This is an optimization exercise on Yosys and OpenROAD, whose aim is small area and a short achievable clock period, not a production implementation. At most, simulation tests tie the RTL to the original design; equivalence was not proved. Some runs may be left out. An edit can pass the tests and still lose a function that they never use. Only the layout flow was run in runs 3 to 7; the RTL was not checked for function there. Power figures rest on the tool's default switching activity, not on a simulated workload. No driver is modelled on the clock port, so clocking that relies on it looks cheaper here than on a real chip.

--- design/flow/config.mk ---
export PLATFORM = sky130hd
export DESIGN_NAME = eight_pt_fft
export DESIGN_NICKNAME = eight_pt_fft
export VERILOG_FILES = /design/flow/design.v
export SDC_FILE = /design/flow/constraint.sdc
export NUM_CORES = 4
export LEC_CHECK = 0
export ABC_AREA = 1
export CAP_MARGIN = 20
export CORE_MARGIN = 2
export CORE_UTILIZATION = 65
export PLACE_DENSITY = 0.75
export SETUP_SLACK_MARGIN = 2.0
export SLEW_MARGIN = 20
--- design/flow/constraint.sdc ---
create_clock -name core_clock -period 4.0 [get_ports {clk}]
set_input_delay 0.8000 -clock core_clock [delete_from_list [all_inputs] [get_ports {clk}]]
set_output_delay 0.8000 -clock core_clock [all_outputs]
set_load 0.01 [all_outputs]
--- design/flow/design.v ---
module eight_pt_fft(a0,a1,a2,a3,a4,a5,a6,a7,clk,rst,
                    y0,yr1,yi1,yr2,yi2,yr3,yi3,y4,yr5,yi5,yr6,yi6,yr7,yi7);
    input  [15:0] a0,a1,a2,a3,a4,a5,a6,a7;
    input  clk,rst;
    output [15:0] y0,yr1,yi1,yr2,yi2,yr3,yi3,y4,yr5,yi5,yr6,yi6,yr7,yi7;
    reg [2:0] cnt;
    always @(posedge clk)
        if (rst) cnt <= 3'd0;
        else if (cnt != 3'd6) cnt <= cnt + 3'd1;
    wire ok = (cnt == 3'd6) & ~rst;
    reg [15:0] x0;
    always @(posedge clk) x0 <= a0;
    reg [15:0] x1;
    always @(posedge clk) x1 <= a1;
    reg [15:0] x2;
    always @(posedge clk) x2 <= a2;
    reg [15:0] x3;
    always @(posedge clk) x3 <= a3;
    reg [15:0] x4;
    always @(posedge clk) x4 <= a4;
    reg [15:0] x5;
    always @(posedge clk) x5 <= a5;
    reg [15:0] x6;
    always @(posedge clk) x6 <= a6;
    reg [15:0] x7;
    always @(posedge clk) x7 <= a7;
    wire w_s0_p1 = x0[0] ^ x4[0];
    wire w_s0_p2 = x0[1] ^ x4[1];
    wire w_s0_p3 = x0[2] ^ x4[2];
    wire w_s0_p4 = x0[3] ^ x4[3];
    wire w_s0_p5 = x0[4] ^ x4[4];
    wire w_s0_p6 = x0[5] ^ x4[5];
    wire w_s0_p7 = x0[6] ^ x4[6];
    wire w_s0_p8 = x0[7] ^ x4[7];
    wire w_s0_p9 = x0[8] ^ x4[8];
    wire w_s0_p10 = x0[9] ^ x4[9];
    wire w_s0_p11 = x0[10] ^ x4[10];
    wire w_s0_p12 = x0[11] ^ x4[11];
    wire w_s0_p13 = x0[12] ^ x4[12];
    wire w_s0_p14 = x0[13] ^ x4[13];
    wire w_s0_p15 = x0[14] ^ x4[14];
    wire w_s0_p16 = x0[15] ^ x4[15];
    wire w_s0_g17 = x0[0] & x4[0];
    wire w_s0_g18 = x0[1] & x4[1];
    wire w_s0_g19 = x0[2] & x4[2];
    wire w_s0_g20 = x0[3] & x4[3];
    wire w_s0_g21 = x0[4] & x4[4];
    wire w_s0_g22 = x0[5] & x4[5];
    wire w_s0_g23 = x0[6] & x4[6];
    wire w_s0_g24 = x0[7] & x4[7];
    wire w_s0_g25 = x0[8] & x4[8];
    wire w_s0_g26 = x0[9] & x4[9];
    wire w_s0_g27 = x0[10] & x4[10];
    wire w_s0_g28 = x0[11] & x4[11];
    wire w_s0_g29 = x0[12] & x4[12];
    wire w_s0_g30 = x0[13] & x4[13];
    wire w_s0_g31 = x0[14] & x4[14];
    wire w_s0_g32 = x0[15] & x4[15];
    wire w_s0_G33 = w_s0_g18 | (w_s0_p2 & w_s0_g17);
    wire w_s0_G34 = w_s0_g20 | (w_s0_p4 & w_s0_g19);
    wire w_s0_P35 = w_s0_p4 & w_s0_p3;
    wire w_s0_G36 = w_s0_g22 | (w_s0_p6 & w_s0_g21);
    wire w_s0_P37 = w_s0_p6 & w_s0_p5;
    wire w_s0_G38 = w_s0_g24 | (w_s0_p8 & w_s0_g23);
    wire w_s0_P39 = w_s0_p8 & w_s0_p7;
    wire w_s0_G40 = w_s0_g26 | (w_s0_p10 & w_s0_g25);
    wire w_s0_P41 = w_s0_p10 & w_s0_p9;
    wire w_s0_G42 = w_s0_g28 | (w_s0_p12 & w_s0_g27);
    wire w_s0_P43 = w_s0_p12 & w_s0_p11;
    wire w_s0_G44 = w_s0_g30 | (w_s0_p14 & w_s0_g29);
    wire w_s0_P45 = w_s0_p14 & w_s0_p13;
    wire w_s0_G46 = w_s0_G34 | (w_s0_P35 & w_s0_G33);
    wire w_s0_G47 = w_s0_G38 | (w_s0_P39 & w_s0_G36);
    wire w_s0_P48 = w_s0_P39 & w_s0_P37;
    wire w_s0_G49 = w_s0_G42 | (w_s0_P43 & w_s0_G40);
    wire w_s0_P50 = w_s0_P43 & w_s0_P41;
    wire w_s0_G51 = w_s0_G47 | (w_s0_P48 & w_s0_G46);
    wire w_s0_G52 = w_s0_G49 | (w_s0_P50 & w_s0_G51);
    wire w_s0_G53 = w_s0_G36 | (w_s0_P37 & w_s0_G46);
    wire w_s0_G54 = w_s0_G40 | (w_s0_P41 & w_s0_G51);
    wire w_s0_G55 = w_s0_G44 | (w_s0_P45 & w_s0_G52);
    wire w_s0_G56 = w_s0_g19 | (w_s0_p3 & w_s0_G33);
    wire w_s0_G57 = w_s0_g21 | (w_s0_p5 & w_s0_G46);
    wire w_s0_G58 = w_s0_g23 | (w_s0_p7 & w_s0_G53);
    wire w_s0_G59 = w_s0_g25 | (w_s0_p9 & w_s0_G51);
    wire w_s0_G60 = w_s0_g27 | (w_s0_p11 & w_s0_G54);
    wire w_s0_G61 = w_s0_g29 | (w_s0_p13 & w_s0_G52);
    wire w_s0_G62 = w_s0_g31 | (w_s0_p15 & w_s0_G55);
    wire w_s0_s63 = w_s0_p2 ^ w_s0_g17;
    wire w_s0_s64 = w_s0_p3 ^ w_s0_G33;
    wire w_s0_s65 = w_s0_p4 ^ w_s0_G56;
    wire w_s0_s66 = w_s0_p5 ^ w_s0_G46;
    wire w_s0_s67 = w_s0_p6 ^ w_s0_G57;
    wire w_s0_s68 = w_s0_p7 ^ w_s0_G53;
    wire w_s0_s69 = w_s0_p8 ^ w_s0_G58;
    wire w_s0_s70 = w_s0_p9 ^ w_s0_G51;
    wire w_s0_s71 = w_s0_p10 ^ w_s0_G59;
    wire w_s0_s72 = w_s0_p11 ^ w_s0_G54;
    wire w_s0_s73 = w_s0_p12 ^ w_s0_G60;
    wire w_s0_s74 = w_s0_p13 ^ w_s0_G52;
    wire w_s0_s75 = w_s0_p14 ^ w_s0_G61;
    wire w_s0_s76 = w_s0_p15 ^ w_s0_G55;
    wire w_s0_s77 = w_s0_p16 ^ w_s0_G62;
    wire [15:0] w_s0 = {w_s0_s77, w_s0_s76, w_s0_s75, w_s0_s74, w_s0_s73, w_s0_s72, w_s0_s71, w_s0_s70, w_s0_s69, w_s0_s68, w_s0_s67, w_s0_s66, w_s0_s65, w_s0_s64, w_s0_s63, w_s0_p1};
    wire w_s1_p78 = x0[0] ^ ~x4[0];
    wire w_s1_p79 = x0[1] ^ ~x4[1];
    wire w_s1_p80 = x0[2] ^ ~x4[2];
    wire w_s1_p81 = x0[3] ^ ~x4[3];
    wire w_s1_p82 = x0[4] ^ ~x4[4];
    wire w_s1_p83 = x0[5] ^ ~x4[5];
    wire w_s1_p84 = x0[6] ^ ~x4[6];
    wire w_s1_p85 = x0[7] ^ ~x4[7];
    wire w_s1_p86 = x0[8] ^ ~x4[8];
    wire w_s1_p87 = x0[9] ^ ~x4[9];
    wire w_s1_p88 = x0[10] ^ ~x4[10];
    wire w_s1_p89 = x0[11] ^ ~x4[11];
    wire w_s1_p90 = x0[12] ^ ~x4[12];
    wire w_s1_p91 = x0[13] ^ ~x4[13];
    wire w_s1_p92 = x0[14] ^ ~x4[14];
    wire w_s1_p93 = x0[15] ^ ~x4[15];
    wire w_s1_g94 = x0[0] & ~x4[0];
    wire w_s1_g95 = x0[1] & ~x4[1];
    wire w_s1_g96 = x0[2] & ~x4[2];
    wire w_s1_g97 = x0[3] & ~x4[3];
    wire w_s1_g98 = x0[4] & ~x4[4];
    wire w_s1_g99 = x0[5] & ~x4[5];
    wire w_s1_g100 = x0[6] & ~x4[6];
    wire w_s1_g101 = x0[7] & ~x4[7];
    wire w_s1_g102 = x0[8] & ~x4[8];
    wire w_s1_g103 = x0[9] & ~x4[9];
    wire w_s1_g104 = x0[10] & ~x4[10];
    wire w_s1_g105 = x0[11] & ~x4[11];
    wire w_s1_g106 = x0[12] & ~x4[12];
    wire w_s1_g107 = x0[13] & ~x4[13];
    wire w_s1_g108 = x0[14] & ~x4[14];
    wire w_s1_g109 = x0[15] & ~x4[15];
    wire w_s1_g110 = x0[0] | ~x4[0];
    wire w_s1_G111 = w_s1_g95 | (w_s1_p79 & w_s1_g110);
    wire w_s1_G112 = w_s1_g97 | (w_s1_p81 & w_s1_g96);
    wire w_s1_P113 = w_s1_p81 & w_s1_p80;
    wire w_s1_G114 = w_s1_g99 | (w_s1_p83 & w_s1_g98);
    wire w_s1_P115 = w_s1_p83 & w_s1_p82;
    wire w_s1_G116 = w_s1_g101 | (w_s1_p85 & w_s1_g100);
    wire w_s1_P117 = w_s1_p85 & w_s1_p84;
    wire w_s1_G118 = w_s1_g103 | (w_s1_p87 & w_s1_g102);
    wire w_s1_P119 = w_s1_p87 & w_s1_p86;
    wire w_s1_G120 = w_s1_g105 | (w_s1_p89 & w_s1_g104);
    wire w_s1_P121 = w_s1_p89 & w_s1_p88;
    wire w_s1_G122 = w_s1_g107 | (w_s1_p91 & w_s1_g106);
    wire w_s1_P123 = w_s1_p91 & w_s1_p90;
    wire w_s1_G124 = w_s1_G112 | (w_s1_P113 & w_s1_G111);
    wire w_s1_G125 = w_s1_G116 | (w_s1_P117 & w_s1_G114);
    wire w_s1_P126 = w_s1_P117 & w_s1_P115;
    wire w_s1_G127 = w_s1_G120 | (w_s1_P121 & w_s1_G118);
    wire w_s1_P128 = w_s1_P121 & w_s1_P119;
    wire w_s1_G129 = w_s1_G125 | (w_s1_P126 & w_s1_G124);
    wire w_s1_G130 = w_s1_G127 | (w_s1_P128 & w_s1_G129);
    wire w_s1_G131 = w_s1_G114 | (w_s1_P115 & w_s1_G124);
    wire w_s1_G132 = w_s1_G118 | (w_s1_P119 & w_s1_G129);
    wire w_s1_G133 = w_s1_G122 | (w_s1_P123 & w_s1_G130);
    wire w_s1_G134 = w_s1_g96 | (w_s1_p80 & w_s1_G111);
    wire w_s1_G135 = w_s1_g98 | (w_s1_p82 & w_s1_G124);
    wire w_s1_G136 = w_s1_g100 | (w_s1_p84 & w_s1_G131);
    wire w_s1_G137 = w_s1_g102 | (w_s1_p86 & w_s1_G129);
    wire w_s1_G138 = w_s1_g104 | (w_s1_p88 & w_s1_G132);
    wire w_s1_G139 = w_s1_g106 | (w_s1_p90 & w_s1_G130);
    wire w_s1_G140 = w_s1_g108 | (w_s1_p92 & w_s1_G133);
    wire w_s1_s141 = ~w_s1_p78;
    wire w_s1_s142 = w_s1_p79 ^ w_s1_g110;
    wire w_s1_s143 = w_s1_p80 ^ w_s1_G111;
    wire w_s1_s144 = w_s1_p81 ^ w_s1_G134;
    wire w_s1_s145 = w_s1_p82 ^ w_s1_G124;
    wire w_s1_s146 = w_s1_p83 ^ w_s1_G135;
    wire w_s1_s147 = w_s1_p84 ^ w_s1_G131;
    wire w_s1_s148 = w_s1_p85 ^ w_s1_G136;
    wire w_s1_s149 = w_s1_p86 ^ w_s1_G129;
    wire w_s1_s150 = w_s1_p87 ^ w_s1_G137;
    wire w_s1_s151 = w_s1_p88 ^ w_s1_G132;
    wire w_s1_s152 = w_s1_p89 ^ w_s1_G138;
    wire w_s1_s153 = w_s1_p90 ^ w_s1_G130;
    wire w_s1_s154 = w_s1_p91 ^ w_s1_G139;
    wire w_s1_s155 = w_s1_p92 ^ w_s1_G133;
    wire w_s1_s156 = w_s1_p93 ^ w_s1_G140;
    wire [15:0] w_s1 = {w_s1_s156, w_s1_s155, w_s1_s154, w_s1_s153, w_s1_s152, w_s1_s151, w_s1_s150, w_s1_s149, w_s1_s148, w_s1_s147, w_s1_s146, w_s1_s145, w_s1_s144, w_s1_s143, w_s1_s142, w_s1_s141};
    reg [15:0] s0;
    reg [15:0] s1;
    always @(posedge clk) begin s0 <= w_s0; s1 <= w_s1; end
    wire w_s2_p157 = x2[0] ^ x6[0];
    wire w_s2_p158 = x2[1] ^ x6[1];
    wire w_s2_p159 = x2[2] ^ x6[2];
    wire w_s2_p160 = x2[3] ^ x6[3];
    wire w_s2_p161 = x2[4] ^ x6[4];
    wire w_s2_p162 = x2[5] ^ x6[5];
    wire w_s2_p163 = x2[6] ^ x6[6];
    wire w_s2_p164 = x2[7] ^ x6[7];
    wire w_s2_p165 = x2[8] ^ x6[8];
    wire w_s2_p166 = x2[9] ^ x6[9];
    wire w_s2_p167 = x2[10] ^ x6[10];
    wire w_s2_p168 = x2[11] ^ x6[11];
    wire w_s2_p169 = x2[12] ^ x6[12];
    wire w_s2_p170 = x2[13] ^ x6[13];
    wire w_s2_p171 = x2[14] ^ x6[14];
    wire w_s2_p172 = x2[15] ^ x6[15];
    wire w_s2_g173 = x2[0] & x6[0];
    wire w_s2_g174 = x2[1] & x6[1];
    wire w_s2_g175 = x2[2] & x6[2];
    wire w_s2_g176 = x2[3] & x6[3];
    wire w_s2_g177 = x2[4] & x6[4];
    wire w_s2_g178 = x2[5] & x6[5];
    wire w_s2_g179 = x2[6] & x6[6];
    wire w_s2_g180 = x2[7] & x6[7];
    wire w_s2_g181 = x2[8] & x6[8];
    wire w_s2_g182 = x2[9] & x6[9];
    wire w_s2_g183 = x2[10] & x6[10];
    wire w_s2_g184 = x2[11] & x6[11];
    wire w_s2_g185 = x2[12] & x6[12];
    wire w_s2_g186 = x2[13] & x6[13];
    wire w_s2_g187 = x2[14] & x6[14];
    wire w_s2_g188 = x2[15] & x6[15];
    wire w_s2_G189 = w_s2_g174 | (w_s2_p158 & w_s2_g173);
    wire w_s2_G190 = w_s2_g176 | (w_s2_p160 & w_s2_g175);
    wire w_s2_P191 = w_s2_p160 & w_s2_p159;
    wire w_s2_G192 = w_s2_g178 | (w_s2_p162 & w_s2_g177);
    wire w_s2_P193 = w_s2_p162 & w_s2_p161;
    wire w_s2_G194 = w_s2_g180 | (w_s2_p164 & w_s2_g179);
    wire w_s2_P195 = w_s2_p164 & w_s2_p163;
    wire w_s2_G196 = w_s2_g182 | (w_s2_p166 & w_s2_g181);
    wire w_s2_P197 = w_s2_p166 & w_s2_p165;
    wire w_s2_G198 = w_s2_g184 | (w_s2_p168 & w_s2_g183);
    wire w_s2_P199 = w_s2_p168 & w_s2_p167;
    wire w_s2_G200 = w_s2_g186 | (w_s2_p170 & w_s2_g185);
    wire w_s2_P201 = w_s2_p170 & w_s2_p169;
    wire w_s2_G202 = w_s2_G190 | (w_s2_P191 & w_s2_G189);
    wire w_s2_G203 = w_s2_G194 | (w_s2_P195 & w_s2_G192);
    wire w_s2_P204 = w_s2_P195 & w_s2_P193;
    wire w_s2_G205 = w_s2_G198 | (w_s2_P199 & w_s2_G196);
    wire w_s2_P206 = w_s2_P199 & w_s2_P197;
    wire w_s2_G207 = w_s2_G203 | (w_s2_P204 & w_s2_G202);
    wire w_s2_G208 = w_s2_G205 | (w_s2_P206 & w_s2_G207);
    wire w_s2_G209 = w_s2_G192 | (w_s2_P193 & w_s2_G202);
    wire w_s2_G210 = w_s2_G196 | (w_s2_P197 & w_s2_G207);
    wire w_s2_G211 = w_s2_G200 | (w_s2_P201 & w_s2_G208);
    wire w_s2_G212 = w_s2_g175 | (w_s2_p159 & w_s2_G189);
    wire w_s2_G213 = w_s2_g177 | (w_s2_p161 & w_s2_G202);
    wire w_s2_G214 = w_s2_g179 | (w_s2_p163 & w_s2_G209);
    wire w_s2_G215 = w_s2_g181 | (w_s2_p165 & w_s2_G207);
    wire w_s2_G216 = w_s2_g183 | (w_s2_p167 & w_s2_G210);
    wire w_s2_G217 = w_s2_g185 | (w_s2_p169 & w_s2_G208);
    wire w_s2_G218 = w_s2_g187 | (w_s2_p171 & w_s2_G211);
    wire w_s2_s219 = w_s2_p158 ^ w_s2_g173;
    wire w_s2_s220 = w_s2_p159 ^ w_s2_G189;
    wire w_s2_s221 = w_s2_p160 ^ w_s2_G212;
    wire w_s2_s222 = w_s2_p161 ^ w_s2_G202;
    wire w_s2_s223 = w_s2_p162 ^ w_s2_G213;
    wire w_s2_s224 = w_s2_p163 ^ w_s2_G209;
    wire w_s2_s225 = w_s2_p164 ^ w_s2_G214;
    wire w_s2_s226 = w_s2_p165 ^ w_s2_G207;
    wire w_s2_s227 = w_s2_p166 ^ w_s2_G215;
    wire w_s2_s228 = w_s2_p167 ^ w_s2_G210;
    wire w_s2_s229 = w_s2_p168 ^ w_s2_G216;
    wire w_s2_s230 = w_s2_p169 ^ w_s2_G208;
    wire w_s2_s231 = w_s2_p170 ^ w_s2_G217;
    wire w_s2_s232 = w_s2_p171 ^ w_s2_G211;
    wire w_s2_s233 = w_s2_p172 ^ w_s2_G218;
    wire [15:0] w_s2 = {w_s2_s233, w_s2_s232, w_s2_s231, w_s2_s230, w_s2_s229, w_s2_s228, w_s2_s227, w_s2_s226, w_s2_s225, w_s2_s224, w_s2_s223, w_s2_s222, w_s2_s221, w_s2_s220, w_s2_s219, w_s2_p157};
    wire w_s3_p234 = x2[0] ^ ~x6[0];
    wire w_s3_p235 = x2[1] ^ ~x6[1];
    wire w_s3_p236 = x2[2] ^ ~x6[2];
    wire w_s3_p237 = x2[3] ^ ~x6[3];
    wire w_s3_p238 = x2[4] ^ ~x6[4];
    wire w_s3_p239 = x2[5] ^ ~x6[5];
    wire w_s3_p240 = x2[6] ^ ~x6[6];
    wire w_s3_p241 = x2[7] ^ ~x6[7];
    wire w_s3_p242 = x2[8] ^ ~x6[8];
    wire w_s3_p243 = x2[9] ^ ~x6[9];
    wire w_s3_p244 = x2[10] ^ ~x6[10];
    wire w_s3_p245 = x2[11] ^ ~x6[11];
    wire w_s3_p246 = x2[12] ^ ~x6[12];
    wire w_s3_p247 = x2[13] ^ ~x6[13];
    wire w_s3_p248 = x2[14] ^ ~x6[14];
    wire w_s3_p249 = x2[15] ^ ~x6[15];
    wire w_s3_g250 = x2[0] & ~x6[0];
    wire w_s3_g251 = x2[1] & ~x6[1];
    wire w_s3_g252 = x2[2] & ~x6[2];
    wire w_s3_g253 = x2[3] & ~x6[3];
    wire w_s3_g254 = x2[4] & ~x6[4];
    wire w_s3_g255 = x2[5] & ~x6[5];
    wire w_s3_g256 = x2[6] & ~x6[6];
    wire w_s3_g257 = x2[7] & ~x6[7];
    wire w_s3_g258 = x2[8] & ~x6[8];
    wire w_s3_g259 = x2[9] & ~x6[9];
    wire w_s3_g260 = x2[10] & ~x6[10];
    wire w_s3_g261 = x2[11] & ~x6[11];
    wire w_s3_g262 = x2[12] & ~x6[12];
    wire w_s3_g263 = x2[13] & ~x6[13];
    wire w_s3_g264 = x2[14] & ~x6[14];
    wire w_s3_g265 = x2[15] & ~x6[15];
    wire w_s3_g266 = x2[0] | ~x6[0];
    wire w_s3_G267 = w_s3_g251 | (w_s3_p235 & w_s3_g266);
    wire w_s3_G268 = w_s3_g253 | (w_s3_p237 & w_s3_g252);
    wire w_s3_P269 = w_s3_p237 & w_s3_p236;
    wire w_s3_G270 = w_s3_g255 | (w_s3_p239 & w_s3_g254);
    wire w_s3_P271 = w_s3_p239 & w_s3_p238;
    wire w_s3_G272 = w_s3_g257 | (w_s3_p241 & w_s3_g256);
    wire w_s3_P273 = w_s3_p241 & w_s3_p240;
    wire w_s3_G274 = w_s3_g259 | (w_s3_p243 & w_s3_g258);
    wire w_s3_P275 = w_s3_p243 & w_s3_p242;
    wire w_s3_G276 = w_s3_g261 | (w_s3_p245 & w_s3_g260);
    wire w_s3_P277 = w_s3_p245 & w_s3_p244;
    wire w_s3_G278 = w_s3_g263 | (w_s3_p247 & w_s3_g262);
    wire w_s3_P279 = w_s3_p247 & w_s3_p246;
    wire w_s3_G280 = w_s3_G268 | (w_s3_P269 & w_s3_G267);
    wire w_s3_G281 = w_s3_G272 | (w_s3_P273 & w_s3_G270);
    wire w_s3_P282 = w_s3_P273 & w_s3_P271;
    wire w_s3_G283 = w_s3_G276 | (w_s3_P277 & w_s3_G274);
    wire w_s3_P284 = w_s3_P277 & w_s3_P275;
    wire w_s3_G285 = w_s3_G281 | (w_s3_P282 & w_s3_G280);
    wire w_s3_G286 = w_s3_G283 | (w_s3_P284 & w_s3_G285);
    wire w_s3_G287 = w_s3_G270 | (w_s3_P271 & w_s3_G280);
    wire w_s3_G288 = w_s3_G274 | (w_s3_P275 & w_s3_G285);
    wire w_s3_G289 = w_s3_G278 | (w_s3_P279 & w_s3_G286);
    wire w_s3_G290 = w_s3_g252 | (w_s3_p236 & w_s3_G267);
    wire w_s3_G291 = w_s3_g254 | (w_s3_p238 & w_s3_G280);
    wire w_s3_G292 = w_s3_g256 | (w_s3_p240 & w_s3_G287);
    wire w_s3_G293 = w_s3_g258 | (w_s3_p242 & w_s3_G285);
    wire w_s3_G294 = w_s3_g260 | (w_s3_p244 & w_s3_G288);
    wire w_s3_G295 = w_s3_g262 | (w_s3_p246 & w_s3_G286);
    wire w_s3_G296 = w_s3_g264 | (w_s3_p248 & w_s3_G289);
    wire w_s3_s297 = ~w_s3_p234;
    wire w_s3_s298 = w_s3_p235 ^ w_s3_g266;
    wire w_s3_s299 = w_s3_p236 ^ w_s3_G267;
    wire w_s3_s300 = w_s3_p237 ^ w_s3_G290;
    wire w_s3_s301 = w_s3_p238 ^ w_s3_G280;
    wire w_s3_s302 = w_s3_p239 ^ w_s3_G291;
    wire w_s3_s303 = w_s3_p240 ^ w_s3_G287;
    wire w_s3_s304 = w_s3_p241 ^ w_s3_G292;
    wire w_s3_s305 = w_s3_p242 ^ w_s3_G285;
    wire w_s3_s306 = w_s3_p243 ^ w_s3_G293;
    wire w_s3_s307 = w_s3_p244 ^ w_s3_G288;
    wire w_s3_s308 = w_s3_p245 ^ w_s3_G294;
    wire w_s3_s309 = w_s3_p246 ^ w_s3_G286;
    wire w_s3_s310 = w_s3_p247 ^ w_s3_G295;
    wire w_s3_s311 = w_s3_p248 ^ w_s3_G289;
    wire w_s3_s312 = w_s3_p249 ^ w_s3_G296;
    wire [15:0] w_s3 = {w_s3_s312, w_s3_s311, w_s3_s310, w_s3_s309, w_s3_s308, w_s3_s307, w_s3_s306, w_s3_s305, w_s3_s304, w_s3_s303, w_s3_s302, w_s3_s301, w_s3_s300, w_s3_s299, w_s3_s298, w_s3_s297};
    reg [15:0] s2;
    reg [15:0] s3;
    always @(posedge clk) begin s2 <= w_s2; s3 <= w_s3; end
    wire w_s4_p313 = x1[0] ^ x5[0];
    wire w_s4_p314 = x1[1] ^ x5[1];
    wire w_s4_p315 = x1[2] ^ x5[2];
    wire w_s4_p316 = x1[3] ^ x5[3];
    wire w_s4_p317 = x1[4] ^ x5[4];
    wire w_s4_p318 = x1[5] ^ x5[5];
    wire w_s4_p319 = x1[6] ^ x5[6];
    wire w_s4_p320 = x1[7] ^ x5[7];
    wire w_s4_p321 = x1[8] ^ x5[8];
    wire w_s4_p322 = x1[9] ^ x5[9];
    wire w_s4_p323 = x1[10] ^ x5[10];
    wire w_s4_p324 = x1[11] ^ x5[11];
    wire w_s4_p325 = x1[12] ^ x5[12];
    wire w_s4_p326 = x1[13] ^ x5[13];
    wire w_s4_p327 = x1[14] ^ x5[14];
    wire w_s4_p328 = x1[15] ^ x5[15];
    wire w_s4_g329 = x1[0] & x5[0];
    wire w_s4_g330 = x1[1] & x5[1];
    wire w_s4_g331 = x1[2] & x5[2];
    wire w_s4_g332 = x1[3] & x5[3];
    wire w_s4_g333 = x1[4] & x5[4];
    wire w_s4_g334 = x1[5] & x5[5];
    wire w_s4_g335 = x1[6] & x5[6];
    wire w_s4_g336 = x1[7] & x5[7];
    wire w_s4_g337 = x1[8] & x5[8];
    wire w_s4_g338 = x1[9] & x5[9];
    wire w_s4_g339 = x1[10] & x5[10];
    wire w_s4_g340 = x1[11] & x5[11];
    wire w_s4_g341 = x1[12] & x5[12];
    wire w_s4_g342 = x1[13] & x5[13];
    wire w_s4_g343 = x1[14] & x5[14];
    wire w_s4_g344 = x1[15] & x5[15];
    wire w_s4_G345 = w_s4_g330 | (w_s4_p314 & w_s4_g329);
    wire w_s4_G346 = w_s4_g332 | (w_s4_p316 & w_s4_g331);
    wire w_s4_P347 = w_s4_p316 & w_s4_p315;
    wire w_s4_G348 = w_s4_g334 | (w_s4_p318 & w_s4_g333);
    wire w_s4_P349 = w_s4_p318 & w_s4_p317;
    wire w_s4_G350 = w_s4_g336 | (w_s4_p320 & w_s4_g335);
    wire w_s4_P351 = w_s4_p320 & w_s4_p319;
    wire w_s4_G352 = w_s4_g338 | (w_s4_p322 & w_s4_g337);
    wire w_s4_P353 = w_s4_p322 & w_s4_p321;
    wire w_s4_G354 = w_s4_g340 | (w_s4_p324 & w_s4_g339);
    wire w_s4_P355 = w_s4_p324 & w_s4_p323;
    wire w_s4_G356 = w_s4_g342 | (w_s4_p326 & w_s4_g341);
    wire w_s4_P357 = w_s4_p326 & w_s4_p325;
    wire w_s4_G358 = w_s4_G346 | (w_s4_P347 & w_s4_G345);
    wire w_s4_G359 = w_s4_G350 | (w_s4_P351 & w_s4_G348);
    wire w_s4_P360 = w_s4_P351 & w_s4_P349;
    wire w_s4_G361 = w_s4_G354 | (w_s4_P355 & w_s4_G352);
    wire w_s4_P362 = w_s4_P355 & w_s4_P353;
    wire w_s4_G363 = w_s4_G359 | (w_s4_P360 & w_s4_G358);
    wire w_s4_G364 = w_s4_G361 | (w_s4_P362 & w_s4_G363);
    wire w_s4_G365 = w_s4_G348 | (w_s4_P349 & w_s4_G358);
    wire w_s4_G366 = w_s4_G352 | (w_s4_P353 & w_s4_G363);
    wire w_s4_G367 = w_s4_G356 | (w_s4_P357 & w_s4_G364);
    wire w_s4_G368 = w_s4_g331 | (w_s4_p315 & w_s4_G345);
    wire w_s4_G369 = w_s4_g333 | (w_s4_p317 & w_s4_G358);
    wire w_s4_G370 = w_s4_g335 | (w_s4_p319 & w_s4_G365);
    wire w_s4_G371 = w_s4_g337 | (w_s4_p321 & w_s4_G363);
    wire w_s4_G372 = w_s4_g339 | (w_s4_p323 & w_s4_G366);
    wire w_s4_G373 = w_s4_g341 | (w_s4_p325 & w_s4_G364);
    wire w_s4_G374 = w_s4_g343 | (w_s4_p327 & w_s4_G367);
    wire w_s4_s375 = w_s4_p314 ^ w_s4_g329;
    wire w_s4_s376 = w_s4_p315 ^ w_s4_G345;
    wire w_s4_s377 = w_s4_p316 ^ w_s4_G368;
    wire w_s4_s378 = w_s4_p317 ^ w_s4_G358;
    wire w_s4_s379 = w_s4_p318 ^ w_s4_G369;
    wire w_s4_s380 = w_s4_p319 ^ w_s4_G365;
    wire w_s4_s381 = w_s4_p320 ^ w_s4_G370;
    wire w_s4_s382 = w_s4_p321 ^ w_s4_G363;
    wire w_s4_s383 = w_s4_p322 ^ w_s4_G371;
    wire w_s4_s384 = w_s4_p323 ^ w_s4_G366;
    wire w_s4_s385 = w_s4_p324 ^ w_s4_G372;
    wire w_s4_s386 = w_s4_p325 ^ w_s4_G364;
    wire w_s4_s387 = w_s4_p326 ^ w_s4_G373;
    wire w_s4_s388 = w_s4_p327 ^ w_s4_G367;
    wire w_s4_s389 = w_s4_p328 ^ w_s4_G374;
    wire [15:0] w_s4 = {w_s4_s389, w_s4_s388, w_s4_s387, w_s4_s386, w_s4_s385, w_s4_s384, w_s4_s383, w_s4_s382, w_s4_s381, w_s4_s380, w_s4_s379, w_s4_s378, w_s4_s377, w_s4_s376, w_s4_s375, w_s4_p313};
    wire w_s5_p390 = x1[0] ^ ~x5[0];
    wire w_s5_p391 = x1[1] ^ ~x5[1];
    wire w_s5_p392 = x1[2] ^ ~x5[2];
    wire w_s5_p393 = x1[3] ^ ~x5[3];
    wire w_s5_p394 = x1[4] ^ ~x5[4];
    wire w_s5_p395 = x1[5] ^ ~x5[5];
    wire w_s5_p396 = x1[6] ^ ~x5[6];
    wire w_s5_p397 = x1[7] ^ ~x5[7];
    wire w_s5_p398 = x1[8] ^ ~x5[8];
    wire w_s5_p399 = x1[9] ^ ~x5[9];
    wire w_s5_p400 = x1[10] ^ ~x5[10];
    wire w_s5_p401 = x1[11] ^ ~x5[11];
    wire w_s5_p402 = x1[12] ^ ~x5[12];
    wire w_s5_p403 = x1[13] ^ ~x5[13];
    wire w_s5_p404 = x1[14] ^ ~x5[14];
    wire w_s5_p405 = x1[15] ^ ~x5[15];
    wire w_s5_g406 = x1[0] & ~x5[0];
    wire w_s5_g407 = x1[1] & ~x5[1];
    wire w_s5_g408 = x1[2] & ~x5[2];
    wire w_s5_g409 = x1[3] & ~x5[3];
    wire w_s5_g410 = x1[4] & ~x5[4];
    wire w_s5_g411 = x1[5] & ~x5[5];
    wire w_s5_g412 = x1[6] & ~x5[6];
    wire w_s5_g413 = x1[7] & ~x5[7];
    wire w_s5_g414 = x1[8] & ~x5[8];
    wire w_s5_g415 = x1[9] & ~x5[9];
    wire w_s5_g416 = x1[10] & ~x5[10];
    wire w_s5_g417 = x1[11] & ~x5[11];
    wire w_s5_g418 = x1[12] & ~x5[12];
    wire w_s5_g419 = x1[13] & ~x5[13];
    wire w_s5_g420 = x1[14] & ~x5[14];
    wire w_s5_g421 = x1[15] & ~x5[15];
    wire w_s5_g422 = x1[0] | ~x5[0];
    wire w_s5_G423 = w_s5_g407 | (w_s5_p391 & w_s5_g422);
    wire w_s5_G424 = w_s5_g409 | (w_s5_p393 & w_s5_g408);
    wire w_s5_P425 = w_s5_p393 & w_s5_p392;
    wire w_s5_G426 = w_s5_g411 | (w_s5_p395 & w_s5_g410);
    wire w_s5_P427 = w_s5_p395 & w_s5_p394;
    wire w_s5_G428 = w_s5_g413 | (w_s5_p397 & w_s5_g412);
    wire w_s5_P429 = w_s5_p397 & w_s5_p396;
    wire w_s5_G430 = w_s5_g415 | (w_s5_p399 & w_s5_g414);
    wire w_s5_P431 = w_s5_p399 & w_s5_p398;
    wire w_s5_G432 = w_s5_g417 | (w_s5_p401 & w_s5_g416);
    wire w_s5_P433 = w_s5_p401 & w_s5_p400;
    wire w_s5_G434 = w_s5_g419 | (w_s5_p403 & w_s5_g418);
    wire w_s5_P435 = w_s5_p403 & w_s5_p402;
    wire w_s5_G436 = w_s5_G424 | (w_s5_P425 & w_s5_G423);
    wire w_s5_G437 = w_s5_G428 | (w_s5_P429 & w_s5_G426);
    wire w_s5_P438 = w_s5_P429 & w_s5_P427;
    wire w_s5_G439 = w_s5_G432 | (w_s5_P433 & w_s5_G430);
    wire w_s5_P440 = w_s5_P433 & w_s5_P431;
    wire w_s5_G441 = w_s5_G437 | (w_s5_P438 & w_s5_G436);
    wire w_s5_G442 = w_s5_G439 | (w_s5_P440 & w_s5_G441);
    wire w_s5_G443 = w_s5_G426 | (w_s5_P427 & w_s5_G436);
    wire w_s5_G444 = w_s5_G430 | (w_s5_P431 & w_s5_G441);
    wire w_s5_G445 = w_s5_G434 | (w_s5_P435 & w_s5_G442);
    wire w_s5_G446 = w_s5_g408 | (w_s5_p392 & w_s5_G423);
    wire w_s5_G447 = w_s5_g410 | (w_s5_p394 & w_s5_G436);
    wire w_s5_G448 = w_s5_g412 | (w_s5_p396 & w_s5_G443);
    wire w_s5_G449 = w_s5_g414 | (w_s5_p398 & w_s5_G441);
    wire w_s5_G450 = w_s5_g416 | (w_s5_p400 & w_s5_G444);
    wire w_s5_G451 = w_s5_g418 | (w_s5_p402 & w_s5_G442);
    wire w_s5_G452 = w_s5_g420 | (w_s5_p404 & w_s5_G445);
    wire w_s5_s453 = ~w_s5_p390;
    wire w_s5_s454 = w_s5_p391 ^ w_s5_g422;
    wire w_s5_s455 = w_s5_p392 ^ w_s5_G423;
    wire w_s5_s456 = w_s5_p393 ^ w_s5_G446;
    wire w_s5_s457 = w_s5_p394 ^ w_s5_G436;
    wire w_s5_s458 = w_s5_p395 ^ w_s5_G447;
    wire w_s5_s459 = w_s5_p396 ^ w_s5_G443;
    wire w_s5_s460 = w_s5_p397 ^ w_s5_G448;
    wire w_s5_s461 = w_s5_p398 ^ w_s5_G441;
    wire w_s5_s462 = w_s5_p399 ^ w_s5_G449;
    wire w_s5_s463 = w_s5_p400 ^ w_s5_G444;
    wire w_s5_s464 = w_s5_p401 ^ w_s5_G450;
    wire w_s5_s465 = w_s5_p402 ^ w_s5_G442;
    wire w_s5_s466 = w_s5_p403 ^ w_s5_G451;
    wire w_s5_s467 = w_s5_p404 ^ w_s5_G445;
    wire w_s5_s468 = w_s5_p405 ^ w_s5_G452;
    wire [15:0] w_s5 = {w_s5_s468, w_s5_s467, w_s5_s466, w_s5_s465, w_s5_s464, w_s5_s463, w_s5_s462, w_s5_s461, w_s5_s460, w_s5_s459, w_s5_s458, w_s5_s457, w_s5_s456, w_s5_s455, w_s5_s454, w_s5_s453};
    reg [15:0] s4;
    reg [15:0] s5;
    always @(posedge clk) begin s4 <= w_s4; s5 <= w_s5; end
    wire w_s6_p469 = x3[0] ^ x7[0];
    wire w_s6_p470 = x3[1] ^ x7[1];
    wire w_s6_p471 = x3[2] ^ x7[2];
    wire w_s6_p472 = x3[3] ^ x7[3];
    wire w_s6_p473 = x3[4] ^ x7[4];
    wire w_s6_p474 = x3[5] ^ x7[5];
    wire w_s6_p475 = x3[6] ^ x7[6];
    wire w_s6_p476 = x3[7] ^ x7[7];
    wire w_s6_p477 = x3[8] ^ x7[8];
    wire w_s6_p478 = x3[9] ^ x7[9];
    wire w_s6_p479 = x3[10] ^ x7[10];
    wire w_s6_p480 = x3[11] ^ x7[11];
    wire w_s6_p481 = x3[12] ^ x7[12];
    wire w_s6_p482 = x3[13] ^ x7[13];
    wire w_s6_p483 = x3[14] ^ x7[14];
    wire w_s6_p484 = x3[15] ^ x7[15];
    wire w_s6_g485 = x3[0] & x7[0];
    wire w_s6_g486 = x3[1] & x7[1];
    wire w_s6_g487 = x3[2] & x7[2];
    wire w_s6_g488 = x3[3] & x7[3];
    wire w_s6_g489 = x3[4] & x7[4];
    wire w_s6_g490 = x3[5] & x7[5];
    wire w_s6_g491 = x3[6] & x7[6];
    wire w_s6_g492 = x3[7] & x7[7];
    wire w_s6_g493 = x3[8] & x7[8];
    wire w_s6_g494 = x3[9] & x7[9];
    wire w_s6_g495 = x3[10] & x7[10];
    wire w_s6_g496 = x3[11] & x7[11];
    wire w_s6_g497 = x3[12] & x7[12];
    wire w_s6_g498 = x3[13] & x7[13];
    wire w_s6_g499 = x3[14] & x7[14];
    wire w_s6_g500 = x3[15] & x7[15];
    wire w_s6_G501 = w_s6_g486 | (w_s6_p470 & w_s6_g485);
    wire w_s6_G502 = w_s6_g488 | (w_s6_p472 & w_s6_g487);
    wire w_s6_P503 = w_s6_p472 & w_s6_p471;
    wire w_s6_G504 = w_s6_g490 | (w_s6_p474 & w_s6_g489);
    wire w_s6_P505 = w_s6_p474 & w_s6_p473;
    wire w_s6_G506 = w_s6_g492 | (w_s6_p476 & w_s6_g491);
    wire w_s6_P507 = w_s6_p476 & w_s6_p475;
    wire w_s6_G508 = w_s6_g494 | (w_s6_p478 & w_s6_g493);
    wire w_s6_P509 = w_s6_p478 & w_s6_p477;
    wire w_s6_G510 = w_s6_g496 | (w_s6_p480 & w_s6_g495);
    wire w_s6_P511 = w_s6_p480 & w_s6_p479;
    wire w_s6_G512 = w_s6_g498 | (w_s6_p482 & w_s6_g497);
    wire w_s6_P513 = w_s6_p482 & w_s6_p481;
    wire w_s6_G514 = w_s6_G502 | (w_s6_P503 & w_s6_G501);
    wire w_s6_G515 = w_s6_G506 | (w_s6_P507 & w_s6_G504);
    wire w_s6_P516 = w_s6_P507 & w_s6_P505;
    wire w_s6_G517 = w_s6_G510 | (w_s6_P511 & w_s6_G508);
    wire w_s6_P518 = w_s6_P511 & w_s6_P509;
    wire w_s6_G519 = w_s6_G515 | (w_s6_P516 & w_s6_G514);
    wire w_s6_G520 = w_s6_G517 | (w_s6_P518 & w_s6_G519);
    wire w_s6_G521 = w_s6_G504 | (w_s6_P505 & w_s6_G514);
    wire w_s6_G522 = w_s6_G508 | (w_s6_P509 & w_s6_G519);
    wire w_s6_G523 = w_s6_G512 | (w_s6_P513 & w_s6_G520);
    wire w_s6_G524 = w_s6_g487 | (w_s6_p471 & w_s6_G501);
    wire w_s6_G525 = w_s6_g489 | (w_s6_p473 & w_s6_G514);
    wire w_s6_G526 = w_s6_g491 | (w_s6_p475 & w_s6_G521);
    wire w_s6_G527 = w_s6_g493 | (w_s6_p477 & w_s6_G519);
    wire w_s6_G528 = w_s6_g495 | (w_s6_p479 & w_s6_G522);
    wire w_s6_G529 = w_s6_g497 | (w_s6_p481 & w_s6_G520);
    wire w_s6_G530 = w_s6_g499 | (w_s6_p483 & w_s6_G523);
    wire w_s6_s531 = w_s6_p470 ^ w_s6_g485;
    wire w_s6_s532 = w_s6_p471 ^ w_s6_G501;
    wire w_s6_s533 = w_s6_p472 ^ w_s6_G524;
    wire w_s6_s534 = w_s6_p473 ^ w_s6_G514;
    wire w_s6_s535 = w_s6_p474 ^ w_s6_G525;
    wire w_s6_s536 = w_s6_p475 ^ w_s6_G521;
    wire w_s6_s537 = w_s6_p476 ^ w_s6_G526;
    wire w_s6_s538 = w_s6_p477 ^ w_s6_G519;
    wire w_s6_s539 = w_s6_p478 ^ w_s6_G527;
    wire w_s6_s540 = w_s6_p479 ^ w_s6_G522;
    wire w_s6_s541 = w_s6_p480 ^ w_s6_G528;
    wire w_s6_s542 = w_s6_p481 ^ w_s6_G520;
    wire w_s6_s543 = w_s6_p482 ^ w_s6_G529;
    wire w_s6_s544 = w_s6_p483 ^ w_s6_G523;
    wire w_s6_s545 = w_s6_p484 ^ w_s6_G530;
    wire [15:0] w_s6 = {w_s6_s545, w_s6_s544, w_s6_s543, w_s6_s542, w_s6_s541, w_s6_s540, w_s6_s539, w_s6_s538, w_s6_s537, w_s6_s536, w_s6_s535, w_s6_s534, w_s6_s533, w_s6_s532, w_s6_s531, w_s6_p469};
    wire w_s7_p546 = x3[0] ^ ~x7[0];
    wire w_s7_p547 = x3[1] ^ ~x7[1];
    wire w_s7_p548 = x3[2] ^ ~x7[2];
    wire w_s7_p549 = x3[3] ^ ~x7[3];
    wire w_s7_p550 = x3[4] ^ ~x7[4];
    wire w_s7_p551 = x3[5] ^ ~x7[5];
    wire w_s7_p552 = x3[6] ^ ~x7[6];
    wire w_s7_p553 = x3[7] ^ ~x7[7];
    wire w_s7_p554 = x3[8] ^ ~x7[8];
    wire w_s7_p555 = x3[9] ^ ~x7[9];
    wire w_s7_p556 = x3[10] ^ ~x7[10];
    wire w_s7_p557 = x3[11] ^ ~x7[11];
    wire w_s7_p558 = x3[12] ^ ~x7[12];
    wire w_s7_p559 = x3[13] ^ ~x7[13];
    wire w_s7_p560 = x3[14] ^ ~x7[14];
    wire w_s7_p561 = x3[15] ^ ~x7[15];
    wire w_s7_g562 = x3[0] & ~x7[0];
    wire w_s7_g563 = x3[1] & ~x7[1];
    wire w_s7_g564 = x3[2] & ~x7[2];
    wire w_s7_g565 = x3[3] & ~x7[3];
    wire w_s7_g566 = x3[4] & ~x7[4];
    wire w_s7_g567 = x3[5] & ~x7[5];
    wire w_s7_g568 = x3[6] & ~x7[6];
    wire w_s7_g569 = x3[7] & ~x7[7];
    wire w_s7_g570 = x3[8] & ~x7[8];
    wire w_s7_g571 = x3[9] & ~x7[9];
    wire w_s7_g572 = x3[10] & ~x7[10];
    wire w_s7_g573 = x3[11] & ~x7[11];
    wire w_s7_g574 = x3[12] & ~x7[12];
    wire w_s7_g575 = x3[13] & ~x7[13];
    wire w_s7_g576 = x3[14] & ~x7[14];
    wire w_s7_g577 = x3[15] & ~x7[15];
    wire w_s7_g578 = x3[0] | ~x7[0];
    wire w_s7_G579 = w_s7_g563 | (w_s7_p547 & w_s7_g578);
    wire w_s7_G580 = w_s7_g565 | (w_s7_p549 & w_s7_g564);
    wire w_s7_P581 = w_s7_p549 & w_s7_p548;
    wire w_s7_G582 = w_s7_g567 | (w_s7_p551 & w_s7_g566);
    wire w_s7_P583 = w_s7_p551 & w_s7_p550;
    wire w_s7_G584 = w_s7_g569 | (w_s7_p553 & w_s7_g568);
    wire w_s7_P585 = w_s7_p553 & w_s7_p552;
    wire w_s7_G586 = w_s7_g571 | (w_s7_p555 & w_s7_g570);
    wire w_s7_P587 = w_s7_p555 & w_s7_p554;
    wire w_s7_G588 = w_s7_g573 | (w_s7_p557 & w_s7_g572);
    wire w_s7_P589 = w_s7_p557 & w_s7_p556;
    wire w_s7_G590 = w_s7_g575 | (w_s7_p559 & w_s7_g574);
    wire w_s7_P591 = w_s7_p559 & w_s7_p558;
    wire w_s7_G592 = w_s7_G580 | (w_s7_P581 & w_s7_G579);
    wire w_s7_G593 = w_s7_G584 | (w_s7_P585 & w_s7_G582);
    wire w_s7_P594 = w_s7_P585 & w_s7_P583;
    wire w_s7_G595 = w_s7_G588 | (w_s7_P589 & w_s7_G586);
    wire w_s7_P596 = w_s7_P589 & w_s7_P587;
    wire w_s7_G597 = w_s7_G593 | (w_s7_P594 & w_s7_G592);
    wire w_s7_G598 = w_s7_G595 | (w_s7_P596 & w_s7_G597);
    wire w_s7_G599 = w_s7_G582 | (w_s7_P583 & w_s7_G592);
    wire w_s7_G600 = w_s7_G586 | (w_s7_P587 & w_s7_G597);
    wire w_s7_G601 = w_s7_G590 | (w_s7_P591 & w_s7_G598);
    wire w_s7_G602 = w_s7_g564 | (w_s7_p548 & w_s7_G579);
    wire w_s7_G603 = w_s7_g566 | (w_s7_p550 & w_s7_G592);
    wire w_s7_G604 = w_s7_g568 | (w_s7_p552 & w_s7_G599);
    wire w_s7_G605 = w_s7_g570 | (w_s7_p554 & w_s7_G597);
    wire w_s7_G606 = w_s7_g572 | (w_s7_p556 & w_s7_G600);
    wire w_s7_G607 = w_s7_g574 | (w_s7_p558 & w_s7_G598);
    wire w_s7_G608 = w_s7_g576 | (w_s7_p560 & w_s7_G601);
    wire w_s7_s609 = ~w_s7_p546;
    wire w_s7_s610 = w_s7_p547 ^ w_s7_g578;
    wire w_s7_s611 = w_s7_p548 ^ w_s7_G579;
    wire w_s7_s612 = w_s7_p549 ^ w_s7_G602;
    wire w_s7_s613 = w_s7_p550 ^ w_s7_G592;
    wire w_s7_s614 = w_s7_p551 ^ w_s7_G603;
    wire w_s7_s615 = w_s7_p552 ^ w_s7_G599;
    wire w_s7_s616 = w_s7_p553 ^ w_s7_G604;
    wire w_s7_s617 = w_s7_p554 ^ w_s7_G597;
    wire w_s7_s618 = w_s7_p555 ^ w_s7_G605;
    wire w_s7_s619 = w_s7_p556 ^ w_s7_G600;
    wire w_s7_s620 = w_s7_p557 ^ w_s7_G606;
    wire w_s7_s621 = w_s7_p558 ^ w_s7_G598;
    wire w_s7_s622 = w_s7_p559 ^ w_s7_G607;
    wire w_s7_s623 = w_s7_p560 ^ w_s7_G601;
    wire w_s7_s624 = w_s7_p561 ^ w_s7_G608;
    wire [15:0] w_s7 = {w_s7_s624, w_s7_s623, w_s7_s622, w_s7_s621, w_s7_s620, w_s7_s619, w_s7_s618, w_s7_s617, w_s7_s616, w_s7_s615, w_s7_s614, w_s7_s613, w_s7_s612, w_s7_s611, w_s7_s610, w_s7_s609};
    reg [15:0] s6;
    reg [15:0] s7;
    always @(posedge clk) begin s6 <= w_s6; s7 <= w_s7; end
    wire w_t0_p625 = s0[0] ^ s2[0];
    wire w_t0_p626 = s0[1] ^ s2[1];
    wire w_t0_p627 = s0[2] ^ s2[2];
    wire w_t0_p628 = s0[3] ^ s2[3];
    wire w_t0_p629 = s0[4] ^ s2[4];
    wire w_t0_p630 = s0[5] ^ s2[5];
    wire w_t0_p631 = s0[6] ^ s2[6];
    wire w_t0_p632 = s0[7] ^ s2[7];
    wire w_t0_p633 = s0[8] ^ s2[8];
    wire w_t0_p634 = s0[9] ^ s2[9];
    wire w_t0_p635 = s0[10] ^ s2[10];
    wire w_t0_p636 = s0[11] ^ s2[11];
    wire w_t0_p637 = s0[12] ^ s2[12];
    wire w_t0_p638 = s0[13] ^ s2[13];
    wire w_t0_p639 = s0[14] ^ s2[14];
    wire w_t0_p640 = s0[15] ^ s2[15];
    wire w_t0_g641 = s0[0] & s2[0];
    wire w_t0_g642 = s0[1] & s2[1];
    wire w_t0_g643 = s0[2] & s2[2];
    wire w_t0_g644 = s0[3] & s2[3];
    wire w_t0_g645 = s0[4] & s2[4];
    wire w_t0_g646 = s0[5] & s2[5];
    wire w_t0_g647 = s0[6] & s2[6];
    wire w_t0_g648 = s0[7] & s2[7];
    wire w_t0_g649 = s0[8] & s2[8];
    wire w_t0_g650 = s0[9] & s2[9];
    wire w_t0_g651 = s0[10] & s2[10];
    wire w_t0_g652 = s0[11] & s2[11];
    wire w_t0_g653 = s0[12] & s2[12];
    wire w_t0_g654 = s0[13] & s2[13];
    wire w_t0_g655 = s0[14] & s2[14];
    wire w_t0_g656 = s0[15] & s2[15];
    wire w_t0_G657 = w_t0_g642 | (w_t0_p626 & w_t0_g641);
    wire w_t0_G658 = w_t0_g644 | (w_t0_p628 & w_t0_g643);
    wire w_t0_P659 = w_t0_p628 & w_t0_p627;
    wire w_t0_G660 = w_t0_g646 | (w_t0_p630 & w_t0_g645);
    wire w_t0_P661 = w_t0_p630 & w_t0_p629;
    wire w_t0_G662 = w_t0_g648 | (w_t0_p632 & w_t0_g647);
    wire w_t0_P663 = w_t0_p632 & w_t0_p631;
    wire w_t0_G664 = w_t0_g650 | (w_t0_p634 & w_t0_g649);
    wire w_t0_P665 = w_t0_p634 & w_t0_p633;
    wire w_t0_G666 = w_t0_g652 | (w_t0_p636 & w_t0_g651);
    wire w_t0_P667 = w_t0_p636 & w_t0_p635;
    wire w_t0_G668 = w_t0_g654 | (w_t0_p638 & w_t0_g653);
    wire w_t0_P669 = w_t0_p638 & w_t0_p637;
    wire w_t0_G670 = w_t0_G658 | (w_t0_P659 & w_t0_G657);
    wire w_t0_G671 = w_t0_G662 | (w_t0_P663 & w_t0_G660);
    wire w_t0_P672 = w_t0_P663 & w_t0_P661;
    wire w_t0_G673 = w_t0_G666 | (w_t0_P667 & w_t0_G664);
    wire w_t0_P674 = w_t0_P667 & w_t0_P665;
    wire w_t0_G675 = w_t0_G671 | (w_t0_P672 & w_t0_G670);
    wire w_t0_G676 = w_t0_G673 | (w_t0_P674 & w_t0_G675);
    wire w_t0_G677 = w_t0_G660 | (w_t0_P661 & w_t0_G670);
    wire w_t0_G678 = w_t0_G664 | (w_t0_P665 & w_t0_G675);
    wire w_t0_G679 = w_t0_G668 | (w_t0_P669 & w_t0_G676);
    wire w_t0_G680 = w_t0_g643 | (w_t0_p627 & w_t0_G657);
    wire w_t0_G681 = w_t0_g645 | (w_t0_p629 & w_t0_G670);
    wire w_t0_G682 = w_t0_g647 | (w_t0_p631 & w_t0_G677);
    wire w_t0_G683 = w_t0_g649 | (w_t0_p633 & w_t0_G675);
    wire w_t0_G684 = w_t0_g651 | (w_t0_p635 & w_t0_G678);
    wire w_t0_G685 = w_t0_g653 | (w_t0_p637 & w_t0_G676);
    wire w_t0_G686 = w_t0_g655 | (w_t0_p639 & w_t0_G679);
    wire w_t0_s687 = w_t0_p626 ^ w_t0_g641;
    wire w_t0_s688 = w_t0_p627 ^ w_t0_G657;
    wire w_t0_s689 = w_t0_p628 ^ w_t0_G680;
    wire w_t0_s690 = w_t0_p629 ^ w_t0_G670;
    wire w_t0_s691 = w_t0_p630 ^ w_t0_G681;
    wire w_t0_s692 = w_t0_p631 ^ w_t0_G677;
    wire w_t0_s693 = w_t0_p632 ^ w_t0_G682;
    wire w_t0_s694 = w_t0_p633 ^ w_t0_G675;
    wire w_t0_s695 = w_t0_p634 ^ w_t0_G683;
    wire w_t0_s696 = w_t0_p635 ^ w_t0_G678;
    wire w_t0_s697 = w_t0_p636 ^ w_t0_G684;
    wire w_t0_s698 = w_t0_p637 ^ w_t0_G676;
    wire w_t0_s699 = w_t0_p638 ^ w_t0_G685;
    wire w_t0_s700 = w_t0_p639 ^ w_t0_G679;
    wire w_t0_s701 = w_t0_p640 ^ w_t0_G686;
    wire [15:0] w_t0 = {w_t0_s701, w_t0_s700, w_t0_s699, w_t0_s698, w_t0_s697, w_t0_s696, w_t0_s695, w_t0_s694, w_t0_s693, w_t0_s692, w_t0_s691, w_t0_s690, w_t0_s689, w_t0_s688, w_t0_s687, w_t0_p625};
    reg [15:0] t0;
    always @(posedge clk) t0 <= w_t0;
    wire w_t2_p702 = s0[0] ^ ~s2[0];
    wire w_t2_p703 = s0[1] ^ ~s2[1];
    wire w_t2_p704 = s0[2] ^ ~s2[2];
    wire w_t2_p705 = s0[3] ^ ~s2[3];
    wire w_t2_p706 = s0[4] ^ ~s2[4];
    wire w_t2_p707 = s0[5] ^ ~s2[5];
    wire w_t2_p708 = s0[6] ^ ~s2[6];
    wire w_t2_p709 = s0[7] ^ ~s2[7];
    wire w_t2_p710 = s0[8] ^ ~s2[8];
    wire w_t2_p711 = s0[9] ^ ~s2[9];
    wire w_t2_p712 = s0[10] ^ ~s2[10];
    wire w_t2_p713 = s0[11] ^ ~s2[11];
    wire w_t2_p714 = s0[12] ^ ~s2[12];
    wire w_t2_p715 = s0[13] ^ ~s2[13];
    wire w_t2_p716 = s0[14] ^ ~s2[14];
    wire w_t2_p717 = s0[15] ^ ~s2[15];
    wire w_t2_g718 = s0[0] & ~s2[0];
    wire w_t2_g719 = s0[1] & ~s2[1];
    wire w_t2_g720 = s0[2] & ~s2[2];
    wire w_t2_g721 = s0[3] & ~s2[3];
    wire w_t2_g722 = s0[4] & ~s2[4];
    wire w_t2_g723 = s0[5] & ~s2[5];
    wire w_t2_g724 = s0[6] & ~s2[6];
    wire w_t2_g725 = s0[7] & ~s2[7];
    wire w_t2_g726 = s0[8] & ~s2[8];
    wire w_t2_g727 = s0[9] & ~s2[9];
    wire w_t2_g728 = s0[10] & ~s2[10];
    wire w_t2_g729 = s0[11] & ~s2[11];
    wire w_t2_g730 = s0[12] & ~s2[12];
    wire w_t2_g731 = s0[13] & ~s2[13];
    wire w_t2_g732 = s0[14] & ~s2[14];
    wire w_t2_g733 = s0[15] & ~s2[15];
    wire w_t2_g734 = s0[0] | ~s2[0];
    wire w_t2_G735 = w_t2_g719 | (w_t2_p703 & w_t2_g734);
    wire w_t2_G736 = w_t2_g721 | (w_t2_p705 & w_t2_g720);
    wire w_t2_P737 = w_t2_p705 & w_t2_p704;
    wire w_t2_G738 = w_t2_g723 | (w_t2_p707 & w_t2_g722);
    wire w_t2_P739 = w_t2_p707 & w_t2_p706;
    wire w_t2_G740 = w_t2_g725 | (w_t2_p709 & w_t2_g724);
    wire w_t2_P741 = w_t2_p709 & w_t2_p708;
    wire w_t2_G742 = w_t2_g727 | (w_t2_p711 & w_t2_g726);
    wire w_t2_P743 = w_t2_p711 & w_t2_p710;
    wire w_t2_G744 = w_t2_g729 | (w_t2_p713 & w_t2_g728);
    wire w_t2_P745 = w_t2_p713 & w_t2_p712;
    wire w_t2_G746 = w_t2_g731 | (w_t2_p715 & w_t2_g730);
    wire w_t2_P747 = w_t2_p715 & w_t2_p714;
    wire w_t2_G748 = w_t2_G736 | (w_t2_P737 & w_t2_G735);
    wire w_t2_G749 = w_t2_G740 | (w_t2_P741 & w_t2_G738);
    wire w_t2_P750 = w_t2_P741 & w_t2_P739;
    wire w_t2_G751 = w_t2_G744 | (w_t2_P745 & w_t2_G742);
    wire w_t2_P752 = w_t2_P745 & w_t2_P743;
    wire w_t2_G753 = w_t2_G749 | (w_t2_P750 & w_t2_G748);
    wire w_t2_G754 = w_t2_G751 | (w_t2_P752 & w_t2_G753);
    wire w_t2_G755 = w_t2_G738 | (w_t2_P739 & w_t2_G748);
    wire w_t2_G756 = w_t2_G742 | (w_t2_P743 & w_t2_G753);
    wire w_t2_G757 = w_t2_G746 | (w_t2_P747 & w_t2_G754);
    wire w_t2_G758 = w_t2_g720 | (w_t2_p704 & w_t2_G735);
    wire w_t2_G759 = w_t2_g722 | (w_t2_p706 & w_t2_G748);
    wire w_t2_G760 = w_t2_g724 | (w_t2_p708 & w_t2_G755);
    wire w_t2_G761 = w_t2_g726 | (w_t2_p710 & w_t2_G753);
    wire w_t2_G762 = w_t2_g728 | (w_t2_p712 & w_t2_G756);
    wire w_t2_G763 = w_t2_g730 | (w_t2_p714 & w_t2_G754);
    wire w_t2_G764 = w_t2_g732 | (w_t2_p716 & w_t2_G757);
    wire w_t2_s765 = ~w_t2_p702;
    wire w_t2_s766 = w_t2_p703 ^ w_t2_g734;
    wire w_t2_s767 = w_t2_p704 ^ w_t2_G735;
    wire w_t2_s768 = w_t2_p705 ^ w_t2_G758;
    wire w_t2_s769 = w_t2_p706 ^ w_t2_G748;
    wire w_t2_s770 = w_t2_p707 ^ w_t2_G759;
    wire w_t2_s771 = w_t2_p708 ^ w_t2_G755;
    wire w_t2_s772 = w_t2_p709 ^ w_t2_G760;
    wire w_t2_s773 = w_t2_p710 ^ w_t2_G753;
    wire w_t2_s774 = w_t2_p711 ^ w_t2_G761;
    wire w_t2_s775 = w_t2_p712 ^ w_t2_G756;
    wire w_t2_s776 = w_t2_p713 ^ w_t2_G762;
    wire w_t2_s777 = w_t2_p714 ^ w_t2_G754;
    wire w_t2_s778 = w_t2_p715 ^ w_t2_G763;
    wire w_t2_s779 = w_t2_p716 ^ w_t2_G757;
    wire w_t2_s780 = w_t2_p717 ^ w_t2_G764;
    wire [15:0] w_t2 = {w_t2_s780, w_t2_s779, w_t2_s778, w_t2_s777, w_t2_s776, w_t2_s775, w_t2_s774, w_t2_s773, w_t2_s772, w_t2_s771, w_t2_s770, w_t2_s769, w_t2_s768, w_t2_s767, w_t2_s766, w_t2_s765};
    reg [15:0] t2;
    always @(posedge clk) t2 <= w_t2;
    wire w_t4_p781 = s4[0] ^ s6[0];
    wire w_t4_p782 = s4[1] ^ s6[1];
    wire w_t4_p783 = s4[2] ^ s6[2];
    wire w_t4_p784 = s4[3] ^ s6[3];
    wire w_t4_p785 = s4[4] ^ s6[4];
    wire w_t4_p786 = s4[5] ^ s6[5];
    wire w_t4_p787 = s4[6] ^ s6[6];
    wire w_t4_p788 = s4[7] ^ s6[7];
    wire w_t4_p789 = s4[8] ^ s6[8];
    wire w_t4_p790 = s4[9] ^ s6[9];
    wire w_t4_p791 = s4[10] ^ s6[10];
    wire w_t4_p792 = s4[11] ^ s6[11];
    wire w_t4_p793 = s4[12] ^ s6[12];
    wire w_t4_p794 = s4[13] ^ s6[13];
    wire w_t4_p795 = s4[14] ^ s6[14];
    wire w_t4_p796 = s4[15] ^ s6[15];
    wire w_t4_g797 = s4[0] & s6[0];
    wire w_t4_g798 = s4[1] & s6[1];
    wire w_t4_g799 = s4[2] & s6[2];
    wire w_t4_g800 = s4[3] & s6[3];
    wire w_t4_g801 = s4[4] & s6[4];
    wire w_t4_g802 = s4[5] & s6[5];
    wire w_t4_g803 = s4[6] & s6[6];
    wire w_t4_g804 = s4[7] & s6[7];
    wire w_t4_g805 = s4[8] & s6[8];
    wire w_t4_g806 = s4[9] & s6[9];
    wire w_t4_g807 = s4[10] & s6[10];
    wire w_t4_g808 = s4[11] & s6[11];
    wire w_t4_g809 = s4[12] & s6[12];
    wire w_t4_g810 = s4[13] & s6[13];
    wire w_t4_g811 = s4[14] & s6[14];
    wire w_t4_g812 = s4[15] & s6[15];
    wire w_t4_G813 = w_t4_g798 | (w_t4_p782 & w_t4_g797);
    wire w_t4_G814 = w_t4_g800 | (w_t4_p784 & w_t4_g799);
    wire w_t4_P815 = w_t4_p784 & w_t4_p783;
    wire w_t4_G816 = w_t4_g802 | (w_t4_p786 & w_t4_g801);
    wire w_t4_P817 = w_t4_p786 & w_t4_p785;
    wire w_t4_G818 = w_t4_g804 | (w_t4_p788 & w_t4_g803);
    wire w_t4_P819 = w_t4_p788 & w_t4_p787;
    wire w_t4_G820 = w_t4_g806 | (w_t4_p790 & w_t4_g805);
    wire w_t4_P821 = w_t4_p790 & w_t4_p789;
    wire w_t4_G822 = w_t4_g808 | (w_t4_p792 & w_t4_g807);
    wire w_t4_P823 = w_t4_p792 & w_t4_p791;
    wire w_t4_G824 = w_t4_g810 | (w_t4_p794 & w_t4_g809);
    wire w_t4_P825 = w_t4_p794 & w_t4_p793;
    wire w_t4_G826 = w_t4_G814 | (w_t4_P815 & w_t4_G813);
    wire w_t4_G827 = w_t4_G818 | (w_t4_P819 & w_t4_G816);
    wire w_t4_P828 = w_t4_P819 & w_t4_P817;
    wire w_t4_G829 = w_t4_G822 | (w_t4_P823 & w_t4_G820);
    wire w_t4_P830 = w_t4_P823 & w_t4_P821;
    wire w_t4_G831 = w_t4_G827 | (w_t4_P828 & w_t4_G826);
    wire w_t4_G832 = w_t4_G829 | (w_t4_P830 & w_t4_G831);
    wire w_t4_G833 = w_t4_G816 | (w_t4_P817 & w_t4_G826);
    wire w_t4_G834 = w_t4_G820 | (w_t4_P821 & w_t4_G831);
    wire w_t4_G835 = w_t4_G824 | (w_t4_P825 & w_t4_G832);
    wire w_t4_G836 = w_t4_g799 | (w_t4_p783 & w_t4_G813);
    wire w_t4_G837 = w_t4_g801 | (w_t4_p785 & w_t4_G826);
    wire w_t4_G838 = w_t4_g803 | (w_t4_p787 & w_t4_G833);
    wire w_t4_G839 = w_t4_g805 | (w_t4_p789 & w_t4_G831);
    wire w_t4_G840 = w_t4_g807 | (w_t4_p791 & w_t4_G834);
    wire w_t4_G841 = w_t4_g809 | (w_t4_p793 & w_t4_G832);
    wire w_t4_G842 = w_t4_g811 | (w_t4_p795 & w_t4_G835);
    wire w_t4_s843 = w_t4_p782 ^ w_t4_g797;
    wire w_t4_s844 = w_t4_p783 ^ w_t4_G813;
    wire w_t4_s845 = w_t4_p784 ^ w_t4_G836;
    wire w_t4_s846 = w_t4_p785 ^ w_t4_G826;
    wire w_t4_s847 = w_t4_p786 ^ w_t4_G837;
    wire w_t4_s848 = w_t4_p787 ^ w_t4_G833;
    wire w_t4_s849 = w_t4_p788 ^ w_t4_G838;
    wire w_t4_s850 = w_t4_p789 ^ w_t4_G831;
    wire w_t4_s851 = w_t4_p790 ^ w_t4_G839;
    wire w_t4_s852 = w_t4_p791 ^ w_t4_G834;
    wire w_t4_s853 = w_t4_p792 ^ w_t4_G840;
    wire w_t4_s854 = w_t4_p793 ^ w_t4_G832;
    wire w_t4_s855 = w_t4_p794 ^ w_t4_G841;
    wire w_t4_s856 = w_t4_p795 ^ w_t4_G835;
    wire w_t4_s857 = w_t4_p796 ^ w_t4_G842;
    wire [15:0] w_t4 = {w_t4_s857, w_t4_s856, w_t4_s855, w_t4_s854, w_t4_s853, w_t4_s852, w_t4_s851, w_t4_s850, w_t4_s849, w_t4_s848, w_t4_s847, w_t4_s846, w_t4_s845, w_t4_s844, w_t4_s843, w_t4_p781};
    reg [15:0] t4;
    always @(posedge clk) t4 <= w_t4;
    wire w_t6_p858 = s4[0] ^ ~s6[0];
    wire w_t6_p859 = s4[1] ^ ~s6[1];
    wire w_t6_p860 = s4[2] ^ ~s6[2];
    wire w_t6_p861 = s4[3] ^ ~s6[3];
    wire w_t6_p862 = s4[4] ^ ~s6[4];
    wire w_t6_p863 = s4[5] ^ ~s6[5];
    wire w_t6_p864 = s4[6] ^ ~s6[6];
    wire w_t6_p865 = s4[7] ^ ~s6[7];
    wire w_t6_p866 = s4[8] ^ ~s6[8];
    wire w_t6_p867 = s4[9] ^ ~s6[9];
    wire w_t6_p868 = s4[10] ^ ~s6[10];
    wire w_t6_p869 = s4[11] ^ ~s6[11];
    wire w_t6_p870 = s4[12] ^ ~s6[12];
    wire w_t6_p871 = s4[13] ^ ~s6[13];
    wire w_t6_p872 = s4[14] ^ ~s6[14];
    wire w_t6_p873 = s4[15] ^ ~s6[15];
    wire w_t6_g874 = s4[0] & ~s6[0];
    wire w_t6_g875 = s4[1] & ~s6[1];
    wire w_t6_g876 = s4[2] & ~s6[2];
    wire w_t6_g877 = s4[3] & ~s6[3];
    wire w_t6_g878 = s4[4] & ~s6[4];
    wire w_t6_g879 = s4[5] & ~s6[5];
    wire w_t6_g880 = s4[6] & ~s6[6];
    wire w_t6_g881 = s4[7] & ~s6[7];
    wire w_t6_g882 = s4[8] & ~s6[8];
    wire w_t6_g883 = s4[9] & ~s6[9];
    wire w_t6_g884 = s4[10] & ~s6[10];
    wire w_t6_g885 = s4[11] & ~s6[11];
    wire w_t6_g886 = s4[12] & ~s6[12];
    wire w_t6_g887 = s4[13] & ~s6[13];
    wire w_t6_g888 = s4[14] & ~s6[14];
    wire w_t6_g889 = s4[15] & ~s6[15];
    wire w_t6_g890 = s4[0] | ~s6[0];
    wire w_t6_G891 = w_t6_g875 | (w_t6_p859 & w_t6_g890);
    wire w_t6_G892 = w_t6_g877 | (w_t6_p861 & w_t6_g876);
    wire w_t6_P893 = w_t6_p861 & w_t6_p860;
    wire w_t6_G894 = w_t6_g879 | (w_t6_p863 & w_t6_g878);
    wire w_t6_P895 = w_t6_p863 & w_t6_p862;
    wire w_t6_G896 = w_t6_g881 | (w_t6_p865 & w_t6_g880);
    wire w_t6_P897 = w_t6_p865 & w_t6_p864;
    wire w_t6_G898 = w_t6_g883 | (w_t6_p867 & w_t6_g882);
    wire w_t6_P899 = w_t6_p867 & w_t6_p866;
    wire w_t6_G900 = w_t6_g885 | (w_t6_p869 & w_t6_g884);
    wire w_t6_P901 = w_t6_p869 & w_t6_p868;
    wire w_t6_G902 = w_t6_g887 | (w_t6_p871 & w_t6_g886);
    wire w_t6_P903 = w_t6_p871 & w_t6_p870;
    wire w_t6_G904 = w_t6_G892 | (w_t6_P893 & w_t6_G891);
    wire w_t6_G905 = w_t6_G896 | (w_t6_P897 & w_t6_G894);
    wire w_t6_P906 = w_t6_P897 & w_t6_P895;
    wire w_t6_G907 = w_t6_G900 | (w_t6_P901 & w_t6_G898);
    wire w_t6_P908 = w_t6_P901 & w_t6_P899;
    wire w_t6_G909 = w_t6_G905 | (w_t6_P906 & w_t6_G904);
    wire w_t6_G910 = w_t6_G907 | (w_t6_P908 & w_t6_G909);
    wire w_t6_G911 = w_t6_G894 | (w_t6_P895 & w_t6_G904);
    wire w_t6_G912 = w_t6_G898 | (w_t6_P899 & w_t6_G909);
    wire w_t6_G913 = w_t6_G902 | (w_t6_P903 & w_t6_G910);
    wire w_t6_G914 = w_t6_g876 | (w_t6_p860 & w_t6_G891);
    wire w_t6_G915 = w_t6_g878 | (w_t6_p862 & w_t6_G904);
    wire w_t6_G916 = w_t6_g880 | (w_t6_p864 & w_t6_G911);
    wire w_t6_G917 = w_t6_g882 | (w_t6_p866 & w_t6_G909);
    wire w_t6_G918 = w_t6_g884 | (w_t6_p868 & w_t6_G912);
    wire w_t6_G919 = w_t6_g886 | (w_t6_p870 & w_t6_G910);
    wire w_t6_G920 = w_t6_g888 | (w_t6_p872 & w_t6_G913);
    wire w_t6_s921 = ~w_t6_p858;
    wire w_t6_s922 = w_t6_p859 ^ w_t6_g890;
    wire w_t6_s923 = w_t6_p860 ^ w_t6_G891;
    wire w_t6_s924 = w_t6_p861 ^ w_t6_G914;
    wire w_t6_s925 = w_t6_p862 ^ w_t6_G904;
    wire w_t6_s926 = w_t6_p863 ^ w_t6_G915;
    wire w_t6_s927 = w_t6_p864 ^ w_t6_G911;
    wire w_t6_s928 = w_t6_p865 ^ w_t6_G916;
    wire w_t6_s929 = w_t6_p866 ^ w_t6_G909;
    wire w_t6_s930 = w_t6_p867 ^ w_t6_G917;
    wire w_t6_s931 = w_t6_p868 ^ w_t6_G912;
    wire w_t6_s932 = w_t6_p869 ^ w_t6_G918;
    wire w_t6_s933 = w_t6_p870 ^ w_t6_G910;
    wire w_t6_s934 = w_t6_p871 ^ w_t6_G919;
    wire w_t6_s935 = w_t6_p872 ^ w_t6_G913;
    wire w_t6_s936 = w_t6_p873 ^ w_t6_G920;
    wire [15:0] w_t6 = {w_t6_s936, w_t6_s935, w_t6_s934, w_t6_s933, w_t6_s932, w_t6_s931, w_t6_s930, w_t6_s929, w_t6_s928, w_t6_s927, w_t6_s926, w_t6_s925, w_t6_s924, w_t6_s923, w_t6_s922, w_t6_s921};
    reg [15:0] t6;
    always @(posedge clk) t6 <= w_t6;
    wire w_u_p937 = s5[0] ^ ~s7[0];
    wire w_u_p938 = s5[1] ^ ~s7[1];
    wire w_u_p939 = s5[2] ^ ~s7[2];
    wire w_u_p940 = s5[3] ^ ~s7[3];
    wire w_u_p941 = s5[4] ^ ~s7[4];
    wire w_u_p942 = s5[5] ^ ~s7[5];
    wire w_u_p943 = s5[6] ^ ~s7[6];
    wire w_u_p944 = s5[7] ^ ~s7[7];
    wire w_u_p945 = s5[8] ^ ~s7[8];
    wire w_u_p946 = s5[9] ^ ~s7[9];
    wire w_u_p947 = s5[10] ^ ~s7[10];
    wire w_u_p948 = s5[11] ^ ~s7[11];
    wire w_u_p949 = s5[12] ^ ~s7[12];
    wire w_u_p950 = s5[13] ^ ~s7[13];
    wire w_u_p951 = s5[14] ^ ~s7[14];
    wire w_u_p952 = s5[15] ^ ~s7[15];
    wire w_u_g953 = s5[0] & ~s7[0];
    wire w_u_g954 = s5[1] & ~s7[1];
    wire w_u_g955 = s5[2] & ~s7[2];
    wire w_u_g956 = s5[3] & ~s7[3];
    wire w_u_g957 = s5[4] & ~s7[4];
    wire w_u_g958 = s5[5] & ~s7[5];
    wire w_u_g959 = s5[6] & ~s7[6];
    wire w_u_g960 = s5[7] & ~s7[7];
    wire w_u_g961 = s5[8] & ~s7[8];
    wire w_u_g962 = s5[9] & ~s7[9];
    wire w_u_g963 = s5[10] & ~s7[10];
    wire w_u_g964 = s5[11] & ~s7[11];
    wire w_u_g965 = s5[12] & ~s7[12];
    wire w_u_g966 = s5[13] & ~s7[13];
    wire w_u_g967 = s5[14] & ~s7[14];
    wire w_u_g968 = s5[15] & ~s7[15];
    wire w_u_g969 = s5[0] | ~s7[0];
    wire w_u_G970 = w_u_g954 | (w_u_p938 & w_u_g969);
    wire w_u_G971 = w_u_g956 | (w_u_p940 & w_u_g955);
    wire w_u_P972 = w_u_p940 & w_u_p939;
    wire w_u_G973 = w_u_g958 | (w_u_p942 & w_u_g957);
    wire w_u_P974 = w_u_p942 & w_u_p941;
    wire w_u_G975 = w_u_g960 | (w_u_p944 & w_u_g959);
    wire w_u_P976 = w_u_p944 & w_u_p943;
    wire w_u_G977 = w_u_g962 | (w_u_p946 & w_u_g961);
    wire w_u_P978 = w_u_p946 & w_u_p945;
    wire w_u_G979 = w_u_g964 | (w_u_p948 & w_u_g963);
    wire w_u_P980 = w_u_p948 & w_u_p947;
    wire w_u_G981 = w_u_g966 | (w_u_p950 & w_u_g965);
    wire w_u_P982 = w_u_p950 & w_u_p949;
    wire w_u_G983 = w_u_G971 | (w_u_P972 & w_u_G970);
    wire w_u_G984 = w_u_G975 | (w_u_P976 & w_u_G973);
    wire w_u_P985 = w_u_P976 & w_u_P974;
    wire w_u_G986 = w_u_G979 | (w_u_P980 & w_u_G977);
    wire w_u_P987 = w_u_P980 & w_u_P978;
    wire w_u_G988 = w_u_G984 | (w_u_P985 & w_u_G983);
    wire w_u_G989 = w_u_G986 | (w_u_P987 & w_u_G988);
    wire w_u_G990 = w_u_G973 | (w_u_P974 & w_u_G983);
    wire w_u_G991 = w_u_G977 | (w_u_P978 & w_u_G988);
    wire w_u_G992 = w_u_G981 | (w_u_P982 & w_u_G989);
    wire w_u_G993 = w_u_g955 | (w_u_p939 & w_u_G970);
    wire w_u_G994 = w_u_g957 | (w_u_p941 & w_u_G983);
    wire w_u_G995 = w_u_g959 | (w_u_p943 & w_u_G990);
    wire w_u_G996 = w_u_g961 | (w_u_p945 & w_u_G988);
    wire w_u_G997 = w_u_g963 | (w_u_p947 & w_u_G991);
    wire w_u_G998 = w_u_g965 | (w_u_p949 & w_u_G989);
    wire w_u_G999 = w_u_g967 | (w_u_p951 & w_u_G992);
    wire w_u_s1000 = ~w_u_p937;
    wire w_u_s1001 = w_u_p938 ^ w_u_g969;
    wire w_u_s1002 = w_u_p939 ^ w_u_G970;
    wire w_u_s1003 = w_u_p940 ^ w_u_G993;
    wire w_u_s1004 = w_u_p941 ^ w_u_G983;
    wire w_u_s1005 = w_u_p942 ^ w_u_G994;
    wire w_u_s1006 = w_u_p943 ^ w_u_G990;
    wire w_u_s1007 = w_u_p944 ^ w_u_G995;
    wire w_u_s1008 = w_u_p945 ^ w_u_G988;
    wire w_u_s1009 = w_u_p946 ^ w_u_G996;
    wire w_u_s1010 = w_u_p947 ^ w_u_G991;
    wire w_u_s1011 = w_u_p948 ^ w_u_G997;
    wire w_u_s1012 = w_u_p949 ^ w_u_G989;
    wire w_u_s1013 = w_u_p950 ^ w_u_G998;
    wire w_u_s1014 = w_u_p951 ^ w_u_G992;
    wire w_u_s1015 = w_u_p952 ^ w_u_G999;
    wire [15:0] w_u = {w_u_s1015, w_u_s1014, w_u_s1013, w_u_s1012, w_u_s1011, w_u_s1010, w_u_s1009, w_u_s1008, w_u_s1007, w_u_s1006, w_u_s1005, w_u_s1004, w_u_s1003, w_u_s1002, w_u_s1001, w_u_s1000};
    reg [15:0] u;
    always @(posedge clk) u <= w_u;
    wire w_v_p1016 = s5[0] ^ s7[0];
    wire w_v_p1017 = s5[1] ^ s7[1];
    wire w_v_p1018 = s5[2] ^ s7[2];
    wire w_v_p1019 = s5[3] ^ s7[3];
    wire w_v_p1020 = s5[4] ^ s7[4];
    wire w_v_p1021 = s5[5] ^ s7[5];
    wire w_v_p1022 = s5[6] ^ s7[6];
    wire w_v_p1023 = s5[7] ^ s7[7];
    wire w_v_p1024 = s5[8] ^ s7[8];
    wire w_v_p1025 = s5[9] ^ s7[9];
    wire w_v_p1026 = s5[10] ^ s7[10];
    wire w_v_p1027 = s5[11] ^ s7[11];
    wire w_v_p1028 = s5[12] ^ s7[12];
    wire w_v_p1029 = s5[13] ^ s7[13];
    wire w_v_p1030 = s5[14] ^ s7[14];
    wire w_v_p1031 = s5[15] ^ s7[15];
    wire w_v_g1032 = s5[0] & s7[0];
    wire w_v_g1033 = s5[1] & s7[1];
    wire w_v_g1034 = s5[2] & s7[2];
    wire w_v_g1035 = s5[3] & s7[3];
    wire w_v_g1036 = s5[4] & s7[4];
    wire w_v_g1037 = s5[5] & s7[5];
    wire w_v_g1038 = s5[6] & s7[6];
    wire w_v_g1039 = s5[7] & s7[7];
    wire w_v_g1040 = s5[8] & s7[8];
    wire w_v_g1041 = s5[9] & s7[9];
    wire w_v_g1042 = s5[10] & s7[10];
    wire w_v_g1043 = s5[11] & s7[11];
    wire w_v_g1044 = s5[12] & s7[12];
    wire w_v_g1045 = s5[13] & s7[13];
    wire w_v_g1046 = s5[14] & s7[14];
    wire w_v_g1047 = s5[15] & s7[15];
    wire w_v_G1048 = w_v_g1033 | (w_v_p1017 & w_v_g1032);
    wire w_v_G1049 = w_v_g1035 | (w_v_p1019 & w_v_g1034);
    wire w_v_P1050 = w_v_p1019 & w_v_p1018;
    wire w_v_G1051 = w_v_g1037 | (w_v_p1021 & w_v_g1036);
    wire w_v_P1052 = w_v_p1021 & w_v_p1020;
    wire w_v_G1053 = w_v_g1039 | (w_v_p1023 & w_v_g1038);
    wire w_v_P1054 = w_v_p1023 & w_v_p1022;
    wire w_v_G1055 = w_v_g1041 | (w_v_p1025 & w_v_g1040);
    wire w_v_P1056 = w_v_p1025 & w_v_p1024;
    wire w_v_G1057 = w_v_g1043 | (w_v_p1027 & w_v_g1042);
    wire w_v_P1058 = w_v_p1027 & w_v_p1026;
    wire w_v_G1059 = w_v_g1045 | (w_v_p1029 & w_v_g1044);
    wire w_v_P1060 = w_v_p1029 & w_v_p1028;
    wire w_v_G1061 = w_v_G1049 | (w_v_P1050 & w_v_G1048);
    wire w_v_G1062 = w_v_G1053 | (w_v_P1054 & w_v_G1051);
    wire w_v_P1063 = w_v_P1054 & w_v_P1052;
    wire w_v_G1064 = w_v_G1057 | (w_v_P1058 & w_v_G1055);
    wire w_v_P1065 = w_v_P1058 & w_v_P1056;
    wire w_v_G1066 = w_v_G1062 | (w_v_P1063 & w_v_G1061);
    wire w_v_G1067 = w_v_G1064 | (w_v_P1065 & w_v_G1066);
    wire w_v_G1068 = w_v_G1051 | (w_v_P1052 & w_v_G1061);
    wire w_v_G1069 = w_v_G1055 | (w_v_P1056 & w_v_G1066);
    wire w_v_G1070 = w_v_G1059 | (w_v_P1060 & w_v_G1067);
    wire w_v_G1071 = w_v_g1034 | (w_v_p1018 & w_v_G1048);
    wire w_v_G1072 = w_v_g1036 | (w_v_p1020 & w_v_G1061);
    wire w_v_G1073 = w_v_g1038 | (w_v_p1022 & w_v_G1068);
    wire w_v_G1074 = w_v_g1040 | (w_v_p1024 & w_v_G1066);
    wire w_v_G1075 = w_v_g1042 | (w_v_p1026 & w_v_G1069);
    wire w_v_G1076 = w_v_g1044 | (w_v_p1028 & w_v_G1067);
    wire w_v_G1077 = w_v_g1046 | (w_v_p1030 & w_v_G1070);
    wire w_v_s1078 = w_v_p1017 ^ w_v_g1032;
    wire w_v_s1079 = w_v_p1018 ^ w_v_G1048;
    wire w_v_s1080 = w_v_p1019 ^ w_v_G1071;
    wire w_v_s1081 = w_v_p1020 ^ w_v_G1061;
    wire w_v_s1082 = w_v_p1021 ^ w_v_G1072;
    wire w_v_s1083 = w_v_p1022 ^ w_v_G1068;
    wire w_v_s1084 = w_v_p1023 ^ w_v_G1073;
    wire w_v_s1085 = w_v_p1024 ^ w_v_G1066;
    wire w_v_s1086 = w_v_p1025 ^ w_v_G1074;
    wire w_v_s1087 = w_v_p1026 ^ w_v_G1069;
    wire w_v_s1088 = w_v_p1027 ^ w_v_G1075;
    wire w_v_s1089 = w_v_p1028 ^ w_v_G1067;
    wire w_v_s1090 = w_v_p1029 ^ w_v_G1076;
    wire w_v_s1091 = w_v_p1030 ^ w_v_G1070;
    wire w_v_s1092 = w_v_p1031 ^ w_v_G1077;
    wire [15:0] w_v = {w_v_s1092, w_v_s1091, w_v_s1090, w_v_s1089, w_v_s1088, w_v_s1087, w_v_s1086, w_v_s1085, w_v_s1084, w_v_s1083, w_v_s1082, w_v_s1081, w_v_s1080, w_v_s1079, w_v_s1078, w_v_p1016};
    reg [15:0] v;
    always @(posedge clk) v <= w_v;
    reg [15:0] b1;
    always @(posedge clk) b1 <= s1;
    reg [15:0] b3;
    always @(posedge clk) b3 <= s3;
    wire cp_hs1093 = u[1] ^ u[3];
    wire cp_hc1094 = u[1] & u[3];
    wire cp_fs1095 = u[2] ^ u[4] ^ u[5];
    wire cp_fc1096 = (u[2] & u[4]) | (u[2] & u[5]) | (u[4] & u[5]);
    wire cp_fs1097 = u[3] ^ u[5] ^ u[6];
    wire cp_fc1098 = (u[3] & u[5]) | (u[3] & u[6]) | (u[5] & u[6]);
    wire cp_fs1099 = u[4] ^ u[6] ^ u[7];
    wire cp_fc1100 = (u[4] & u[6]) | (u[4] & u[7]) | (u[6] & u[7]);
    wire cp_fs1101 = u[5] ^ u[7] ^ u[8];
    wire cp_fc1102 = (u[5] & u[7]) | (u[5] & u[8]) | (u[7] & u[8]);
    wire cp_fs1103 = u[6] ^ u[8] ^ u[9];
    wire cp_fc1104 = (u[6] & u[8]) | (u[6] & u[9]) | (u[8] & u[9]);
    wire cp_fs1105 = u[7] ^ u[9] ^ u[10];
    wire cp_fc1106 = (u[7] & u[9]) | (u[7] & u[10]) | (u[9] & u[10]);
    wire cp_fs1107 = u[8] ^ u[10] ^ u[11];
    wire cp_fc1108 = (u[8] & u[10]) | (u[8] & u[11]) | (u[10] & u[11]);
    wire cp_fs1109 = u[9] ^ u[11] ^ u[12];
    wire cp_fc1110 = (u[9] & u[11]) | (u[9] & u[12]) | (u[11] & u[12]);
    wire cp_hs1111 = cp_hs1093 ^ u[4];
    wire cp_hc1112 = cp_hs1093 & u[4];
    wire cp_fs1113 = cp_hc1094 ^ cp_fs1095 ^ u[7];
    wire cp_fc1114 = (cp_hc1094 & cp_fs1095) | (cp_hc1094 & u[7]) | (cp_fs1095 & u[7]);
    wire cp_fs1115 = cp_fc1096 ^ cp_fs1097 ^ u[8];
    wire cp_fc1116 = (cp_fc1096 & cp_fs1097) | (cp_fc1096 & u[8]) | (cp_fs1097 & u[8]);
    wire cp_fs1117 = cp_fc1098 ^ cp_fs1099 ^ u[9];
    wire cp_fc1118 = (cp_fc1098 & cp_fs1099) | (cp_fc1098 & u[9]) | (cp_fs1099 & u[9]);
    wire cp_fs1119 = cp_fc1100 ^ cp_fs1101 ^ u[10];
    wire cp_fc1120 = (cp_fc1100 & cp_fs1101) | (cp_fc1100 & u[10]) | (cp_fs1101 & u[10]);
    wire cp_fs1121 = cp_fc1102 ^ cp_fs1103 ^ u[11];
    wire cp_fc1122 = (cp_fc1102 & cp_fs1103) | (cp_fc1102 & u[11]) | (cp_fs1103 & u[11]);
    wire cp_fs1123 = cp_fc1104 ^ cp_fs1105 ^ u[12];
    wire cp_fc1124 = (cp_fc1104 & cp_fs1105) | (cp_fc1104 & u[12]) | (cp_fs1105 & u[12]);
    wire cp_fs1125 = cp_fc1106 ^ cp_fs1107 ^ u[13];
    wire cp_fc1126 = (cp_fc1106 & cp_fs1107) | (cp_fc1106 & u[13]) | (cp_fs1107 & u[13]);
    wire cp_fs1127 = cp_fc1108 ^ cp_fs1109 ^ u[14];
    wire cp_fc1128 = (cp_fc1108 & cp_fs1109) | (cp_fc1108 & u[14]) | (cp_fs1109 & u[14]);
    wire cp_fs1129 = cp_fc1110 ^ u[10] ^ u[12];
    wire cp_fc1130 = (cp_fc1110 & u[10]) | (cp_fc1110 & u[12]) | (u[10] & u[12]);
    wire cp_fs1131 = u[11] ^ u[13] ^ u[14];
    wire cp_fc1132 = (u[11] & u[13]) | (u[11] & u[14]) | (u[13] & u[14]);
    wire cp_hs1133 = cp_hs1111 ^ u[6];
    wire cp_hc1134 = cp_hs1111 & u[6];
    wire cp_fs1135 = cp_hc1112 ^ cp_fs1113 ^ u[9];
    wire cp_fc1136 = (cp_hc1112 & cp_fs1113) | (cp_hc1112 & u[9]) | (cp_fs1113 & u[9]);
    wire cp_fs1137 = cp_fc1114 ^ cp_fs1115 ^ u[10];
    wire cp_fc1138 = (cp_fc1114 & cp_fs1115) | (cp_fc1114 & u[10]) | (cp_fs1115 & u[10]);
    wire cp_fs1139 = cp_fc1116 ^ cp_fs1117 ^ u[11];
    wire cp_fc1140 = (cp_fc1116 & cp_fs1117) | (cp_fc1116 & u[11]) | (cp_fs1117 & u[11]);
    wire cp_fs1141 = cp_fc1118 ^ cp_fs1119 ^ u[12];
    wire cp_fc1142 = (cp_fc1118 & cp_fs1119) | (cp_fc1118 & u[12]) | (cp_fs1119 & u[12]);
    wire cp_fs1143 = cp_fc1120 ^ cp_fs1121 ^ u[13];
    wire cp_fc1144 = (cp_fc1120 & cp_fs1121) | (cp_fc1120 & u[13]) | (cp_fs1121 & u[13]);
    wire cp_fs1145 = cp_fc1122 ^ cp_fs1123 ^ u[14];
    wire cp_fc1146 = (cp_fc1122 & cp_fs1123) | (cp_fc1122 & u[14]) | (cp_fs1123 & u[14]);
    wire cp_fs1147 = cp_fc1124 ^ cp_fs1125 ^ u[15];
    wire cp_fc1148 = (cp_fc1124 & cp_fs1125) | (cp_fc1124 & u[15]) | (cp_fs1125 & u[15]);
    wire cp_fs1149 = cp_fc1126 ^ cp_fs1127 ^ u[15];
    wire cp_fc1150 = (cp_fc1126 & cp_fs1127) | (cp_fc1126 & u[15]) | (cp_fs1127 & u[15]);
    wire cp_fs1151 = cp_fc1128 ^ cp_fs1129 ^ u[13];
    wire cp_fc1152 = (cp_fc1128 & cp_fs1129) | (cp_fc1128 & u[13]) | (cp_fs1129 & u[13]);
    wire cp_fs1153 = cp_fc1130 ^ cp_fs1131 ^ u[15];
    wire cp_fc1154 = (cp_fc1130 & cp_fs1131) | (cp_fc1130 & u[15]) | (cp_fs1131 & u[15]);
    wire cp_fs1155 = cp_fc1132 ^ u[12] ^ u[14];
    wire cp_fc1156 = (cp_fc1132 & u[12]) | (cp_fc1132 & u[14]) | (u[12] & u[14]);
    wire [15:0] cp_s = {u[15], 1'b0, u[14], cp_fc1156, cp_fc1154, cp_fc1152, cp_fc1150, cp_fc1148, cp_fc1146, cp_fc1144, cp_fc1142, cp_fc1140, cp_fc1138, cp_fc1136, cp_hc1134, cp_hs1133};
    wire [15:0] cp_c = {1'b0, 1'b0, u[15], u[13], cp_fs1155, cp_fs1153, cp_fs1151, cp_fs1149, cp_fs1147, cp_fs1145, cp_fs1143, cp_fs1141, cp_fs1139, cp_fs1137, cp_fs1135, u[8]};
    wire cq_hs1157 = v[1] ^ v[3];
    wire cq_hc1158 = v[1] & v[3];
    wire cq_fs1159 = v[2] ^ v[4] ^ v[5];
    wire cq_fc1160 = (v[2] & v[4]) | (v[2] & v[5]) | (v[4] & v[5]);
    wire cq_fs1161 = v[3] ^ v[5] ^ v[6];
    wire cq_fc1162 = (v[3] & v[5]) | (v[3] & v[6]) | (v[5] & v[6]);
    wire cq_fs1163 = v[4] ^ v[6] ^ v[7];
    wire cq_fc1164 = (v[4] & v[6]) | (v[4] & v[7]) | (v[6] & v[7]);
    wire cq_fs1165 = v[5] ^ v[7] ^ v[8];
    wire cq_fc1166 = (v[5] & v[7]) | (v[5] & v[8]) | (v[7] & v[8]);
    wire cq_fs1167 = v[6] ^ v[8] ^ v[9];
    wire cq_fc1168 = (v[6] & v[8]) | (v[6] & v[9]) | (v[8] & v[9]);
    wire cq_fs1169 = v[7] ^ v[9] ^ v[10];
    wire cq_fc1170 = (v[7] & v[9]) | (v[7] & v[10]) | (v[9] & v[10]);
    wire cq_fs1171 = v[8] ^ v[10] ^ v[11];
    wire cq_fc1172 = (v[8] & v[10]) | (v[8] & v[11]) | (v[10] & v[11]);
    wire cq_fs1173 = v[9] ^ v[11] ^ v[12];
    wire cq_fc1174 = (v[9] & v[11]) | (v[9] & v[12]) | (v[11] & v[12]);
    wire cq_hs1175 = cq_hs1157 ^ v[4];
    wire cq_hc1176 = cq_hs1157 & v[4];
    wire cq_fs1177 = cq_hc1158 ^ cq_fs1159 ^ v[7];
    wire cq_fc1178 = (cq_hc1158 & cq_fs1159) | (cq_hc1158 & v[7]) | (cq_fs1159 & v[7]);
    wire cq_fs1179 = cq_fc1160 ^ cq_fs1161 ^ v[8];
    wire cq_fc1180 = (cq_fc1160 & cq_fs1161) | (cq_fc1160 & v[8]) | (cq_fs1161 & v[8]);
    wire cq_fs1181 = cq_fc1162 ^ cq_fs1163 ^ v[9];
    wire cq_fc1182 = (cq_fc1162 & cq_fs1163) | (cq_fc1162 & v[9]) | (cq_fs1163 & v[9]);
    wire cq_fs1183 = cq_fc1164 ^ cq_fs1165 ^ v[10];
    wire cq_fc1184 = (cq_fc1164 & cq_fs1165) | (cq_fc1164 & v[10]) | (cq_fs1165 & v[10]);
    wire cq_fs1185 = cq_fc1166 ^ cq_fs1167 ^ v[11];
    wire cq_fc1186 = (cq_fc1166 & cq_fs1167) | (cq_fc1166 & v[11]) | (cq_fs1167 & v[11]);
    wire cq_fs1187 = cq_fc1168 ^ cq_fs1169 ^ v[12];
    wire cq_fc1188 = (cq_fc1168 & cq_fs1169) | (cq_fc1168 & v[12]) | (cq_fs1169 & v[12]);
    wire cq_fs1189 = cq_fc1170 ^ cq_fs1171 ^ v[13];
    wire cq_fc1190 = (cq_fc1170 & cq_fs1171) | (cq_fc1170 & v[13]) | (cq_fs1171 & v[13]);
    wire cq_fs1191 = cq_fc1172 ^ cq_fs1173 ^ v[14];
    wire cq_fc1192 = (cq_fc1172 & cq_fs1173) | (cq_fc1172 & v[14]) | (cq_fs1173 & v[14]);
    wire cq_fs1193 = cq_fc1174 ^ v[10] ^ v[12];
    wire cq_fc1194 = (cq_fc1174 & v[10]) | (cq_fc1174 & v[12]) | (v[10] & v[12]);
    wire cq_fs1195 = v[11] ^ v[13] ^ v[14];
    wire cq_fc1196 = (v[11] & v[13]) | (v[11] & v[14]) | (v[13] & v[14]);
    wire cq_hs1197 = cq_hs1175 ^ v[6];
    wire cq_hc1198 = cq_hs1175 & v[6];
    wire cq_fs1199 = cq_hc1176 ^ cq_fs1177 ^ v[9];
    wire cq_fc1200 = (cq_hc1176 & cq_fs1177) | (cq_hc1176 & v[9]) | (cq_fs1177 & v[9]);
    wire cq_fs1201 = cq_fc1178 ^ cq_fs1179 ^ v[10];
    wire cq_fc1202 = (cq_fc1178 & cq_fs1179) | (cq_fc1178 & v[10]) | (cq_fs1179 & v[10]);
    wire cq_fs1203 = cq_fc1180 ^ cq_fs1181 ^ v[11];
    wire cq_fc1204 = (cq_fc1180 & cq_fs1181) | (cq_fc1180 & v[11]) | (cq_fs1181 & v[11]);
    wire cq_fs1205 = cq_fc1182 ^ cq_fs1183 ^ v[12];
    wire cq_fc1206 = (cq_fc1182 & cq_fs1183) | (cq_fc1182 & v[12]) | (cq_fs1183 & v[12]);
    wire cq_fs1207 = cq_fc1184 ^ cq_fs1185 ^ v[13];
    wire cq_fc1208 = (cq_fc1184 & cq_fs1185) | (cq_fc1184 & v[13]) | (cq_fs1185 & v[13]);
    wire cq_fs1209 = cq_fc1186 ^ cq_fs1187 ^ v[14];
    wire cq_fc1210 = (cq_fc1186 & cq_fs1187) | (cq_fc1186 & v[14]) | (cq_fs1187 & v[14]);
    wire cq_fs1211 = cq_fc1188 ^ cq_fs1189 ^ v[15];
    wire cq_fc1212 = (cq_fc1188 & cq_fs1189) | (cq_fc1188 & v[15]) | (cq_fs1189 & v[15]);
    wire cq_fs1213 = cq_fc1190 ^ cq_fs1191 ^ v[15];
    wire cq_fc1214 = (cq_fc1190 & cq_fs1191) | (cq_fc1190 & v[15]) | (cq_fs1191 & v[15]);
    wire cq_fs1215 = cq_fc1192 ^ cq_fs1193 ^ v[13];
    wire cq_fc1216 = (cq_fc1192 & cq_fs1193) | (cq_fc1192 & v[13]) | (cq_fs1193 & v[13]);
    wire cq_fs1217 = cq_fc1194 ^ cq_fs1195 ^ v[15];
    wire cq_fc1218 = (cq_fc1194 & cq_fs1195) | (cq_fc1194 & v[15]) | (cq_fs1195 & v[15]);
    wire cq_fs1219 = cq_fc1196 ^ v[12] ^ v[14];
    wire cq_fc1220 = (cq_fc1196 & v[12]) | (cq_fc1196 & v[14]) | (v[12] & v[14]);
    wire [15:0] cq_s = {v[15], 1'b0, v[14], cq_fc1220, cq_fc1218, cq_fc1216, cq_fc1214, cq_fc1212, cq_fc1210, cq_fc1208, cq_fc1206, cq_fc1204, cq_fc1202, cq_fc1200, cq_hc1198, cq_hs1197};
    wire [15:0] cq_c = {1'b0, 1'b0, v[15], v[13], cq_fs1219, cq_fs1217, cq_fs1215, cq_fs1213, cq_fs1211, cq_fs1209, cq_fs1207, cq_fs1205, cq_fs1203, cq_fs1201, cq_fs1199, v[8]};
    reg [15:0] ps;
    reg [15:0] pc;
    reg [15:0] qs;
    reg [15:0] qc;
    reg [15:0] c0;
    reg [15:0] c2;
    reg [15:0] c4;
    reg [15:0] c6;
    reg [15:0] c1;
    reg [15:0] c3;
    always @(posedge clk) begin ps <= cp_s; pc <= cp_c; qs <= cq_s; qc <= cq_c; c0 <= t0; c2 <= t2; c4 <= t4; c6 <= t6; c1 <= b1; c3 <= b3; end
    wire w_p_p1221 = ps[0] ^ pc[0];
    wire w_p_p1222 = ps[1] ^ pc[1];
    wire w_p_p1223 = ps[2] ^ pc[2];
    wire w_p_p1224 = ps[3] ^ pc[3];
    wire w_p_p1225 = ps[4] ^ pc[4];
    wire w_p_p1226 = ps[5] ^ pc[5];
    wire w_p_p1227 = ps[6] ^ pc[6];
    wire w_p_p1228 = ps[7] ^ pc[7];
    wire w_p_p1229 = ps[8] ^ pc[8];
    wire w_p_p1230 = ps[9] ^ pc[9];
    wire w_p_p1231 = ps[10] ^ pc[10];
    wire w_p_p1232 = ps[11] ^ pc[11];
    wire w_p_p1233 = ps[12] ^ pc[12];
    wire w_p_p1234 = ps[13] ^ pc[13];
    wire w_p_p1235 = ps[14] ^ pc[14];
    wire w_p_p1236 = ps[15] ^ pc[15];
    wire w_p_g1237 = ps[0] & pc[0];
    wire w_p_g1238 = ps[1] & pc[1];
    wire w_p_g1239 = ps[2] & pc[2];
    wire w_p_g1240 = ps[3] & pc[3];
    wire w_p_g1241 = ps[4] & pc[4];
    wire w_p_g1242 = ps[5] & pc[5];
    wire w_p_g1243 = ps[6] & pc[6];
    wire w_p_g1244 = ps[7] & pc[7];
    wire w_p_g1245 = ps[8] & pc[8];
    wire w_p_g1246 = ps[9] & pc[9];
    wire w_p_g1247 = ps[10] & pc[10];
    wire w_p_g1248 = ps[11] & pc[11];
    wire w_p_g1249 = ps[12] & pc[12];
    wire w_p_g1250 = ps[13] & pc[13];
    wire w_p_g1251 = ps[14] & pc[14];
    wire w_p_g1252 = ps[15] & pc[15];
    wire w_p_G1253 = w_p_g1238 | (w_p_p1222 & w_p_g1237);
    wire w_p_G1254 = w_p_g1240 | (w_p_p1224 & w_p_g1239);
    wire w_p_P1255 = w_p_p1224 & w_p_p1223;
    wire w_p_G1256 = w_p_g1242 | (w_p_p1226 & w_p_g1241);
    wire w_p_P1257 = w_p_p1226 & w_p_p1225;
    wire w_p_G1258 = w_p_g1244 | (w_p_p1228 & w_p_g1243);
    wire w_p_P1259 = w_p_p1228 & w_p_p1227;
    wire w_p_G1260 = w_p_g1246 | (w_p_p1230 & w_p_g1245);
    wire w_p_P1261 = w_p_p1230 & w_p_p1229;
    wire w_p_G1262 = w_p_g1248 | (w_p_p1232 & w_p_g1247);
    wire w_p_P1263 = w_p_p1232 & w_p_p1231;
    wire w_p_G1264 = w_p_g1250 | (w_p_p1234 & w_p_g1249);
    wire w_p_P1265 = w_p_p1234 & w_p_p1233;
    wire w_p_G1266 = w_p_G1254 | (w_p_P1255 & w_p_G1253);
    wire w_p_G1267 = w_p_G1258 | (w_p_P1259 & w_p_G1256);
    wire w_p_P1268 = w_p_P1259 & w_p_P1257;
    wire w_p_G1269 = w_p_G1262 | (w_p_P1263 & w_p_G1260);
    wire w_p_P1270 = w_p_P1263 & w_p_P1261;
    wire w_p_G1271 = w_p_G1267 | (w_p_P1268 & w_p_G1266);
    wire w_p_G1272 = w_p_G1269 | (w_p_P1270 & w_p_G1271);
    wire w_p_G1273 = w_p_G1256 | (w_p_P1257 & w_p_G1266);
    wire w_p_G1274 = w_p_G1260 | (w_p_P1261 & w_p_G1271);
    wire w_p_G1275 = w_p_G1264 | (w_p_P1265 & w_p_G1272);
    wire w_p_G1276 = w_p_g1239 | (w_p_p1223 & w_p_G1253);
    wire w_p_G1277 = w_p_g1241 | (w_p_p1225 & w_p_G1266);
    wire w_p_G1278 = w_p_g1243 | (w_p_p1227 & w_p_G1273);
    wire w_p_G1279 = w_p_g1245 | (w_p_p1229 & w_p_G1271);
    wire w_p_G1280 = w_p_g1247 | (w_p_p1231 & w_p_G1274);
    wire w_p_G1281 = w_p_g1249 | (w_p_p1233 & w_p_G1272);
    wire w_p_G1282 = w_p_g1251 | (w_p_p1235 & w_p_G1275);
    wire w_p_s1283 = w_p_p1222 ^ w_p_g1237;
    wire w_p_s1284 = w_p_p1223 ^ w_p_G1253;
    wire w_p_s1285 = w_p_p1224 ^ w_p_G1276;
    wire w_p_s1286 = w_p_p1225 ^ w_p_G1266;
    wire w_p_s1287 = w_p_p1226 ^ w_p_G1277;
    wire w_p_s1288 = w_p_p1227 ^ w_p_G1273;
    wire w_p_s1289 = w_p_p1228 ^ w_p_G1278;
    wire w_p_s1290 = w_p_p1229 ^ w_p_G1271;
    wire w_p_s1291 = w_p_p1230 ^ w_p_G1279;
    wire w_p_s1292 = w_p_p1231 ^ w_p_G1274;
    wire w_p_s1293 = w_p_p1232 ^ w_p_G1280;
    wire w_p_s1294 = w_p_p1233 ^ w_p_G1272;
    wire w_p_s1295 = w_p_p1234 ^ w_p_G1281;
    wire w_p_s1296 = w_p_p1235 ^ w_p_G1275;
    wire w_p_s1297 = w_p_p1236 ^ w_p_G1282;
    wire [15:0] w_p = {w_p_s1297, w_p_s1296, w_p_s1295, w_p_s1294, w_p_s1293, w_p_s1292, w_p_s1291, w_p_s1290, w_p_s1289, w_p_s1288, w_p_s1287, w_p_s1286, w_p_s1285, w_p_s1284, w_p_s1283, w_p_p1221};
    wire w_q_p1298 = qs[0] ^ qc[0];
    wire w_q_p1299 = qs[1] ^ qc[1];
    wire w_q_p1300 = qs[2] ^ qc[2];
    wire w_q_p1301 = qs[3] ^ qc[3];
    wire w_q_p1302 = qs[4] ^ qc[4];
    wire w_q_p1303 = qs[5] ^ qc[5];
    wire w_q_p1304 = qs[6] ^ qc[6];
    wire w_q_p1305 = qs[7] ^ qc[7];
    wire w_q_p1306 = qs[8] ^ qc[8];
    wire w_q_p1307 = qs[9] ^ qc[9];
    wire w_q_p1308 = qs[10] ^ qc[10];
    wire w_q_p1309 = qs[11] ^ qc[11];
    wire w_q_p1310 = qs[12] ^ qc[12];
    wire w_q_p1311 = qs[13] ^ qc[13];
    wire w_q_p1312 = qs[14] ^ qc[14];
    wire w_q_p1313 = qs[15] ^ qc[15];
    wire w_q_g1314 = qs[0] & qc[0];
    wire w_q_g1315 = qs[1] & qc[1];
    wire w_q_g1316 = qs[2] & qc[2];
    wire w_q_g1317 = qs[3] & qc[3];
    wire w_q_g1318 = qs[4] & qc[4];
    wire w_q_g1319 = qs[5] & qc[5];
    wire w_q_g1320 = qs[6] & qc[6];
    wire w_q_g1321 = qs[7] & qc[7];
    wire w_q_g1322 = qs[8] & qc[8];
    wire w_q_g1323 = qs[9] & qc[9];
    wire w_q_g1324 = qs[10] & qc[10];
    wire w_q_g1325 = qs[11] & qc[11];
    wire w_q_g1326 = qs[12] & qc[12];
    wire w_q_g1327 = qs[13] & qc[13];
    wire w_q_g1328 = qs[14] & qc[14];
    wire w_q_g1329 = qs[15] & qc[15];
    wire w_q_G1330 = w_q_g1315 | (w_q_p1299 & w_q_g1314);
    wire w_q_G1331 = w_q_g1317 | (w_q_p1301 & w_q_g1316);
    wire w_q_P1332 = w_q_p1301 & w_q_p1300;
    wire w_q_G1333 = w_q_g1319 | (w_q_p1303 & w_q_g1318);
    wire w_q_P1334 = w_q_p1303 & w_q_p1302;
    wire w_q_G1335 = w_q_g1321 | (w_q_p1305 & w_q_g1320);
    wire w_q_P1336 = w_q_p1305 & w_q_p1304;
    wire w_q_G1337 = w_q_g1323 | (w_q_p1307 & w_q_g1322);
    wire w_q_P1338 = w_q_p1307 & w_q_p1306;
    wire w_q_G1339 = w_q_g1325 | (w_q_p1309 & w_q_g1324);
    wire w_q_P1340 = w_q_p1309 & w_q_p1308;
    wire w_q_G1341 = w_q_g1327 | (w_q_p1311 & w_q_g1326);
    wire w_q_P1342 = w_q_p1311 & w_q_p1310;
    wire w_q_G1343 = w_q_G1331 | (w_q_P1332 & w_q_G1330);
    wire w_q_G1344 = w_q_G1335 | (w_q_P1336 & w_q_G1333);
    wire w_q_P1345 = w_q_P1336 & w_q_P1334;
    wire w_q_G1346 = w_q_G1339 | (w_q_P1340 & w_q_G1337);
    wire w_q_P1347 = w_q_P1340 & w_q_P1338;
    wire w_q_G1348 = w_q_G1344 | (w_q_P1345 & w_q_G1343);
    wire w_q_G1349 = w_q_G1346 | (w_q_P1347 & w_q_G1348);
    wire w_q_G1350 = w_q_G1333 | (w_q_P1334 & w_q_G1343);
    wire w_q_G1351 = w_q_G1337 | (w_q_P1338 & w_q_G1348);
    wire w_q_G1352 = w_q_G1341 | (w_q_P1342 & w_q_G1349);
    wire w_q_G1353 = w_q_g1316 | (w_q_p1300 & w_q_G1330);
    wire w_q_G1354 = w_q_g1318 | (w_q_p1302 & w_q_G1343);
    wire w_q_G1355 = w_q_g1320 | (w_q_p1304 & w_q_G1350);
    wire w_q_G1356 = w_q_g1322 | (w_q_p1306 & w_q_G1348);
    wire w_q_G1357 = w_q_g1324 | (w_q_p1308 & w_q_G1351);
    wire w_q_G1358 = w_q_g1326 | (w_q_p1310 & w_q_G1349);
    wire w_q_G1359 = w_q_g1328 | (w_q_p1312 & w_q_G1352);
    wire w_q_s1360 = w_q_p1299 ^ w_q_g1314;
    wire w_q_s1361 = w_q_p1300 ^ w_q_G1330;
    wire w_q_s1362 = w_q_p1301 ^ w_q_G1353;
    wire w_q_s1363 = w_q_p1302 ^ w_q_G1343;
    wire w_q_s1364 = w_q_p1303 ^ w_q_G1354;
    wire w_q_s1365 = w_q_p1304 ^ w_q_G1350;
    wire w_q_s1366 = w_q_p1305 ^ w_q_G1355;
    wire w_q_s1367 = w_q_p1306 ^ w_q_G1348;
    wire w_q_s1368 = w_q_p1307 ^ w_q_G1356;
    wire w_q_s1369 = w_q_p1308 ^ w_q_G1351;
    wire w_q_s1370 = w_q_p1309 ^ w_q_G1357;
    wire w_q_s1371 = w_q_p1310 ^ w_q_G1349;
    wire w_q_s1372 = w_q_p1311 ^ w_q_G1358;
    wire w_q_s1373 = w_q_p1312 ^ w_q_G1352;
    wire w_q_s1374 = w_q_p1313 ^ w_q_G1359;
    wire [15:0] w_q = {w_q_s1374, w_q_s1373, w_q_s1372, w_q_s1371, w_q_s1370, w_q_s1369, w_q_s1368, w_q_s1367, w_q_s1366, w_q_s1365, w_q_s1364, w_q_s1363, w_q_s1362, w_q_s1361, w_q_s1360, w_q_p1298};
    reg [15:0] p;
    reg [15:0] q;
    reg [15:0] d0;
    reg [15:0] d2;
    reg [15:0] d4;
    reg [15:0] d6;
    reg [15:0] d1;
    reg [15:0] d3;
    always @(posedge clk) begin p <= w_p; q <= w_q; d0 <= c0; d2 <= c2; d4 <= c4; d6 <= c6; d1 <= c1; d3 <= c3; end
    wire w_f0_p1375 = d0[0] ^ d4[0];
    wire w_f0_p1376 = d0[1] ^ d4[1];
    wire w_f0_p1377 = d0[2] ^ d4[2];
    wire w_f0_p1378 = d0[3] ^ d4[3];
    wire w_f0_p1379 = d0[4] ^ d4[4];
    wire w_f0_p1380 = d0[5] ^ d4[5];
    wire w_f0_p1381 = d0[6] ^ d4[6];
    wire w_f0_p1382 = d0[7] ^ d4[7];
    wire w_f0_p1383 = d0[8] ^ d4[8];
    wire w_f0_p1384 = d0[9] ^ d4[9];
    wire w_f0_p1385 = d0[10] ^ d4[10];
    wire w_f0_p1386 = d0[11] ^ d4[11];
    wire w_f0_p1387 = d0[12] ^ d4[12];
    wire w_f0_p1388 = d0[13] ^ d4[13];
    wire w_f0_p1389 = d0[14] ^ d4[14];
    wire w_f0_p1390 = d0[15] ^ d4[15];
    wire w_f0_g1391 = d0[0] & d4[0];
    wire w_f0_g1392 = d0[1] & d4[1];
    wire w_f0_g1393 = d0[2] & d4[2];
    wire w_f0_g1394 = d0[3] & d4[3];
    wire w_f0_g1395 = d0[4] & d4[4];
    wire w_f0_g1396 = d0[5] & d4[5];
    wire w_f0_g1397 = d0[6] & d4[6];
    wire w_f0_g1398 = d0[7] & d4[7];
    wire w_f0_g1399 = d0[8] & d4[8];
    wire w_f0_g1400 = d0[9] & d4[9];
    wire w_f0_g1401 = d0[10] & d4[10];
    wire w_f0_g1402 = d0[11] & d4[11];
    wire w_f0_g1403 = d0[12] & d4[12];
    wire w_f0_g1404 = d0[13] & d4[13];
    wire w_f0_g1405 = d0[14] & d4[14];
    wire w_f0_g1406 = d0[15] & d4[15];
    wire w_f0_G1407 = w_f0_g1392 | (w_f0_p1376 & w_f0_g1391);
    wire w_f0_G1408 = w_f0_g1394 | (w_f0_p1378 & w_f0_g1393);
    wire w_f0_P1409 = w_f0_p1378 & w_f0_p1377;
    wire w_f0_G1410 = w_f0_g1396 | (w_f0_p1380 & w_f0_g1395);
    wire w_f0_P1411 = w_f0_p1380 & w_f0_p1379;
    wire w_f0_G1412 = w_f0_g1398 | (w_f0_p1382 & w_f0_g1397);
    wire w_f0_P1413 = w_f0_p1382 & w_f0_p1381;
    wire w_f0_G1414 = w_f0_g1400 | (w_f0_p1384 & w_f0_g1399);
    wire w_f0_P1415 = w_f0_p1384 & w_f0_p1383;
    wire w_f0_G1416 = w_f0_g1402 | (w_f0_p1386 & w_f0_g1401);
    wire w_f0_P1417 = w_f0_p1386 & w_f0_p1385;
    wire w_f0_G1418 = w_f0_g1404 | (w_f0_p1388 & w_f0_g1403);
    wire w_f0_P1419 = w_f0_p1388 & w_f0_p1387;
    wire w_f0_G1420 = w_f0_G1408 | (w_f0_P1409 & w_f0_G1407);
    wire w_f0_G1421 = w_f0_G1412 | (w_f0_P1413 & w_f0_G1410);
    wire w_f0_P1422 = w_f0_P1413 & w_f0_P1411;
    wire w_f0_G1423 = w_f0_G1416 | (w_f0_P1417 & w_f0_G1414);
    wire w_f0_P1424 = w_f0_P1417 & w_f0_P1415;
    wire w_f0_G1425 = w_f0_G1421 | (w_f0_P1422 & w_f0_G1420);
    wire w_f0_G1426 = w_f0_G1423 | (w_f0_P1424 & w_f0_G1425);
    wire w_f0_G1427 = w_f0_G1410 | (w_f0_P1411 & w_f0_G1420);
    wire w_f0_G1428 = w_f0_G1414 | (w_f0_P1415 & w_f0_G1425);
    wire w_f0_G1429 = w_f0_G1418 | (w_f0_P1419 & w_f0_G1426);
    wire w_f0_G1430 = w_f0_g1393 | (w_f0_p1377 & w_f0_G1407);
    wire w_f0_G1431 = w_f0_g1395 | (w_f0_p1379 & w_f0_G1420);
    wire w_f0_G1432 = w_f0_g1397 | (w_f0_p1381 & w_f0_G1427);
    wire w_f0_G1433 = w_f0_g1399 | (w_f0_p1383 & w_f0_G1425);
    wire w_f0_G1434 = w_f0_g1401 | (w_f0_p1385 & w_f0_G1428);
    wire w_f0_G1435 = w_f0_g1403 | (w_f0_p1387 & w_f0_G1426);
    wire w_f0_G1436 = w_f0_g1405 | (w_f0_p1389 & w_f0_G1429);
    wire w_f0_s1437 = w_f0_p1376 ^ w_f0_g1391;
    wire w_f0_s1438 = w_f0_p1377 ^ w_f0_G1407;
    wire w_f0_s1439 = w_f0_p1378 ^ w_f0_G1430;
    wire w_f0_s1440 = w_f0_p1379 ^ w_f0_G1420;
    wire w_f0_s1441 = w_f0_p1380 ^ w_f0_G1431;
    wire w_f0_s1442 = w_f0_p1381 ^ w_f0_G1427;
    wire w_f0_s1443 = w_f0_p1382 ^ w_f0_G1432;
    wire w_f0_s1444 = w_f0_p1383 ^ w_f0_G1425;
    wire w_f0_s1445 = w_f0_p1384 ^ w_f0_G1433;
    wire w_f0_s1446 = w_f0_p1385 ^ w_f0_G1428;
    wire w_f0_s1447 = w_f0_p1386 ^ w_f0_G1434;
    wire w_f0_s1448 = w_f0_p1387 ^ w_f0_G1426;
    wire w_f0_s1449 = w_f0_p1388 ^ w_f0_G1435;
    wire w_f0_s1450 = w_f0_p1389 ^ w_f0_G1429;
    wire w_f0_s1451 = w_f0_p1390 ^ w_f0_G1436;
    wire [15:0] w_f0 = {w_f0_s1451, w_f0_s1450, w_f0_s1449, w_f0_s1448, w_f0_s1447, w_f0_s1446, w_f0_s1445, w_f0_s1444, w_f0_s1443, w_f0_s1442, w_f0_s1441, w_f0_s1440, w_f0_s1439, w_f0_s1438, w_f0_s1437, w_f0_p1375};
    reg [15:0] f0;
    always @(posedge clk) f0 <= w_f0;
    wire w_f4_p1452 = d0[0] ^ ~d4[0];
    wire w_f4_p1453 = d0[1] ^ ~d4[1];
    wire w_f4_p1454 = d0[2] ^ ~d4[2];
    wire w_f4_p1455 = d0[3] ^ ~d4[3];
    wire w_f4_p1456 = d0[4] ^ ~d4[4];
    wire w_f4_p1457 = d0[5] ^ ~d4[5];
    wire w_f4_p1458 = d0[6] ^ ~d4[6];
    wire w_f4_p1459 = d0[7] ^ ~d4[7];
    wire w_f4_p1460 = d0[8] ^ ~d4[8];
    wire w_f4_p1461 = d0[9] ^ ~d4[9];
    wire w_f4_p1462 = d0[10] ^ ~d4[10];
    wire w_f4_p1463 = d0[11] ^ ~d4[11];
    wire w_f4_p1464 = d0[12] ^ ~d4[12];
    wire w_f4_p1465 = d0[13] ^ ~d4[13];
    wire w_f4_p1466 = d0[14] ^ ~d4[14];
    wire w_f4_p1467 = d0[15] ^ ~d4[15];
    wire w_f4_g1468 = d0[0] & ~d4[0];
    wire w_f4_g1469 = d0[1] & ~d4[1];
    wire w_f4_g1470 = d0[2] & ~d4[2];
    wire w_f4_g1471 = d0[3] & ~d4[3];
    wire w_f4_g1472 = d0[4] & ~d4[4];
    wire w_f4_g1473 = d0[5] & ~d4[5];
    wire w_f4_g1474 = d0[6] & ~d4[6];
    wire w_f4_g1475 = d0[7] & ~d4[7];
    wire w_f4_g1476 = d0[8] & ~d4[8];
    wire w_f4_g1477 = d0[9] & ~d4[9];
    wire w_f4_g1478 = d0[10] & ~d4[10];
    wire w_f4_g1479 = d0[11] & ~d4[11];
    wire w_f4_g1480 = d0[12] & ~d4[12];
    wire w_f4_g1481 = d0[13] & ~d4[13];
    wire w_f4_g1482 = d0[14] & ~d4[14];
    wire w_f4_g1483 = d0[15] & ~d4[15];
    wire w_f4_g1484 = d0[0] | ~d4[0];
    wire w_f4_G1485 = w_f4_g1469 | (w_f4_p1453 & w_f4_g1484);
    wire w_f4_G1486 = w_f4_g1471 | (w_f4_p1455 & w_f4_g1470);
    wire w_f4_P1487 = w_f4_p1455 & w_f4_p1454;
    wire w_f4_G1488 = w_f4_g1473 | (w_f4_p1457 & w_f4_g1472);
    wire w_f4_P1489 = w_f4_p1457 & w_f4_p1456;
    wire w_f4_G1490 = w_f4_g1475 | (w_f4_p1459 & w_f4_g1474);
    wire w_f4_P1491 = w_f4_p1459 & w_f4_p1458;
    wire w_f4_G1492 = w_f4_g1477 | (w_f4_p1461 & w_f4_g1476);
    wire w_f4_P1493 = w_f4_p1461 & w_f4_p1460;
    wire w_f4_G1494 = w_f4_g1479 | (w_f4_p1463 & w_f4_g1478);
    wire w_f4_P1495 = w_f4_p1463 & w_f4_p1462;
    wire w_f4_G1496 = w_f4_g1481 | (w_f4_p1465 & w_f4_g1480);
    wire w_f4_P1497 = w_f4_p1465 & w_f4_p1464;
    wire w_f4_G1498 = w_f4_G1486 | (w_f4_P1487 & w_f4_G1485);
    wire w_f4_G1499 = w_f4_G1490 | (w_f4_P1491 & w_f4_G1488);
    wire w_f4_P1500 = w_f4_P1491 & w_f4_P1489;
    wire w_f4_G1501 = w_f4_G1494 | (w_f4_P1495 & w_f4_G1492);
    wire w_f4_P1502 = w_f4_P1495 & w_f4_P1493;
    wire w_f4_G1503 = w_f4_G1499 | (w_f4_P1500 & w_f4_G1498);
    wire w_f4_G1504 = w_f4_G1501 | (w_f4_P1502 & w_f4_G1503);
    wire w_f4_G1505 = w_f4_G1488 | (w_f4_P1489 & w_f4_G1498);
    wire w_f4_G1506 = w_f4_G1492 | (w_f4_P1493 & w_f4_G1503);
    wire w_f4_G1507 = w_f4_G1496 | (w_f4_P1497 & w_f4_G1504);
    wire w_f4_G1508 = w_f4_g1470 | (w_f4_p1454 & w_f4_G1485);
    wire w_f4_G1509 = w_f4_g1472 | (w_f4_p1456 & w_f4_G1498);
    wire w_f4_G1510 = w_f4_g1474 | (w_f4_p1458 & w_f4_G1505);
    wire w_f4_G1511 = w_f4_g1476 | (w_f4_p1460 & w_f4_G1503);
    wire w_f4_G1512 = w_f4_g1478 | (w_f4_p1462 & w_f4_G1506);
    wire w_f4_G1513 = w_f4_g1480 | (w_f4_p1464 & w_f4_G1504);
    wire w_f4_G1514 = w_f4_g1482 | (w_f4_p1466 & w_f4_G1507);
    wire w_f4_s1515 = ~w_f4_p1452;
    wire w_f4_s1516 = w_f4_p1453 ^ w_f4_g1484;
    wire w_f4_s1517 = w_f4_p1454 ^ w_f4_G1485;
    wire w_f4_s1518 = w_f4_p1455 ^ w_f4_G1508;
    wire w_f4_s1519 = w_f4_p1456 ^ w_f4_G1498;
    wire w_f4_s1520 = w_f4_p1457 ^ w_f4_G1509;
    wire w_f4_s1521 = w_f4_p1458 ^ w_f4_G1505;
    wire w_f4_s1522 = w_f4_p1459 ^ w_f4_G1510;
    wire w_f4_s1523 = w_f4_p1460 ^ w_f4_G1503;
    wire w_f4_s1524 = w_f4_p1461 ^ w_f4_G1511;
    wire w_f4_s1525 = w_f4_p1462 ^ w_f4_G1506;
    wire w_f4_s1526 = w_f4_p1463 ^ w_f4_G1512;
    wire w_f4_s1527 = w_f4_p1464 ^ w_f4_G1504;
    wire w_f4_s1528 = w_f4_p1465 ^ w_f4_G1513;
    wire w_f4_s1529 = w_f4_p1466 ^ w_f4_G1507;
    wire w_f4_s1530 = w_f4_p1467 ^ w_f4_G1514;
    wire [15:0] w_f4 = {w_f4_s1530, w_f4_s1529, w_f4_s1528, w_f4_s1527, w_f4_s1526, w_f4_s1525, w_f4_s1524, w_f4_s1523, w_f4_s1522, w_f4_s1521, w_f4_s1520, w_f4_s1519, w_f4_s1518, w_f4_s1517, w_f4_s1516, w_f4_s1515};
    reg [15:0] f4;
    always @(posedge clk) f4 <= w_f4;
    wire w_fr1_p1531 = d1[0] ^ ~p[0];
    wire w_fr1_p1532 = d1[1] ^ ~p[1];
    wire w_fr1_p1533 = d1[2] ^ ~p[2];
    wire w_fr1_p1534 = d1[3] ^ ~p[3];
    wire w_fr1_p1535 = d1[4] ^ ~p[4];
    wire w_fr1_p1536 = d1[5] ^ ~p[5];
    wire w_fr1_p1537 = d1[6] ^ ~p[6];
    wire w_fr1_p1538 = d1[7] ^ ~p[7];
    wire w_fr1_p1539 = d1[8] ^ ~p[8];
    wire w_fr1_p1540 = d1[9] ^ ~p[9];
    wire w_fr1_p1541 = d1[10] ^ ~p[10];
    wire w_fr1_p1542 = d1[11] ^ ~p[11];
    wire w_fr1_p1543 = d1[12] ^ ~p[12];
    wire w_fr1_p1544 = d1[13] ^ ~p[13];
    wire w_fr1_p1545 = d1[14] ^ ~p[14];
    wire w_fr1_p1546 = d1[15] ^ ~p[15];
    wire w_fr1_g1547 = d1[0] & ~p[0];
    wire w_fr1_g1548 = d1[1] & ~p[1];
    wire w_fr1_g1549 = d1[2] & ~p[2];
    wire w_fr1_g1550 = d1[3] & ~p[3];
    wire w_fr1_g1551 = d1[4] & ~p[4];
    wire w_fr1_g1552 = d1[5] & ~p[5];
    wire w_fr1_g1553 = d1[6] & ~p[6];
    wire w_fr1_g1554 = d1[7] & ~p[7];
    wire w_fr1_g1555 = d1[8] & ~p[8];
    wire w_fr1_g1556 = d1[9] & ~p[9];
    wire w_fr1_g1557 = d1[10] & ~p[10];
    wire w_fr1_g1558 = d1[11] & ~p[11];
    wire w_fr1_g1559 = d1[12] & ~p[12];
    wire w_fr1_g1560 = d1[13] & ~p[13];
    wire w_fr1_g1561 = d1[14] & ~p[14];
    wire w_fr1_g1562 = d1[15] & ~p[15];
    wire w_fr1_g1563 = d1[0] | ~p[0];
    wire w_fr1_G1564 = w_fr1_g1548 | (w_fr1_p1532 & w_fr1_g1563);
    wire w_fr1_G1565 = w_fr1_g1550 | (w_fr1_p1534 & w_fr1_g1549);
    wire w_fr1_P1566 = w_fr1_p1534 & w_fr1_p1533;
    wire w_fr1_G1567 = w_fr1_g1552 | (w_fr1_p1536 & w_fr1_g1551);
    wire w_fr1_P1568 = w_fr1_p1536 & w_fr1_p1535;
    wire w_fr1_G1569 = w_fr1_g1554 | (w_fr1_p1538 & w_fr1_g1553);
    wire w_fr1_P1570 = w_fr1_p1538 & w_fr1_p1537;
    wire w_fr1_G1571 = w_fr1_g1556 | (w_fr1_p1540 & w_fr1_g1555);
    wire w_fr1_P1572 = w_fr1_p1540 & w_fr1_p1539;
    wire w_fr1_G1573 = w_fr1_g1558 | (w_fr1_p1542 & w_fr1_g1557);
    wire w_fr1_P1574 = w_fr1_p1542 & w_fr1_p1541;
    wire w_fr1_G1575 = w_fr1_g1560 | (w_fr1_p1544 & w_fr1_g1559);
    wire w_fr1_P1576 = w_fr1_p1544 & w_fr1_p1543;
    wire w_fr1_G1577 = w_fr1_G1565 | (w_fr1_P1566 & w_fr1_G1564);
    wire w_fr1_G1578 = w_fr1_G1569 | (w_fr1_P1570 & w_fr1_G1567);
    wire w_fr1_P1579 = w_fr1_P1570 & w_fr1_P1568;
    wire w_fr1_G1580 = w_fr1_G1573 | (w_fr1_P1574 & w_fr1_G1571);
    wire w_fr1_P1581 = w_fr1_P1574 & w_fr1_P1572;
    wire w_fr1_G1582 = w_fr1_G1578 | (w_fr1_P1579 & w_fr1_G1577);
    wire w_fr1_G1583 = w_fr1_G1580 | (w_fr1_P1581 & w_fr1_G1582);
    wire w_fr1_G1584 = w_fr1_G1567 | (w_fr1_P1568 & w_fr1_G1577);
    wire w_fr1_G1585 = w_fr1_G1571 | (w_fr1_P1572 & w_fr1_G1582);
    wire w_fr1_G1586 = w_fr1_G1575 | (w_fr1_P1576 & w_fr1_G1583);
    wire w_fr1_G1587 = w_fr1_g1549 | (w_fr1_p1533 & w_fr1_G1564);
    wire w_fr1_G1588 = w_fr1_g1551 | (w_fr1_p1535 & w_fr1_G1577);
    wire w_fr1_G1589 = w_fr1_g1553 | (w_fr1_p1537 & w_fr1_G1584);
    wire w_fr1_G1590 = w_fr1_g1555 | (w_fr1_p1539 & w_fr1_G1582);
    wire w_fr1_G1591 = w_fr1_g1557 | (w_fr1_p1541 & w_fr1_G1585);
    wire w_fr1_G1592 = w_fr1_g1559 | (w_fr1_p1543 & w_fr1_G1583);
    wire w_fr1_G1593 = w_fr1_g1561 | (w_fr1_p1545 & w_fr1_G1586);
    wire w_fr1_s1594 = ~w_fr1_p1531;
    wire w_fr1_s1595 = w_fr1_p1532 ^ w_fr1_g1563;
    wire w_fr1_s1596 = w_fr1_p1533 ^ w_fr1_G1564;
    wire w_fr1_s1597 = w_fr1_p1534 ^ w_fr1_G1587;
    wire w_fr1_s1598 = w_fr1_p1535 ^ w_fr1_G1577;
    wire w_fr1_s1599 = w_fr1_p1536 ^ w_fr1_G1588;
    wire w_fr1_s1600 = w_fr1_p1537 ^ w_fr1_G1584;
    wire w_fr1_s1601 = w_fr1_p1538 ^ w_fr1_G1589;
    wire w_fr1_s1602 = w_fr1_p1539 ^ w_fr1_G1582;
    wire w_fr1_s1603 = w_fr1_p1540 ^ w_fr1_G1590;
    wire w_fr1_s1604 = w_fr1_p1541 ^ w_fr1_G1585;
    wire w_fr1_s1605 = w_fr1_p1542 ^ w_fr1_G1591;
    wire w_fr1_s1606 = w_fr1_p1543 ^ w_fr1_G1583;
    wire w_fr1_s1607 = w_fr1_p1544 ^ w_fr1_G1592;
    wire w_fr1_s1608 = w_fr1_p1545 ^ w_fr1_G1586;
    wire w_fr1_s1609 = w_fr1_p1546 ^ w_fr1_G1593;
    wire [15:0] w_fr1 = {w_fr1_s1609, w_fr1_s1608, w_fr1_s1607, w_fr1_s1606, w_fr1_s1605, w_fr1_s1604, w_fr1_s1603, w_fr1_s1602, w_fr1_s1601, w_fr1_s1600, w_fr1_s1599, w_fr1_s1598, w_fr1_s1597, w_fr1_s1596, w_fr1_s1595, w_fr1_s1594};
    reg [15:0] fr1;
    always @(posedge clk) fr1 <= w_fr1;
    wire w_fr5_p1610 = d1[0] ^ p[0];
    wire w_fr5_p1611 = d1[1] ^ p[1];
    wire w_fr5_p1612 = d1[2] ^ p[2];
    wire w_fr5_p1613 = d1[3] ^ p[3];
    wire w_fr5_p1614 = d1[4] ^ p[4];
    wire w_fr5_p1615 = d1[5] ^ p[5];
    wire w_fr5_p1616 = d1[6] ^ p[6];
    wire w_fr5_p1617 = d1[7] ^ p[7];
    wire w_fr5_p1618 = d1[8] ^ p[8];
    wire w_fr5_p1619 = d1[9] ^ p[9];
    wire w_fr5_p1620 = d1[10] ^ p[10];
    wire w_fr5_p1621 = d1[11] ^ p[11];
    wire w_fr5_p1622 = d1[12] ^ p[12];
    wire w_fr5_p1623 = d1[13] ^ p[13];
    wire w_fr5_p1624 = d1[14] ^ p[14];
    wire w_fr5_p1625 = d1[15] ^ p[15];
    wire w_fr5_g1626 = d1[0] & p[0];
    wire w_fr5_g1627 = d1[1] & p[1];
    wire w_fr5_g1628 = d1[2] & p[2];
    wire w_fr5_g1629 = d1[3] & p[3];
    wire w_fr5_g1630 = d1[4] & p[4];
    wire w_fr5_g1631 = d1[5] & p[5];
    wire w_fr5_g1632 = d1[6] & p[6];
    wire w_fr5_g1633 = d1[7] & p[7];
    wire w_fr5_g1634 = d1[8] & p[8];
    wire w_fr5_g1635 = d1[9] & p[9];
    wire w_fr5_g1636 = d1[10] & p[10];
    wire w_fr5_g1637 = d1[11] & p[11];
    wire w_fr5_g1638 = d1[12] & p[12];
    wire w_fr5_g1639 = d1[13] & p[13];
    wire w_fr5_g1640 = d1[14] & p[14];
    wire w_fr5_g1641 = d1[15] & p[15];
    wire w_fr5_G1642 = w_fr5_g1627 | (w_fr5_p1611 & w_fr5_g1626);
    wire w_fr5_G1643 = w_fr5_g1629 | (w_fr5_p1613 & w_fr5_g1628);
    wire w_fr5_P1644 = w_fr5_p1613 & w_fr5_p1612;
    wire w_fr5_G1645 = w_fr5_g1631 | (w_fr5_p1615 & w_fr5_g1630);
    wire w_fr5_P1646 = w_fr5_p1615 & w_fr5_p1614;
    wire w_fr5_G1647 = w_fr5_g1633 | (w_fr5_p1617 & w_fr5_g1632);
    wire w_fr5_P1648 = w_fr5_p1617 & w_fr5_p1616;
    wire w_fr5_G1649 = w_fr5_g1635 | (w_fr5_p1619 & w_fr5_g1634);
    wire w_fr5_P1650 = w_fr5_p1619 & w_fr5_p1618;
    wire w_fr5_G1651 = w_fr5_g1637 | (w_fr5_p1621 & w_fr5_g1636);
    wire w_fr5_P1652 = w_fr5_p1621 & w_fr5_p1620;
    wire w_fr5_G1653 = w_fr5_g1639 | (w_fr5_p1623 & w_fr5_g1638);
    wire w_fr5_P1654 = w_fr5_p1623 & w_fr5_p1622;
    wire w_fr5_G1655 = w_fr5_G1643 | (w_fr5_P1644 & w_fr5_G1642);
    wire w_fr5_G1656 = w_fr5_G1647 | (w_fr5_P1648 & w_fr5_G1645);
    wire w_fr5_P1657 = w_fr5_P1648 & w_fr5_P1646;
    wire w_fr5_G1658 = w_fr5_G1651 | (w_fr5_P1652 & w_fr5_G1649);
    wire w_fr5_P1659 = w_fr5_P1652 & w_fr5_P1650;
    wire w_fr5_G1660 = w_fr5_G1656 | (w_fr5_P1657 & w_fr5_G1655);
    wire w_fr5_G1661 = w_fr5_G1658 | (w_fr5_P1659 & w_fr5_G1660);
    wire w_fr5_G1662 = w_fr5_G1645 | (w_fr5_P1646 & w_fr5_G1655);
    wire w_fr5_G1663 = w_fr5_G1649 | (w_fr5_P1650 & w_fr5_G1660);
    wire w_fr5_G1664 = w_fr5_G1653 | (w_fr5_P1654 & w_fr5_G1661);
    wire w_fr5_G1665 = w_fr5_g1628 | (w_fr5_p1612 & w_fr5_G1642);
    wire w_fr5_G1666 = w_fr5_g1630 | (w_fr5_p1614 & w_fr5_G1655);
    wire w_fr5_G1667 = w_fr5_g1632 | (w_fr5_p1616 & w_fr5_G1662);
    wire w_fr5_G1668 = w_fr5_g1634 | (w_fr5_p1618 & w_fr5_G1660);
    wire w_fr5_G1669 = w_fr5_g1636 | (w_fr5_p1620 & w_fr5_G1663);
    wire w_fr5_G1670 = w_fr5_g1638 | (w_fr5_p1622 & w_fr5_G1661);
    wire w_fr5_G1671 = w_fr5_g1640 | (w_fr5_p1624 & w_fr5_G1664);
    wire w_fr5_s1672 = w_fr5_p1611 ^ w_fr5_g1626;
    wire w_fr5_s1673 = w_fr5_p1612 ^ w_fr5_G1642;
    wire w_fr5_s1674 = w_fr5_p1613 ^ w_fr5_G1665;
    wire w_fr5_s1675 = w_fr5_p1614 ^ w_fr5_G1655;
    wire w_fr5_s1676 = w_fr5_p1615 ^ w_fr5_G1666;
    wire w_fr5_s1677 = w_fr5_p1616 ^ w_fr5_G1662;
    wire w_fr5_s1678 = w_fr5_p1617 ^ w_fr5_G1667;
    wire w_fr5_s1679 = w_fr5_p1618 ^ w_fr5_G1660;
    wire w_fr5_s1680 = w_fr5_p1619 ^ w_fr5_G1668;
    wire w_fr5_s1681 = w_fr5_p1620 ^ w_fr5_G1663;
    wire w_fr5_s1682 = w_fr5_p1621 ^ w_fr5_G1669;
    wire w_fr5_s1683 = w_fr5_p1622 ^ w_fr5_G1661;
    wire w_fr5_s1684 = w_fr5_p1623 ^ w_fr5_G1670;
    wire w_fr5_s1685 = w_fr5_p1624 ^ w_fr5_G1664;
    wire w_fr5_s1686 = w_fr5_p1625 ^ w_fr5_G1671;
    wire [15:0] w_fr5 = {w_fr5_s1686, w_fr5_s1685, w_fr5_s1684, w_fr5_s1683, w_fr5_s1682, w_fr5_s1681, w_fr5_s1680, w_fr5_s1679, w_fr5_s1678, w_fr5_s1677, w_fr5_s1676, w_fr5_s1675, w_fr5_s1674, w_fr5_s1673, w_fr5_s1672, w_fr5_p1610};
    reg [15:0] fr5;
    always @(posedge clk) fr5 <= w_fr5;
    wire w_fi3_p1687 = d3[0] ^ ~q[0];
    wire w_fi3_p1688 = d3[1] ^ ~q[1];
    wire w_fi3_p1689 = d3[2] ^ ~q[2];
    wire w_fi3_p1690 = d3[3] ^ ~q[3];
    wire w_fi3_p1691 = d3[4] ^ ~q[4];
    wire w_fi3_p1692 = d3[5] ^ ~q[5];
    wire w_fi3_p1693 = d3[6] ^ ~q[6];
    wire w_fi3_p1694 = d3[7] ^ ~q[7];
    wire w_fi3_p1695 = d3[8] ^ ~q[8];
    wire w_fi3_p1696 = d3[9] ^ ~q[9];
    wire w_fi3_p1697 = d3[10] ^ ~q[10];
    wire w_fi3_p1698 = d3[11] ^ ~q[11];
    wire w_fi3_p1699 = d3[12] ^ ~q[12];
    wire w_fi3_p1700 = d3[13] ^ ~q[13];
    wire w_fi3_p1701 = d3[14] ^ ~q[14];
    wire w_fi3_p1702 = d3[15] ^ ~q[15];
    wire w_fi3_g1703 = d3[0] & ~q[0];
    wire w_fi3_g1704 = d3[1] & ~q[1];
    wire w_fi3_g1705 = d3[2] & ~q[2];
    wire w_fi3_g1706 = d3[3] & ~q[3];
    wire w_fi3_g1707 = d3[4] & ~q[4];
    wire w_fi3_g1708 = d3[5] & ~q[5];
    wire w_fi3_g1709 = d3[6] & ~q[6];
    wire w_fi3_g1710 = d3[7] & ~q[7];
    wire w_fi3_g1711 = d3[8] & ~q[8];
    wire w_fi3_g1712 = d3[9] & ~q[9];
    wire w_fi3_g1713 = d3[10] & ~q[10];
    wire w_fi3_g1714 = d3[11] & ~q[11];
    wire w_fi3_g1715 = d3[12] & ~q[12];
    wire w_fi3_g1716 = d3[13] & ~q[13];
    wire w_fi3_g1717 = d3[14] & ~q[14];
    wire w_fi3_g1718 = d3[15] & ~q[15];
    wire w_fi3_g1719 = d3[0] | ~q[0];
    wire w_fi3_G1720 = w_fi3_g1704 | (w_fi3_p1688 & w_fi3_g1719);
    wire w_fi3_G1721 = w_fi3_g1706 | (w_fi3_p1690 & w_fi3_g1705);
    wire w_fi3_P1722 = w_fi3_p1690 & w_fi3_p1689;
    wire w_fi3_G1723 = w_fi3_g1708 | (w_fi3_p1692 & w_fi3_g1707);
    wire w_fi3_P1724 = w_fi3_p1692 & w_fi3_p1691;
    wire w_fi3_G1725 = w_fi3_g1710 | (w_fi3_p1694 & w_fi3_g1709);
    wire w_fi3_P1726 = w_fi3_p1694 & w_fi3_p1693;
    wire w_fi3_G1727 = w_fi3_g1712 | (w_fi3_p1696 & w_fi3_g1711);
    wire w_fi3_P1728 = w_fi3_p1696 & w_fi3_p1695;
    wire w_fi3_G1729 = w_fi3_g1714 | (w_fi3_p1698 & w_fi3_g1713);
    wire w_fi3_P1730 = w_fi3_p1698 & w_fi3_p1697;
    wire w_fi3_G1731 = w_fi3_g1716 | (w_fi3_p1700 & w_fi3_g1715);
    wire w_fi3_P1732 = w_fi3_p1700 & w_fi3_p1699;
    wire w_fi3_G1733 = w_fi3_G1721 | (w_fi3_P1722 & w_fi3_G1720);
    wire w_fi3_G1734 = w_fi3_G1725 | (w_fi3_P1726 & w_fi3_G1723);
    wire w_fi3_P1735 = w_fi3_P1726 & w_fi3_P1724;
    wire w_fi3_G1736 = w_fi3_G1729 | (w_fi3_P1730 & w_fi3_G1727);
    wire w_fi3_P1737 = w_fi3_P1730 & w_fi3_P1728;
    wire w_fi3_G1738 = w_fi3_G1734 | (w_fi3_P1735 & w_fi3_G1733);
    wire w_fi3_G1739 = w_fi3_G1736 | (w_fi3_P1737 & w_fi3_G1738);
    wire w_fi3_G1740 = w_fi3_G1723 | (w_fi3_P1724 & w_fi3_G1733);
    wire w_fi3_G1741 = w_fi3_G1727 | (w_fi3_P1728 & w_fi3_G1738);
    wire w_fi3_G1742 = w_fi3_G1731 | (w_fi3_P1732 & w_fi3_G1739);
    wire w_fi3_G1743 = w_fi3_g1705 | (w_fi3_p1689 & w_fi3_G1720);
    wire w_fi3_G1744 = w_fi3_g1707 | (w_fi3_p1691 & w_fi3_G1733);
    wire w_fi3_G1745 = w_fi3_g1709 | (w_fi3_p1693 & w_fi3_G1740);
    wire w_fi3_G1746 = w_fi3_g1711 | (w_fi3_p1695 & w_fi3_G1738);
    wire w_fi3_G1747 = w_fi3_g1713 | (w_fi3_p1697 & w_fi3_G1741);
    wire w_fi3_G1748 = w_fi3_g1715 | (w_fi3_p1699 & w_fi3_G1739);
    wire w_fi3_G1749 = w_fi3_g1717 | (w_fi3_p1701 & w_fi3_G1742);
    wire w_fi3_s1750 = ~w_fi3_p1687;
    wire w_fi3_s1751 = w_fi3_p1688 ^ w_fi3_g1719;
    wire w_fi3_s1752 = w_fi3_p1689 ^ w_fi3_G1720;
    wire w_fi3_s1753 = w_fi3_p1690 ^ w_fi3_G1743;
    wire w_fi3_s1754 = w_fi3_p1691 ^ w_fi3_G1733;
    wire w_fi3_s1755 = w_fi3_p1692 ^ w_fi3_G1744;
    wire w_fi3_s1756 = w_fi3_p1693 ^ w_fi3_G1740;
    wire w_fi3_s1757 = w_fi3_p1694 ^ w_fi3_G1745;
    wire w_fi3_s1758 = w_fi3_p1695 ^ w_fi3_G1738;
    wire w_fi3_s1759 = w_fi3_p1696 ^ w_fi3_G1746;
    wire w_fi3_s1760 = w_fi3_p1697 ^ w_fi3_G1741;
    wire w_fi3_s1761 = w_fi3_p1698 ^ w_fi3_G1747;
    wire w_fi3_s1762 = w_fi3_p1699 ^ w_fi3_G1739;
    wire w_fi3_s1763 = w_fi3_p1700 ^ w_fi3_G1748;
    wire w_fi3_s1764 = w_fi3_p1701 ^ w_fi3_G1742;
    wire w_fi3_s1765 = w_fi3_p1702 ^ w_fi3_G1749;
    wire [15:0] w_fi3 = {w_fi3_s1765, w_fi3_s1764, w_fi3_s1763, w_fi3_s1762, w_fi3_s1761, w_fi3_s1760, w_fi3_s1759, w_fi3_s1758, w_fi3_s1757, w_fi3_s1756, w_fi3_s1755, w_fi3_s1754, w_fi3_s1753, w_fi3_s1752, w_fi3_s1751, w_fi3_s1750};
    reg [15:0] fi3;
    always @(posedge clk) fi3 <= w_fi3;
    wire w_fi7_p1766 = d3[0] ^ q[0];
    wire w_fi7_p1767 = d3[1] ^ q[1];
    wire w_fi7_p1768 = d3[2] ^ q[2];
    wire w_fi7_p1769 = d3[3] ^ q[3];
    wire w_fi7_p1770 = d3[4] ^ q[4];
    wire w_fi7_p1771 = d3[5] ^ q[5];
    wire w_fi7_p1772 = d3[6] ^ q[6];
    wire w_fi7_p1773 = d3[7] ^ q[7];
    wire w_fi7_p1774 = d3[8] ^ q[8];
    wire w_fi7_p1775 = d3[9] ^ q[9];
    wire w_fi7_p1776 = d3[10] ^ q[10];
    wire w_fi7_p1777 = d3[11] ^ q[11];
    wire w_fi7_p1778 = d3[12] ^ q[12];
    wire w_fi7_p1779 = d3[13] ^ q[13];
    wire w_fi7_p1780 = d3[14] ^ q[14];
    wire w_fi7_p1781 = d3[15] ^ q[15];
    wire w_fi7_g1782 = d3[0] & q[0];
    wire w_fi7_g1783 = d3[1] & q[1];
    wire w_fi7_g1784 = d3[2] & q[2];
    wire w_fi7_g1785 = d3[3] & q[3];
    wire w_fi7_g1786 = d3[4] & q[4];
    wire w_fi7_g1787 = d3[5] & q[5];
    wire w_fi7_g1788 = d3[6] & q[6];
    wire w_fi7_g1789 = d3[7] & q[7];
    wire w_fi7_g1790 = d3[8] & q[8];
    wire w_fi7_g1791 = d3[9] & q[9];
    wire w_fi7_g1792 = d3[10] & q[10];
    wire w_fi7_g1793 = d3[11] & q[11];
    wire w_fi7_g1794 = d3[12] & q[12];
    wire w_fi7_g1795 = d3[13] & q[13];
    wire w_fi7_g1796 = d3[14] & q[14];
    wire w_fi7_g1797 = d3[15] & q[15];
    wire w_fi7_G1798 = w_fi7_g1783 | (w_fi7_p1767 & w_fi7_g1782);
    wire w_fi7_G1799 = w_fi7_g1785 | (w_fi7_p1769 & w_fi7_g1784);
    wire w_fi7_P1800 = w_fi7_p1769 & w_fi7_p1768;
    wire w_fi7_G1801 = w_fi7_g1787 | (w_fi7_p1771 & w_fi7_g1786);
    wire w_fi7_P1802 = w_fi7_p1771 & w_fi7_p1770;
    wire w_fi7_G1803 = w_fi7_g1789 | (w_fi7_p1773 & w_fi7_g1788);
    wire w_fi7_P1804 = w_fi7_p1773 & w_fi7_p1772;
    wire w_fi7_G1805 = w_fi7_g1791 | (w_fi7_p1775 & w_fi7_g1790);
    wire w_fi7_P1806 = w_fi7_p1775 & w_fi7_p1774;
    wire w_fi7_G1807 = w_fi7_g1793 | (w_fi7_p1777 & w_fi7_g1792);
    wire w_fi7_P1808 = w_fi7_p1777 & w_fi7_p1776;
    wire w_fi7_G1809 = w_fi7_g1795 | (w_fi7_p1779 & w_fi7_g1794);
    wire w_fi7_P1810 = w_fi7_p1779 & w_fi7_p1778;
    wire w_fi7_G1811 = w_fi7_G1799 | (w_fi7_P1800 & w_fi7_G1798);
    wire w_fi7_G1812 = w_fi7_G1803 | (w_fi7_P1804 & w_fi7_G1801);
    wire w_fi7_P1813 = w_fi7_P1804 & w_fi7_P1802;
    wire w_fi7_G1814 = w_fi7_G1807 | (w_fi7_P1808 & w_fi7_G1805);
    wire w_fi7_P1815 = w_fi7_P1808 & w_fi7_P1806;
    wire w_fi7_G1816 = w_fi7_G1812 | (w_fi7_P1813 & w_fi7_G1811);
    wire w_fi7_G1817 = w_fi7_G1814 | (w_fi7_P1815 & w_fi7_G1816);
    wire w_fi7_G1818 = w_fi7_G1801 | (w_fi7_P1802 & w_fi7_G1811);
    wire w_fi7_G1819 = w_fi7_G1805 | (w_fi7_P1806 & w_fi7_G1816);
    wire w_fi7_G1820 = w_fi7_G1809 | (w_fi7_P1810 & w_fi7_G1817);
    wire w_fi7_G1821 = w_fi7_g1784 | (w_fi7_p1768 & w_fi7_G1798);
    wire w_fi7_G1822 = w_fi7_g1786 | (w_fi7_p1770 & w_fi7_G1811);
    wire w_fi7_G1823 = w_fi7_g1788 | (w_fi7_p1772 & w_fi7_G1818);
    wire w_fi7_G1824 = w_fi7_g1790 | (w_fi7_p1774 & w_fi7_G1816);
    wire w_fi7_G1825 = w_fi7_g1792 | (w_fi7_p1776 & w_fi7_G1819);
    wire w_fi7_G1826 = w_fi7_g1794 | (w_fi7_p1778 & w_fi7_G1817);
    wire w_fi7_G1827 = w_fi7_g1796 | (w_fi7_p1780 & w_fi7_G1820);
    wire w_fi7_s1828 = w_fi7_p1767 ^ w_fi7_g1782;
    wire w_fi7_s1829 = w_fi7_p1768 ^ w_fi7_G1798;
    wire w_fi7_s1830 = w_fi7_p1769 ^ w_fi7_G1821;
    wire w_fi7_s1831 = w_fi7_p1770 ^ w_fi7_G1811;
    wire w_fi7_s1832 = w_fi7_p1771 ^ w_fi7_G1822;
    wire w_fi7_s1833 = w_fi7_p1772 ^ w_fi7_G1818;
    wire w_fi7_s1834 = w_fi7_p1773 ^ w_fi7_G1823;
    wire w_fi7_s1835 = w_fi7_p1774 ^ w_fi7_G1816;
    wire w_fi7_s1836 = w_fi7_p1775 ^ w_fi7_G1824;
    wire w_fi7_s1837 = w_fi7_p1776 ^ w_fi7_G1819;
    wire w_fi7_s1838 = w_fi7_p1777 ^ w_fi7_G1825;
    wire w_fi7_s1839 = w_fi7_p1778 ^ w_fi7_G1817;
    wire w_fi7_s1840 = w_fi7_p1779 ^ w_fi7_G1826;
    wire w_fi7_s1841 = w_fi7_p1780 ^ w_fi7_G1820;
    wire w_fi7_s1842 = w_fi7_p1781 ^ w_fi7_G1827;
    wire [15:0] w_fi7 = {w_fi7_s1842, w_fi7_s1841, w_fi7_s1840, w_fi7_s1839, w_fi7_s1838, w_fi7_s1837, w_fi7_s1836, w_fi7_s1835, w_fi7_s1834, w_fi7_s1833, w_fi7_s1832, w_fi7_s1831, w_fi7_s1830, w_fi7_s1829, w_fi7_s1828, w_fi7_p1766};
    reg [15:0] fi7;
    always @(posedge clk) fi7 <= w_fi7;
    reg [15:0] f2;
    always @(posedge clk) f2 <= d2;
    reg [15:0] f6;
    always @(posedge clk) f6 <= d6;
    wire w_ni2_o1843 = f6[1] | f6[0];
    wire w_ni2_o1844 = f6[3] | f6[2];
    wire w_ni2_o1845 = f6[5] | f6[4];
    wire w_ni2_o1846 = f6[7] | f6[6];
    wire w_ni2_o1847 = f6[9] | f6[8];
    wire w_ni2_o1848 = f6[11] | f6[10];
    wire w_ni2_o1849 = f6[13] | f6[12];
    wire w_ni2_o1850 = f6[15] | f6[14];
    wire w_ni2_o1851 = f6[2] | w_ni2_o1843;
    wire w_ni2_o1852 = w_ni2_o1844 | w_ni2_o1843;
    wire w_ni2_o1853 = f6[6] | w_ni2_o1845;
    wire w_ni2_o1854 = w_ni2_o1846 | w_ni2_o1845;
    wire w_ni2_o1855 = f6[10] | w_ni2_o1847;
    wire w_ni2_o1856 = w_ni2_o1848 | w_ni2_o1847;
    wire w_ni2_o1857 = f6[14] | w_ni2_o1849;
    wire w_ni2_o1858 = w_ni2_o1850 | w_ni2_o1849;
    wire w_ni2_o1859 = f6[4] | w_ni2_o1852;
    wire w_ni2_o1860 = w_ni2_o1845 | w_ni2_o1852;
    wire w_ni2_o1861 = w_ni2_o1853 | w_ni2_o1852;
    wire w_ni2_o1862 = w_ni2_o1854 | w_ni2_o1852;
    wire w_ni2_o1863 = f6[12] | w_ni2_o1856;
    wire w_ni2_o1864 = w_ni2_o1849 | w_ni2_o1856;
    wire w_ni2_o1865 = w_ni2_o1857 | w_ni2_o1856;
    wire w_ni2_o1866 = w_ni2_o1858 | w_ni2_o1856;
    wire w_ni2_o1867 = f6[8] | w_ni2_o1862;
    wire w_ni2_o1868 = w_ni2_o1847 | w_ni2_o1862;
    wire w_ni2_o1869 = w_ni2_o1855 | w_ni2_o1862;
    wire w_ni2_o1870 = w_ni2_o1856 | w_ni2_o1862;
    wire w_ni2_o1871 = w_ni2_o1863 | w_ni2_o1862;
    wire w_ni2_o1872 = w_ni2_o1864 | w_ni2_o1862;
    wire w_ni2_o1873 = w_ni2_o1865 | w_ni2_o1862;
    wire w_ni2_o1874 = w_ni2_o1866 | w_ni2_o1862;
    wire [15:0] w_ni2 = {f6[15] ^ w_ni2_o1873, f6[14] ^ w_ni2_o1872, f6[13] ^ w_ni2_o1871, f6[12] ^ w_ni2_o1870, f6[11] ^ w_ni2_o1869, f6[10] ^ w_ni2_o1868, f6[9] ^ w_ni2_o1867, f6[8] ^ w_ni2_o1862, f6[7] ^ w_ni2_o1861, f6[6] ^ w_ni2_o1860, f6[5] ^ w_ni2_o1859, f6[4] ^ w_ni2_o1852, f6[3] ^ w_ni2_o1851, f6[2] ^ w_ni2_o1843, f6[1] ^ f6[0], f6[0]};
    wire w_ni5_o1875 = fi3[1] | fi3[0];
    wire w_ni5_o1876 = fi3[3] | fi3[2];
    wire w_ni5_o1877 = fi3[5] | fi3[4];
    wire w_ni5_o1878 = fi3[7] | fi3[6];
    wire w_ni5_o1879 = fi3[9] | fi3[8];
    wire w_ni5_o1880 = fi3[11] | fi3[10];
    wire w_ni5_o1881 = fi3[13] | fi3[12];
    wire w_ni5_o1882 = fi3[15] | fi3[14];
    wire w_ni5_o1883 = fi3[2] | w_ni5_o1875;
    wire w_ni5_o1884 = w_ni5_o1876 | w_ni5_o1875;
    wire w_ni5_o1885 = fi3[6] | w_ni5_o1877;
    wire w_ni5_o1886 = w_ni5_o1878 | w_ni5_o1877;
    wire w_ni5_o1887 = fi3[10] | w_ni5_o1879;
    wire w_ni5_o1888 = w_ni5_o1880 | w_ni5_o1879;
    wire w_ni5_o1889 = fi3[14] | w_ni5_o1881;
    wire w_ni5_o1890 = w_ni5_o1882 | w_ni5_o1881;
    wire w_ni5_o1891 = fi3[4] | w_ni5_o1884;
    wire w_ni5_o1892 = w_ni5_o1877 | w_ni5_o1884;
    wire w_ni5_o1893 = w_ni5_o1885 | w_ni5_o1884;
    wire w_ni5_o1894 = w_ni5_o1886 | w_ni5_o1884;
    wire w_ni5_o1895 = fi3[12] | w_ni5_o1888;
    wire w_ni5_o1896 = w_ni5_o1881 | w_ni5_o1888;
    wire w_ni5_o1897 = w_ni5_o1889 | w_ni5_o1888;
    wire w_ni5_o1898 = w_ni5_o1890 | w_ni5_o1888;
    wire w_ni5_o1899 = fi3[8] | w_ni5_o1894;
    wire w_ni5_o1900 = w_ni5_o1879 | w_ni5_o1894;
    wire w_ni5_o1901 = w_ni5_o1887 | w_ni5_o1894;
    wire w_ni5_o1902 = w_ni5_o1888 | w_ni5_o1894;
    wire w_ni5_o1903 = w_ni5_o1895 | w_ni5_o1894;
    wire w_ni5_o1904 = w_ni5_o1896 | w_ni5_o1894;
    wire w_ni5_o1905 = w_ni5_o1897 | w_ni5_o1894;
    wire w_ni5_o1906 = w_ni5_o1898 | w_ni5_o1894;
    wire [15:0] w_ni5 = {fi3[15] ^ w_ni5_o1905, fi3[14] ^ w_ni5_o1904, fi3[13] ^ w_ni5_o1903, fi3[12] ^ w_ni5_o1902, fi3[11] ^ w_ni5_o1901, fi3[10] ^ w_ni5_o1900, fi3[9] ^ w_ni5_o1899, fi3[8] ^ w_ni5_o1894, fi3[7] ^ w_ni5_o1893, fi3[6] ^ w_ni5_o1892, fi3[5] ^ w_ni5_o1891, fi3[4] ^ w_ni5_o1884, fi3[3] ^ w_ni5_o1883, fi3[2] ^ w_ni5_o1875, fi3[1] ^ fi3[0], fi3[0]};
    wire w_ni1_o1907 = fi7[1] | fi7[0];
    wire w_ni1_o1908 = fi7[3] | fi7[2];
    wire w_ni1_o1909 = fi7[5] | fi7[4];
    wire w_ni1_o1910 = fi7[7] | fi7[6];
    wire w_ni1_o1911 = fi7[9] | fi7[8];
    wire w_ni1_o1912 = fi7[11] | fi7[10];
    wire w_ni1_o1913 = fi7[13] | fi7[12];
    wire w_ni1_o1914 = fi7[15] | fi7[14];
    wire w_ni1_o1915 = fi7[2] | w_ni1_o1907;
    wire w_ni1_o1916 = w_ni1_o1908 | w_ni1_o1907;
    wire w_ni1_o1917 = fi7[6] | w_ni1_o1909;
    wire w_ni1_o1918 = w_ni1_o1910 | w_ni1_o1909;
    wire w_ni1_o1919 = fi7[10] | w_ni1_o1911;
    wire w_ni1_o1920 = w_ni1_o1912 | w_ni1_o1911;
    wire w_ni1_o1921 = fi7[14] | w_ni1_o1913;
    wire w_ni1_o1922 = w_ni1_o1914 | w_ni1_o1913;
    wire w_ni1_o1923 = fi7[4] | w_ni1_o1916;
    wire w_ni1_o1924 = w_ni1_o1909 | w_ni1_o1916;
    wire w_ni1_o1925 = w_ni1_o1917 | w_ni1_o1916;
    wire w_ni1_o1926 = w_ni1_o1918 | w_ni1_o1916;
    wire w_ni1_o1927 = fi7[12] | w_ni1_o1920;
    wire w_ni1_o1928 = w_ni1_o1913 | w_ni1_o1920;
    wire w_ni1_o1929 = w_ni1_o1921 | w_ni1_o1920;
    wire w_ni1_o1930 = w_ni1_o1922 | w_ni1_o1920;
    wire w_ni1_o1931 = fi7[8] | w_ni1_o1926;
    wire w_ni1_o1932 = w_ni1_o1911 | w_ni1_o1926;
    wire w_ni1_o1933 = w_ni1_o1919 | w_ni1_o1926;
    wire w_ni1_o1934 = w_ni1_o1920 | w_ni1_o1926;
    wire w_ni1_o1935 = w_ni1_o1927 | w_ni1_o1926;
    wire w_ni1_o1936 = w_ni1_o1928 | w_ni1_o1926;
    wire w_ni1_o1937 = w_ni1_o1929 | w_ni1_o1926;
    wire w_ni1_o1938 = w_ni1_o1930 | w_ni1_o1926;
    wire [15:0] w_ni1 = {fi7[15] ^ w_ni1_o1937, fi7[14] ^ w_ni1_o1936, fi7[13] ^ w_ni1_o1935, fi7[12] ^ w_ni1_o1934, fi7[11] ^ w_ni1_o1933, fi7[10] ^ w_ni1_o1932, fi7[9] ^ w_ni1_o1931, fi7[8] ^ w_ni1_o1926, fi7[7] ^ w_ni1_o1925, fi7[6] ^ w_ni1_o1924, fi7[5] ^ w_ni1_o1923, fi7[4] ^ w_ni1_o1916, fi7[3] ^ w_ni1_o1915, fi7[2] ^ w_ni1_o1907, fi7[1] ^ fi7[0], fi7[0]};
    reg [15:0] o0;
    always @(posedge clk) o0 <= f0 & {16{ok}};
    reg [15:0] o4;
    always @(posedge clk) o4 <= f4 & {16{ok}};
    reg [15:0] or1;
    always @(posedge clk) or1 <= fr1 & {16{ok}};
    reg [15:0] or5;
    always @(posedge clk) or5 <= fr5 & {16{ok}};
    reg [15:0] or2;
    always @(posedge clk) or2 <= f2 & {16{ok}};
    reg [15:0] oi6;
    always @(posedge clk) oi6 <= f6 & {16{ok}};
    reg [15:0] oi2;
    always @(posedge clk) oi2 <= w_ni2 & {16{ok}};
    reg [15:0] oi3;
    always @(posedge clk) oi3 <= fi3 & {16{ok}};
    reg [15:0] oi5;
    always @(posedge clk) oi5 <= w_ni5 & {16{ok}};
    reg [15:0] oi7;
    always @(posedge clk) oi7 <= fi7 & {16{ok}};
    reg [15:0] oi1;
    always @(posedge clk) oi1 <= w_ni1 & {16{ok}};
    assign y0 = o0;   assign y4 = o4;
    assign yr1 = or1; assign yr3 = or1;
    assign yr5 = or5; assign yr7 = or5;
    assign yr2 = or2; assign yr6 = or2;
    assign yi2 = oi2; assign yi6 = oi6;
    assign yi1 = oi1; assign yi3 = oi3;
    assign yi5 = oi5; assign yi7 = oi7;
endmodule
--- design/flow/flow/run.sh ---
#!/bin/bash
# Standard layout, except: synthesis maps adders to plain gates instead of the
# platform's full/half-adder cells (ADDER_MAP_FILE left empty); ports buffered with buf_2; clock tree without dummy loads.
# Registers, their names and cell types are the same as the standard synthesis.
set -euo pipefail
bash standard.sh ADDER_MAP_FILE= 'BUFFER_PORTS_ARGS=-buffer_cell sky130_fd_sc_hd__buf_2' 'CTS_ARGS=-sink_clustering_enable -repair_clock_nets -sink_clustering_size 30 -sink_clustering_max_diameter 120 -dont_use_dummy_load' finish > run_make.log 2>&1
--- design/flow/standard.sh ---
#!/bin/bash
# synth_recipe.tcl (not shown) runs the flow's synth.tcl, then flattens the netlist and writes it again
# the make line also repeats each setting of config.mk as NAME=value (left out here)
make -C /OpenROAD-flow-scripts/flow DESIGN_CONFIG=/design/flow/config.mk WORK_HOME=/design/flow/orfs CLKGATE_MAP_FILE= SYNTH_SCRIPT=/design/flow/synth_recipe.tcl "${@:-finish}"
Fig. 1: run 1, zoomed window
The bar under the picture is 10 µm long. Window x 103 to 133, y 56 to 86 µm. Cells in gray, sequential cells in the stronger gray; small squares are vias.
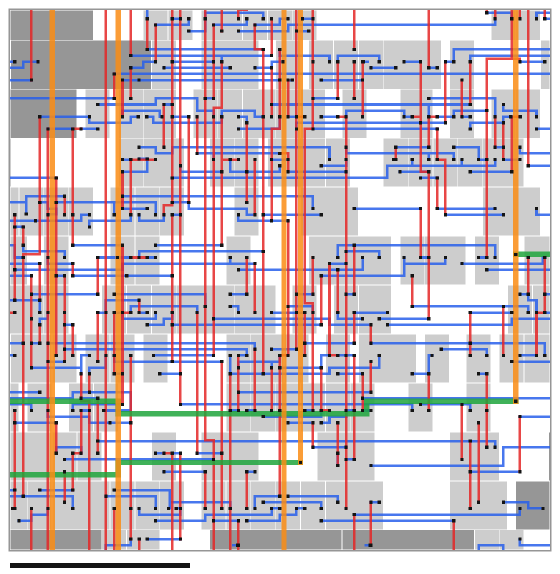
Blue shows M1. Green shows M3. Orange shows M4. Red shows M2.
Sequential cells in the window: 3. Most frequent: nand2_1 (71), xor2_1 (11), inv_1 (10). Netlist names of flops here include `v` (2), `c6` (1). 117 logic cells have their middle in the window.

Fig. 2: run 1, drive-strength map
The bar under the picture is 50 µm long.
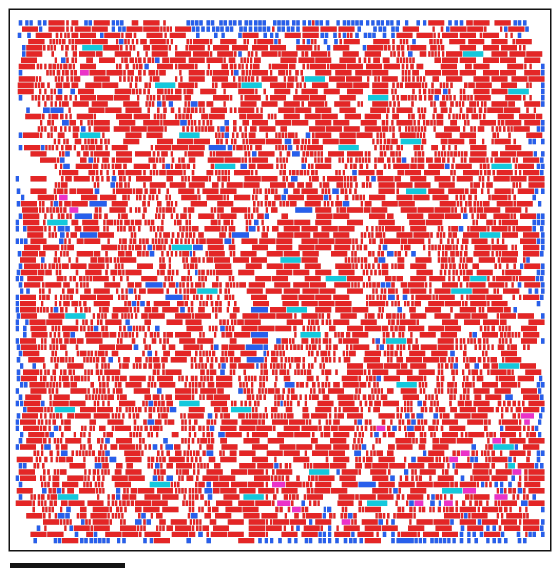
Red shows x1 and smaller, cells 3962, most used nand2_1. Cyan shows x6 and larger, cells 39, most used clkbuf_16. Blue shows x2, cells 538, most used buf_2. Magenta shows x3 and x4, cells 18, most used nand2_4.
Area Overhead vs Synth: 8.993%
final setup margin: 2075 ps

Fig. 3: run 1, routing congestion map
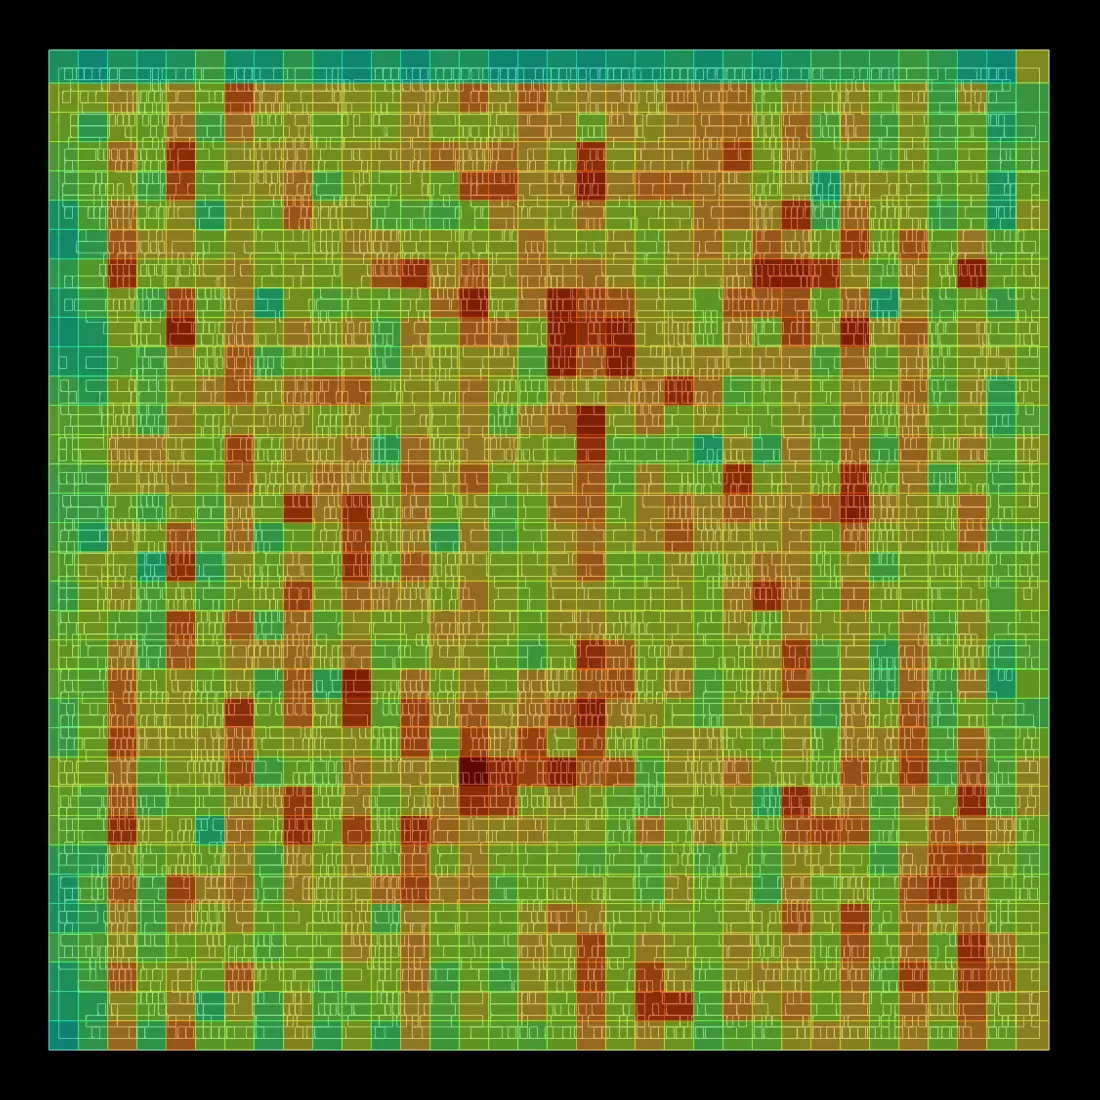
met2 Resource Use GR: 39.48%
GR peak layer: met2

==> metrics.md, run 1 <==
| Metric | Value |
|---|---|
| RR Startpoint | `cnt[0]$_SDFFE_PP0P_` |
| NonClk Buf Share | `4.727%` |
| Inst Count DP | `5208` |
| Total negative slack | `0 ps` |
| DRT iter0 DRCs | `1142` |
| Overall Global Routing Usage | `22.67%` |
| M1 GR Usage | `29.64%` |
| Design area | `0.03796 mm²` |
| RR Endpoint | `or1[11]$_DFF_P_` |
| Crit path DAT | `1130 ps` |
| # hold bufs at CTS | `0` |
| Hold Vio Cnt, Final | `0` |
| DRC Markers | `0` |
| Post-synthesis instance area | `0.03482 mm²` |
| Mapped Cells | `roughly 4200` |
| Dominant cells by area after synthesis | `dfxtp_1, nand2_1, xor2_1` |
| Max VDD drop | `460.5 µV` |
| Clock share of power | `approximately 15%` |
| Commonest non-fill, non-tap cell in the layout | `nand2_1` |
| Endpoint of the worst hold path | `x2[11]$_DFF_P_` |
| CP Launch Point | `or2[2]$_DFF_P_` |
| CP max FO | `2` |
| Sequential share of power | `roughly half` |
| I/O Pins | `354` |
| Register area share after synthesis | `54.61%` |
| Number of global-route vias before repair | `22190` |
| Period Utilization, post-route | `48.14%` |
| Max Fclk | `approximately 520 MHz` |
| Worst-skew pair later-pin latency | `600 ps` |
| Ys flop type | `dfxtp_1` |
| Yosys top cell area share | `54.61%` |
| CTS tree | `done` |
| Met1 wire length | `29.37 mm` |
| Via density | `between 4 and 5` |
| FILL cells | `4347` |
| Die X | `235.5 µm` |
| Worst slack, placed | `approximately 1500 ps` |
| Final wirelength | `63.35 mm` |
| RSZ-0062 raised after global routing | `false` |
| Slew Limit Fails | `0` |
| Met3 Track Usage GR | `3.061%` |
| Clk slew on worst S/H paths | `~110 ps` |
| Met2 WL | `29.82 mm` |
| Most frequent cells after synthesis | `nand2_1, dfxtp_1, inv_1` |
| Final Non-Filler Cells | `~5200` |
| Crit path launch type | `register` |
| Ys async rst share | `0%` |
| Netlist cell types | `40` |
| Final GP Congestion | `0.8963` |
| Tapcell count | `around 690` |
| Top Layer Used | `met4` |
| P_sw | `10.91 mW` |
| Switching Fraction | `37.75%` |
| Post-Synth Simple-Gate Area | `22.46%` |
| Buffers outside the clock class | `roughly 360` |
| Initial Utilization | `66.00%` |
| Post-DP HPWL | `49.83 mm` |
| Status | `complete, no violations` |
| Hold WC Path Type | `input pin to register` |
| FP Rows | `84` |
| Multiplexer share of the synthesized area | `0%` |
| Final setup viols | `0` |
| Cell Pwr Density | `761.4 mW/mm²` |
| Fraction of area in multi-input gates | `around 34%` |
| Area share of xor/xnor cells in the synthesized design | `9.935%` |
| Crit-path cells | `buf_2` |
| Logic power comb | `10.6 mW` |
| Clock-net power | `about 4.3 mW` |
| TritonCTS Sinks | `950` |
| Largest net degree at the start of global routing | `a little under 70` |
| Met3 wire length | `around 2.5 mm` |
| CP max stage delay | `about 380 ps` |
| Seq cells post-synth | `950` |
| Tmin final | `roughly 1900 ps` |
| CP max-delay cell | `dfxtp_1` |
| HP Start | `a2[11]` |
| Fin Hold WS | `287.7 ps` |
| H-tree depth | `2` |
| Wire per inst | `~12 µm` |
| Worst path bufs/invs | `1` |
| Static Leak | `20.68 nW` |
| Total Power | `28.90 mW` |
| Worst reg-to-reg setup slack | `2150 ps` |
| Top Consumer | `sequential cells` |
| Max-Cap Viols | `0` |
| Syn avg cell area | `between 8 and 9 µm²` |
Fig. 4: run 1, wiring by layer
The bar under the picture is 50 µm long. Two of the layers only.
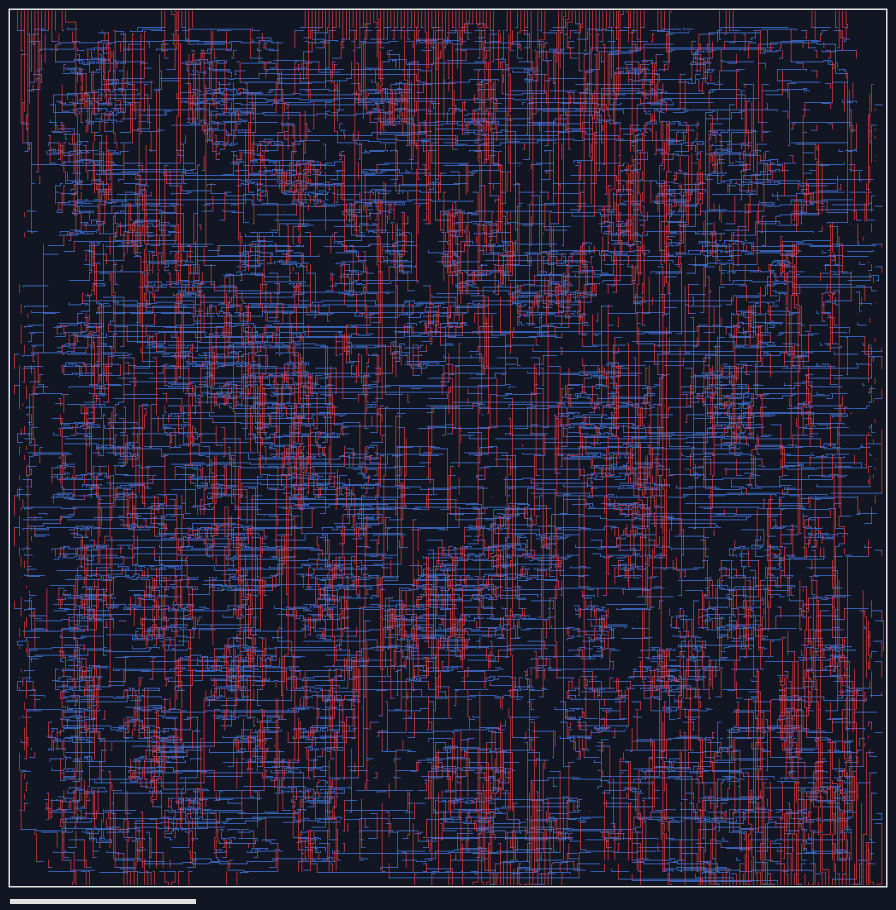

--- run 2 (diff from run 1) ---
--- a/design/flow/config.mk
+++ b/design/flow/config.mk
@@ -9,6 +9,6 @@
 export CAP_MARGIN = 20
 export CORE_MARGIN = 2
-export CORE_UTILIZATION = 65
-export PLACE_DENSITY = 0.75
+export CORE_UTILIZATION = 58
+export PLACE_DENSITY = 0.68
 export SETUP_SLACK_MARGIN = 2.0
 export SLEW_MARGIN = 20
Fig. 5: run 2, wiring by layer
The bar under the picture is 50 µm long. Two of the layers only.
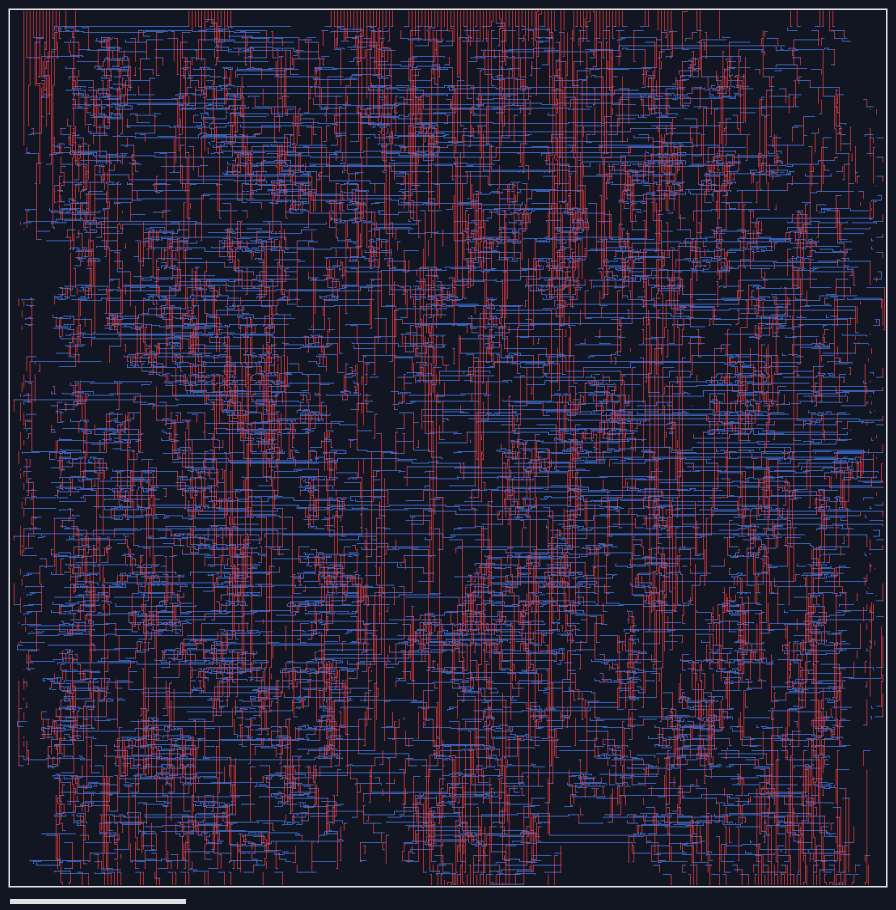
Blue shows M1, wire length 30.9 mm. Red shows M2, wire length 29.7 mm.

Fig. 6: run 2, routing congestion map
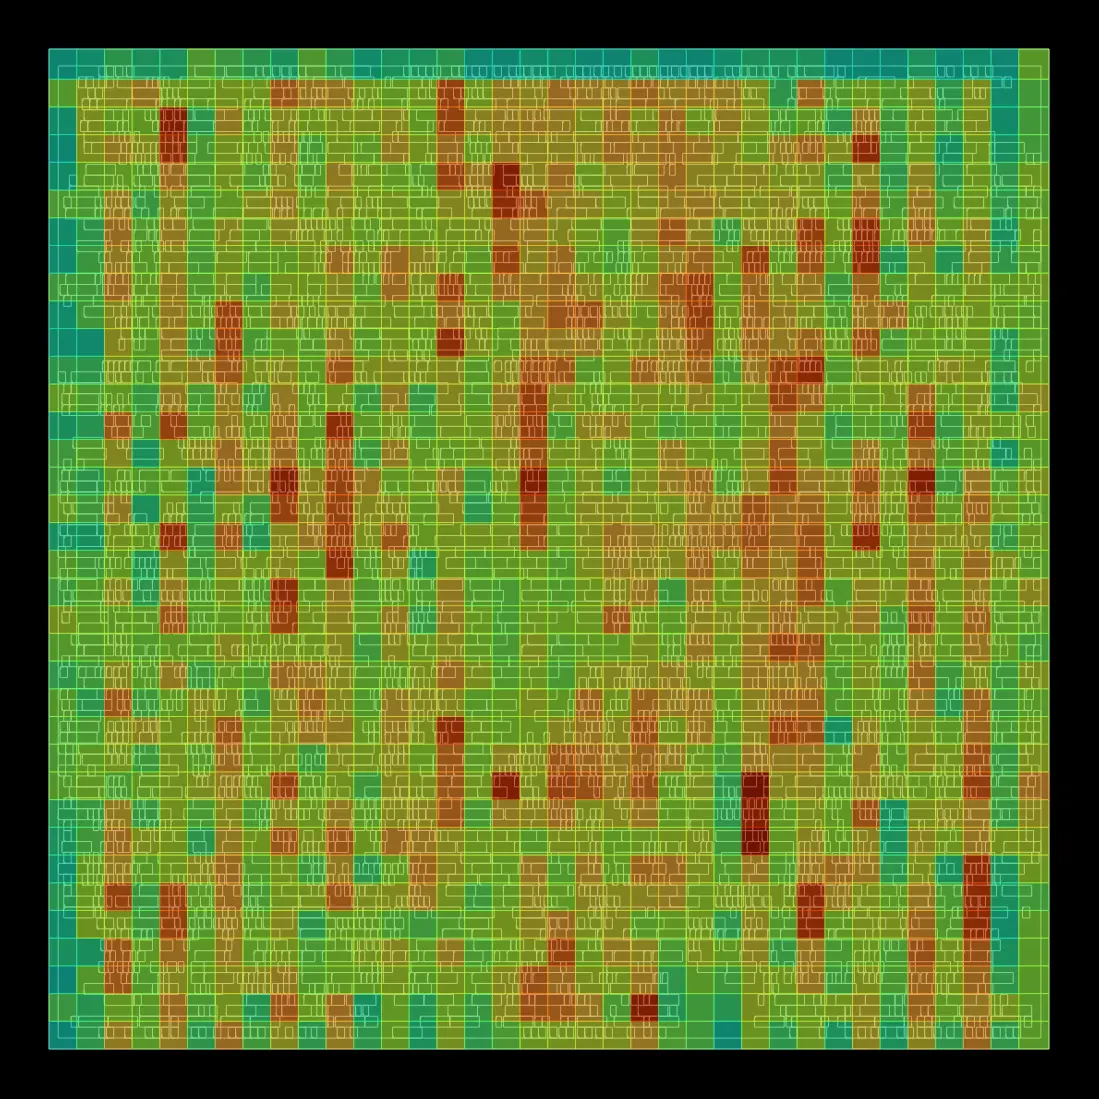
met2 Resource Use GR: 35.28%
wire per inst: 12.04 µm

==> metrics.md, run 2 <==
| Metric | Value |
|---|---|
| Status | `complete, no violations` |
| Slew Limit Fails | `0` |
| Slew headroom | `62.90%` |
| Static Leak | `20.68 nW` |
| Period Utilization, post-route | `between 40% and 50%` |
| Endpoint of the worst hold path | `x6[11]$_DFF_P_` |
| CP Launch Point | `oi6[14]$_DFF_P_` |
| Core box area | `0.05924 mm²` |
| GR peak layer | `met2` |
| Most frequent cells after synthesis | `nand2_1, dfxtp_1, inv_1` |
| Inst Count DP | `5293` |
| TritonCTS Sinks | `950` |
| I/O Pins | `~350` |
| Final setup viols | `0` |
| Area Overhead vs Synth | `9.259%` |
| Area share of xor/xnor cells in the synthesized design | `9.935%` |
| Hold Crit Depth | `1` |
| FP Rows | `around 90` |
| CTS Buffer Depth | `3` |
| Buffers outside the clock class | `356` |
| Register area | `0.01903 mm²` |
| Register area share after synthesis | `between 50 and 60%` |
| Final Non-Filler Cells | `about 5300` |
| Fraction of area in multi-input gates | `34.20%` |
| Number of global-route vias before repair | `21900` |
| # hold bufs at CTS | `0` |
| Final GP Congestion | `0.8680` |
| Max-Cap Viols | `0` |
| RR Startpoint | `x0[3]$_DFF_P_` |
| Die X | `249.0 µm` |
| Met3 wire length | `around 2.3 mm` |
| Logic power comb | `10.5 mW` |
| Post-Synth Simple-Gate Area | `22.46%` |
| DRT iter0 DRCs | `1100` |
| Yosys top cell area share | `roughly 55%` |
| Netlist cell types | `40` |
| Met2 WL | `approximately 30 mm` |
| Post-synthesis instance area | `0.03482 mm²` |
| Tmin final | `1928 ps` |
| Seq cells post-synth | `950` |
| Critical path's top delay family | `flip-flops` |
| M1 GR Usage | `a little over a quarter` |
| Fin Hold WS | `297.6 ps` |
| Hold WC Path Type | `input pin to register` |
| Commonest non-fill, non-tap cell in the layout | `nand2_1` |
| Worst reg-to-reg setup slack | `2150 ps` |
| Worst slack, placed | `between 1000 and 1500 ps` |
| CP max stage delay | `380 ps` |
| Final wirelength | `64.21 mm` |
| DRC Markers | `0` |
| DRT Pass-1 Iters | `7` |
| Top Layer Used | `met5` |
| Total Power | `~29 mW` |
| Clock-net power | `4.32 mW` |
| Finished Core Util | `64.22%` |
| Dominant cells by area after synthesis | `dfxtp_1, nand2_1, xor2_1` |
| CP max-delay cell | `dfxtp_1` |
| Ys flop type | `dfxtp_1` |
| Crit path DAT | `1130 ps` |
| Worst-skew pair later-pin latency | `~600 ps` |
| HP Start | `a6[11]` |
| Top Consumer | `sequential cells` |
| Clk slew on worst S/H paths | `110 ps` |
| NonClk Buf Share | `4.745%` |
| Hold Vio Cnt, Final | `0` |
| Met1 wire length | `between 30 and 40 mm` |
| CP max FO | `1` |
| Crit path launch type | `register` |
| Post-DP HPWL | `50.35 mm` |
| Design area | `0.03805 mm²` |
| Max Fclk | `518.6 MHz` |
| Switching Fraction | `between 30 and 40%` |
| Met3 Track Usage GR | `2.424%` |
| Ys async rst share | `0%` |
| Multiplexer share of the synthesized area | `0%` |
| Tapcell count | `between 700 and 800` |
| CTS tree | `done` |
| Initial Utilization | `approximately 59%` |
| Clock share of power | `15.0%` |
| Multi-input gates | `2604` |
| Largest net degree at the start of global routing | `79` |
| Overall Global Routing Usage | `20.45%` |
| Max VDD drop | `384.2 µV` |
| Sequential share of power | `48.6%` |
| H-tree depth | `2` |
| Final setup margin | `2072 ps` |
| FILL cells | `5203` |
Fig. 7: run 2, gate-type map
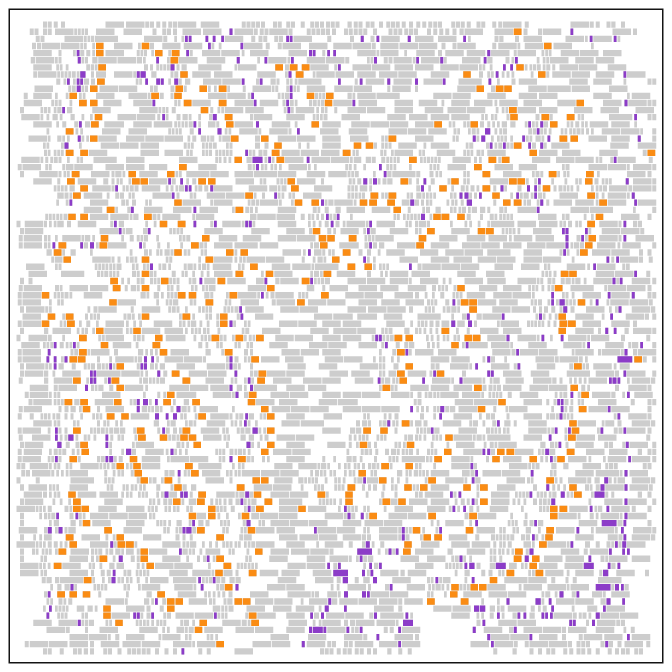

--- run 3: outline of the changes from run 2 ---
design/flow/design.v: 2087 -> 2069 lines; modules unchanged: 0
  eight_pt_fft: edited, 2087 -> 2069 lines
==> design/flow/flow/run.sh (replaced) <==
#!/bin/bash
# Standard layout, except:
# - synthesis maps adders to plain gates instead of the platform's full/half-adder
#   cells (ADDER_MAP_FILE left empty);
# - ABC's area script is replaced by flow/abc_area.script (a copy of ORFS's
#   scripts folder is made with only that file changed);
# - ports are buffered with buf_2; the clock tree is built without dummy loads.
# Registers, their names and cell types are the same as the standard synthesis.
set -euo pipefail
rm -rf scripts_mod
cp -r "$FLOW_HOME/scripts" scripts_mod
cp flow/abc_area.script scripts_mod/abc_area.script
bash standard.sh ADDER_MAP_FILE= SCRIPTS_DIR=$PWD/scripts_mod \
  'BUFFER_PORTS_ARGS=-buffer_cell sky130_fd_sc_hd__buf_2' \
  'CTS_ARGS=-sink_clustering_enable -repair_clock_nets -sink_clustering_size 30 -sink_clustering_max_diameter 120 -dont_use_dummy_load' \
  finish > run_make.log 2>&1
==> design/flow/flow/abc_area.script (new file) <==
strash
dch
map -B 0.9
topo
stime -c
--- a/design/flow/config.mk
+++ b/design/flow/config.mk
@@ -9,6 +9,6 @@
 export CAP_MARGIN = 20
 export CORE_MARGIN = 2
-export CORE_UTILIZATION = 58
-export PLACE_DENSITY = 0.68
+export CORE_UTILIZATION = 65
+export PLACE_DENSITY = 0.75
 export SETUP_SLACK_MARGIN = 2.0
 export SLEW_MARGIN = 20
Fig. 8: run 3, gate-type map
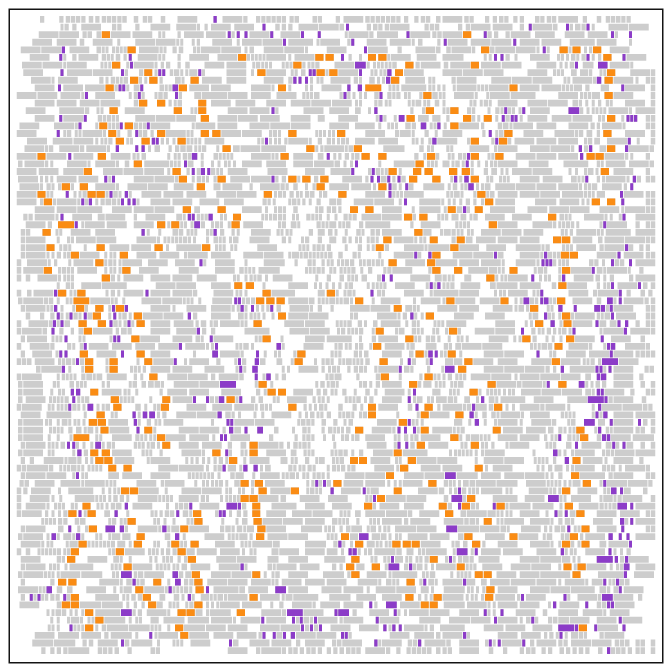
Purple shows nor cells, cells 448, most used nor2_1, where all over the die. Orange shows xor and xnor cells, cells 371, most used xor2_1, where all over the die.
commonest non-fill, non-tap cell in the layout: nand2_1
fraction of area in multi-input gates: 34.49%

==> metrics.md, run 3 <==
| Metric | Value |
|---|---|
| Status | `complete, no violations` |
| Dominant combinational cell family by area after synthesis | `simple AND/OR/NAND/NOR gates` |
| N_diodes | `1` |
| Worst R2R Path Depth | `12` |
| Period Utilization, post-route | `about half` |
| Multiplexer share of the synthesized area | `0%` |
| CP max stage delay | `400 ps` |
| Post-Synth Adder-Cell Area | `0%` |
| Mapped Cells | `approximately 4200` |
| Root buf cell | `clkbuf_16` |
| Most frequent cells in the layout | `nand2_1, dfxtp_1, clkinv_1` |
| Antenna violations before repair | `0` |
| Fin Hold WS | `a little under 300 ps` |
| Endpoint of the worst hold path | `x7[0]$_DFF_P_` |
| GR peak layer | `met2` |
| Top Consumer | `sequential cells` |
| TritonCTS Sinks | `950` |
| Worst Setup End Kind | `primary output` |
| Final GP Congestion | `just under 0.9` |
| Syn_nets | `around 4300` |
| Total Power | `28.98 mW` |
| Via density | `4.711` |
| Ys Warns | `1` |
| Num sequential | `950` |
| Die Height | `233.2 µm` |
| Clock share of power | `14.8%` |
| FP Rows | `84` |
| FILL cells | `4095` |
| Power in sequential cells | `14.0 mW` |
| Clock buffer count | `37` |
| Post-synthesis instance area | `0.03415 mm²` |
| Critical path class | `register to primary output` |
| Clk slew on worst S/H paths | `100 ps` |
| Register area | `0.01911 mm²` |
| CP max FO | `1` |
| CP max-delay cell | `dfxtp_1` |
| PostCTS Resize Cnt | `40` |
| EDFF count, synth | `0` |
| Antenna Violating Nets Remaining | `0` |
| Total negative slack | `0 ps` |
| Top Layer Used | `met4` |
| Clock-net power | `4.28 mW` |
| Hold WC Path Type | `input pin to register` |
| Compound-Gate Fraction of Synth Area | `4.756%` |
| Most numerous cell in the Yosys netlist | `nand2_1` |
| I/O Pins | `354` |
| Multi-input gates | `2612` |
| CTS Buffer Depth | `3` |
| Finished Core Util | `73.29%` |
| CTS tree | `done` |
| Int Power | `around 18 mW` |
| Switching Fraction | `37.69%` |
| Syn avg cell area | `8.125 µm²` |
| Tmin final | `approximately 1900 ps` |
| Setup Skew | `22.47 ps` |
| Inverter count | `587` |
| Buffers outside the clock class | `~380` |
| Final setup viols | `0` |
| Hold Crit Depth | `1` |
| Port bufs | `roughly 350` |
| RR Endpoint | `oi1[12]$_DFF_P_` |
| CP required | `3200 ps` |
| Ys flop type | `dfxtp_1` |
| RR Startpoint | `fi3[0]$_DFF_P_` |
| RSZ-0062 raised after global routing | `true` |
| Library cell with the largest summed area after synthesis | `dfxtp_1` |
| Buffer count from post-CTS setup fixing | `3` |
| Slew Limit Fails | `0` |
| Critical path's top delay family | `flip-flops` |
| Inst Count DP | `about 5200` |
| First-pass GRT wire length | `between 90 and 100 mm` |
| Fin nets | `4695` |
| Met1 wire length | `28.97 mm` |
| Static Leak | `18.43 nW` |
| CTS Buf Count | `37` |
| Final setup margin | `2058 ps` |
| Slew headroom | `68.37%` |
| Overflow after GRT | `0` |
| Max VDD drop | `around 490 µV` |
| Met2 WL | `29.18 mm` |
| H-tree depth | `2` |
| Largest net degree at the start of global routing | `138` |
| # hold bufs at CTS | `0` |
| Slew of the pin with the lowest slew margin | `470.1 ps` |
| Hold Vio Cnt, Final | `0` |
| Cell Pwr Density | `756.9 mW/mm²` |
| Sequential share of power | `48.3%` |
| Worst slack, placed | `about 1500 ps` |
| Sequential portion of the cell area | `49.91%` |
| Register area share after synthesis | `55.69%` |
| Crit path DAT | `1140 ps` |
| Die X | `between 200 and 250 µm` |
| Tapcell count | `688` |
| Placement Cell Area | `0.03641 mm²` |
| Core box area | `0.05224 mm²` |
| HP Start | `a7[0]` |
| Most frequent cells after synthesis | `nand2_1, dfxtp_1, clkinv_1` |
| Post-DP HPWL | `47.31 mm` |
| Area Overhead vs Synth | `12.11%` |
| Area share of xor/xnor cells in the synthesized design | `9.515%` |
| Ys async rst share | `0%` |
| DRT iter0 DRCs | `1018` |
| Area of the multi-input gates | `0.01320 mm²` |
| Netlist cell types | `21` |
| Met3 wire length | `2.635 mm` |
| Logic power comb | `10.7 mW` |
| P_sw | `10.92 mW` |
| Worst reg-to-reg setup slack | `between 2000 and 2500 ps` |
| Worst path depth | `1` |
| DRC Markers | `0` |
| Die area | `0.05439 mm²` |
| Seq cells post-synth | `950` |
| CP Launch Point | `oi2[14]$_DFF_P_` |
| Design area | `0.03828 mm²` |
| Final Non-Filler Cells | `5252` |
| Worst-skew pair later-pin latency | `590 ps` |
| Final wirelength | `62.31 mm` |
| Number of global-route vias before repair | `22060` |
| Comb power frac | `37.0%` |
| Worst setup endpoint | `yi2[14]` |
| Largest class | `flip-flops and latches` |
| Post-Synth Simple-Gate Area | `between 20% and 30%` |
| Dominant cells by area after synthesis | `dfxtp_1, nand2_1, xor2_1` |
| Max Fclk | `515.0 MHz` |
| Worst path bufs/invs | `1` |
| Initial Utilization | `65.38%` |
| DRT Pass-1 Iters | `7` |
| Max-Cap Viols | `0` |
| Via count | `between 20000 and 25000` |
| Yosys top cell area share | `55.69%` |
| Share of layout cells above drive strength 1 | `15.47%` |
| Crit path launch type | `register` |
| NonClk Buf Share | `under 10%` |
| Clock-cell share of area | `2.418%` |
| Crit-path cells | `buf_2` |
| Met3 Track Usage GR | `3.149%` |
Fig. 9: run 3, routing congestion map
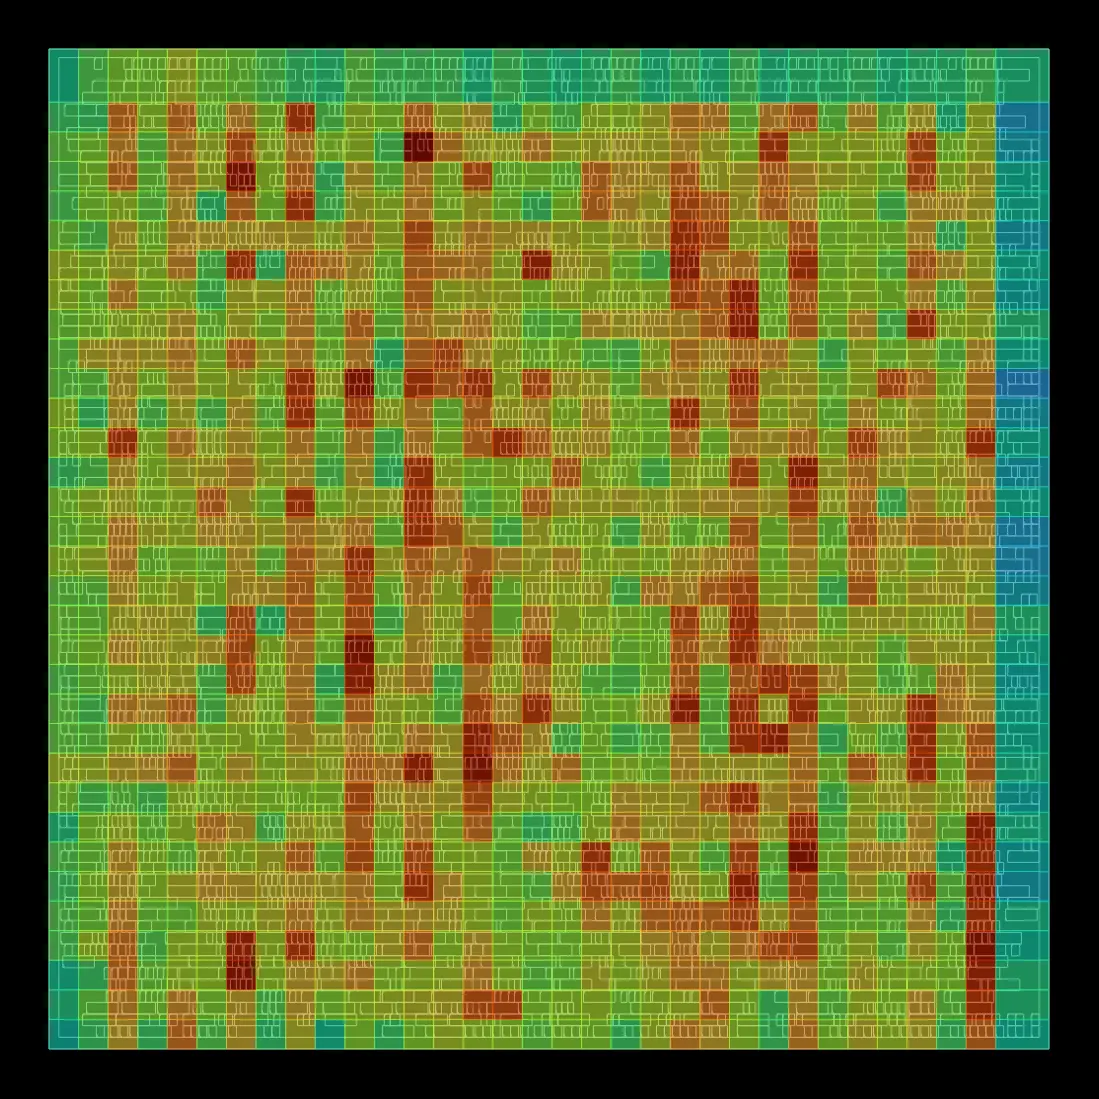
wire per inst: 11.86 µm
M1 GR Usage: 29.61%
Overall Global Routing Usage: 22.70%
met2 Resource Use GR: 39.19%

Fig. 10: run 3, wiring by layer
The bar under the picture is 50 µm long. Two of the layers only.
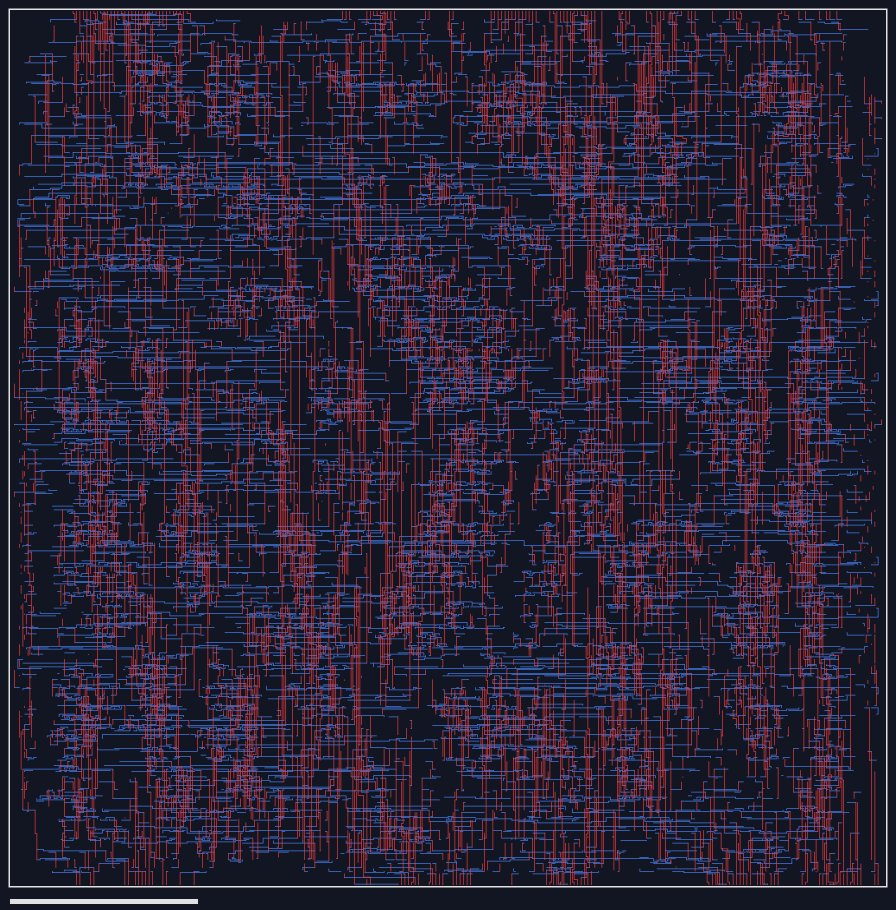

--- run 4 (diff from run 3) ---
==> design/flow/flow/abc_area.script (replaced) <==
strash
&get -n
&dch
&nf
&put
topo
stime -c
buffer -c
upsize -c
dnsize -c
Fig. 11: run 4, wiring by layer
The bar under the picture is 50 µm long. Two of the layers only.
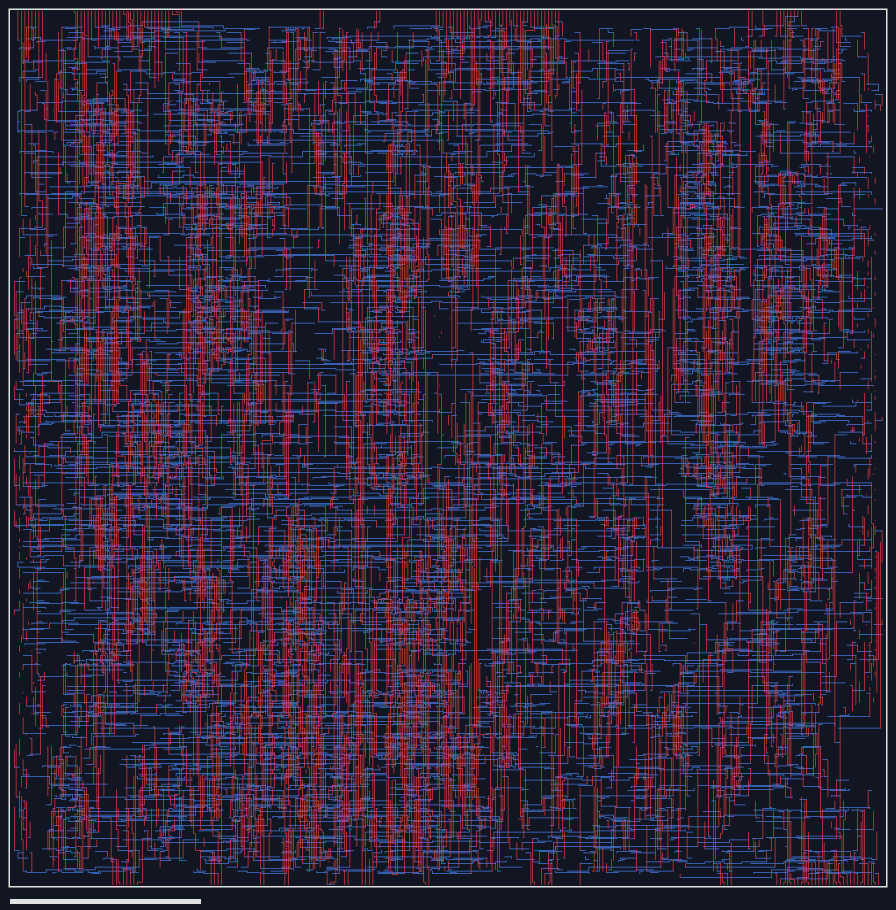
Red shows M2, wire length 38.8 mm. Blue shows M1, wire length 32.5 mm.
via count: 22590
Overall Global Routing Usage: 26.14%
final wirelength: 77.91 mm
wire per inst: 18.15 µm

Fig. 12: run 4, the whole layout, all layers
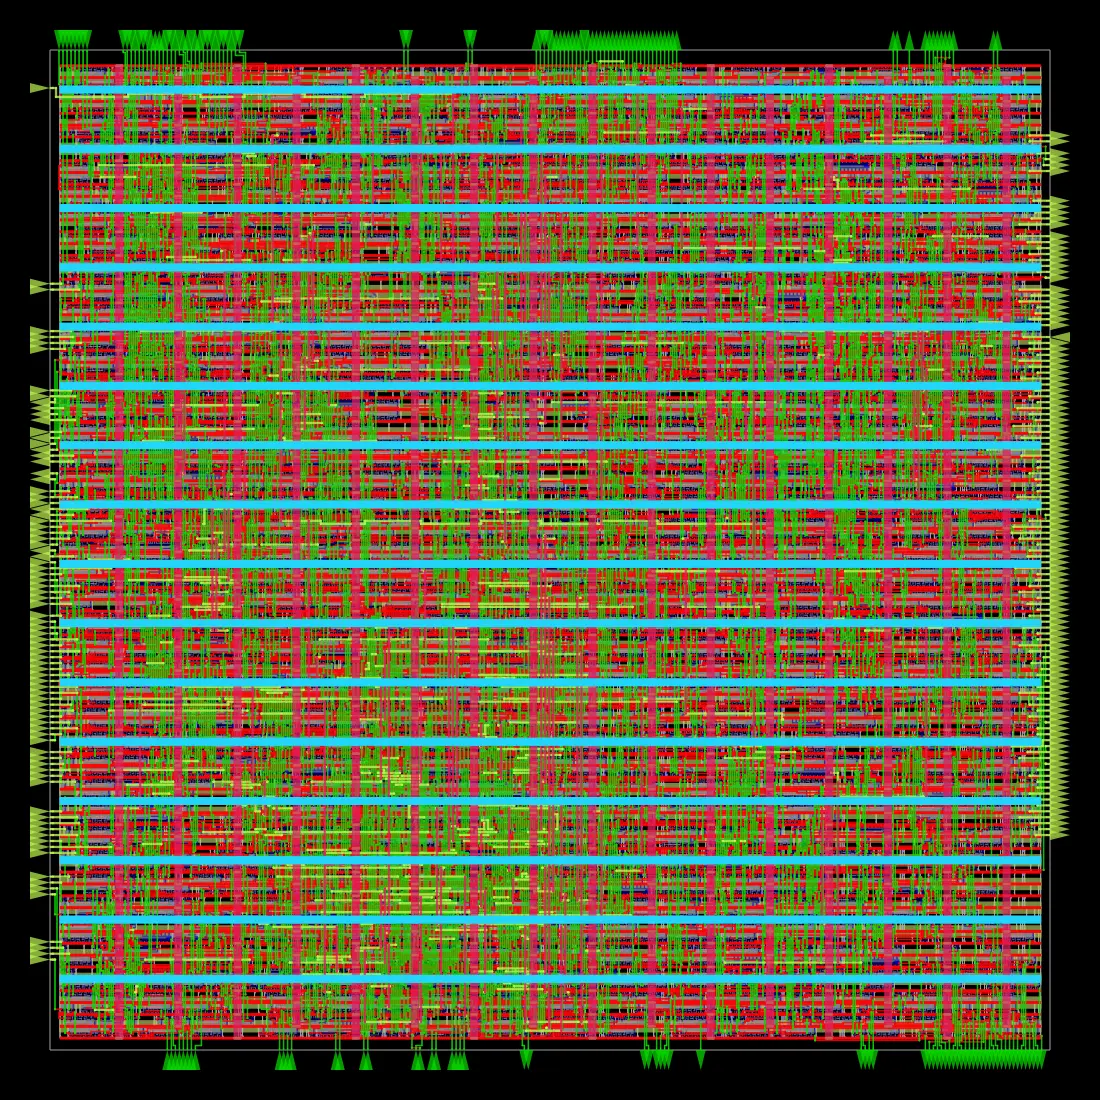
Final Non-Filler Cells: 4293
Die X: 229.4 µm

==> metrics.md, run 4 <==
| Metric | Value |
|---|---|
| Status | `complete, no violations` |
| Register area share after synthesis | `57.60%` |
| CP max-delay cell | `or4_4` |
| PostCTS Resize Cnt | `347` |
| Tmin final | `between 2000 and 3000 ps` |
| Most numerous cell in the Yosys netlist | `dfxtp_1` |
| DRT iter0 DRCs | `1240` |
| Library cell with the largest summed area after synthesis | `dfxtp_1` |
| Hold Vio Cnt, Final | `0` |
| Design area | `0.04206 mm²` |
| Setup Skew | `33.72 ps` |
| Placement Cell Area | `0.03613 mm²` |
| Int Power | `23.30 mW` |
| Static Leak | `17.44 nW` |
| Post-synthesis instance area | `0.03302 mm²` |
| Multiplexer share of the synthesized area | `0%` |
| Critical path's top delay family | `simple AND/OR/NAND/NOR gates` |
| Finished Core Util | `83.83%` |
| Total Power | `36.71 mW` |
| Post-DP HPWL | `49.74 mm` |
| Met3 wire length | `3.611 mm` |
| Clock-cell share of area | `2.201%` |
| # hold bufs at CTS | `0` |
| H-tree depth | `2` |
| Fin Hold WS | `287.2 ps` |
| Worst path depth | `8` |
| Logic power comb | `16.9 mW` |
| RR Startpoint | `fi7[1]$_DFF_P_` |
| Register area | `0.01934 mm²` |
| Compound-Gate Fraction of Synth Area | `around 7.0%` |
| Commonest non-fill, non-tap cell in the layout | `dfxtp_1` |
| Multi-input gates | `1947` |
| Inst Count DP | `3976` |
| CP Launch Point | `fi7[1]$_DFF_P_` |
| Top Consumer | `combinational logic` |
| Met2 Resource Use GR | `46.07%` |
| Top Layer Used | `met4` |
| Worst setup endpoint | `oi1[15]$_DFF_P_` |
| Cell Pwr Density | `872.8 mW/mm²` |
| First-pass GRT wire length | `109.9 mm` |
| Most frequent cells in the layout | `dfxtp_1, xnor2_1, buf_2` |
| Largest net degree at the start of global routing | `158` |
| Final GP Congestion | `0.8837` |
| Area of the multi-input gates | `0.01673 mm²` |
| Antenna Violating Nets Remaining | `0` |
| Max Fclk | `389.5 MHz` |
| Worst Setup End Kind | `register` |
| Hold Crit Depth | `1` |
| Fraction of area in multi-input gates | `39.78%` |
| Syn_nets | `~3200` |
| Max VDD drop | `534.0 µV` |
| Yosys top cell area share | `57.60%` |
| RR Endpoint | `oi1[15]$_DFF_P_` |
| I/O Pins | `354` |
| Inverter count | `52` |
| CP max stage delay | `between 400 and 500 ps` |
| Crit-path cells | `nor4_4, nand2_2, or3_4, or3_4, or3_4, or4_4, o21ai_1, a21oi_1` |
| Buffer count from post-CTS setup fixing | `around 180` |
| Worst path bufs/invs | `0` |
| RSZ-0062 raised after global routing | `true` |
| Total negative slack | `0 ps` |
| M1 GR Usage | `33.16%` |
| Critical path class | `register to register` |
| Crit path launch type | `register` |
| FILL cells | `2514` |
| CTS tree | `done` |
| Clock share of power | `11.8%` |
| Core box area | `0.05017 mm²` |
| NonClk Buf Share | `9.556%` |
| Dominant combinational cell family by area after synthesis | `XOR/XNOR gates` |
| Slew headroom | `between 40% and 50%` |
| DRT Pass-1 Iters | `6` |
| Overflow after GRT | `0` |
| Slew Limit Fails | `0` |
| Hold WC Path Type | `input pin to register` |
| Netlist cell types | `48` |
| HP Start | `a3[0]` |
| Crit path DAT | `3060 ps` |
| Root buf cell | `clkbuf_16` |
| Antenna violations before repair | `6` |
| Num sequential | `950` |
| Dominant cells by area after synthesis | `dfxtp_1, xnor2_1, xor2_1` |
| N_diodes | `0` |
| CTS Buf Count | `37` |
| Via density | `5.262` |
| P_sw | `13.41 mW` |
| Met1 wire length | `32.54 mm` |
| Clock-net power | `about 4.3 mW` |
| Most frequent cells after synthesis | `dfxtp_1, xnor2_1, nand2_1` |
| Ys async rst share | `0%` |
| Met2 WL | `between 30 and 40 mm` |
| Buffers outside the clock class | `635` |
| Worst reg-to-reg setup slack | `between 1000 and 1500 ps` |
| Mapped Cells | `between 3000 and 4000` |
| Worst R2R Path Depth | `8` |
| Number of global-route vias before repair | `21510` |
| Worst slack, placed | `1279 ps` |
| TritonCTS Sinks | `950` |
| Max-Cap Viols | `0` |
| Clk slew on worst S/H paths | `between 100 and 150 ps` |
| CP required | `approximately 4500 ps` |
| Fin nets | `~3800` |
| Sequential share of power | `a little over two fifths` |
| Clock buffer count | `37` |
| Tapcell count | `between 600 and 700` |
| Period Utilization, post-route | `64.19%` |
| Final setup margin | `1432 ps` |
| Final setup viols | `0` |
| Power in sequential cells | `15.5 mW` |
| FP Rows | `82` |
| Post-Synth Simple-Gate Area | `11.34%` |
| Slew of the pin with the lowest slew margin | `a little under 800 ps` |
| GR peak layer | `met2` |
| Comb power frac | `a little under half` |
| Largest class | `flip-flops and latches` |
| Ys flop type | `dfxtp_1` |
| Sequential portion of the cell area | `45.99%` |
| Die area | `0.05262 mm²` |
| CP max FO | `5` |
| EDFF count, synth | `0` |
| DRC Markers | `0` |
Fig. 13: run 4, gate-type map
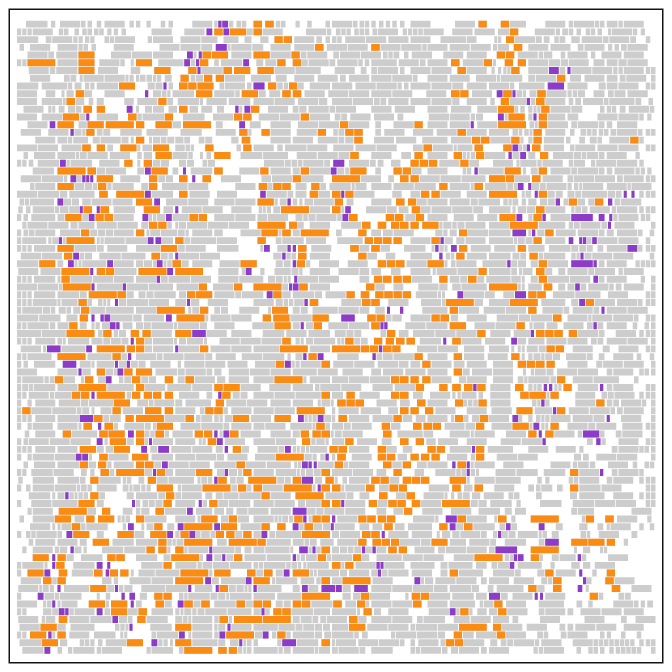

--- run 5 (diff from run 4) ---
==> design/flow/flow/run.sh (replaced) <==
#!/bin/bash
# Standard layout, except: synthesis maps adders to plain gates instead of the
# platform's full/half-adder cells (ADDER_MAP_FILE left empty); ports buffered with buf_2; clock tree without dummy loads.
# Registers, their names and cell types are the same as the standard synthesis.
set -euo pipefail
bash standard.sh ADDER_MAP_FILE= 'BUFFER_PORTS_ARGS=-buffer_cell sky130_fd_sc_hd__buf_2' 'CTS_ARGS=-sink_clustering_enable -repair_clock_nets -sink_clustering_size 30 -sink_clustering_max_diameter 120 -dont_use_dummy_load' finish > run_make.log 2>&1
removed: design/flow/flow/abc_area.script
Fig. 14: run 5, gate-type map
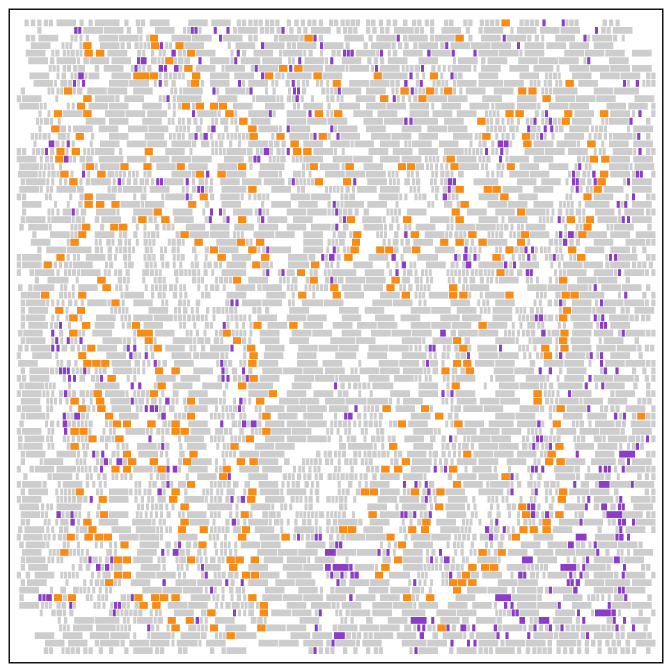
Orange shows xor and xnor cells, cells 371, most used xor2_1, where all over the die. Purple shows nor cells, cells 448, most used nor2_1, where all over the die.

Fig. 15: run 5, zoomed window
The bar under the picture is 10 µm long. Window x 102 to 132, y 55 to 85 µm. Cells in gray, sequential cells in the stronger gray; small squares are vias.
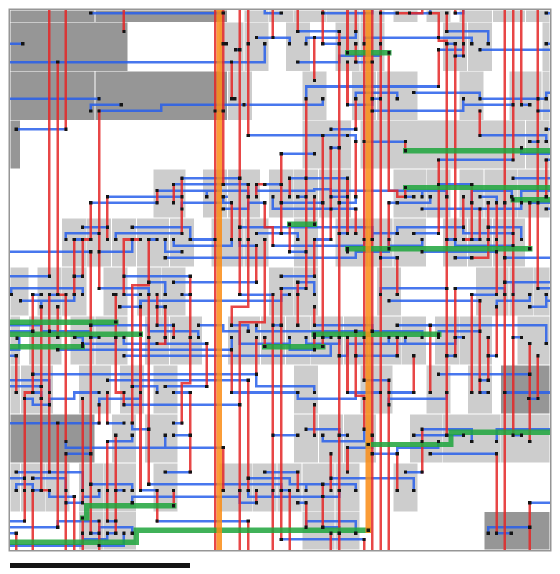
Blue shows M1. Green shows M3. Orange shows M4. Red shows M2.
Sequential cells in the window: 4. Most frequent: nand2_1 (56), nand3_1 (30). 102 logic cells have their middle in the window. Netlist names of flops here include `d6` (2).

==> metrics.md, run 5 <==
| Metric | Value |
|---|---|
| Multi-input gates | `2612` |
| Final Non-Filler Cells | `5234` |
| Most frequent cells in the layout | `nand2_1, dfxtp_1, inv_1` |
| Via density | `4.678` |
| Inst Count DP | `5192` |
| Switching Fraction | `approximately 37%` |
| Clock buffer count | `37` |
| Register area | `0.01905 mm²` |
| Slew of the pin with the lowest slew margin | `976.6 ps` |
| Die X | `234.5 µm` |
| Area of the multi-input gates | `around 0.013 mm²` |
| Worst Setup End Kind | `primary output` |
| HP Start | `a4[12]` |
| CTS Buf Count | `37` |
| Met2 Resource Use GR | `38.25%` |
| CP Launch Point | `oi6[12]$_DFF_P_` |
| CTS Buffer Depth | `3` |
| Post-DP HPWL | `50.03 mm` |
| DRT iter0 DRCs | `1207` |
| Syn avg cell area | `between 8 and 9 µm²` |
| Netlist cell types | `34` |
| Hold Crit Depth | `1` |
| Met1 wire length | `30.77 mm` |
| DRT Pass-1 Iters | `5` |
| Die Height | `234.5 µm` |
| Crit path DAT | `1140 ps` |
| Hold WC Path Type | `input pin to register` |
| Worst R2R Path Depth | `12` |
| CP max-delay cell | `dfxtp_1` |
| Seq cells post-synth | `950` |
| Critical path's top delay family | `flip-flops` |
| Total Power | `roughly 29 mW` |
| Sequential share of power | `49.0%` |
| Critical path class | `register to primary output` |
| Hold Vio Cnt, Final | `0` |
| Slew Limit Fails | `0` |
| M1 GR Usage | `between 30% and 40%` |
| Finished Core Util | `71.99%` |
| Inverter count | `587` |
| Tapcell count | `slightly below 700` |
| CP max FO | `1` |
| Crit path launch type | `register` |
| Library cell with the largest summed area after synthesis | `dfxtp_1` |
| Dominant combinational cell family by area after synthesis | `simple AND/OR/NAND/NOR gates` |
| Slew headroom | `34.89%` |
| Area Overhead vs Synth | `9.558%` |
| Root buf cell | `clkbuf_16` |
| Met3 Track Usage GR | `3.198%` |
| Num sequential | `950` |
| Comb power frac | `35.9%` |
| Ys Warns | `1` |
| Worst setup endpoint | `yi6[12]` |
| Setup Skew | `just over 30 ps` |
| Final GP Congestion | `0.9021` |
| RR Startpoint | `fi3[0]$_DFF_P_` |
| Multiplexer share of the synthesized area | `0%` |
| H-tree depth | `2` |
| TritonCTS Sinks | `950` |
| GR peak layer | `met2` |
| Final setup margin | `about 2100 ps` |
| Post-Synth Adder-Cell Area | `0%` |
| First-pass GRT wire length | `101.7 mm` |
| Post-synthesis instance area | `0.03453 mm²` |
| Max-Cap Viols | `0` |
| Worst slack, placed | `roughly 1700 ps` |
| # hold bufs at CTS | `0` |
| Mapped Cells | `~4200` |
| Share of layout cells above drive strength 1 | `between 10% and 20%` |
| Overall Global Routing Usage | `23.04%` |
| Yosys top cell area share | `about 55%` |
| P_sw | `10.66 mW` |
| Sequential portion of the cell area | `50.35%` |
| Worst path depth | `1` |
| Clock-net power | `4.30 mW` |
| FILL cells | `4321` |
| Top Layer Used | `met5` |
| RSZ-0062 raised after global routing | `true` |
| Design area | `0.03783 mm²` |
| Int Power | `approximately 18 mW` |
| RR Endpoint | `oi5[15]$_DFF_P_` |
| Fin Hold WS | `between 200 and 300 ps` |
| Register area share after synthesis | `a little under three fifths` |
| Most numerous cell in the Yosys netlist | `nand2_1` |
| Clock-cell share of area | `roughly 2.4%` |
| Syn_nets | `4351` |
| Number of global-route vias before repair | `21860` |
| Status | `complete, no violations` |
| Fin nets | `4677` |
| Max VDD drop | `387.9 µV` |
| Area share of xor/xnor cells in the synthesized design | `a little under a tenth` |
| Logic power comb | `10.2 mW` |
| Largest net degree at the start of global routing | `94` |
| Max Fclk | `514.8 MHz` |
| Port bufs | `353` |
| Worst reg-to-reg setup slack | `2130 ps` |
| Compound-Gate Fraction of Synth Area | `4.830%` |
| Most frequent cells after synthesis | `nand2_1, dfxtp_1, inv_1` |
| Core box area | `0.05255 mm²` |
| Largest class | `flip-flops and latches` |
| Fraction of area in multi-input gates | `34.27%` |
| Total negative slack | `0 ps` |
| Dominant cells by area after synthesis | `dfxtp_1, nand2_1, xor2_1` |
| N_diodes | `1` |
| Commonest non-fill, non-tap cell in the layout | `nand2_1` |
| FP Rows | `84` |
| Overflow after GRT | `0` |
| Buffer count from post-CTS setup fixing | `0` |
| CP max stage delay | `340 ps` |
| Met3 wire length | `approximately 2.6 mm` |
| Clock share of power | `15.1%` |
| Endpoint of the worst hold path | `x4[12]$_DFF_P_` |
| Antenna violations before repair | `5` |
| Power in sequential cells | `14.0 mW` |
| Worst path bufs/invs | `1` |
| Crit-path cells | `buf_2` |
| EDFF count, synth | `0` |
| CP required | `roughly 3200 ps` |
| Final setup viols | `0` |
| Worst-skew pair later-pin latency | `580 ps` |
| Top Consumer | `sequential cells` |
| Via count | `24480` |
Fig. 16: run 5, wiring by layer
The bar under the picture is 50 µm long. Two of the layers only.
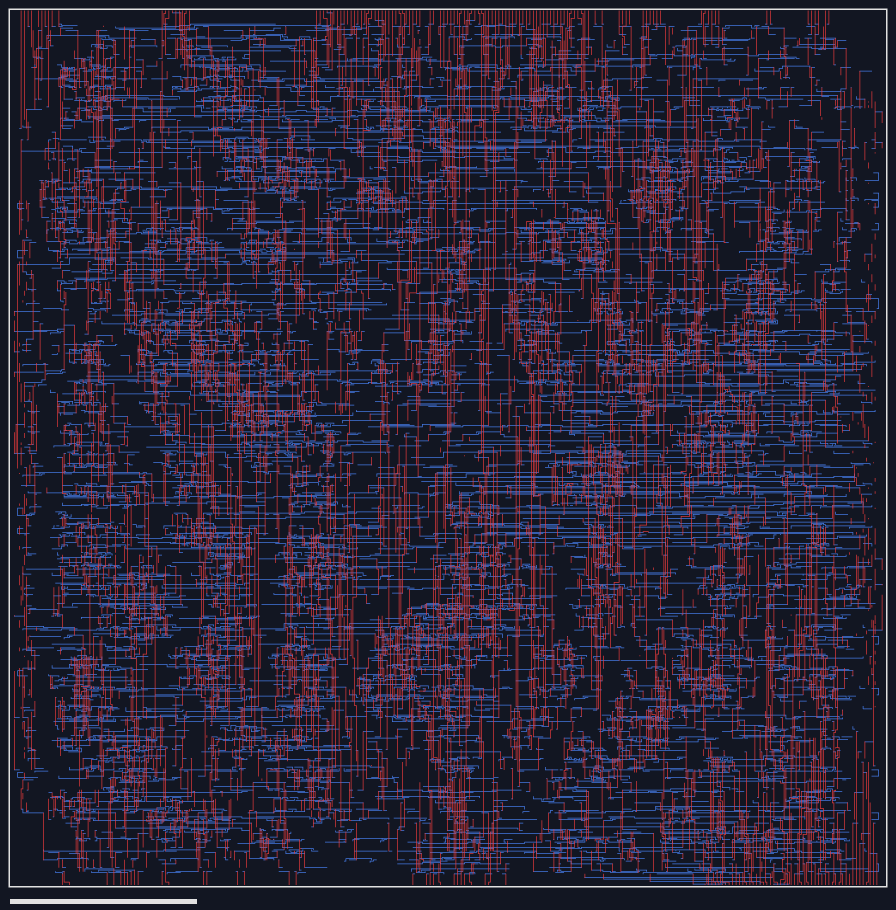

--- run 6 (diff from run 5) ---
--- a/design/flow/config.mk
+++ b/design/flow/config.mk
@@ -10,5 +10,5 @@
 export CORE_MARGIN = 2
 export CORE_UTILIZATION = 65
-export PLACE_DENSITY = 0.75
+export PLACE_DENSITY = 0.65
 export SETUP_SLACK_MARGIN = 2.0
 export SLEW_MARGIN = 20
Fig. 17: run 6, wiring by layer
The bar under the picture is 50 µm long. Two of the layers only.
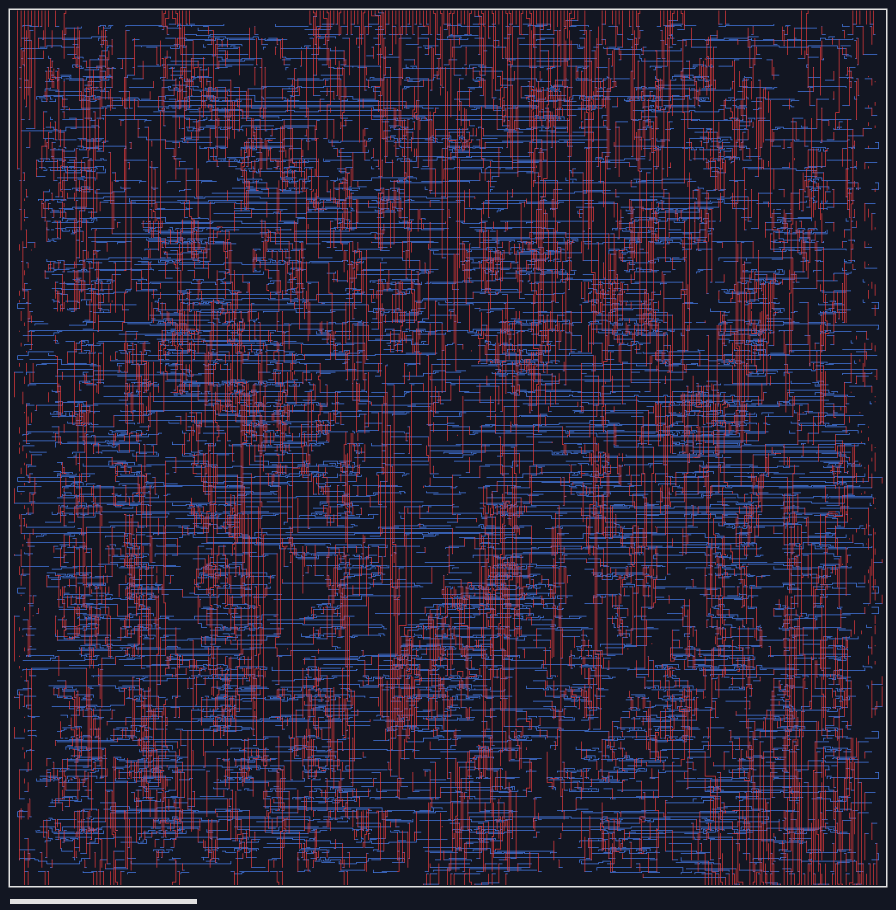
Blue shows M1, wire length 30.3 mm. Red shows M2, wire length 28.5 mm.
wire per inst: 12.06 µm
Overall Global Routing Usage: 22.75%
final wirelength: 63.19 mm
via count: 24480

==> metrics.md, run 6 <==
| Metric | Value |
|---|---|
| Most frequent cells in the layout | `nand2_1, dfxtp_1, inv_1` |
| Cell Pwr Density | `752.6 mW/mm²` |
| Buffer count from post-CTS setup fixing | `0` |
| CP max stage delay | `420 ps` |
| Finished Core Util | `72.09%` |
| Static Leak | `20.58 nW` |
| TritonCTS Sinks | `950` |
| Int Power | `17.84 mW` |
| Max-Cap Viols | `0` |
| Worst Setup End Kind | `primary output` |
| Final setup viols | `0` |
| FP Rows | `84` |
| Fraction of area in multi-input gates | `34.25%` |
| Clock-net power | `~4.3 mW` |
| Clock buffer count | `37` |
| Post-Synth Simple-Gate Area | `around 23%` |
| CP max FO | `1` |
| Area Overhead vs Synth | `9.707%` |
| Dominant cells by area after synthesis | `dfxtp_1, nand2_1, xor2_1` |
| Met1 wire length | `30.34 mm` |
| Buffers outside the clock class | `364` |
| Tmin final | `approximately 2000 ps` |
| Final Non-Filler Cells | `5238` |
| Final GP Congestion | `0.8869` |
| Fin Hold WS | `301.0 ps` |
| Crit-path cells | `buf_2` |
| Total Power | `28.51 mW` |
| CTS tree | `done` |
| Status | `complete, no violations` |
| Clk slew on worst S/H paths | `100 ps` |
| Die X | `234.5 µm` |
| Commonest non-fill, non-tap cell in the layout | `nand2_1` |
| CP Launch Point | `oi2[14]$_DFF_P_` |
| N_diodes | `0` |
| Setup Skew | `around 48 ps` |
| Logic power comb | `10.2 mW` |
| Worst R2R Path Depth | `12` |
| NonClk Buf Share | `4.924%` |
| Worst path bufs/invs | `1` |
| Met2 WL | `28.54 mm` |
| Period Utilization, post-route | `between 40% and 50%` |
| Sequential portion of the cell area | `50.28%` |
| Hold Crit Depth | `1` |
| Syn_nets | `4351` |
| Met3 wire length | `roughly 2.8 mm` |
| Worst reg-to-reg setup slack | `2070 ps` |
| Endpoint of the worst hold path | `x6[12]$_DFF_P_` |
| Post-DP HPWL | `49.69 mm` |
| Initial Utilization | `65.71%` |
| Hold WC Path Type | `input pin to register` |
| Crit path DAT | `1170 ps` |
| Mapped Cells | `between 4000 and 5000` |
| Met2 Resource Use GR | `37.97%` |
| CTS Buffer Depth | `3` |
| Max VDD drop | `about 450 µV` |
| Root buf cell | `clkbuf_16` |
| Seq cells post-synth | `950` |
| Compound-Gate Fraction of Synth Area | `under 10%` |
| Top Consumer | `sequential cells` |
| M1 GR Usage | `31.23%` |
| Via density | `4.673` |
| Multi-input gates | `2612` |
| Slew of the pin with the lowest slew margin | `796.4 ps` |
| CP required | `3200 ps` |
| RR Endpoint | `oi2[12]$_DFF_P_` |
| Most numerous cell in the Yosys netlist | `nand2_1` |
| CP max-delay cell | `dfxtp_1` |
| Dominant combinational cell family by area after synthesis | `simple AND/OR/NAND/NOR gates` |
| Antenna violations before repair | `7` |
| Inverter count | `between 500 and 600` |
| Register area share after synthesis | `55.07%` |
| Post-synthesis instance area | `about 0.035 mm²` |
| Syn avg cell area | `~8 µm²` |
| Critical path class | `register to primary output` |
| Max Fclk | `508.8 MHz` |
| FILL cells | `4241` |
| Worst path depth | `1` |
| Area of the multi-input gates | `0.01297 mm²` |
| Tapcell count | `about 690` |
| Crit path launch type | `register` |
| Die Height | `roughly 230 µm` |
| Most frequent cells after synthesis | `nand2_1, dfxtp_1, inv_1` |
| Die area | `0.05499 mm²` |
| EDFF count, synth | `0` |
| Core box area | `roughly 0.053 mm²` |
| Fin nets | `4682` |
| Worst slack, placed | `1511 ps` |
| Hold Vio Cnt, Final | `0` |
Fig. 18: run 6, drive-strength map
The bar under the picture is 50 µm long.
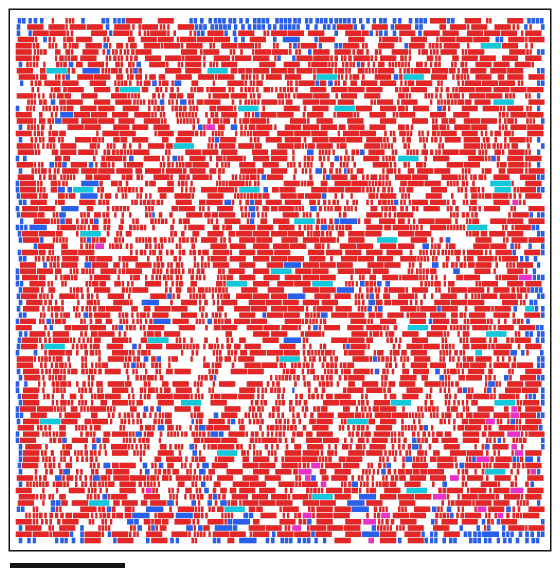
Magenta shows x3 and x4, cells 27. Blue shows x2, cells 525, most used buf_2. Red shows x1 and smaller, cells 3958, most used nand2_1. Cyan shows x6 and larger, cells 40, most used clkbuf_16.
design area: 0.03788 mm²
final setup margin: 2035 ps

Fig. 19: run 6, the whole layout, all layers
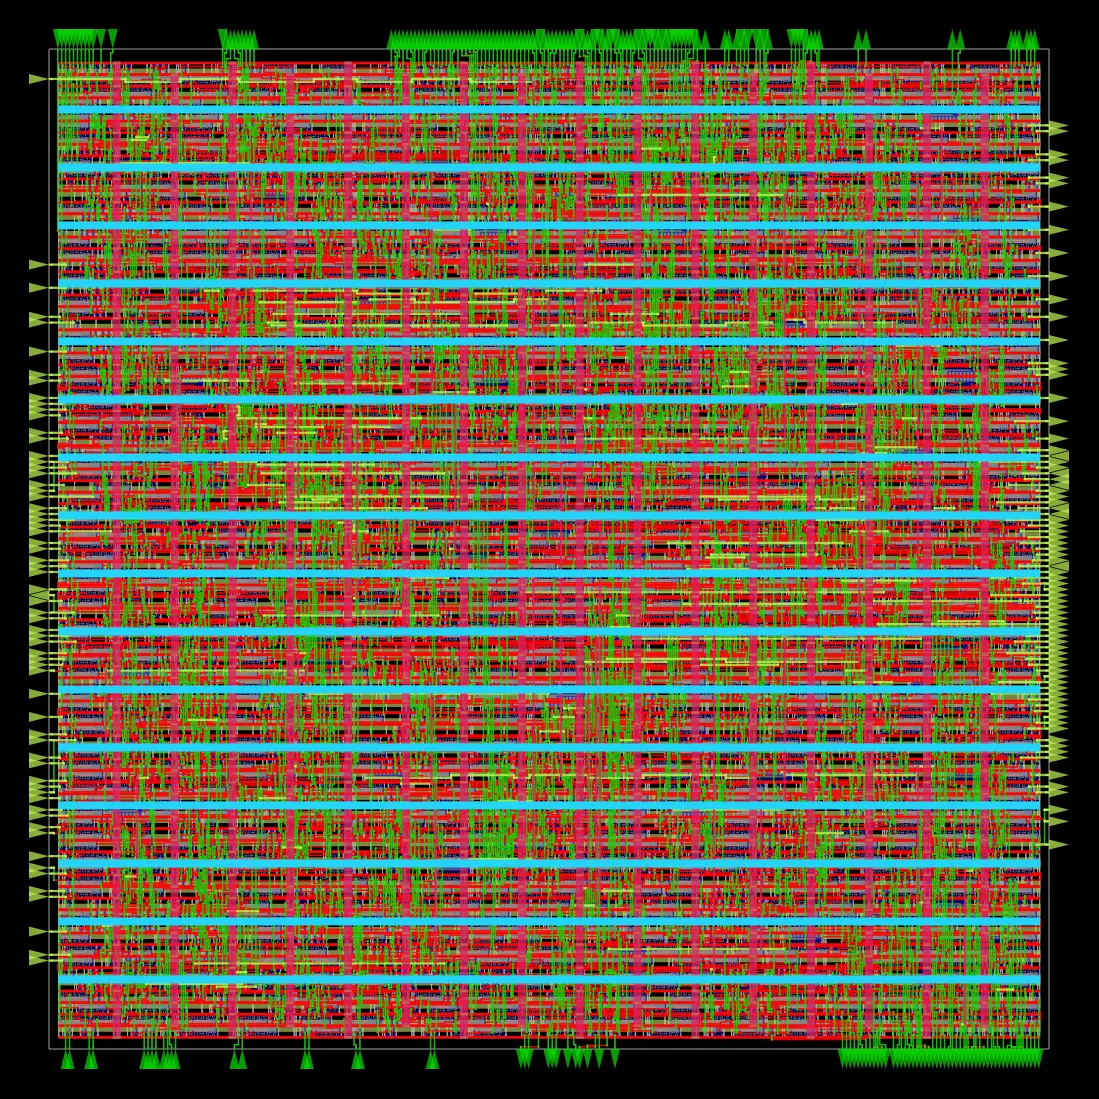

--- run 7 (diff from run 6) ---
--- a/design/flow/config.mk
+++ b/design/flow/config.mk
@@ -9,6 +9,6 @@
 export CAP_MARGIN = 20
 export CORE_MARGIN = 2
-export CORE_UTILIZATION = 65
-export PLACE_DENSITY = 0.65
+export CORE_UTILIZATION = 60
+export PLACE_DENSITY = 0.85
 export SETUP_SLACK_MARGIN = 2.0
 export SLEW_MARGIN = 20
Fig. 20: run 7, the whole layout, all layers
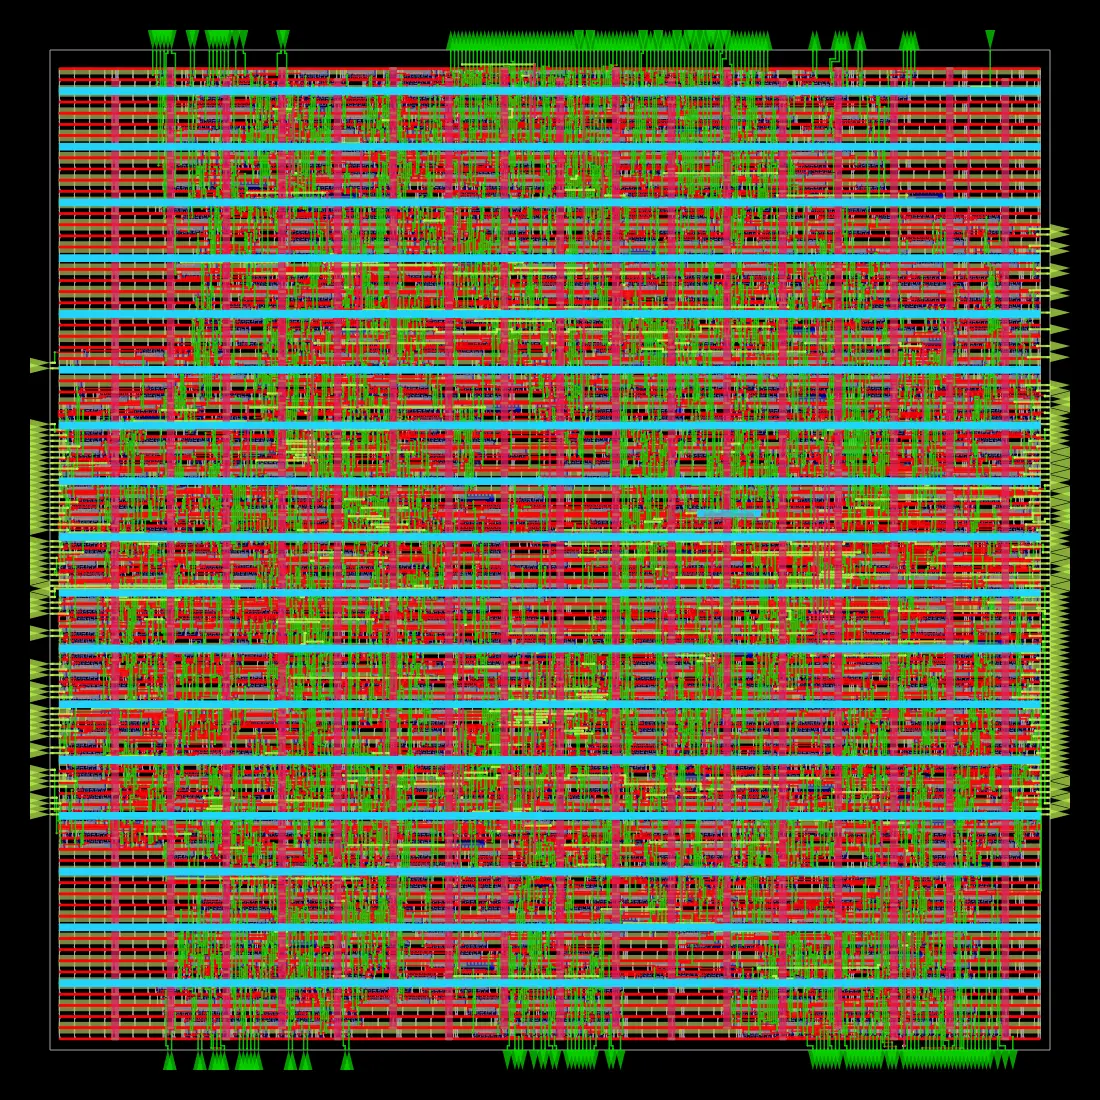
Finished Core Util: 67.09%
final wirelength: 66.80 mm
Final Non-Filler Cells: 5304
Die X: 243.9 µm
Die Height: 243.9 µm

==> metrics.md, run 7 <==
| Metric | Value |
|---|---|
| Max Fclk | `514.0 MHz` |
| DRT Pass-1 Iters | `5` |
| Max-Cap Viols | `0` |
| Netlist cell types | `34` |
| Worst R2R Path Depth | `11` |
| Worst reg-to-reg setup slack | `2120 ps` |
| Fraction of area in multi-input gates | `34.21%` |
| Antenna violations before repair | `8` |
| Syn_nets | `around 4400` |
| Clock share of power | `15.0%` |
| EDFF count, synth | `0` |
| Root buf cell | `clkbuf_16` |
| Final setup margin | `2055 ps` |
| Critical path class | `register to primary output` |
| Buffer count from post-CTS setup fixing | `0` |
| CTS Buffer Depth | `3` |
| Multi-input gates | `~2600` |
| Overflow after GRT | `0` |
| Fin nets | `between 4000 and 5000` |
| Die area | `a little under 0.06 mm²` |
| DRC Markers | `0` |
| H-tree depth | `2` |
| Worst path depth | `1` |
| RR Startpoint | `x6[8]$_DFF_P_` |
| Max VDD drop | `439.3 µV` |
| Via density | `4.735` |
| CP required | `3200 ps` |
| RSZ-0062 raised after global routing | `true` |
| CP max FO | `1` |
| CP max stage delay | `approximately 370 ps` |
| Logic power comb | `10.3 mW` |
| Comb power frac | `36.1%` |
| Clock-cell share of area | `2.438%` |
| Static Leak | `20.53 nW` |
| Commonest non-fill, non-tap cell in the layout | `nand2_1` |
| Ys async rst share | `0%` |
| Post-synthesis instance area | `0.03453 mm²` |
| PostCTS Resize Cnt | `8` |
| Yosys top cell area share | `between 50 and 60%` |
| Core box area | `0.05660 mm²` |
| Antenna Violating Nets Remaining | `0` |
| Design area | `0.03798 mm²` |
| Status | `complete, no violations` |
| CP max-delay cell | `dfxtp_1` |
| Switching Fraction | `between 30% and 40%` |
| CTS Buf Count | `37` |
| Met3 wire length | `3.437 mm` |
| Worst Setup End Kind | `primary output` |
| Sequential portion of the cell area | `50.20%` |
| Total Power | `between 20 and 30 mW` |
| Syn avg cell area | `8.181 µm²` |
| Power in sequential cells | `14.0 mW` |
| Hold Crit Depth | `1` |
| Slew of the pin with the lowest slew margin | `492.9 ps` |
| Post-Synth Simple-Gate Area | `22.94%` |
| Period Utilization, post-route | `48.64%` |
| Crit path DAT | `1150 ps` |
| Most frequent cells after synthesis | `nand2_1, dfxtp_1, inv_1` |
| Initial Utilization | `61.01%` |
| Library cell with the largest summed area after synthesis | `dfxtp_1` |
| RR Endpoint | `s3[15]$_DFF_P_` |
| Cell Pwr Density | `754.2 mW/mm²` |
| Clock-net power | `4.29 mW` |
| HP Start | `a3[1]` |
| CTS tree | `done` |
| Met1 wire length | `30.00 mm` |
| # hold bufs at CTS | `0` |
| I/O Pins | `354` |
| Hold WC Path Type | `input pin to register` |
| Worst setup endpoint | `yi6[15]` |
| Slew Limit Fails | `0` |
| First-pass GRT wire length | `107.5 mm` |
| Slew headroom | `67.03%` |
| Largest class | `flip-flops and latches` |
| CP Launch Point | `oi6[15]$_DFF_P_` |
| Tmin final | `1945 ps` |
| Num sequential | `950` |
| Share of layout cells above drive strength 1 | `13.36%` |
| Worst path bufs/invs | `1` |
Fig. 21: run 7, routing congestion map
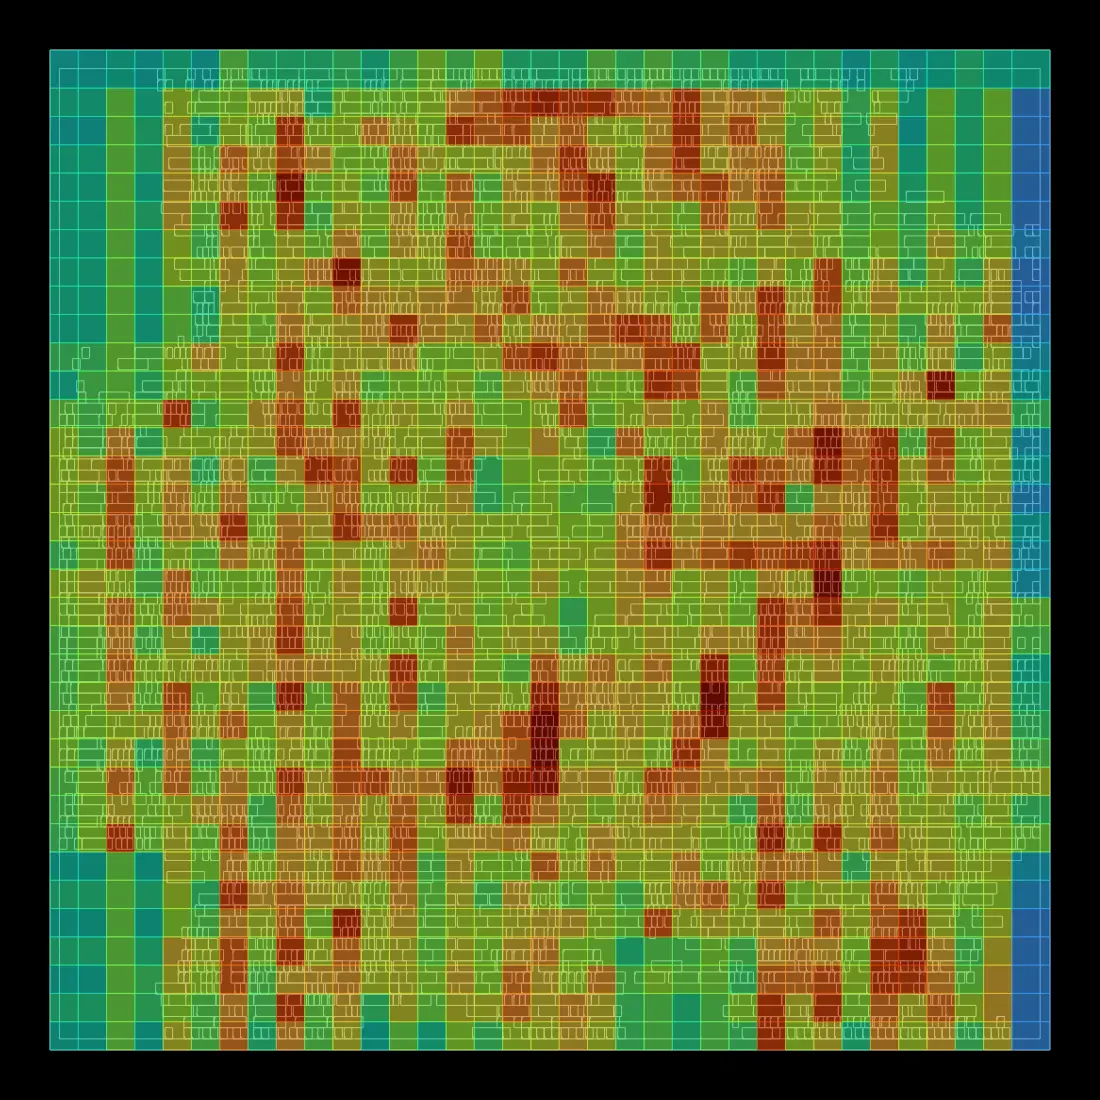
met2 Resource Use GR: 38.19%
Overall Global Routing Usage: 22.21%
met3 Track Usage GR: 3.745%
M1 GR Usage: 28.45%


==> layout pictures side by side <==
Gate-type map.
Plate I
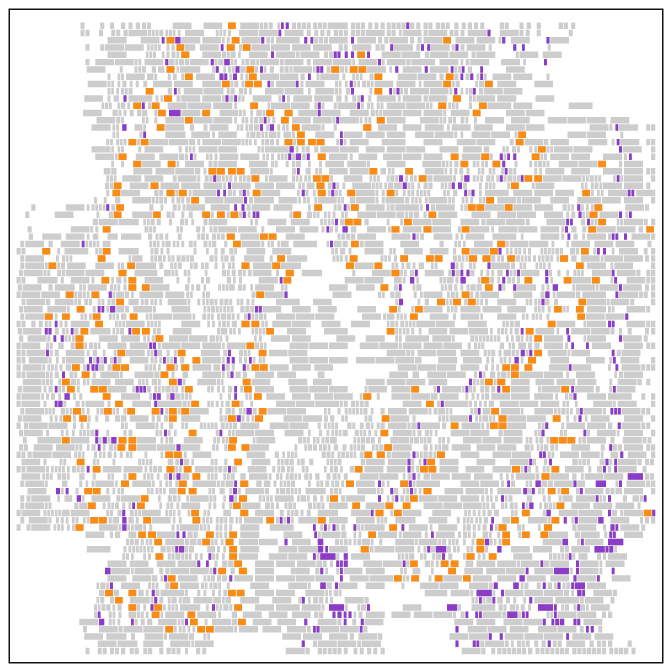
Plate II
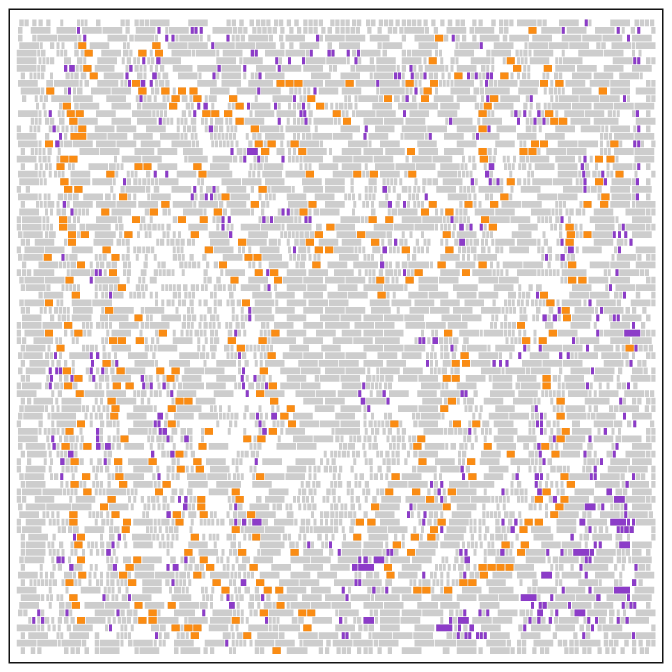
Plate III
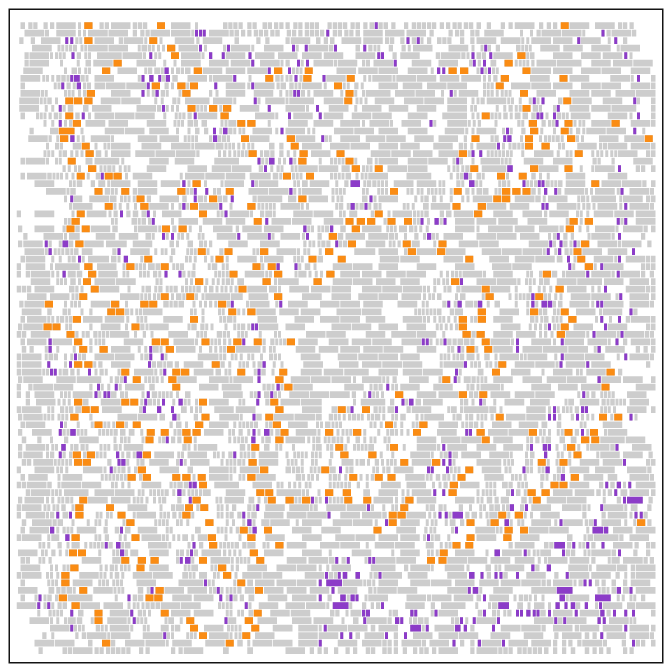
Plate III -> run 1
Plate I -> run 7
Plate II -> run 6

## afterwards: timing with drivers on the ports
The flow's constraints put no driver on any port. The routed layouts listed below were extracted and timed again, unchanged, in two steps.
Step 1 assumes that a clkbuf_16 drives the clock port and a buf_2 every other input.
Step 2 adds t to the input delays and takes it off the output delays; t is the mean of the earliest and latest rising clock arrival at the registers after step 1. Input paths then give back, and output paths get back, about the clock's delay inside the block.
Slacks: ideal ports / drivers / drivers and shift; pairs: ideal ports / drivers.
run | t (ns) | setup slack, ns | hold slack, ns
run 1 | 0.641 | 2.075 / 2.012 / 1.669 | 0.288 / 0.250 / 0.320
run 2 | 0.645 | 2.072 / 2.010 / 1.691 | 0.298 / 0.257 / 0.320
run 3 | 0.641 | 2.058 / 1.998 / 1.782 | 0.297 / 0.258 / 0.327
run 4 | 0.647 | 1.432 / 1.432 / 1.432 | 0.287 / 0.253 / 0.316
run 5 | 0.639 | 2.057 / 1.994 / 1.748 | 0.296 / 0.258 / 0.324
run 6 | 0.625 | 2.035 / 1.975 / 1.759 | 0.301 / 0.265 / 0.318
run 7 | 0.647 | 2.055 / 1.994 / 1.703 | 0.294 / 0.254 / 0.329
After both steps setup and hold are still met in every run listed. For run 1, which loses most, drivers alone change the setup slack by -0.063 ns; drivers and shift together by -0.406 ns.
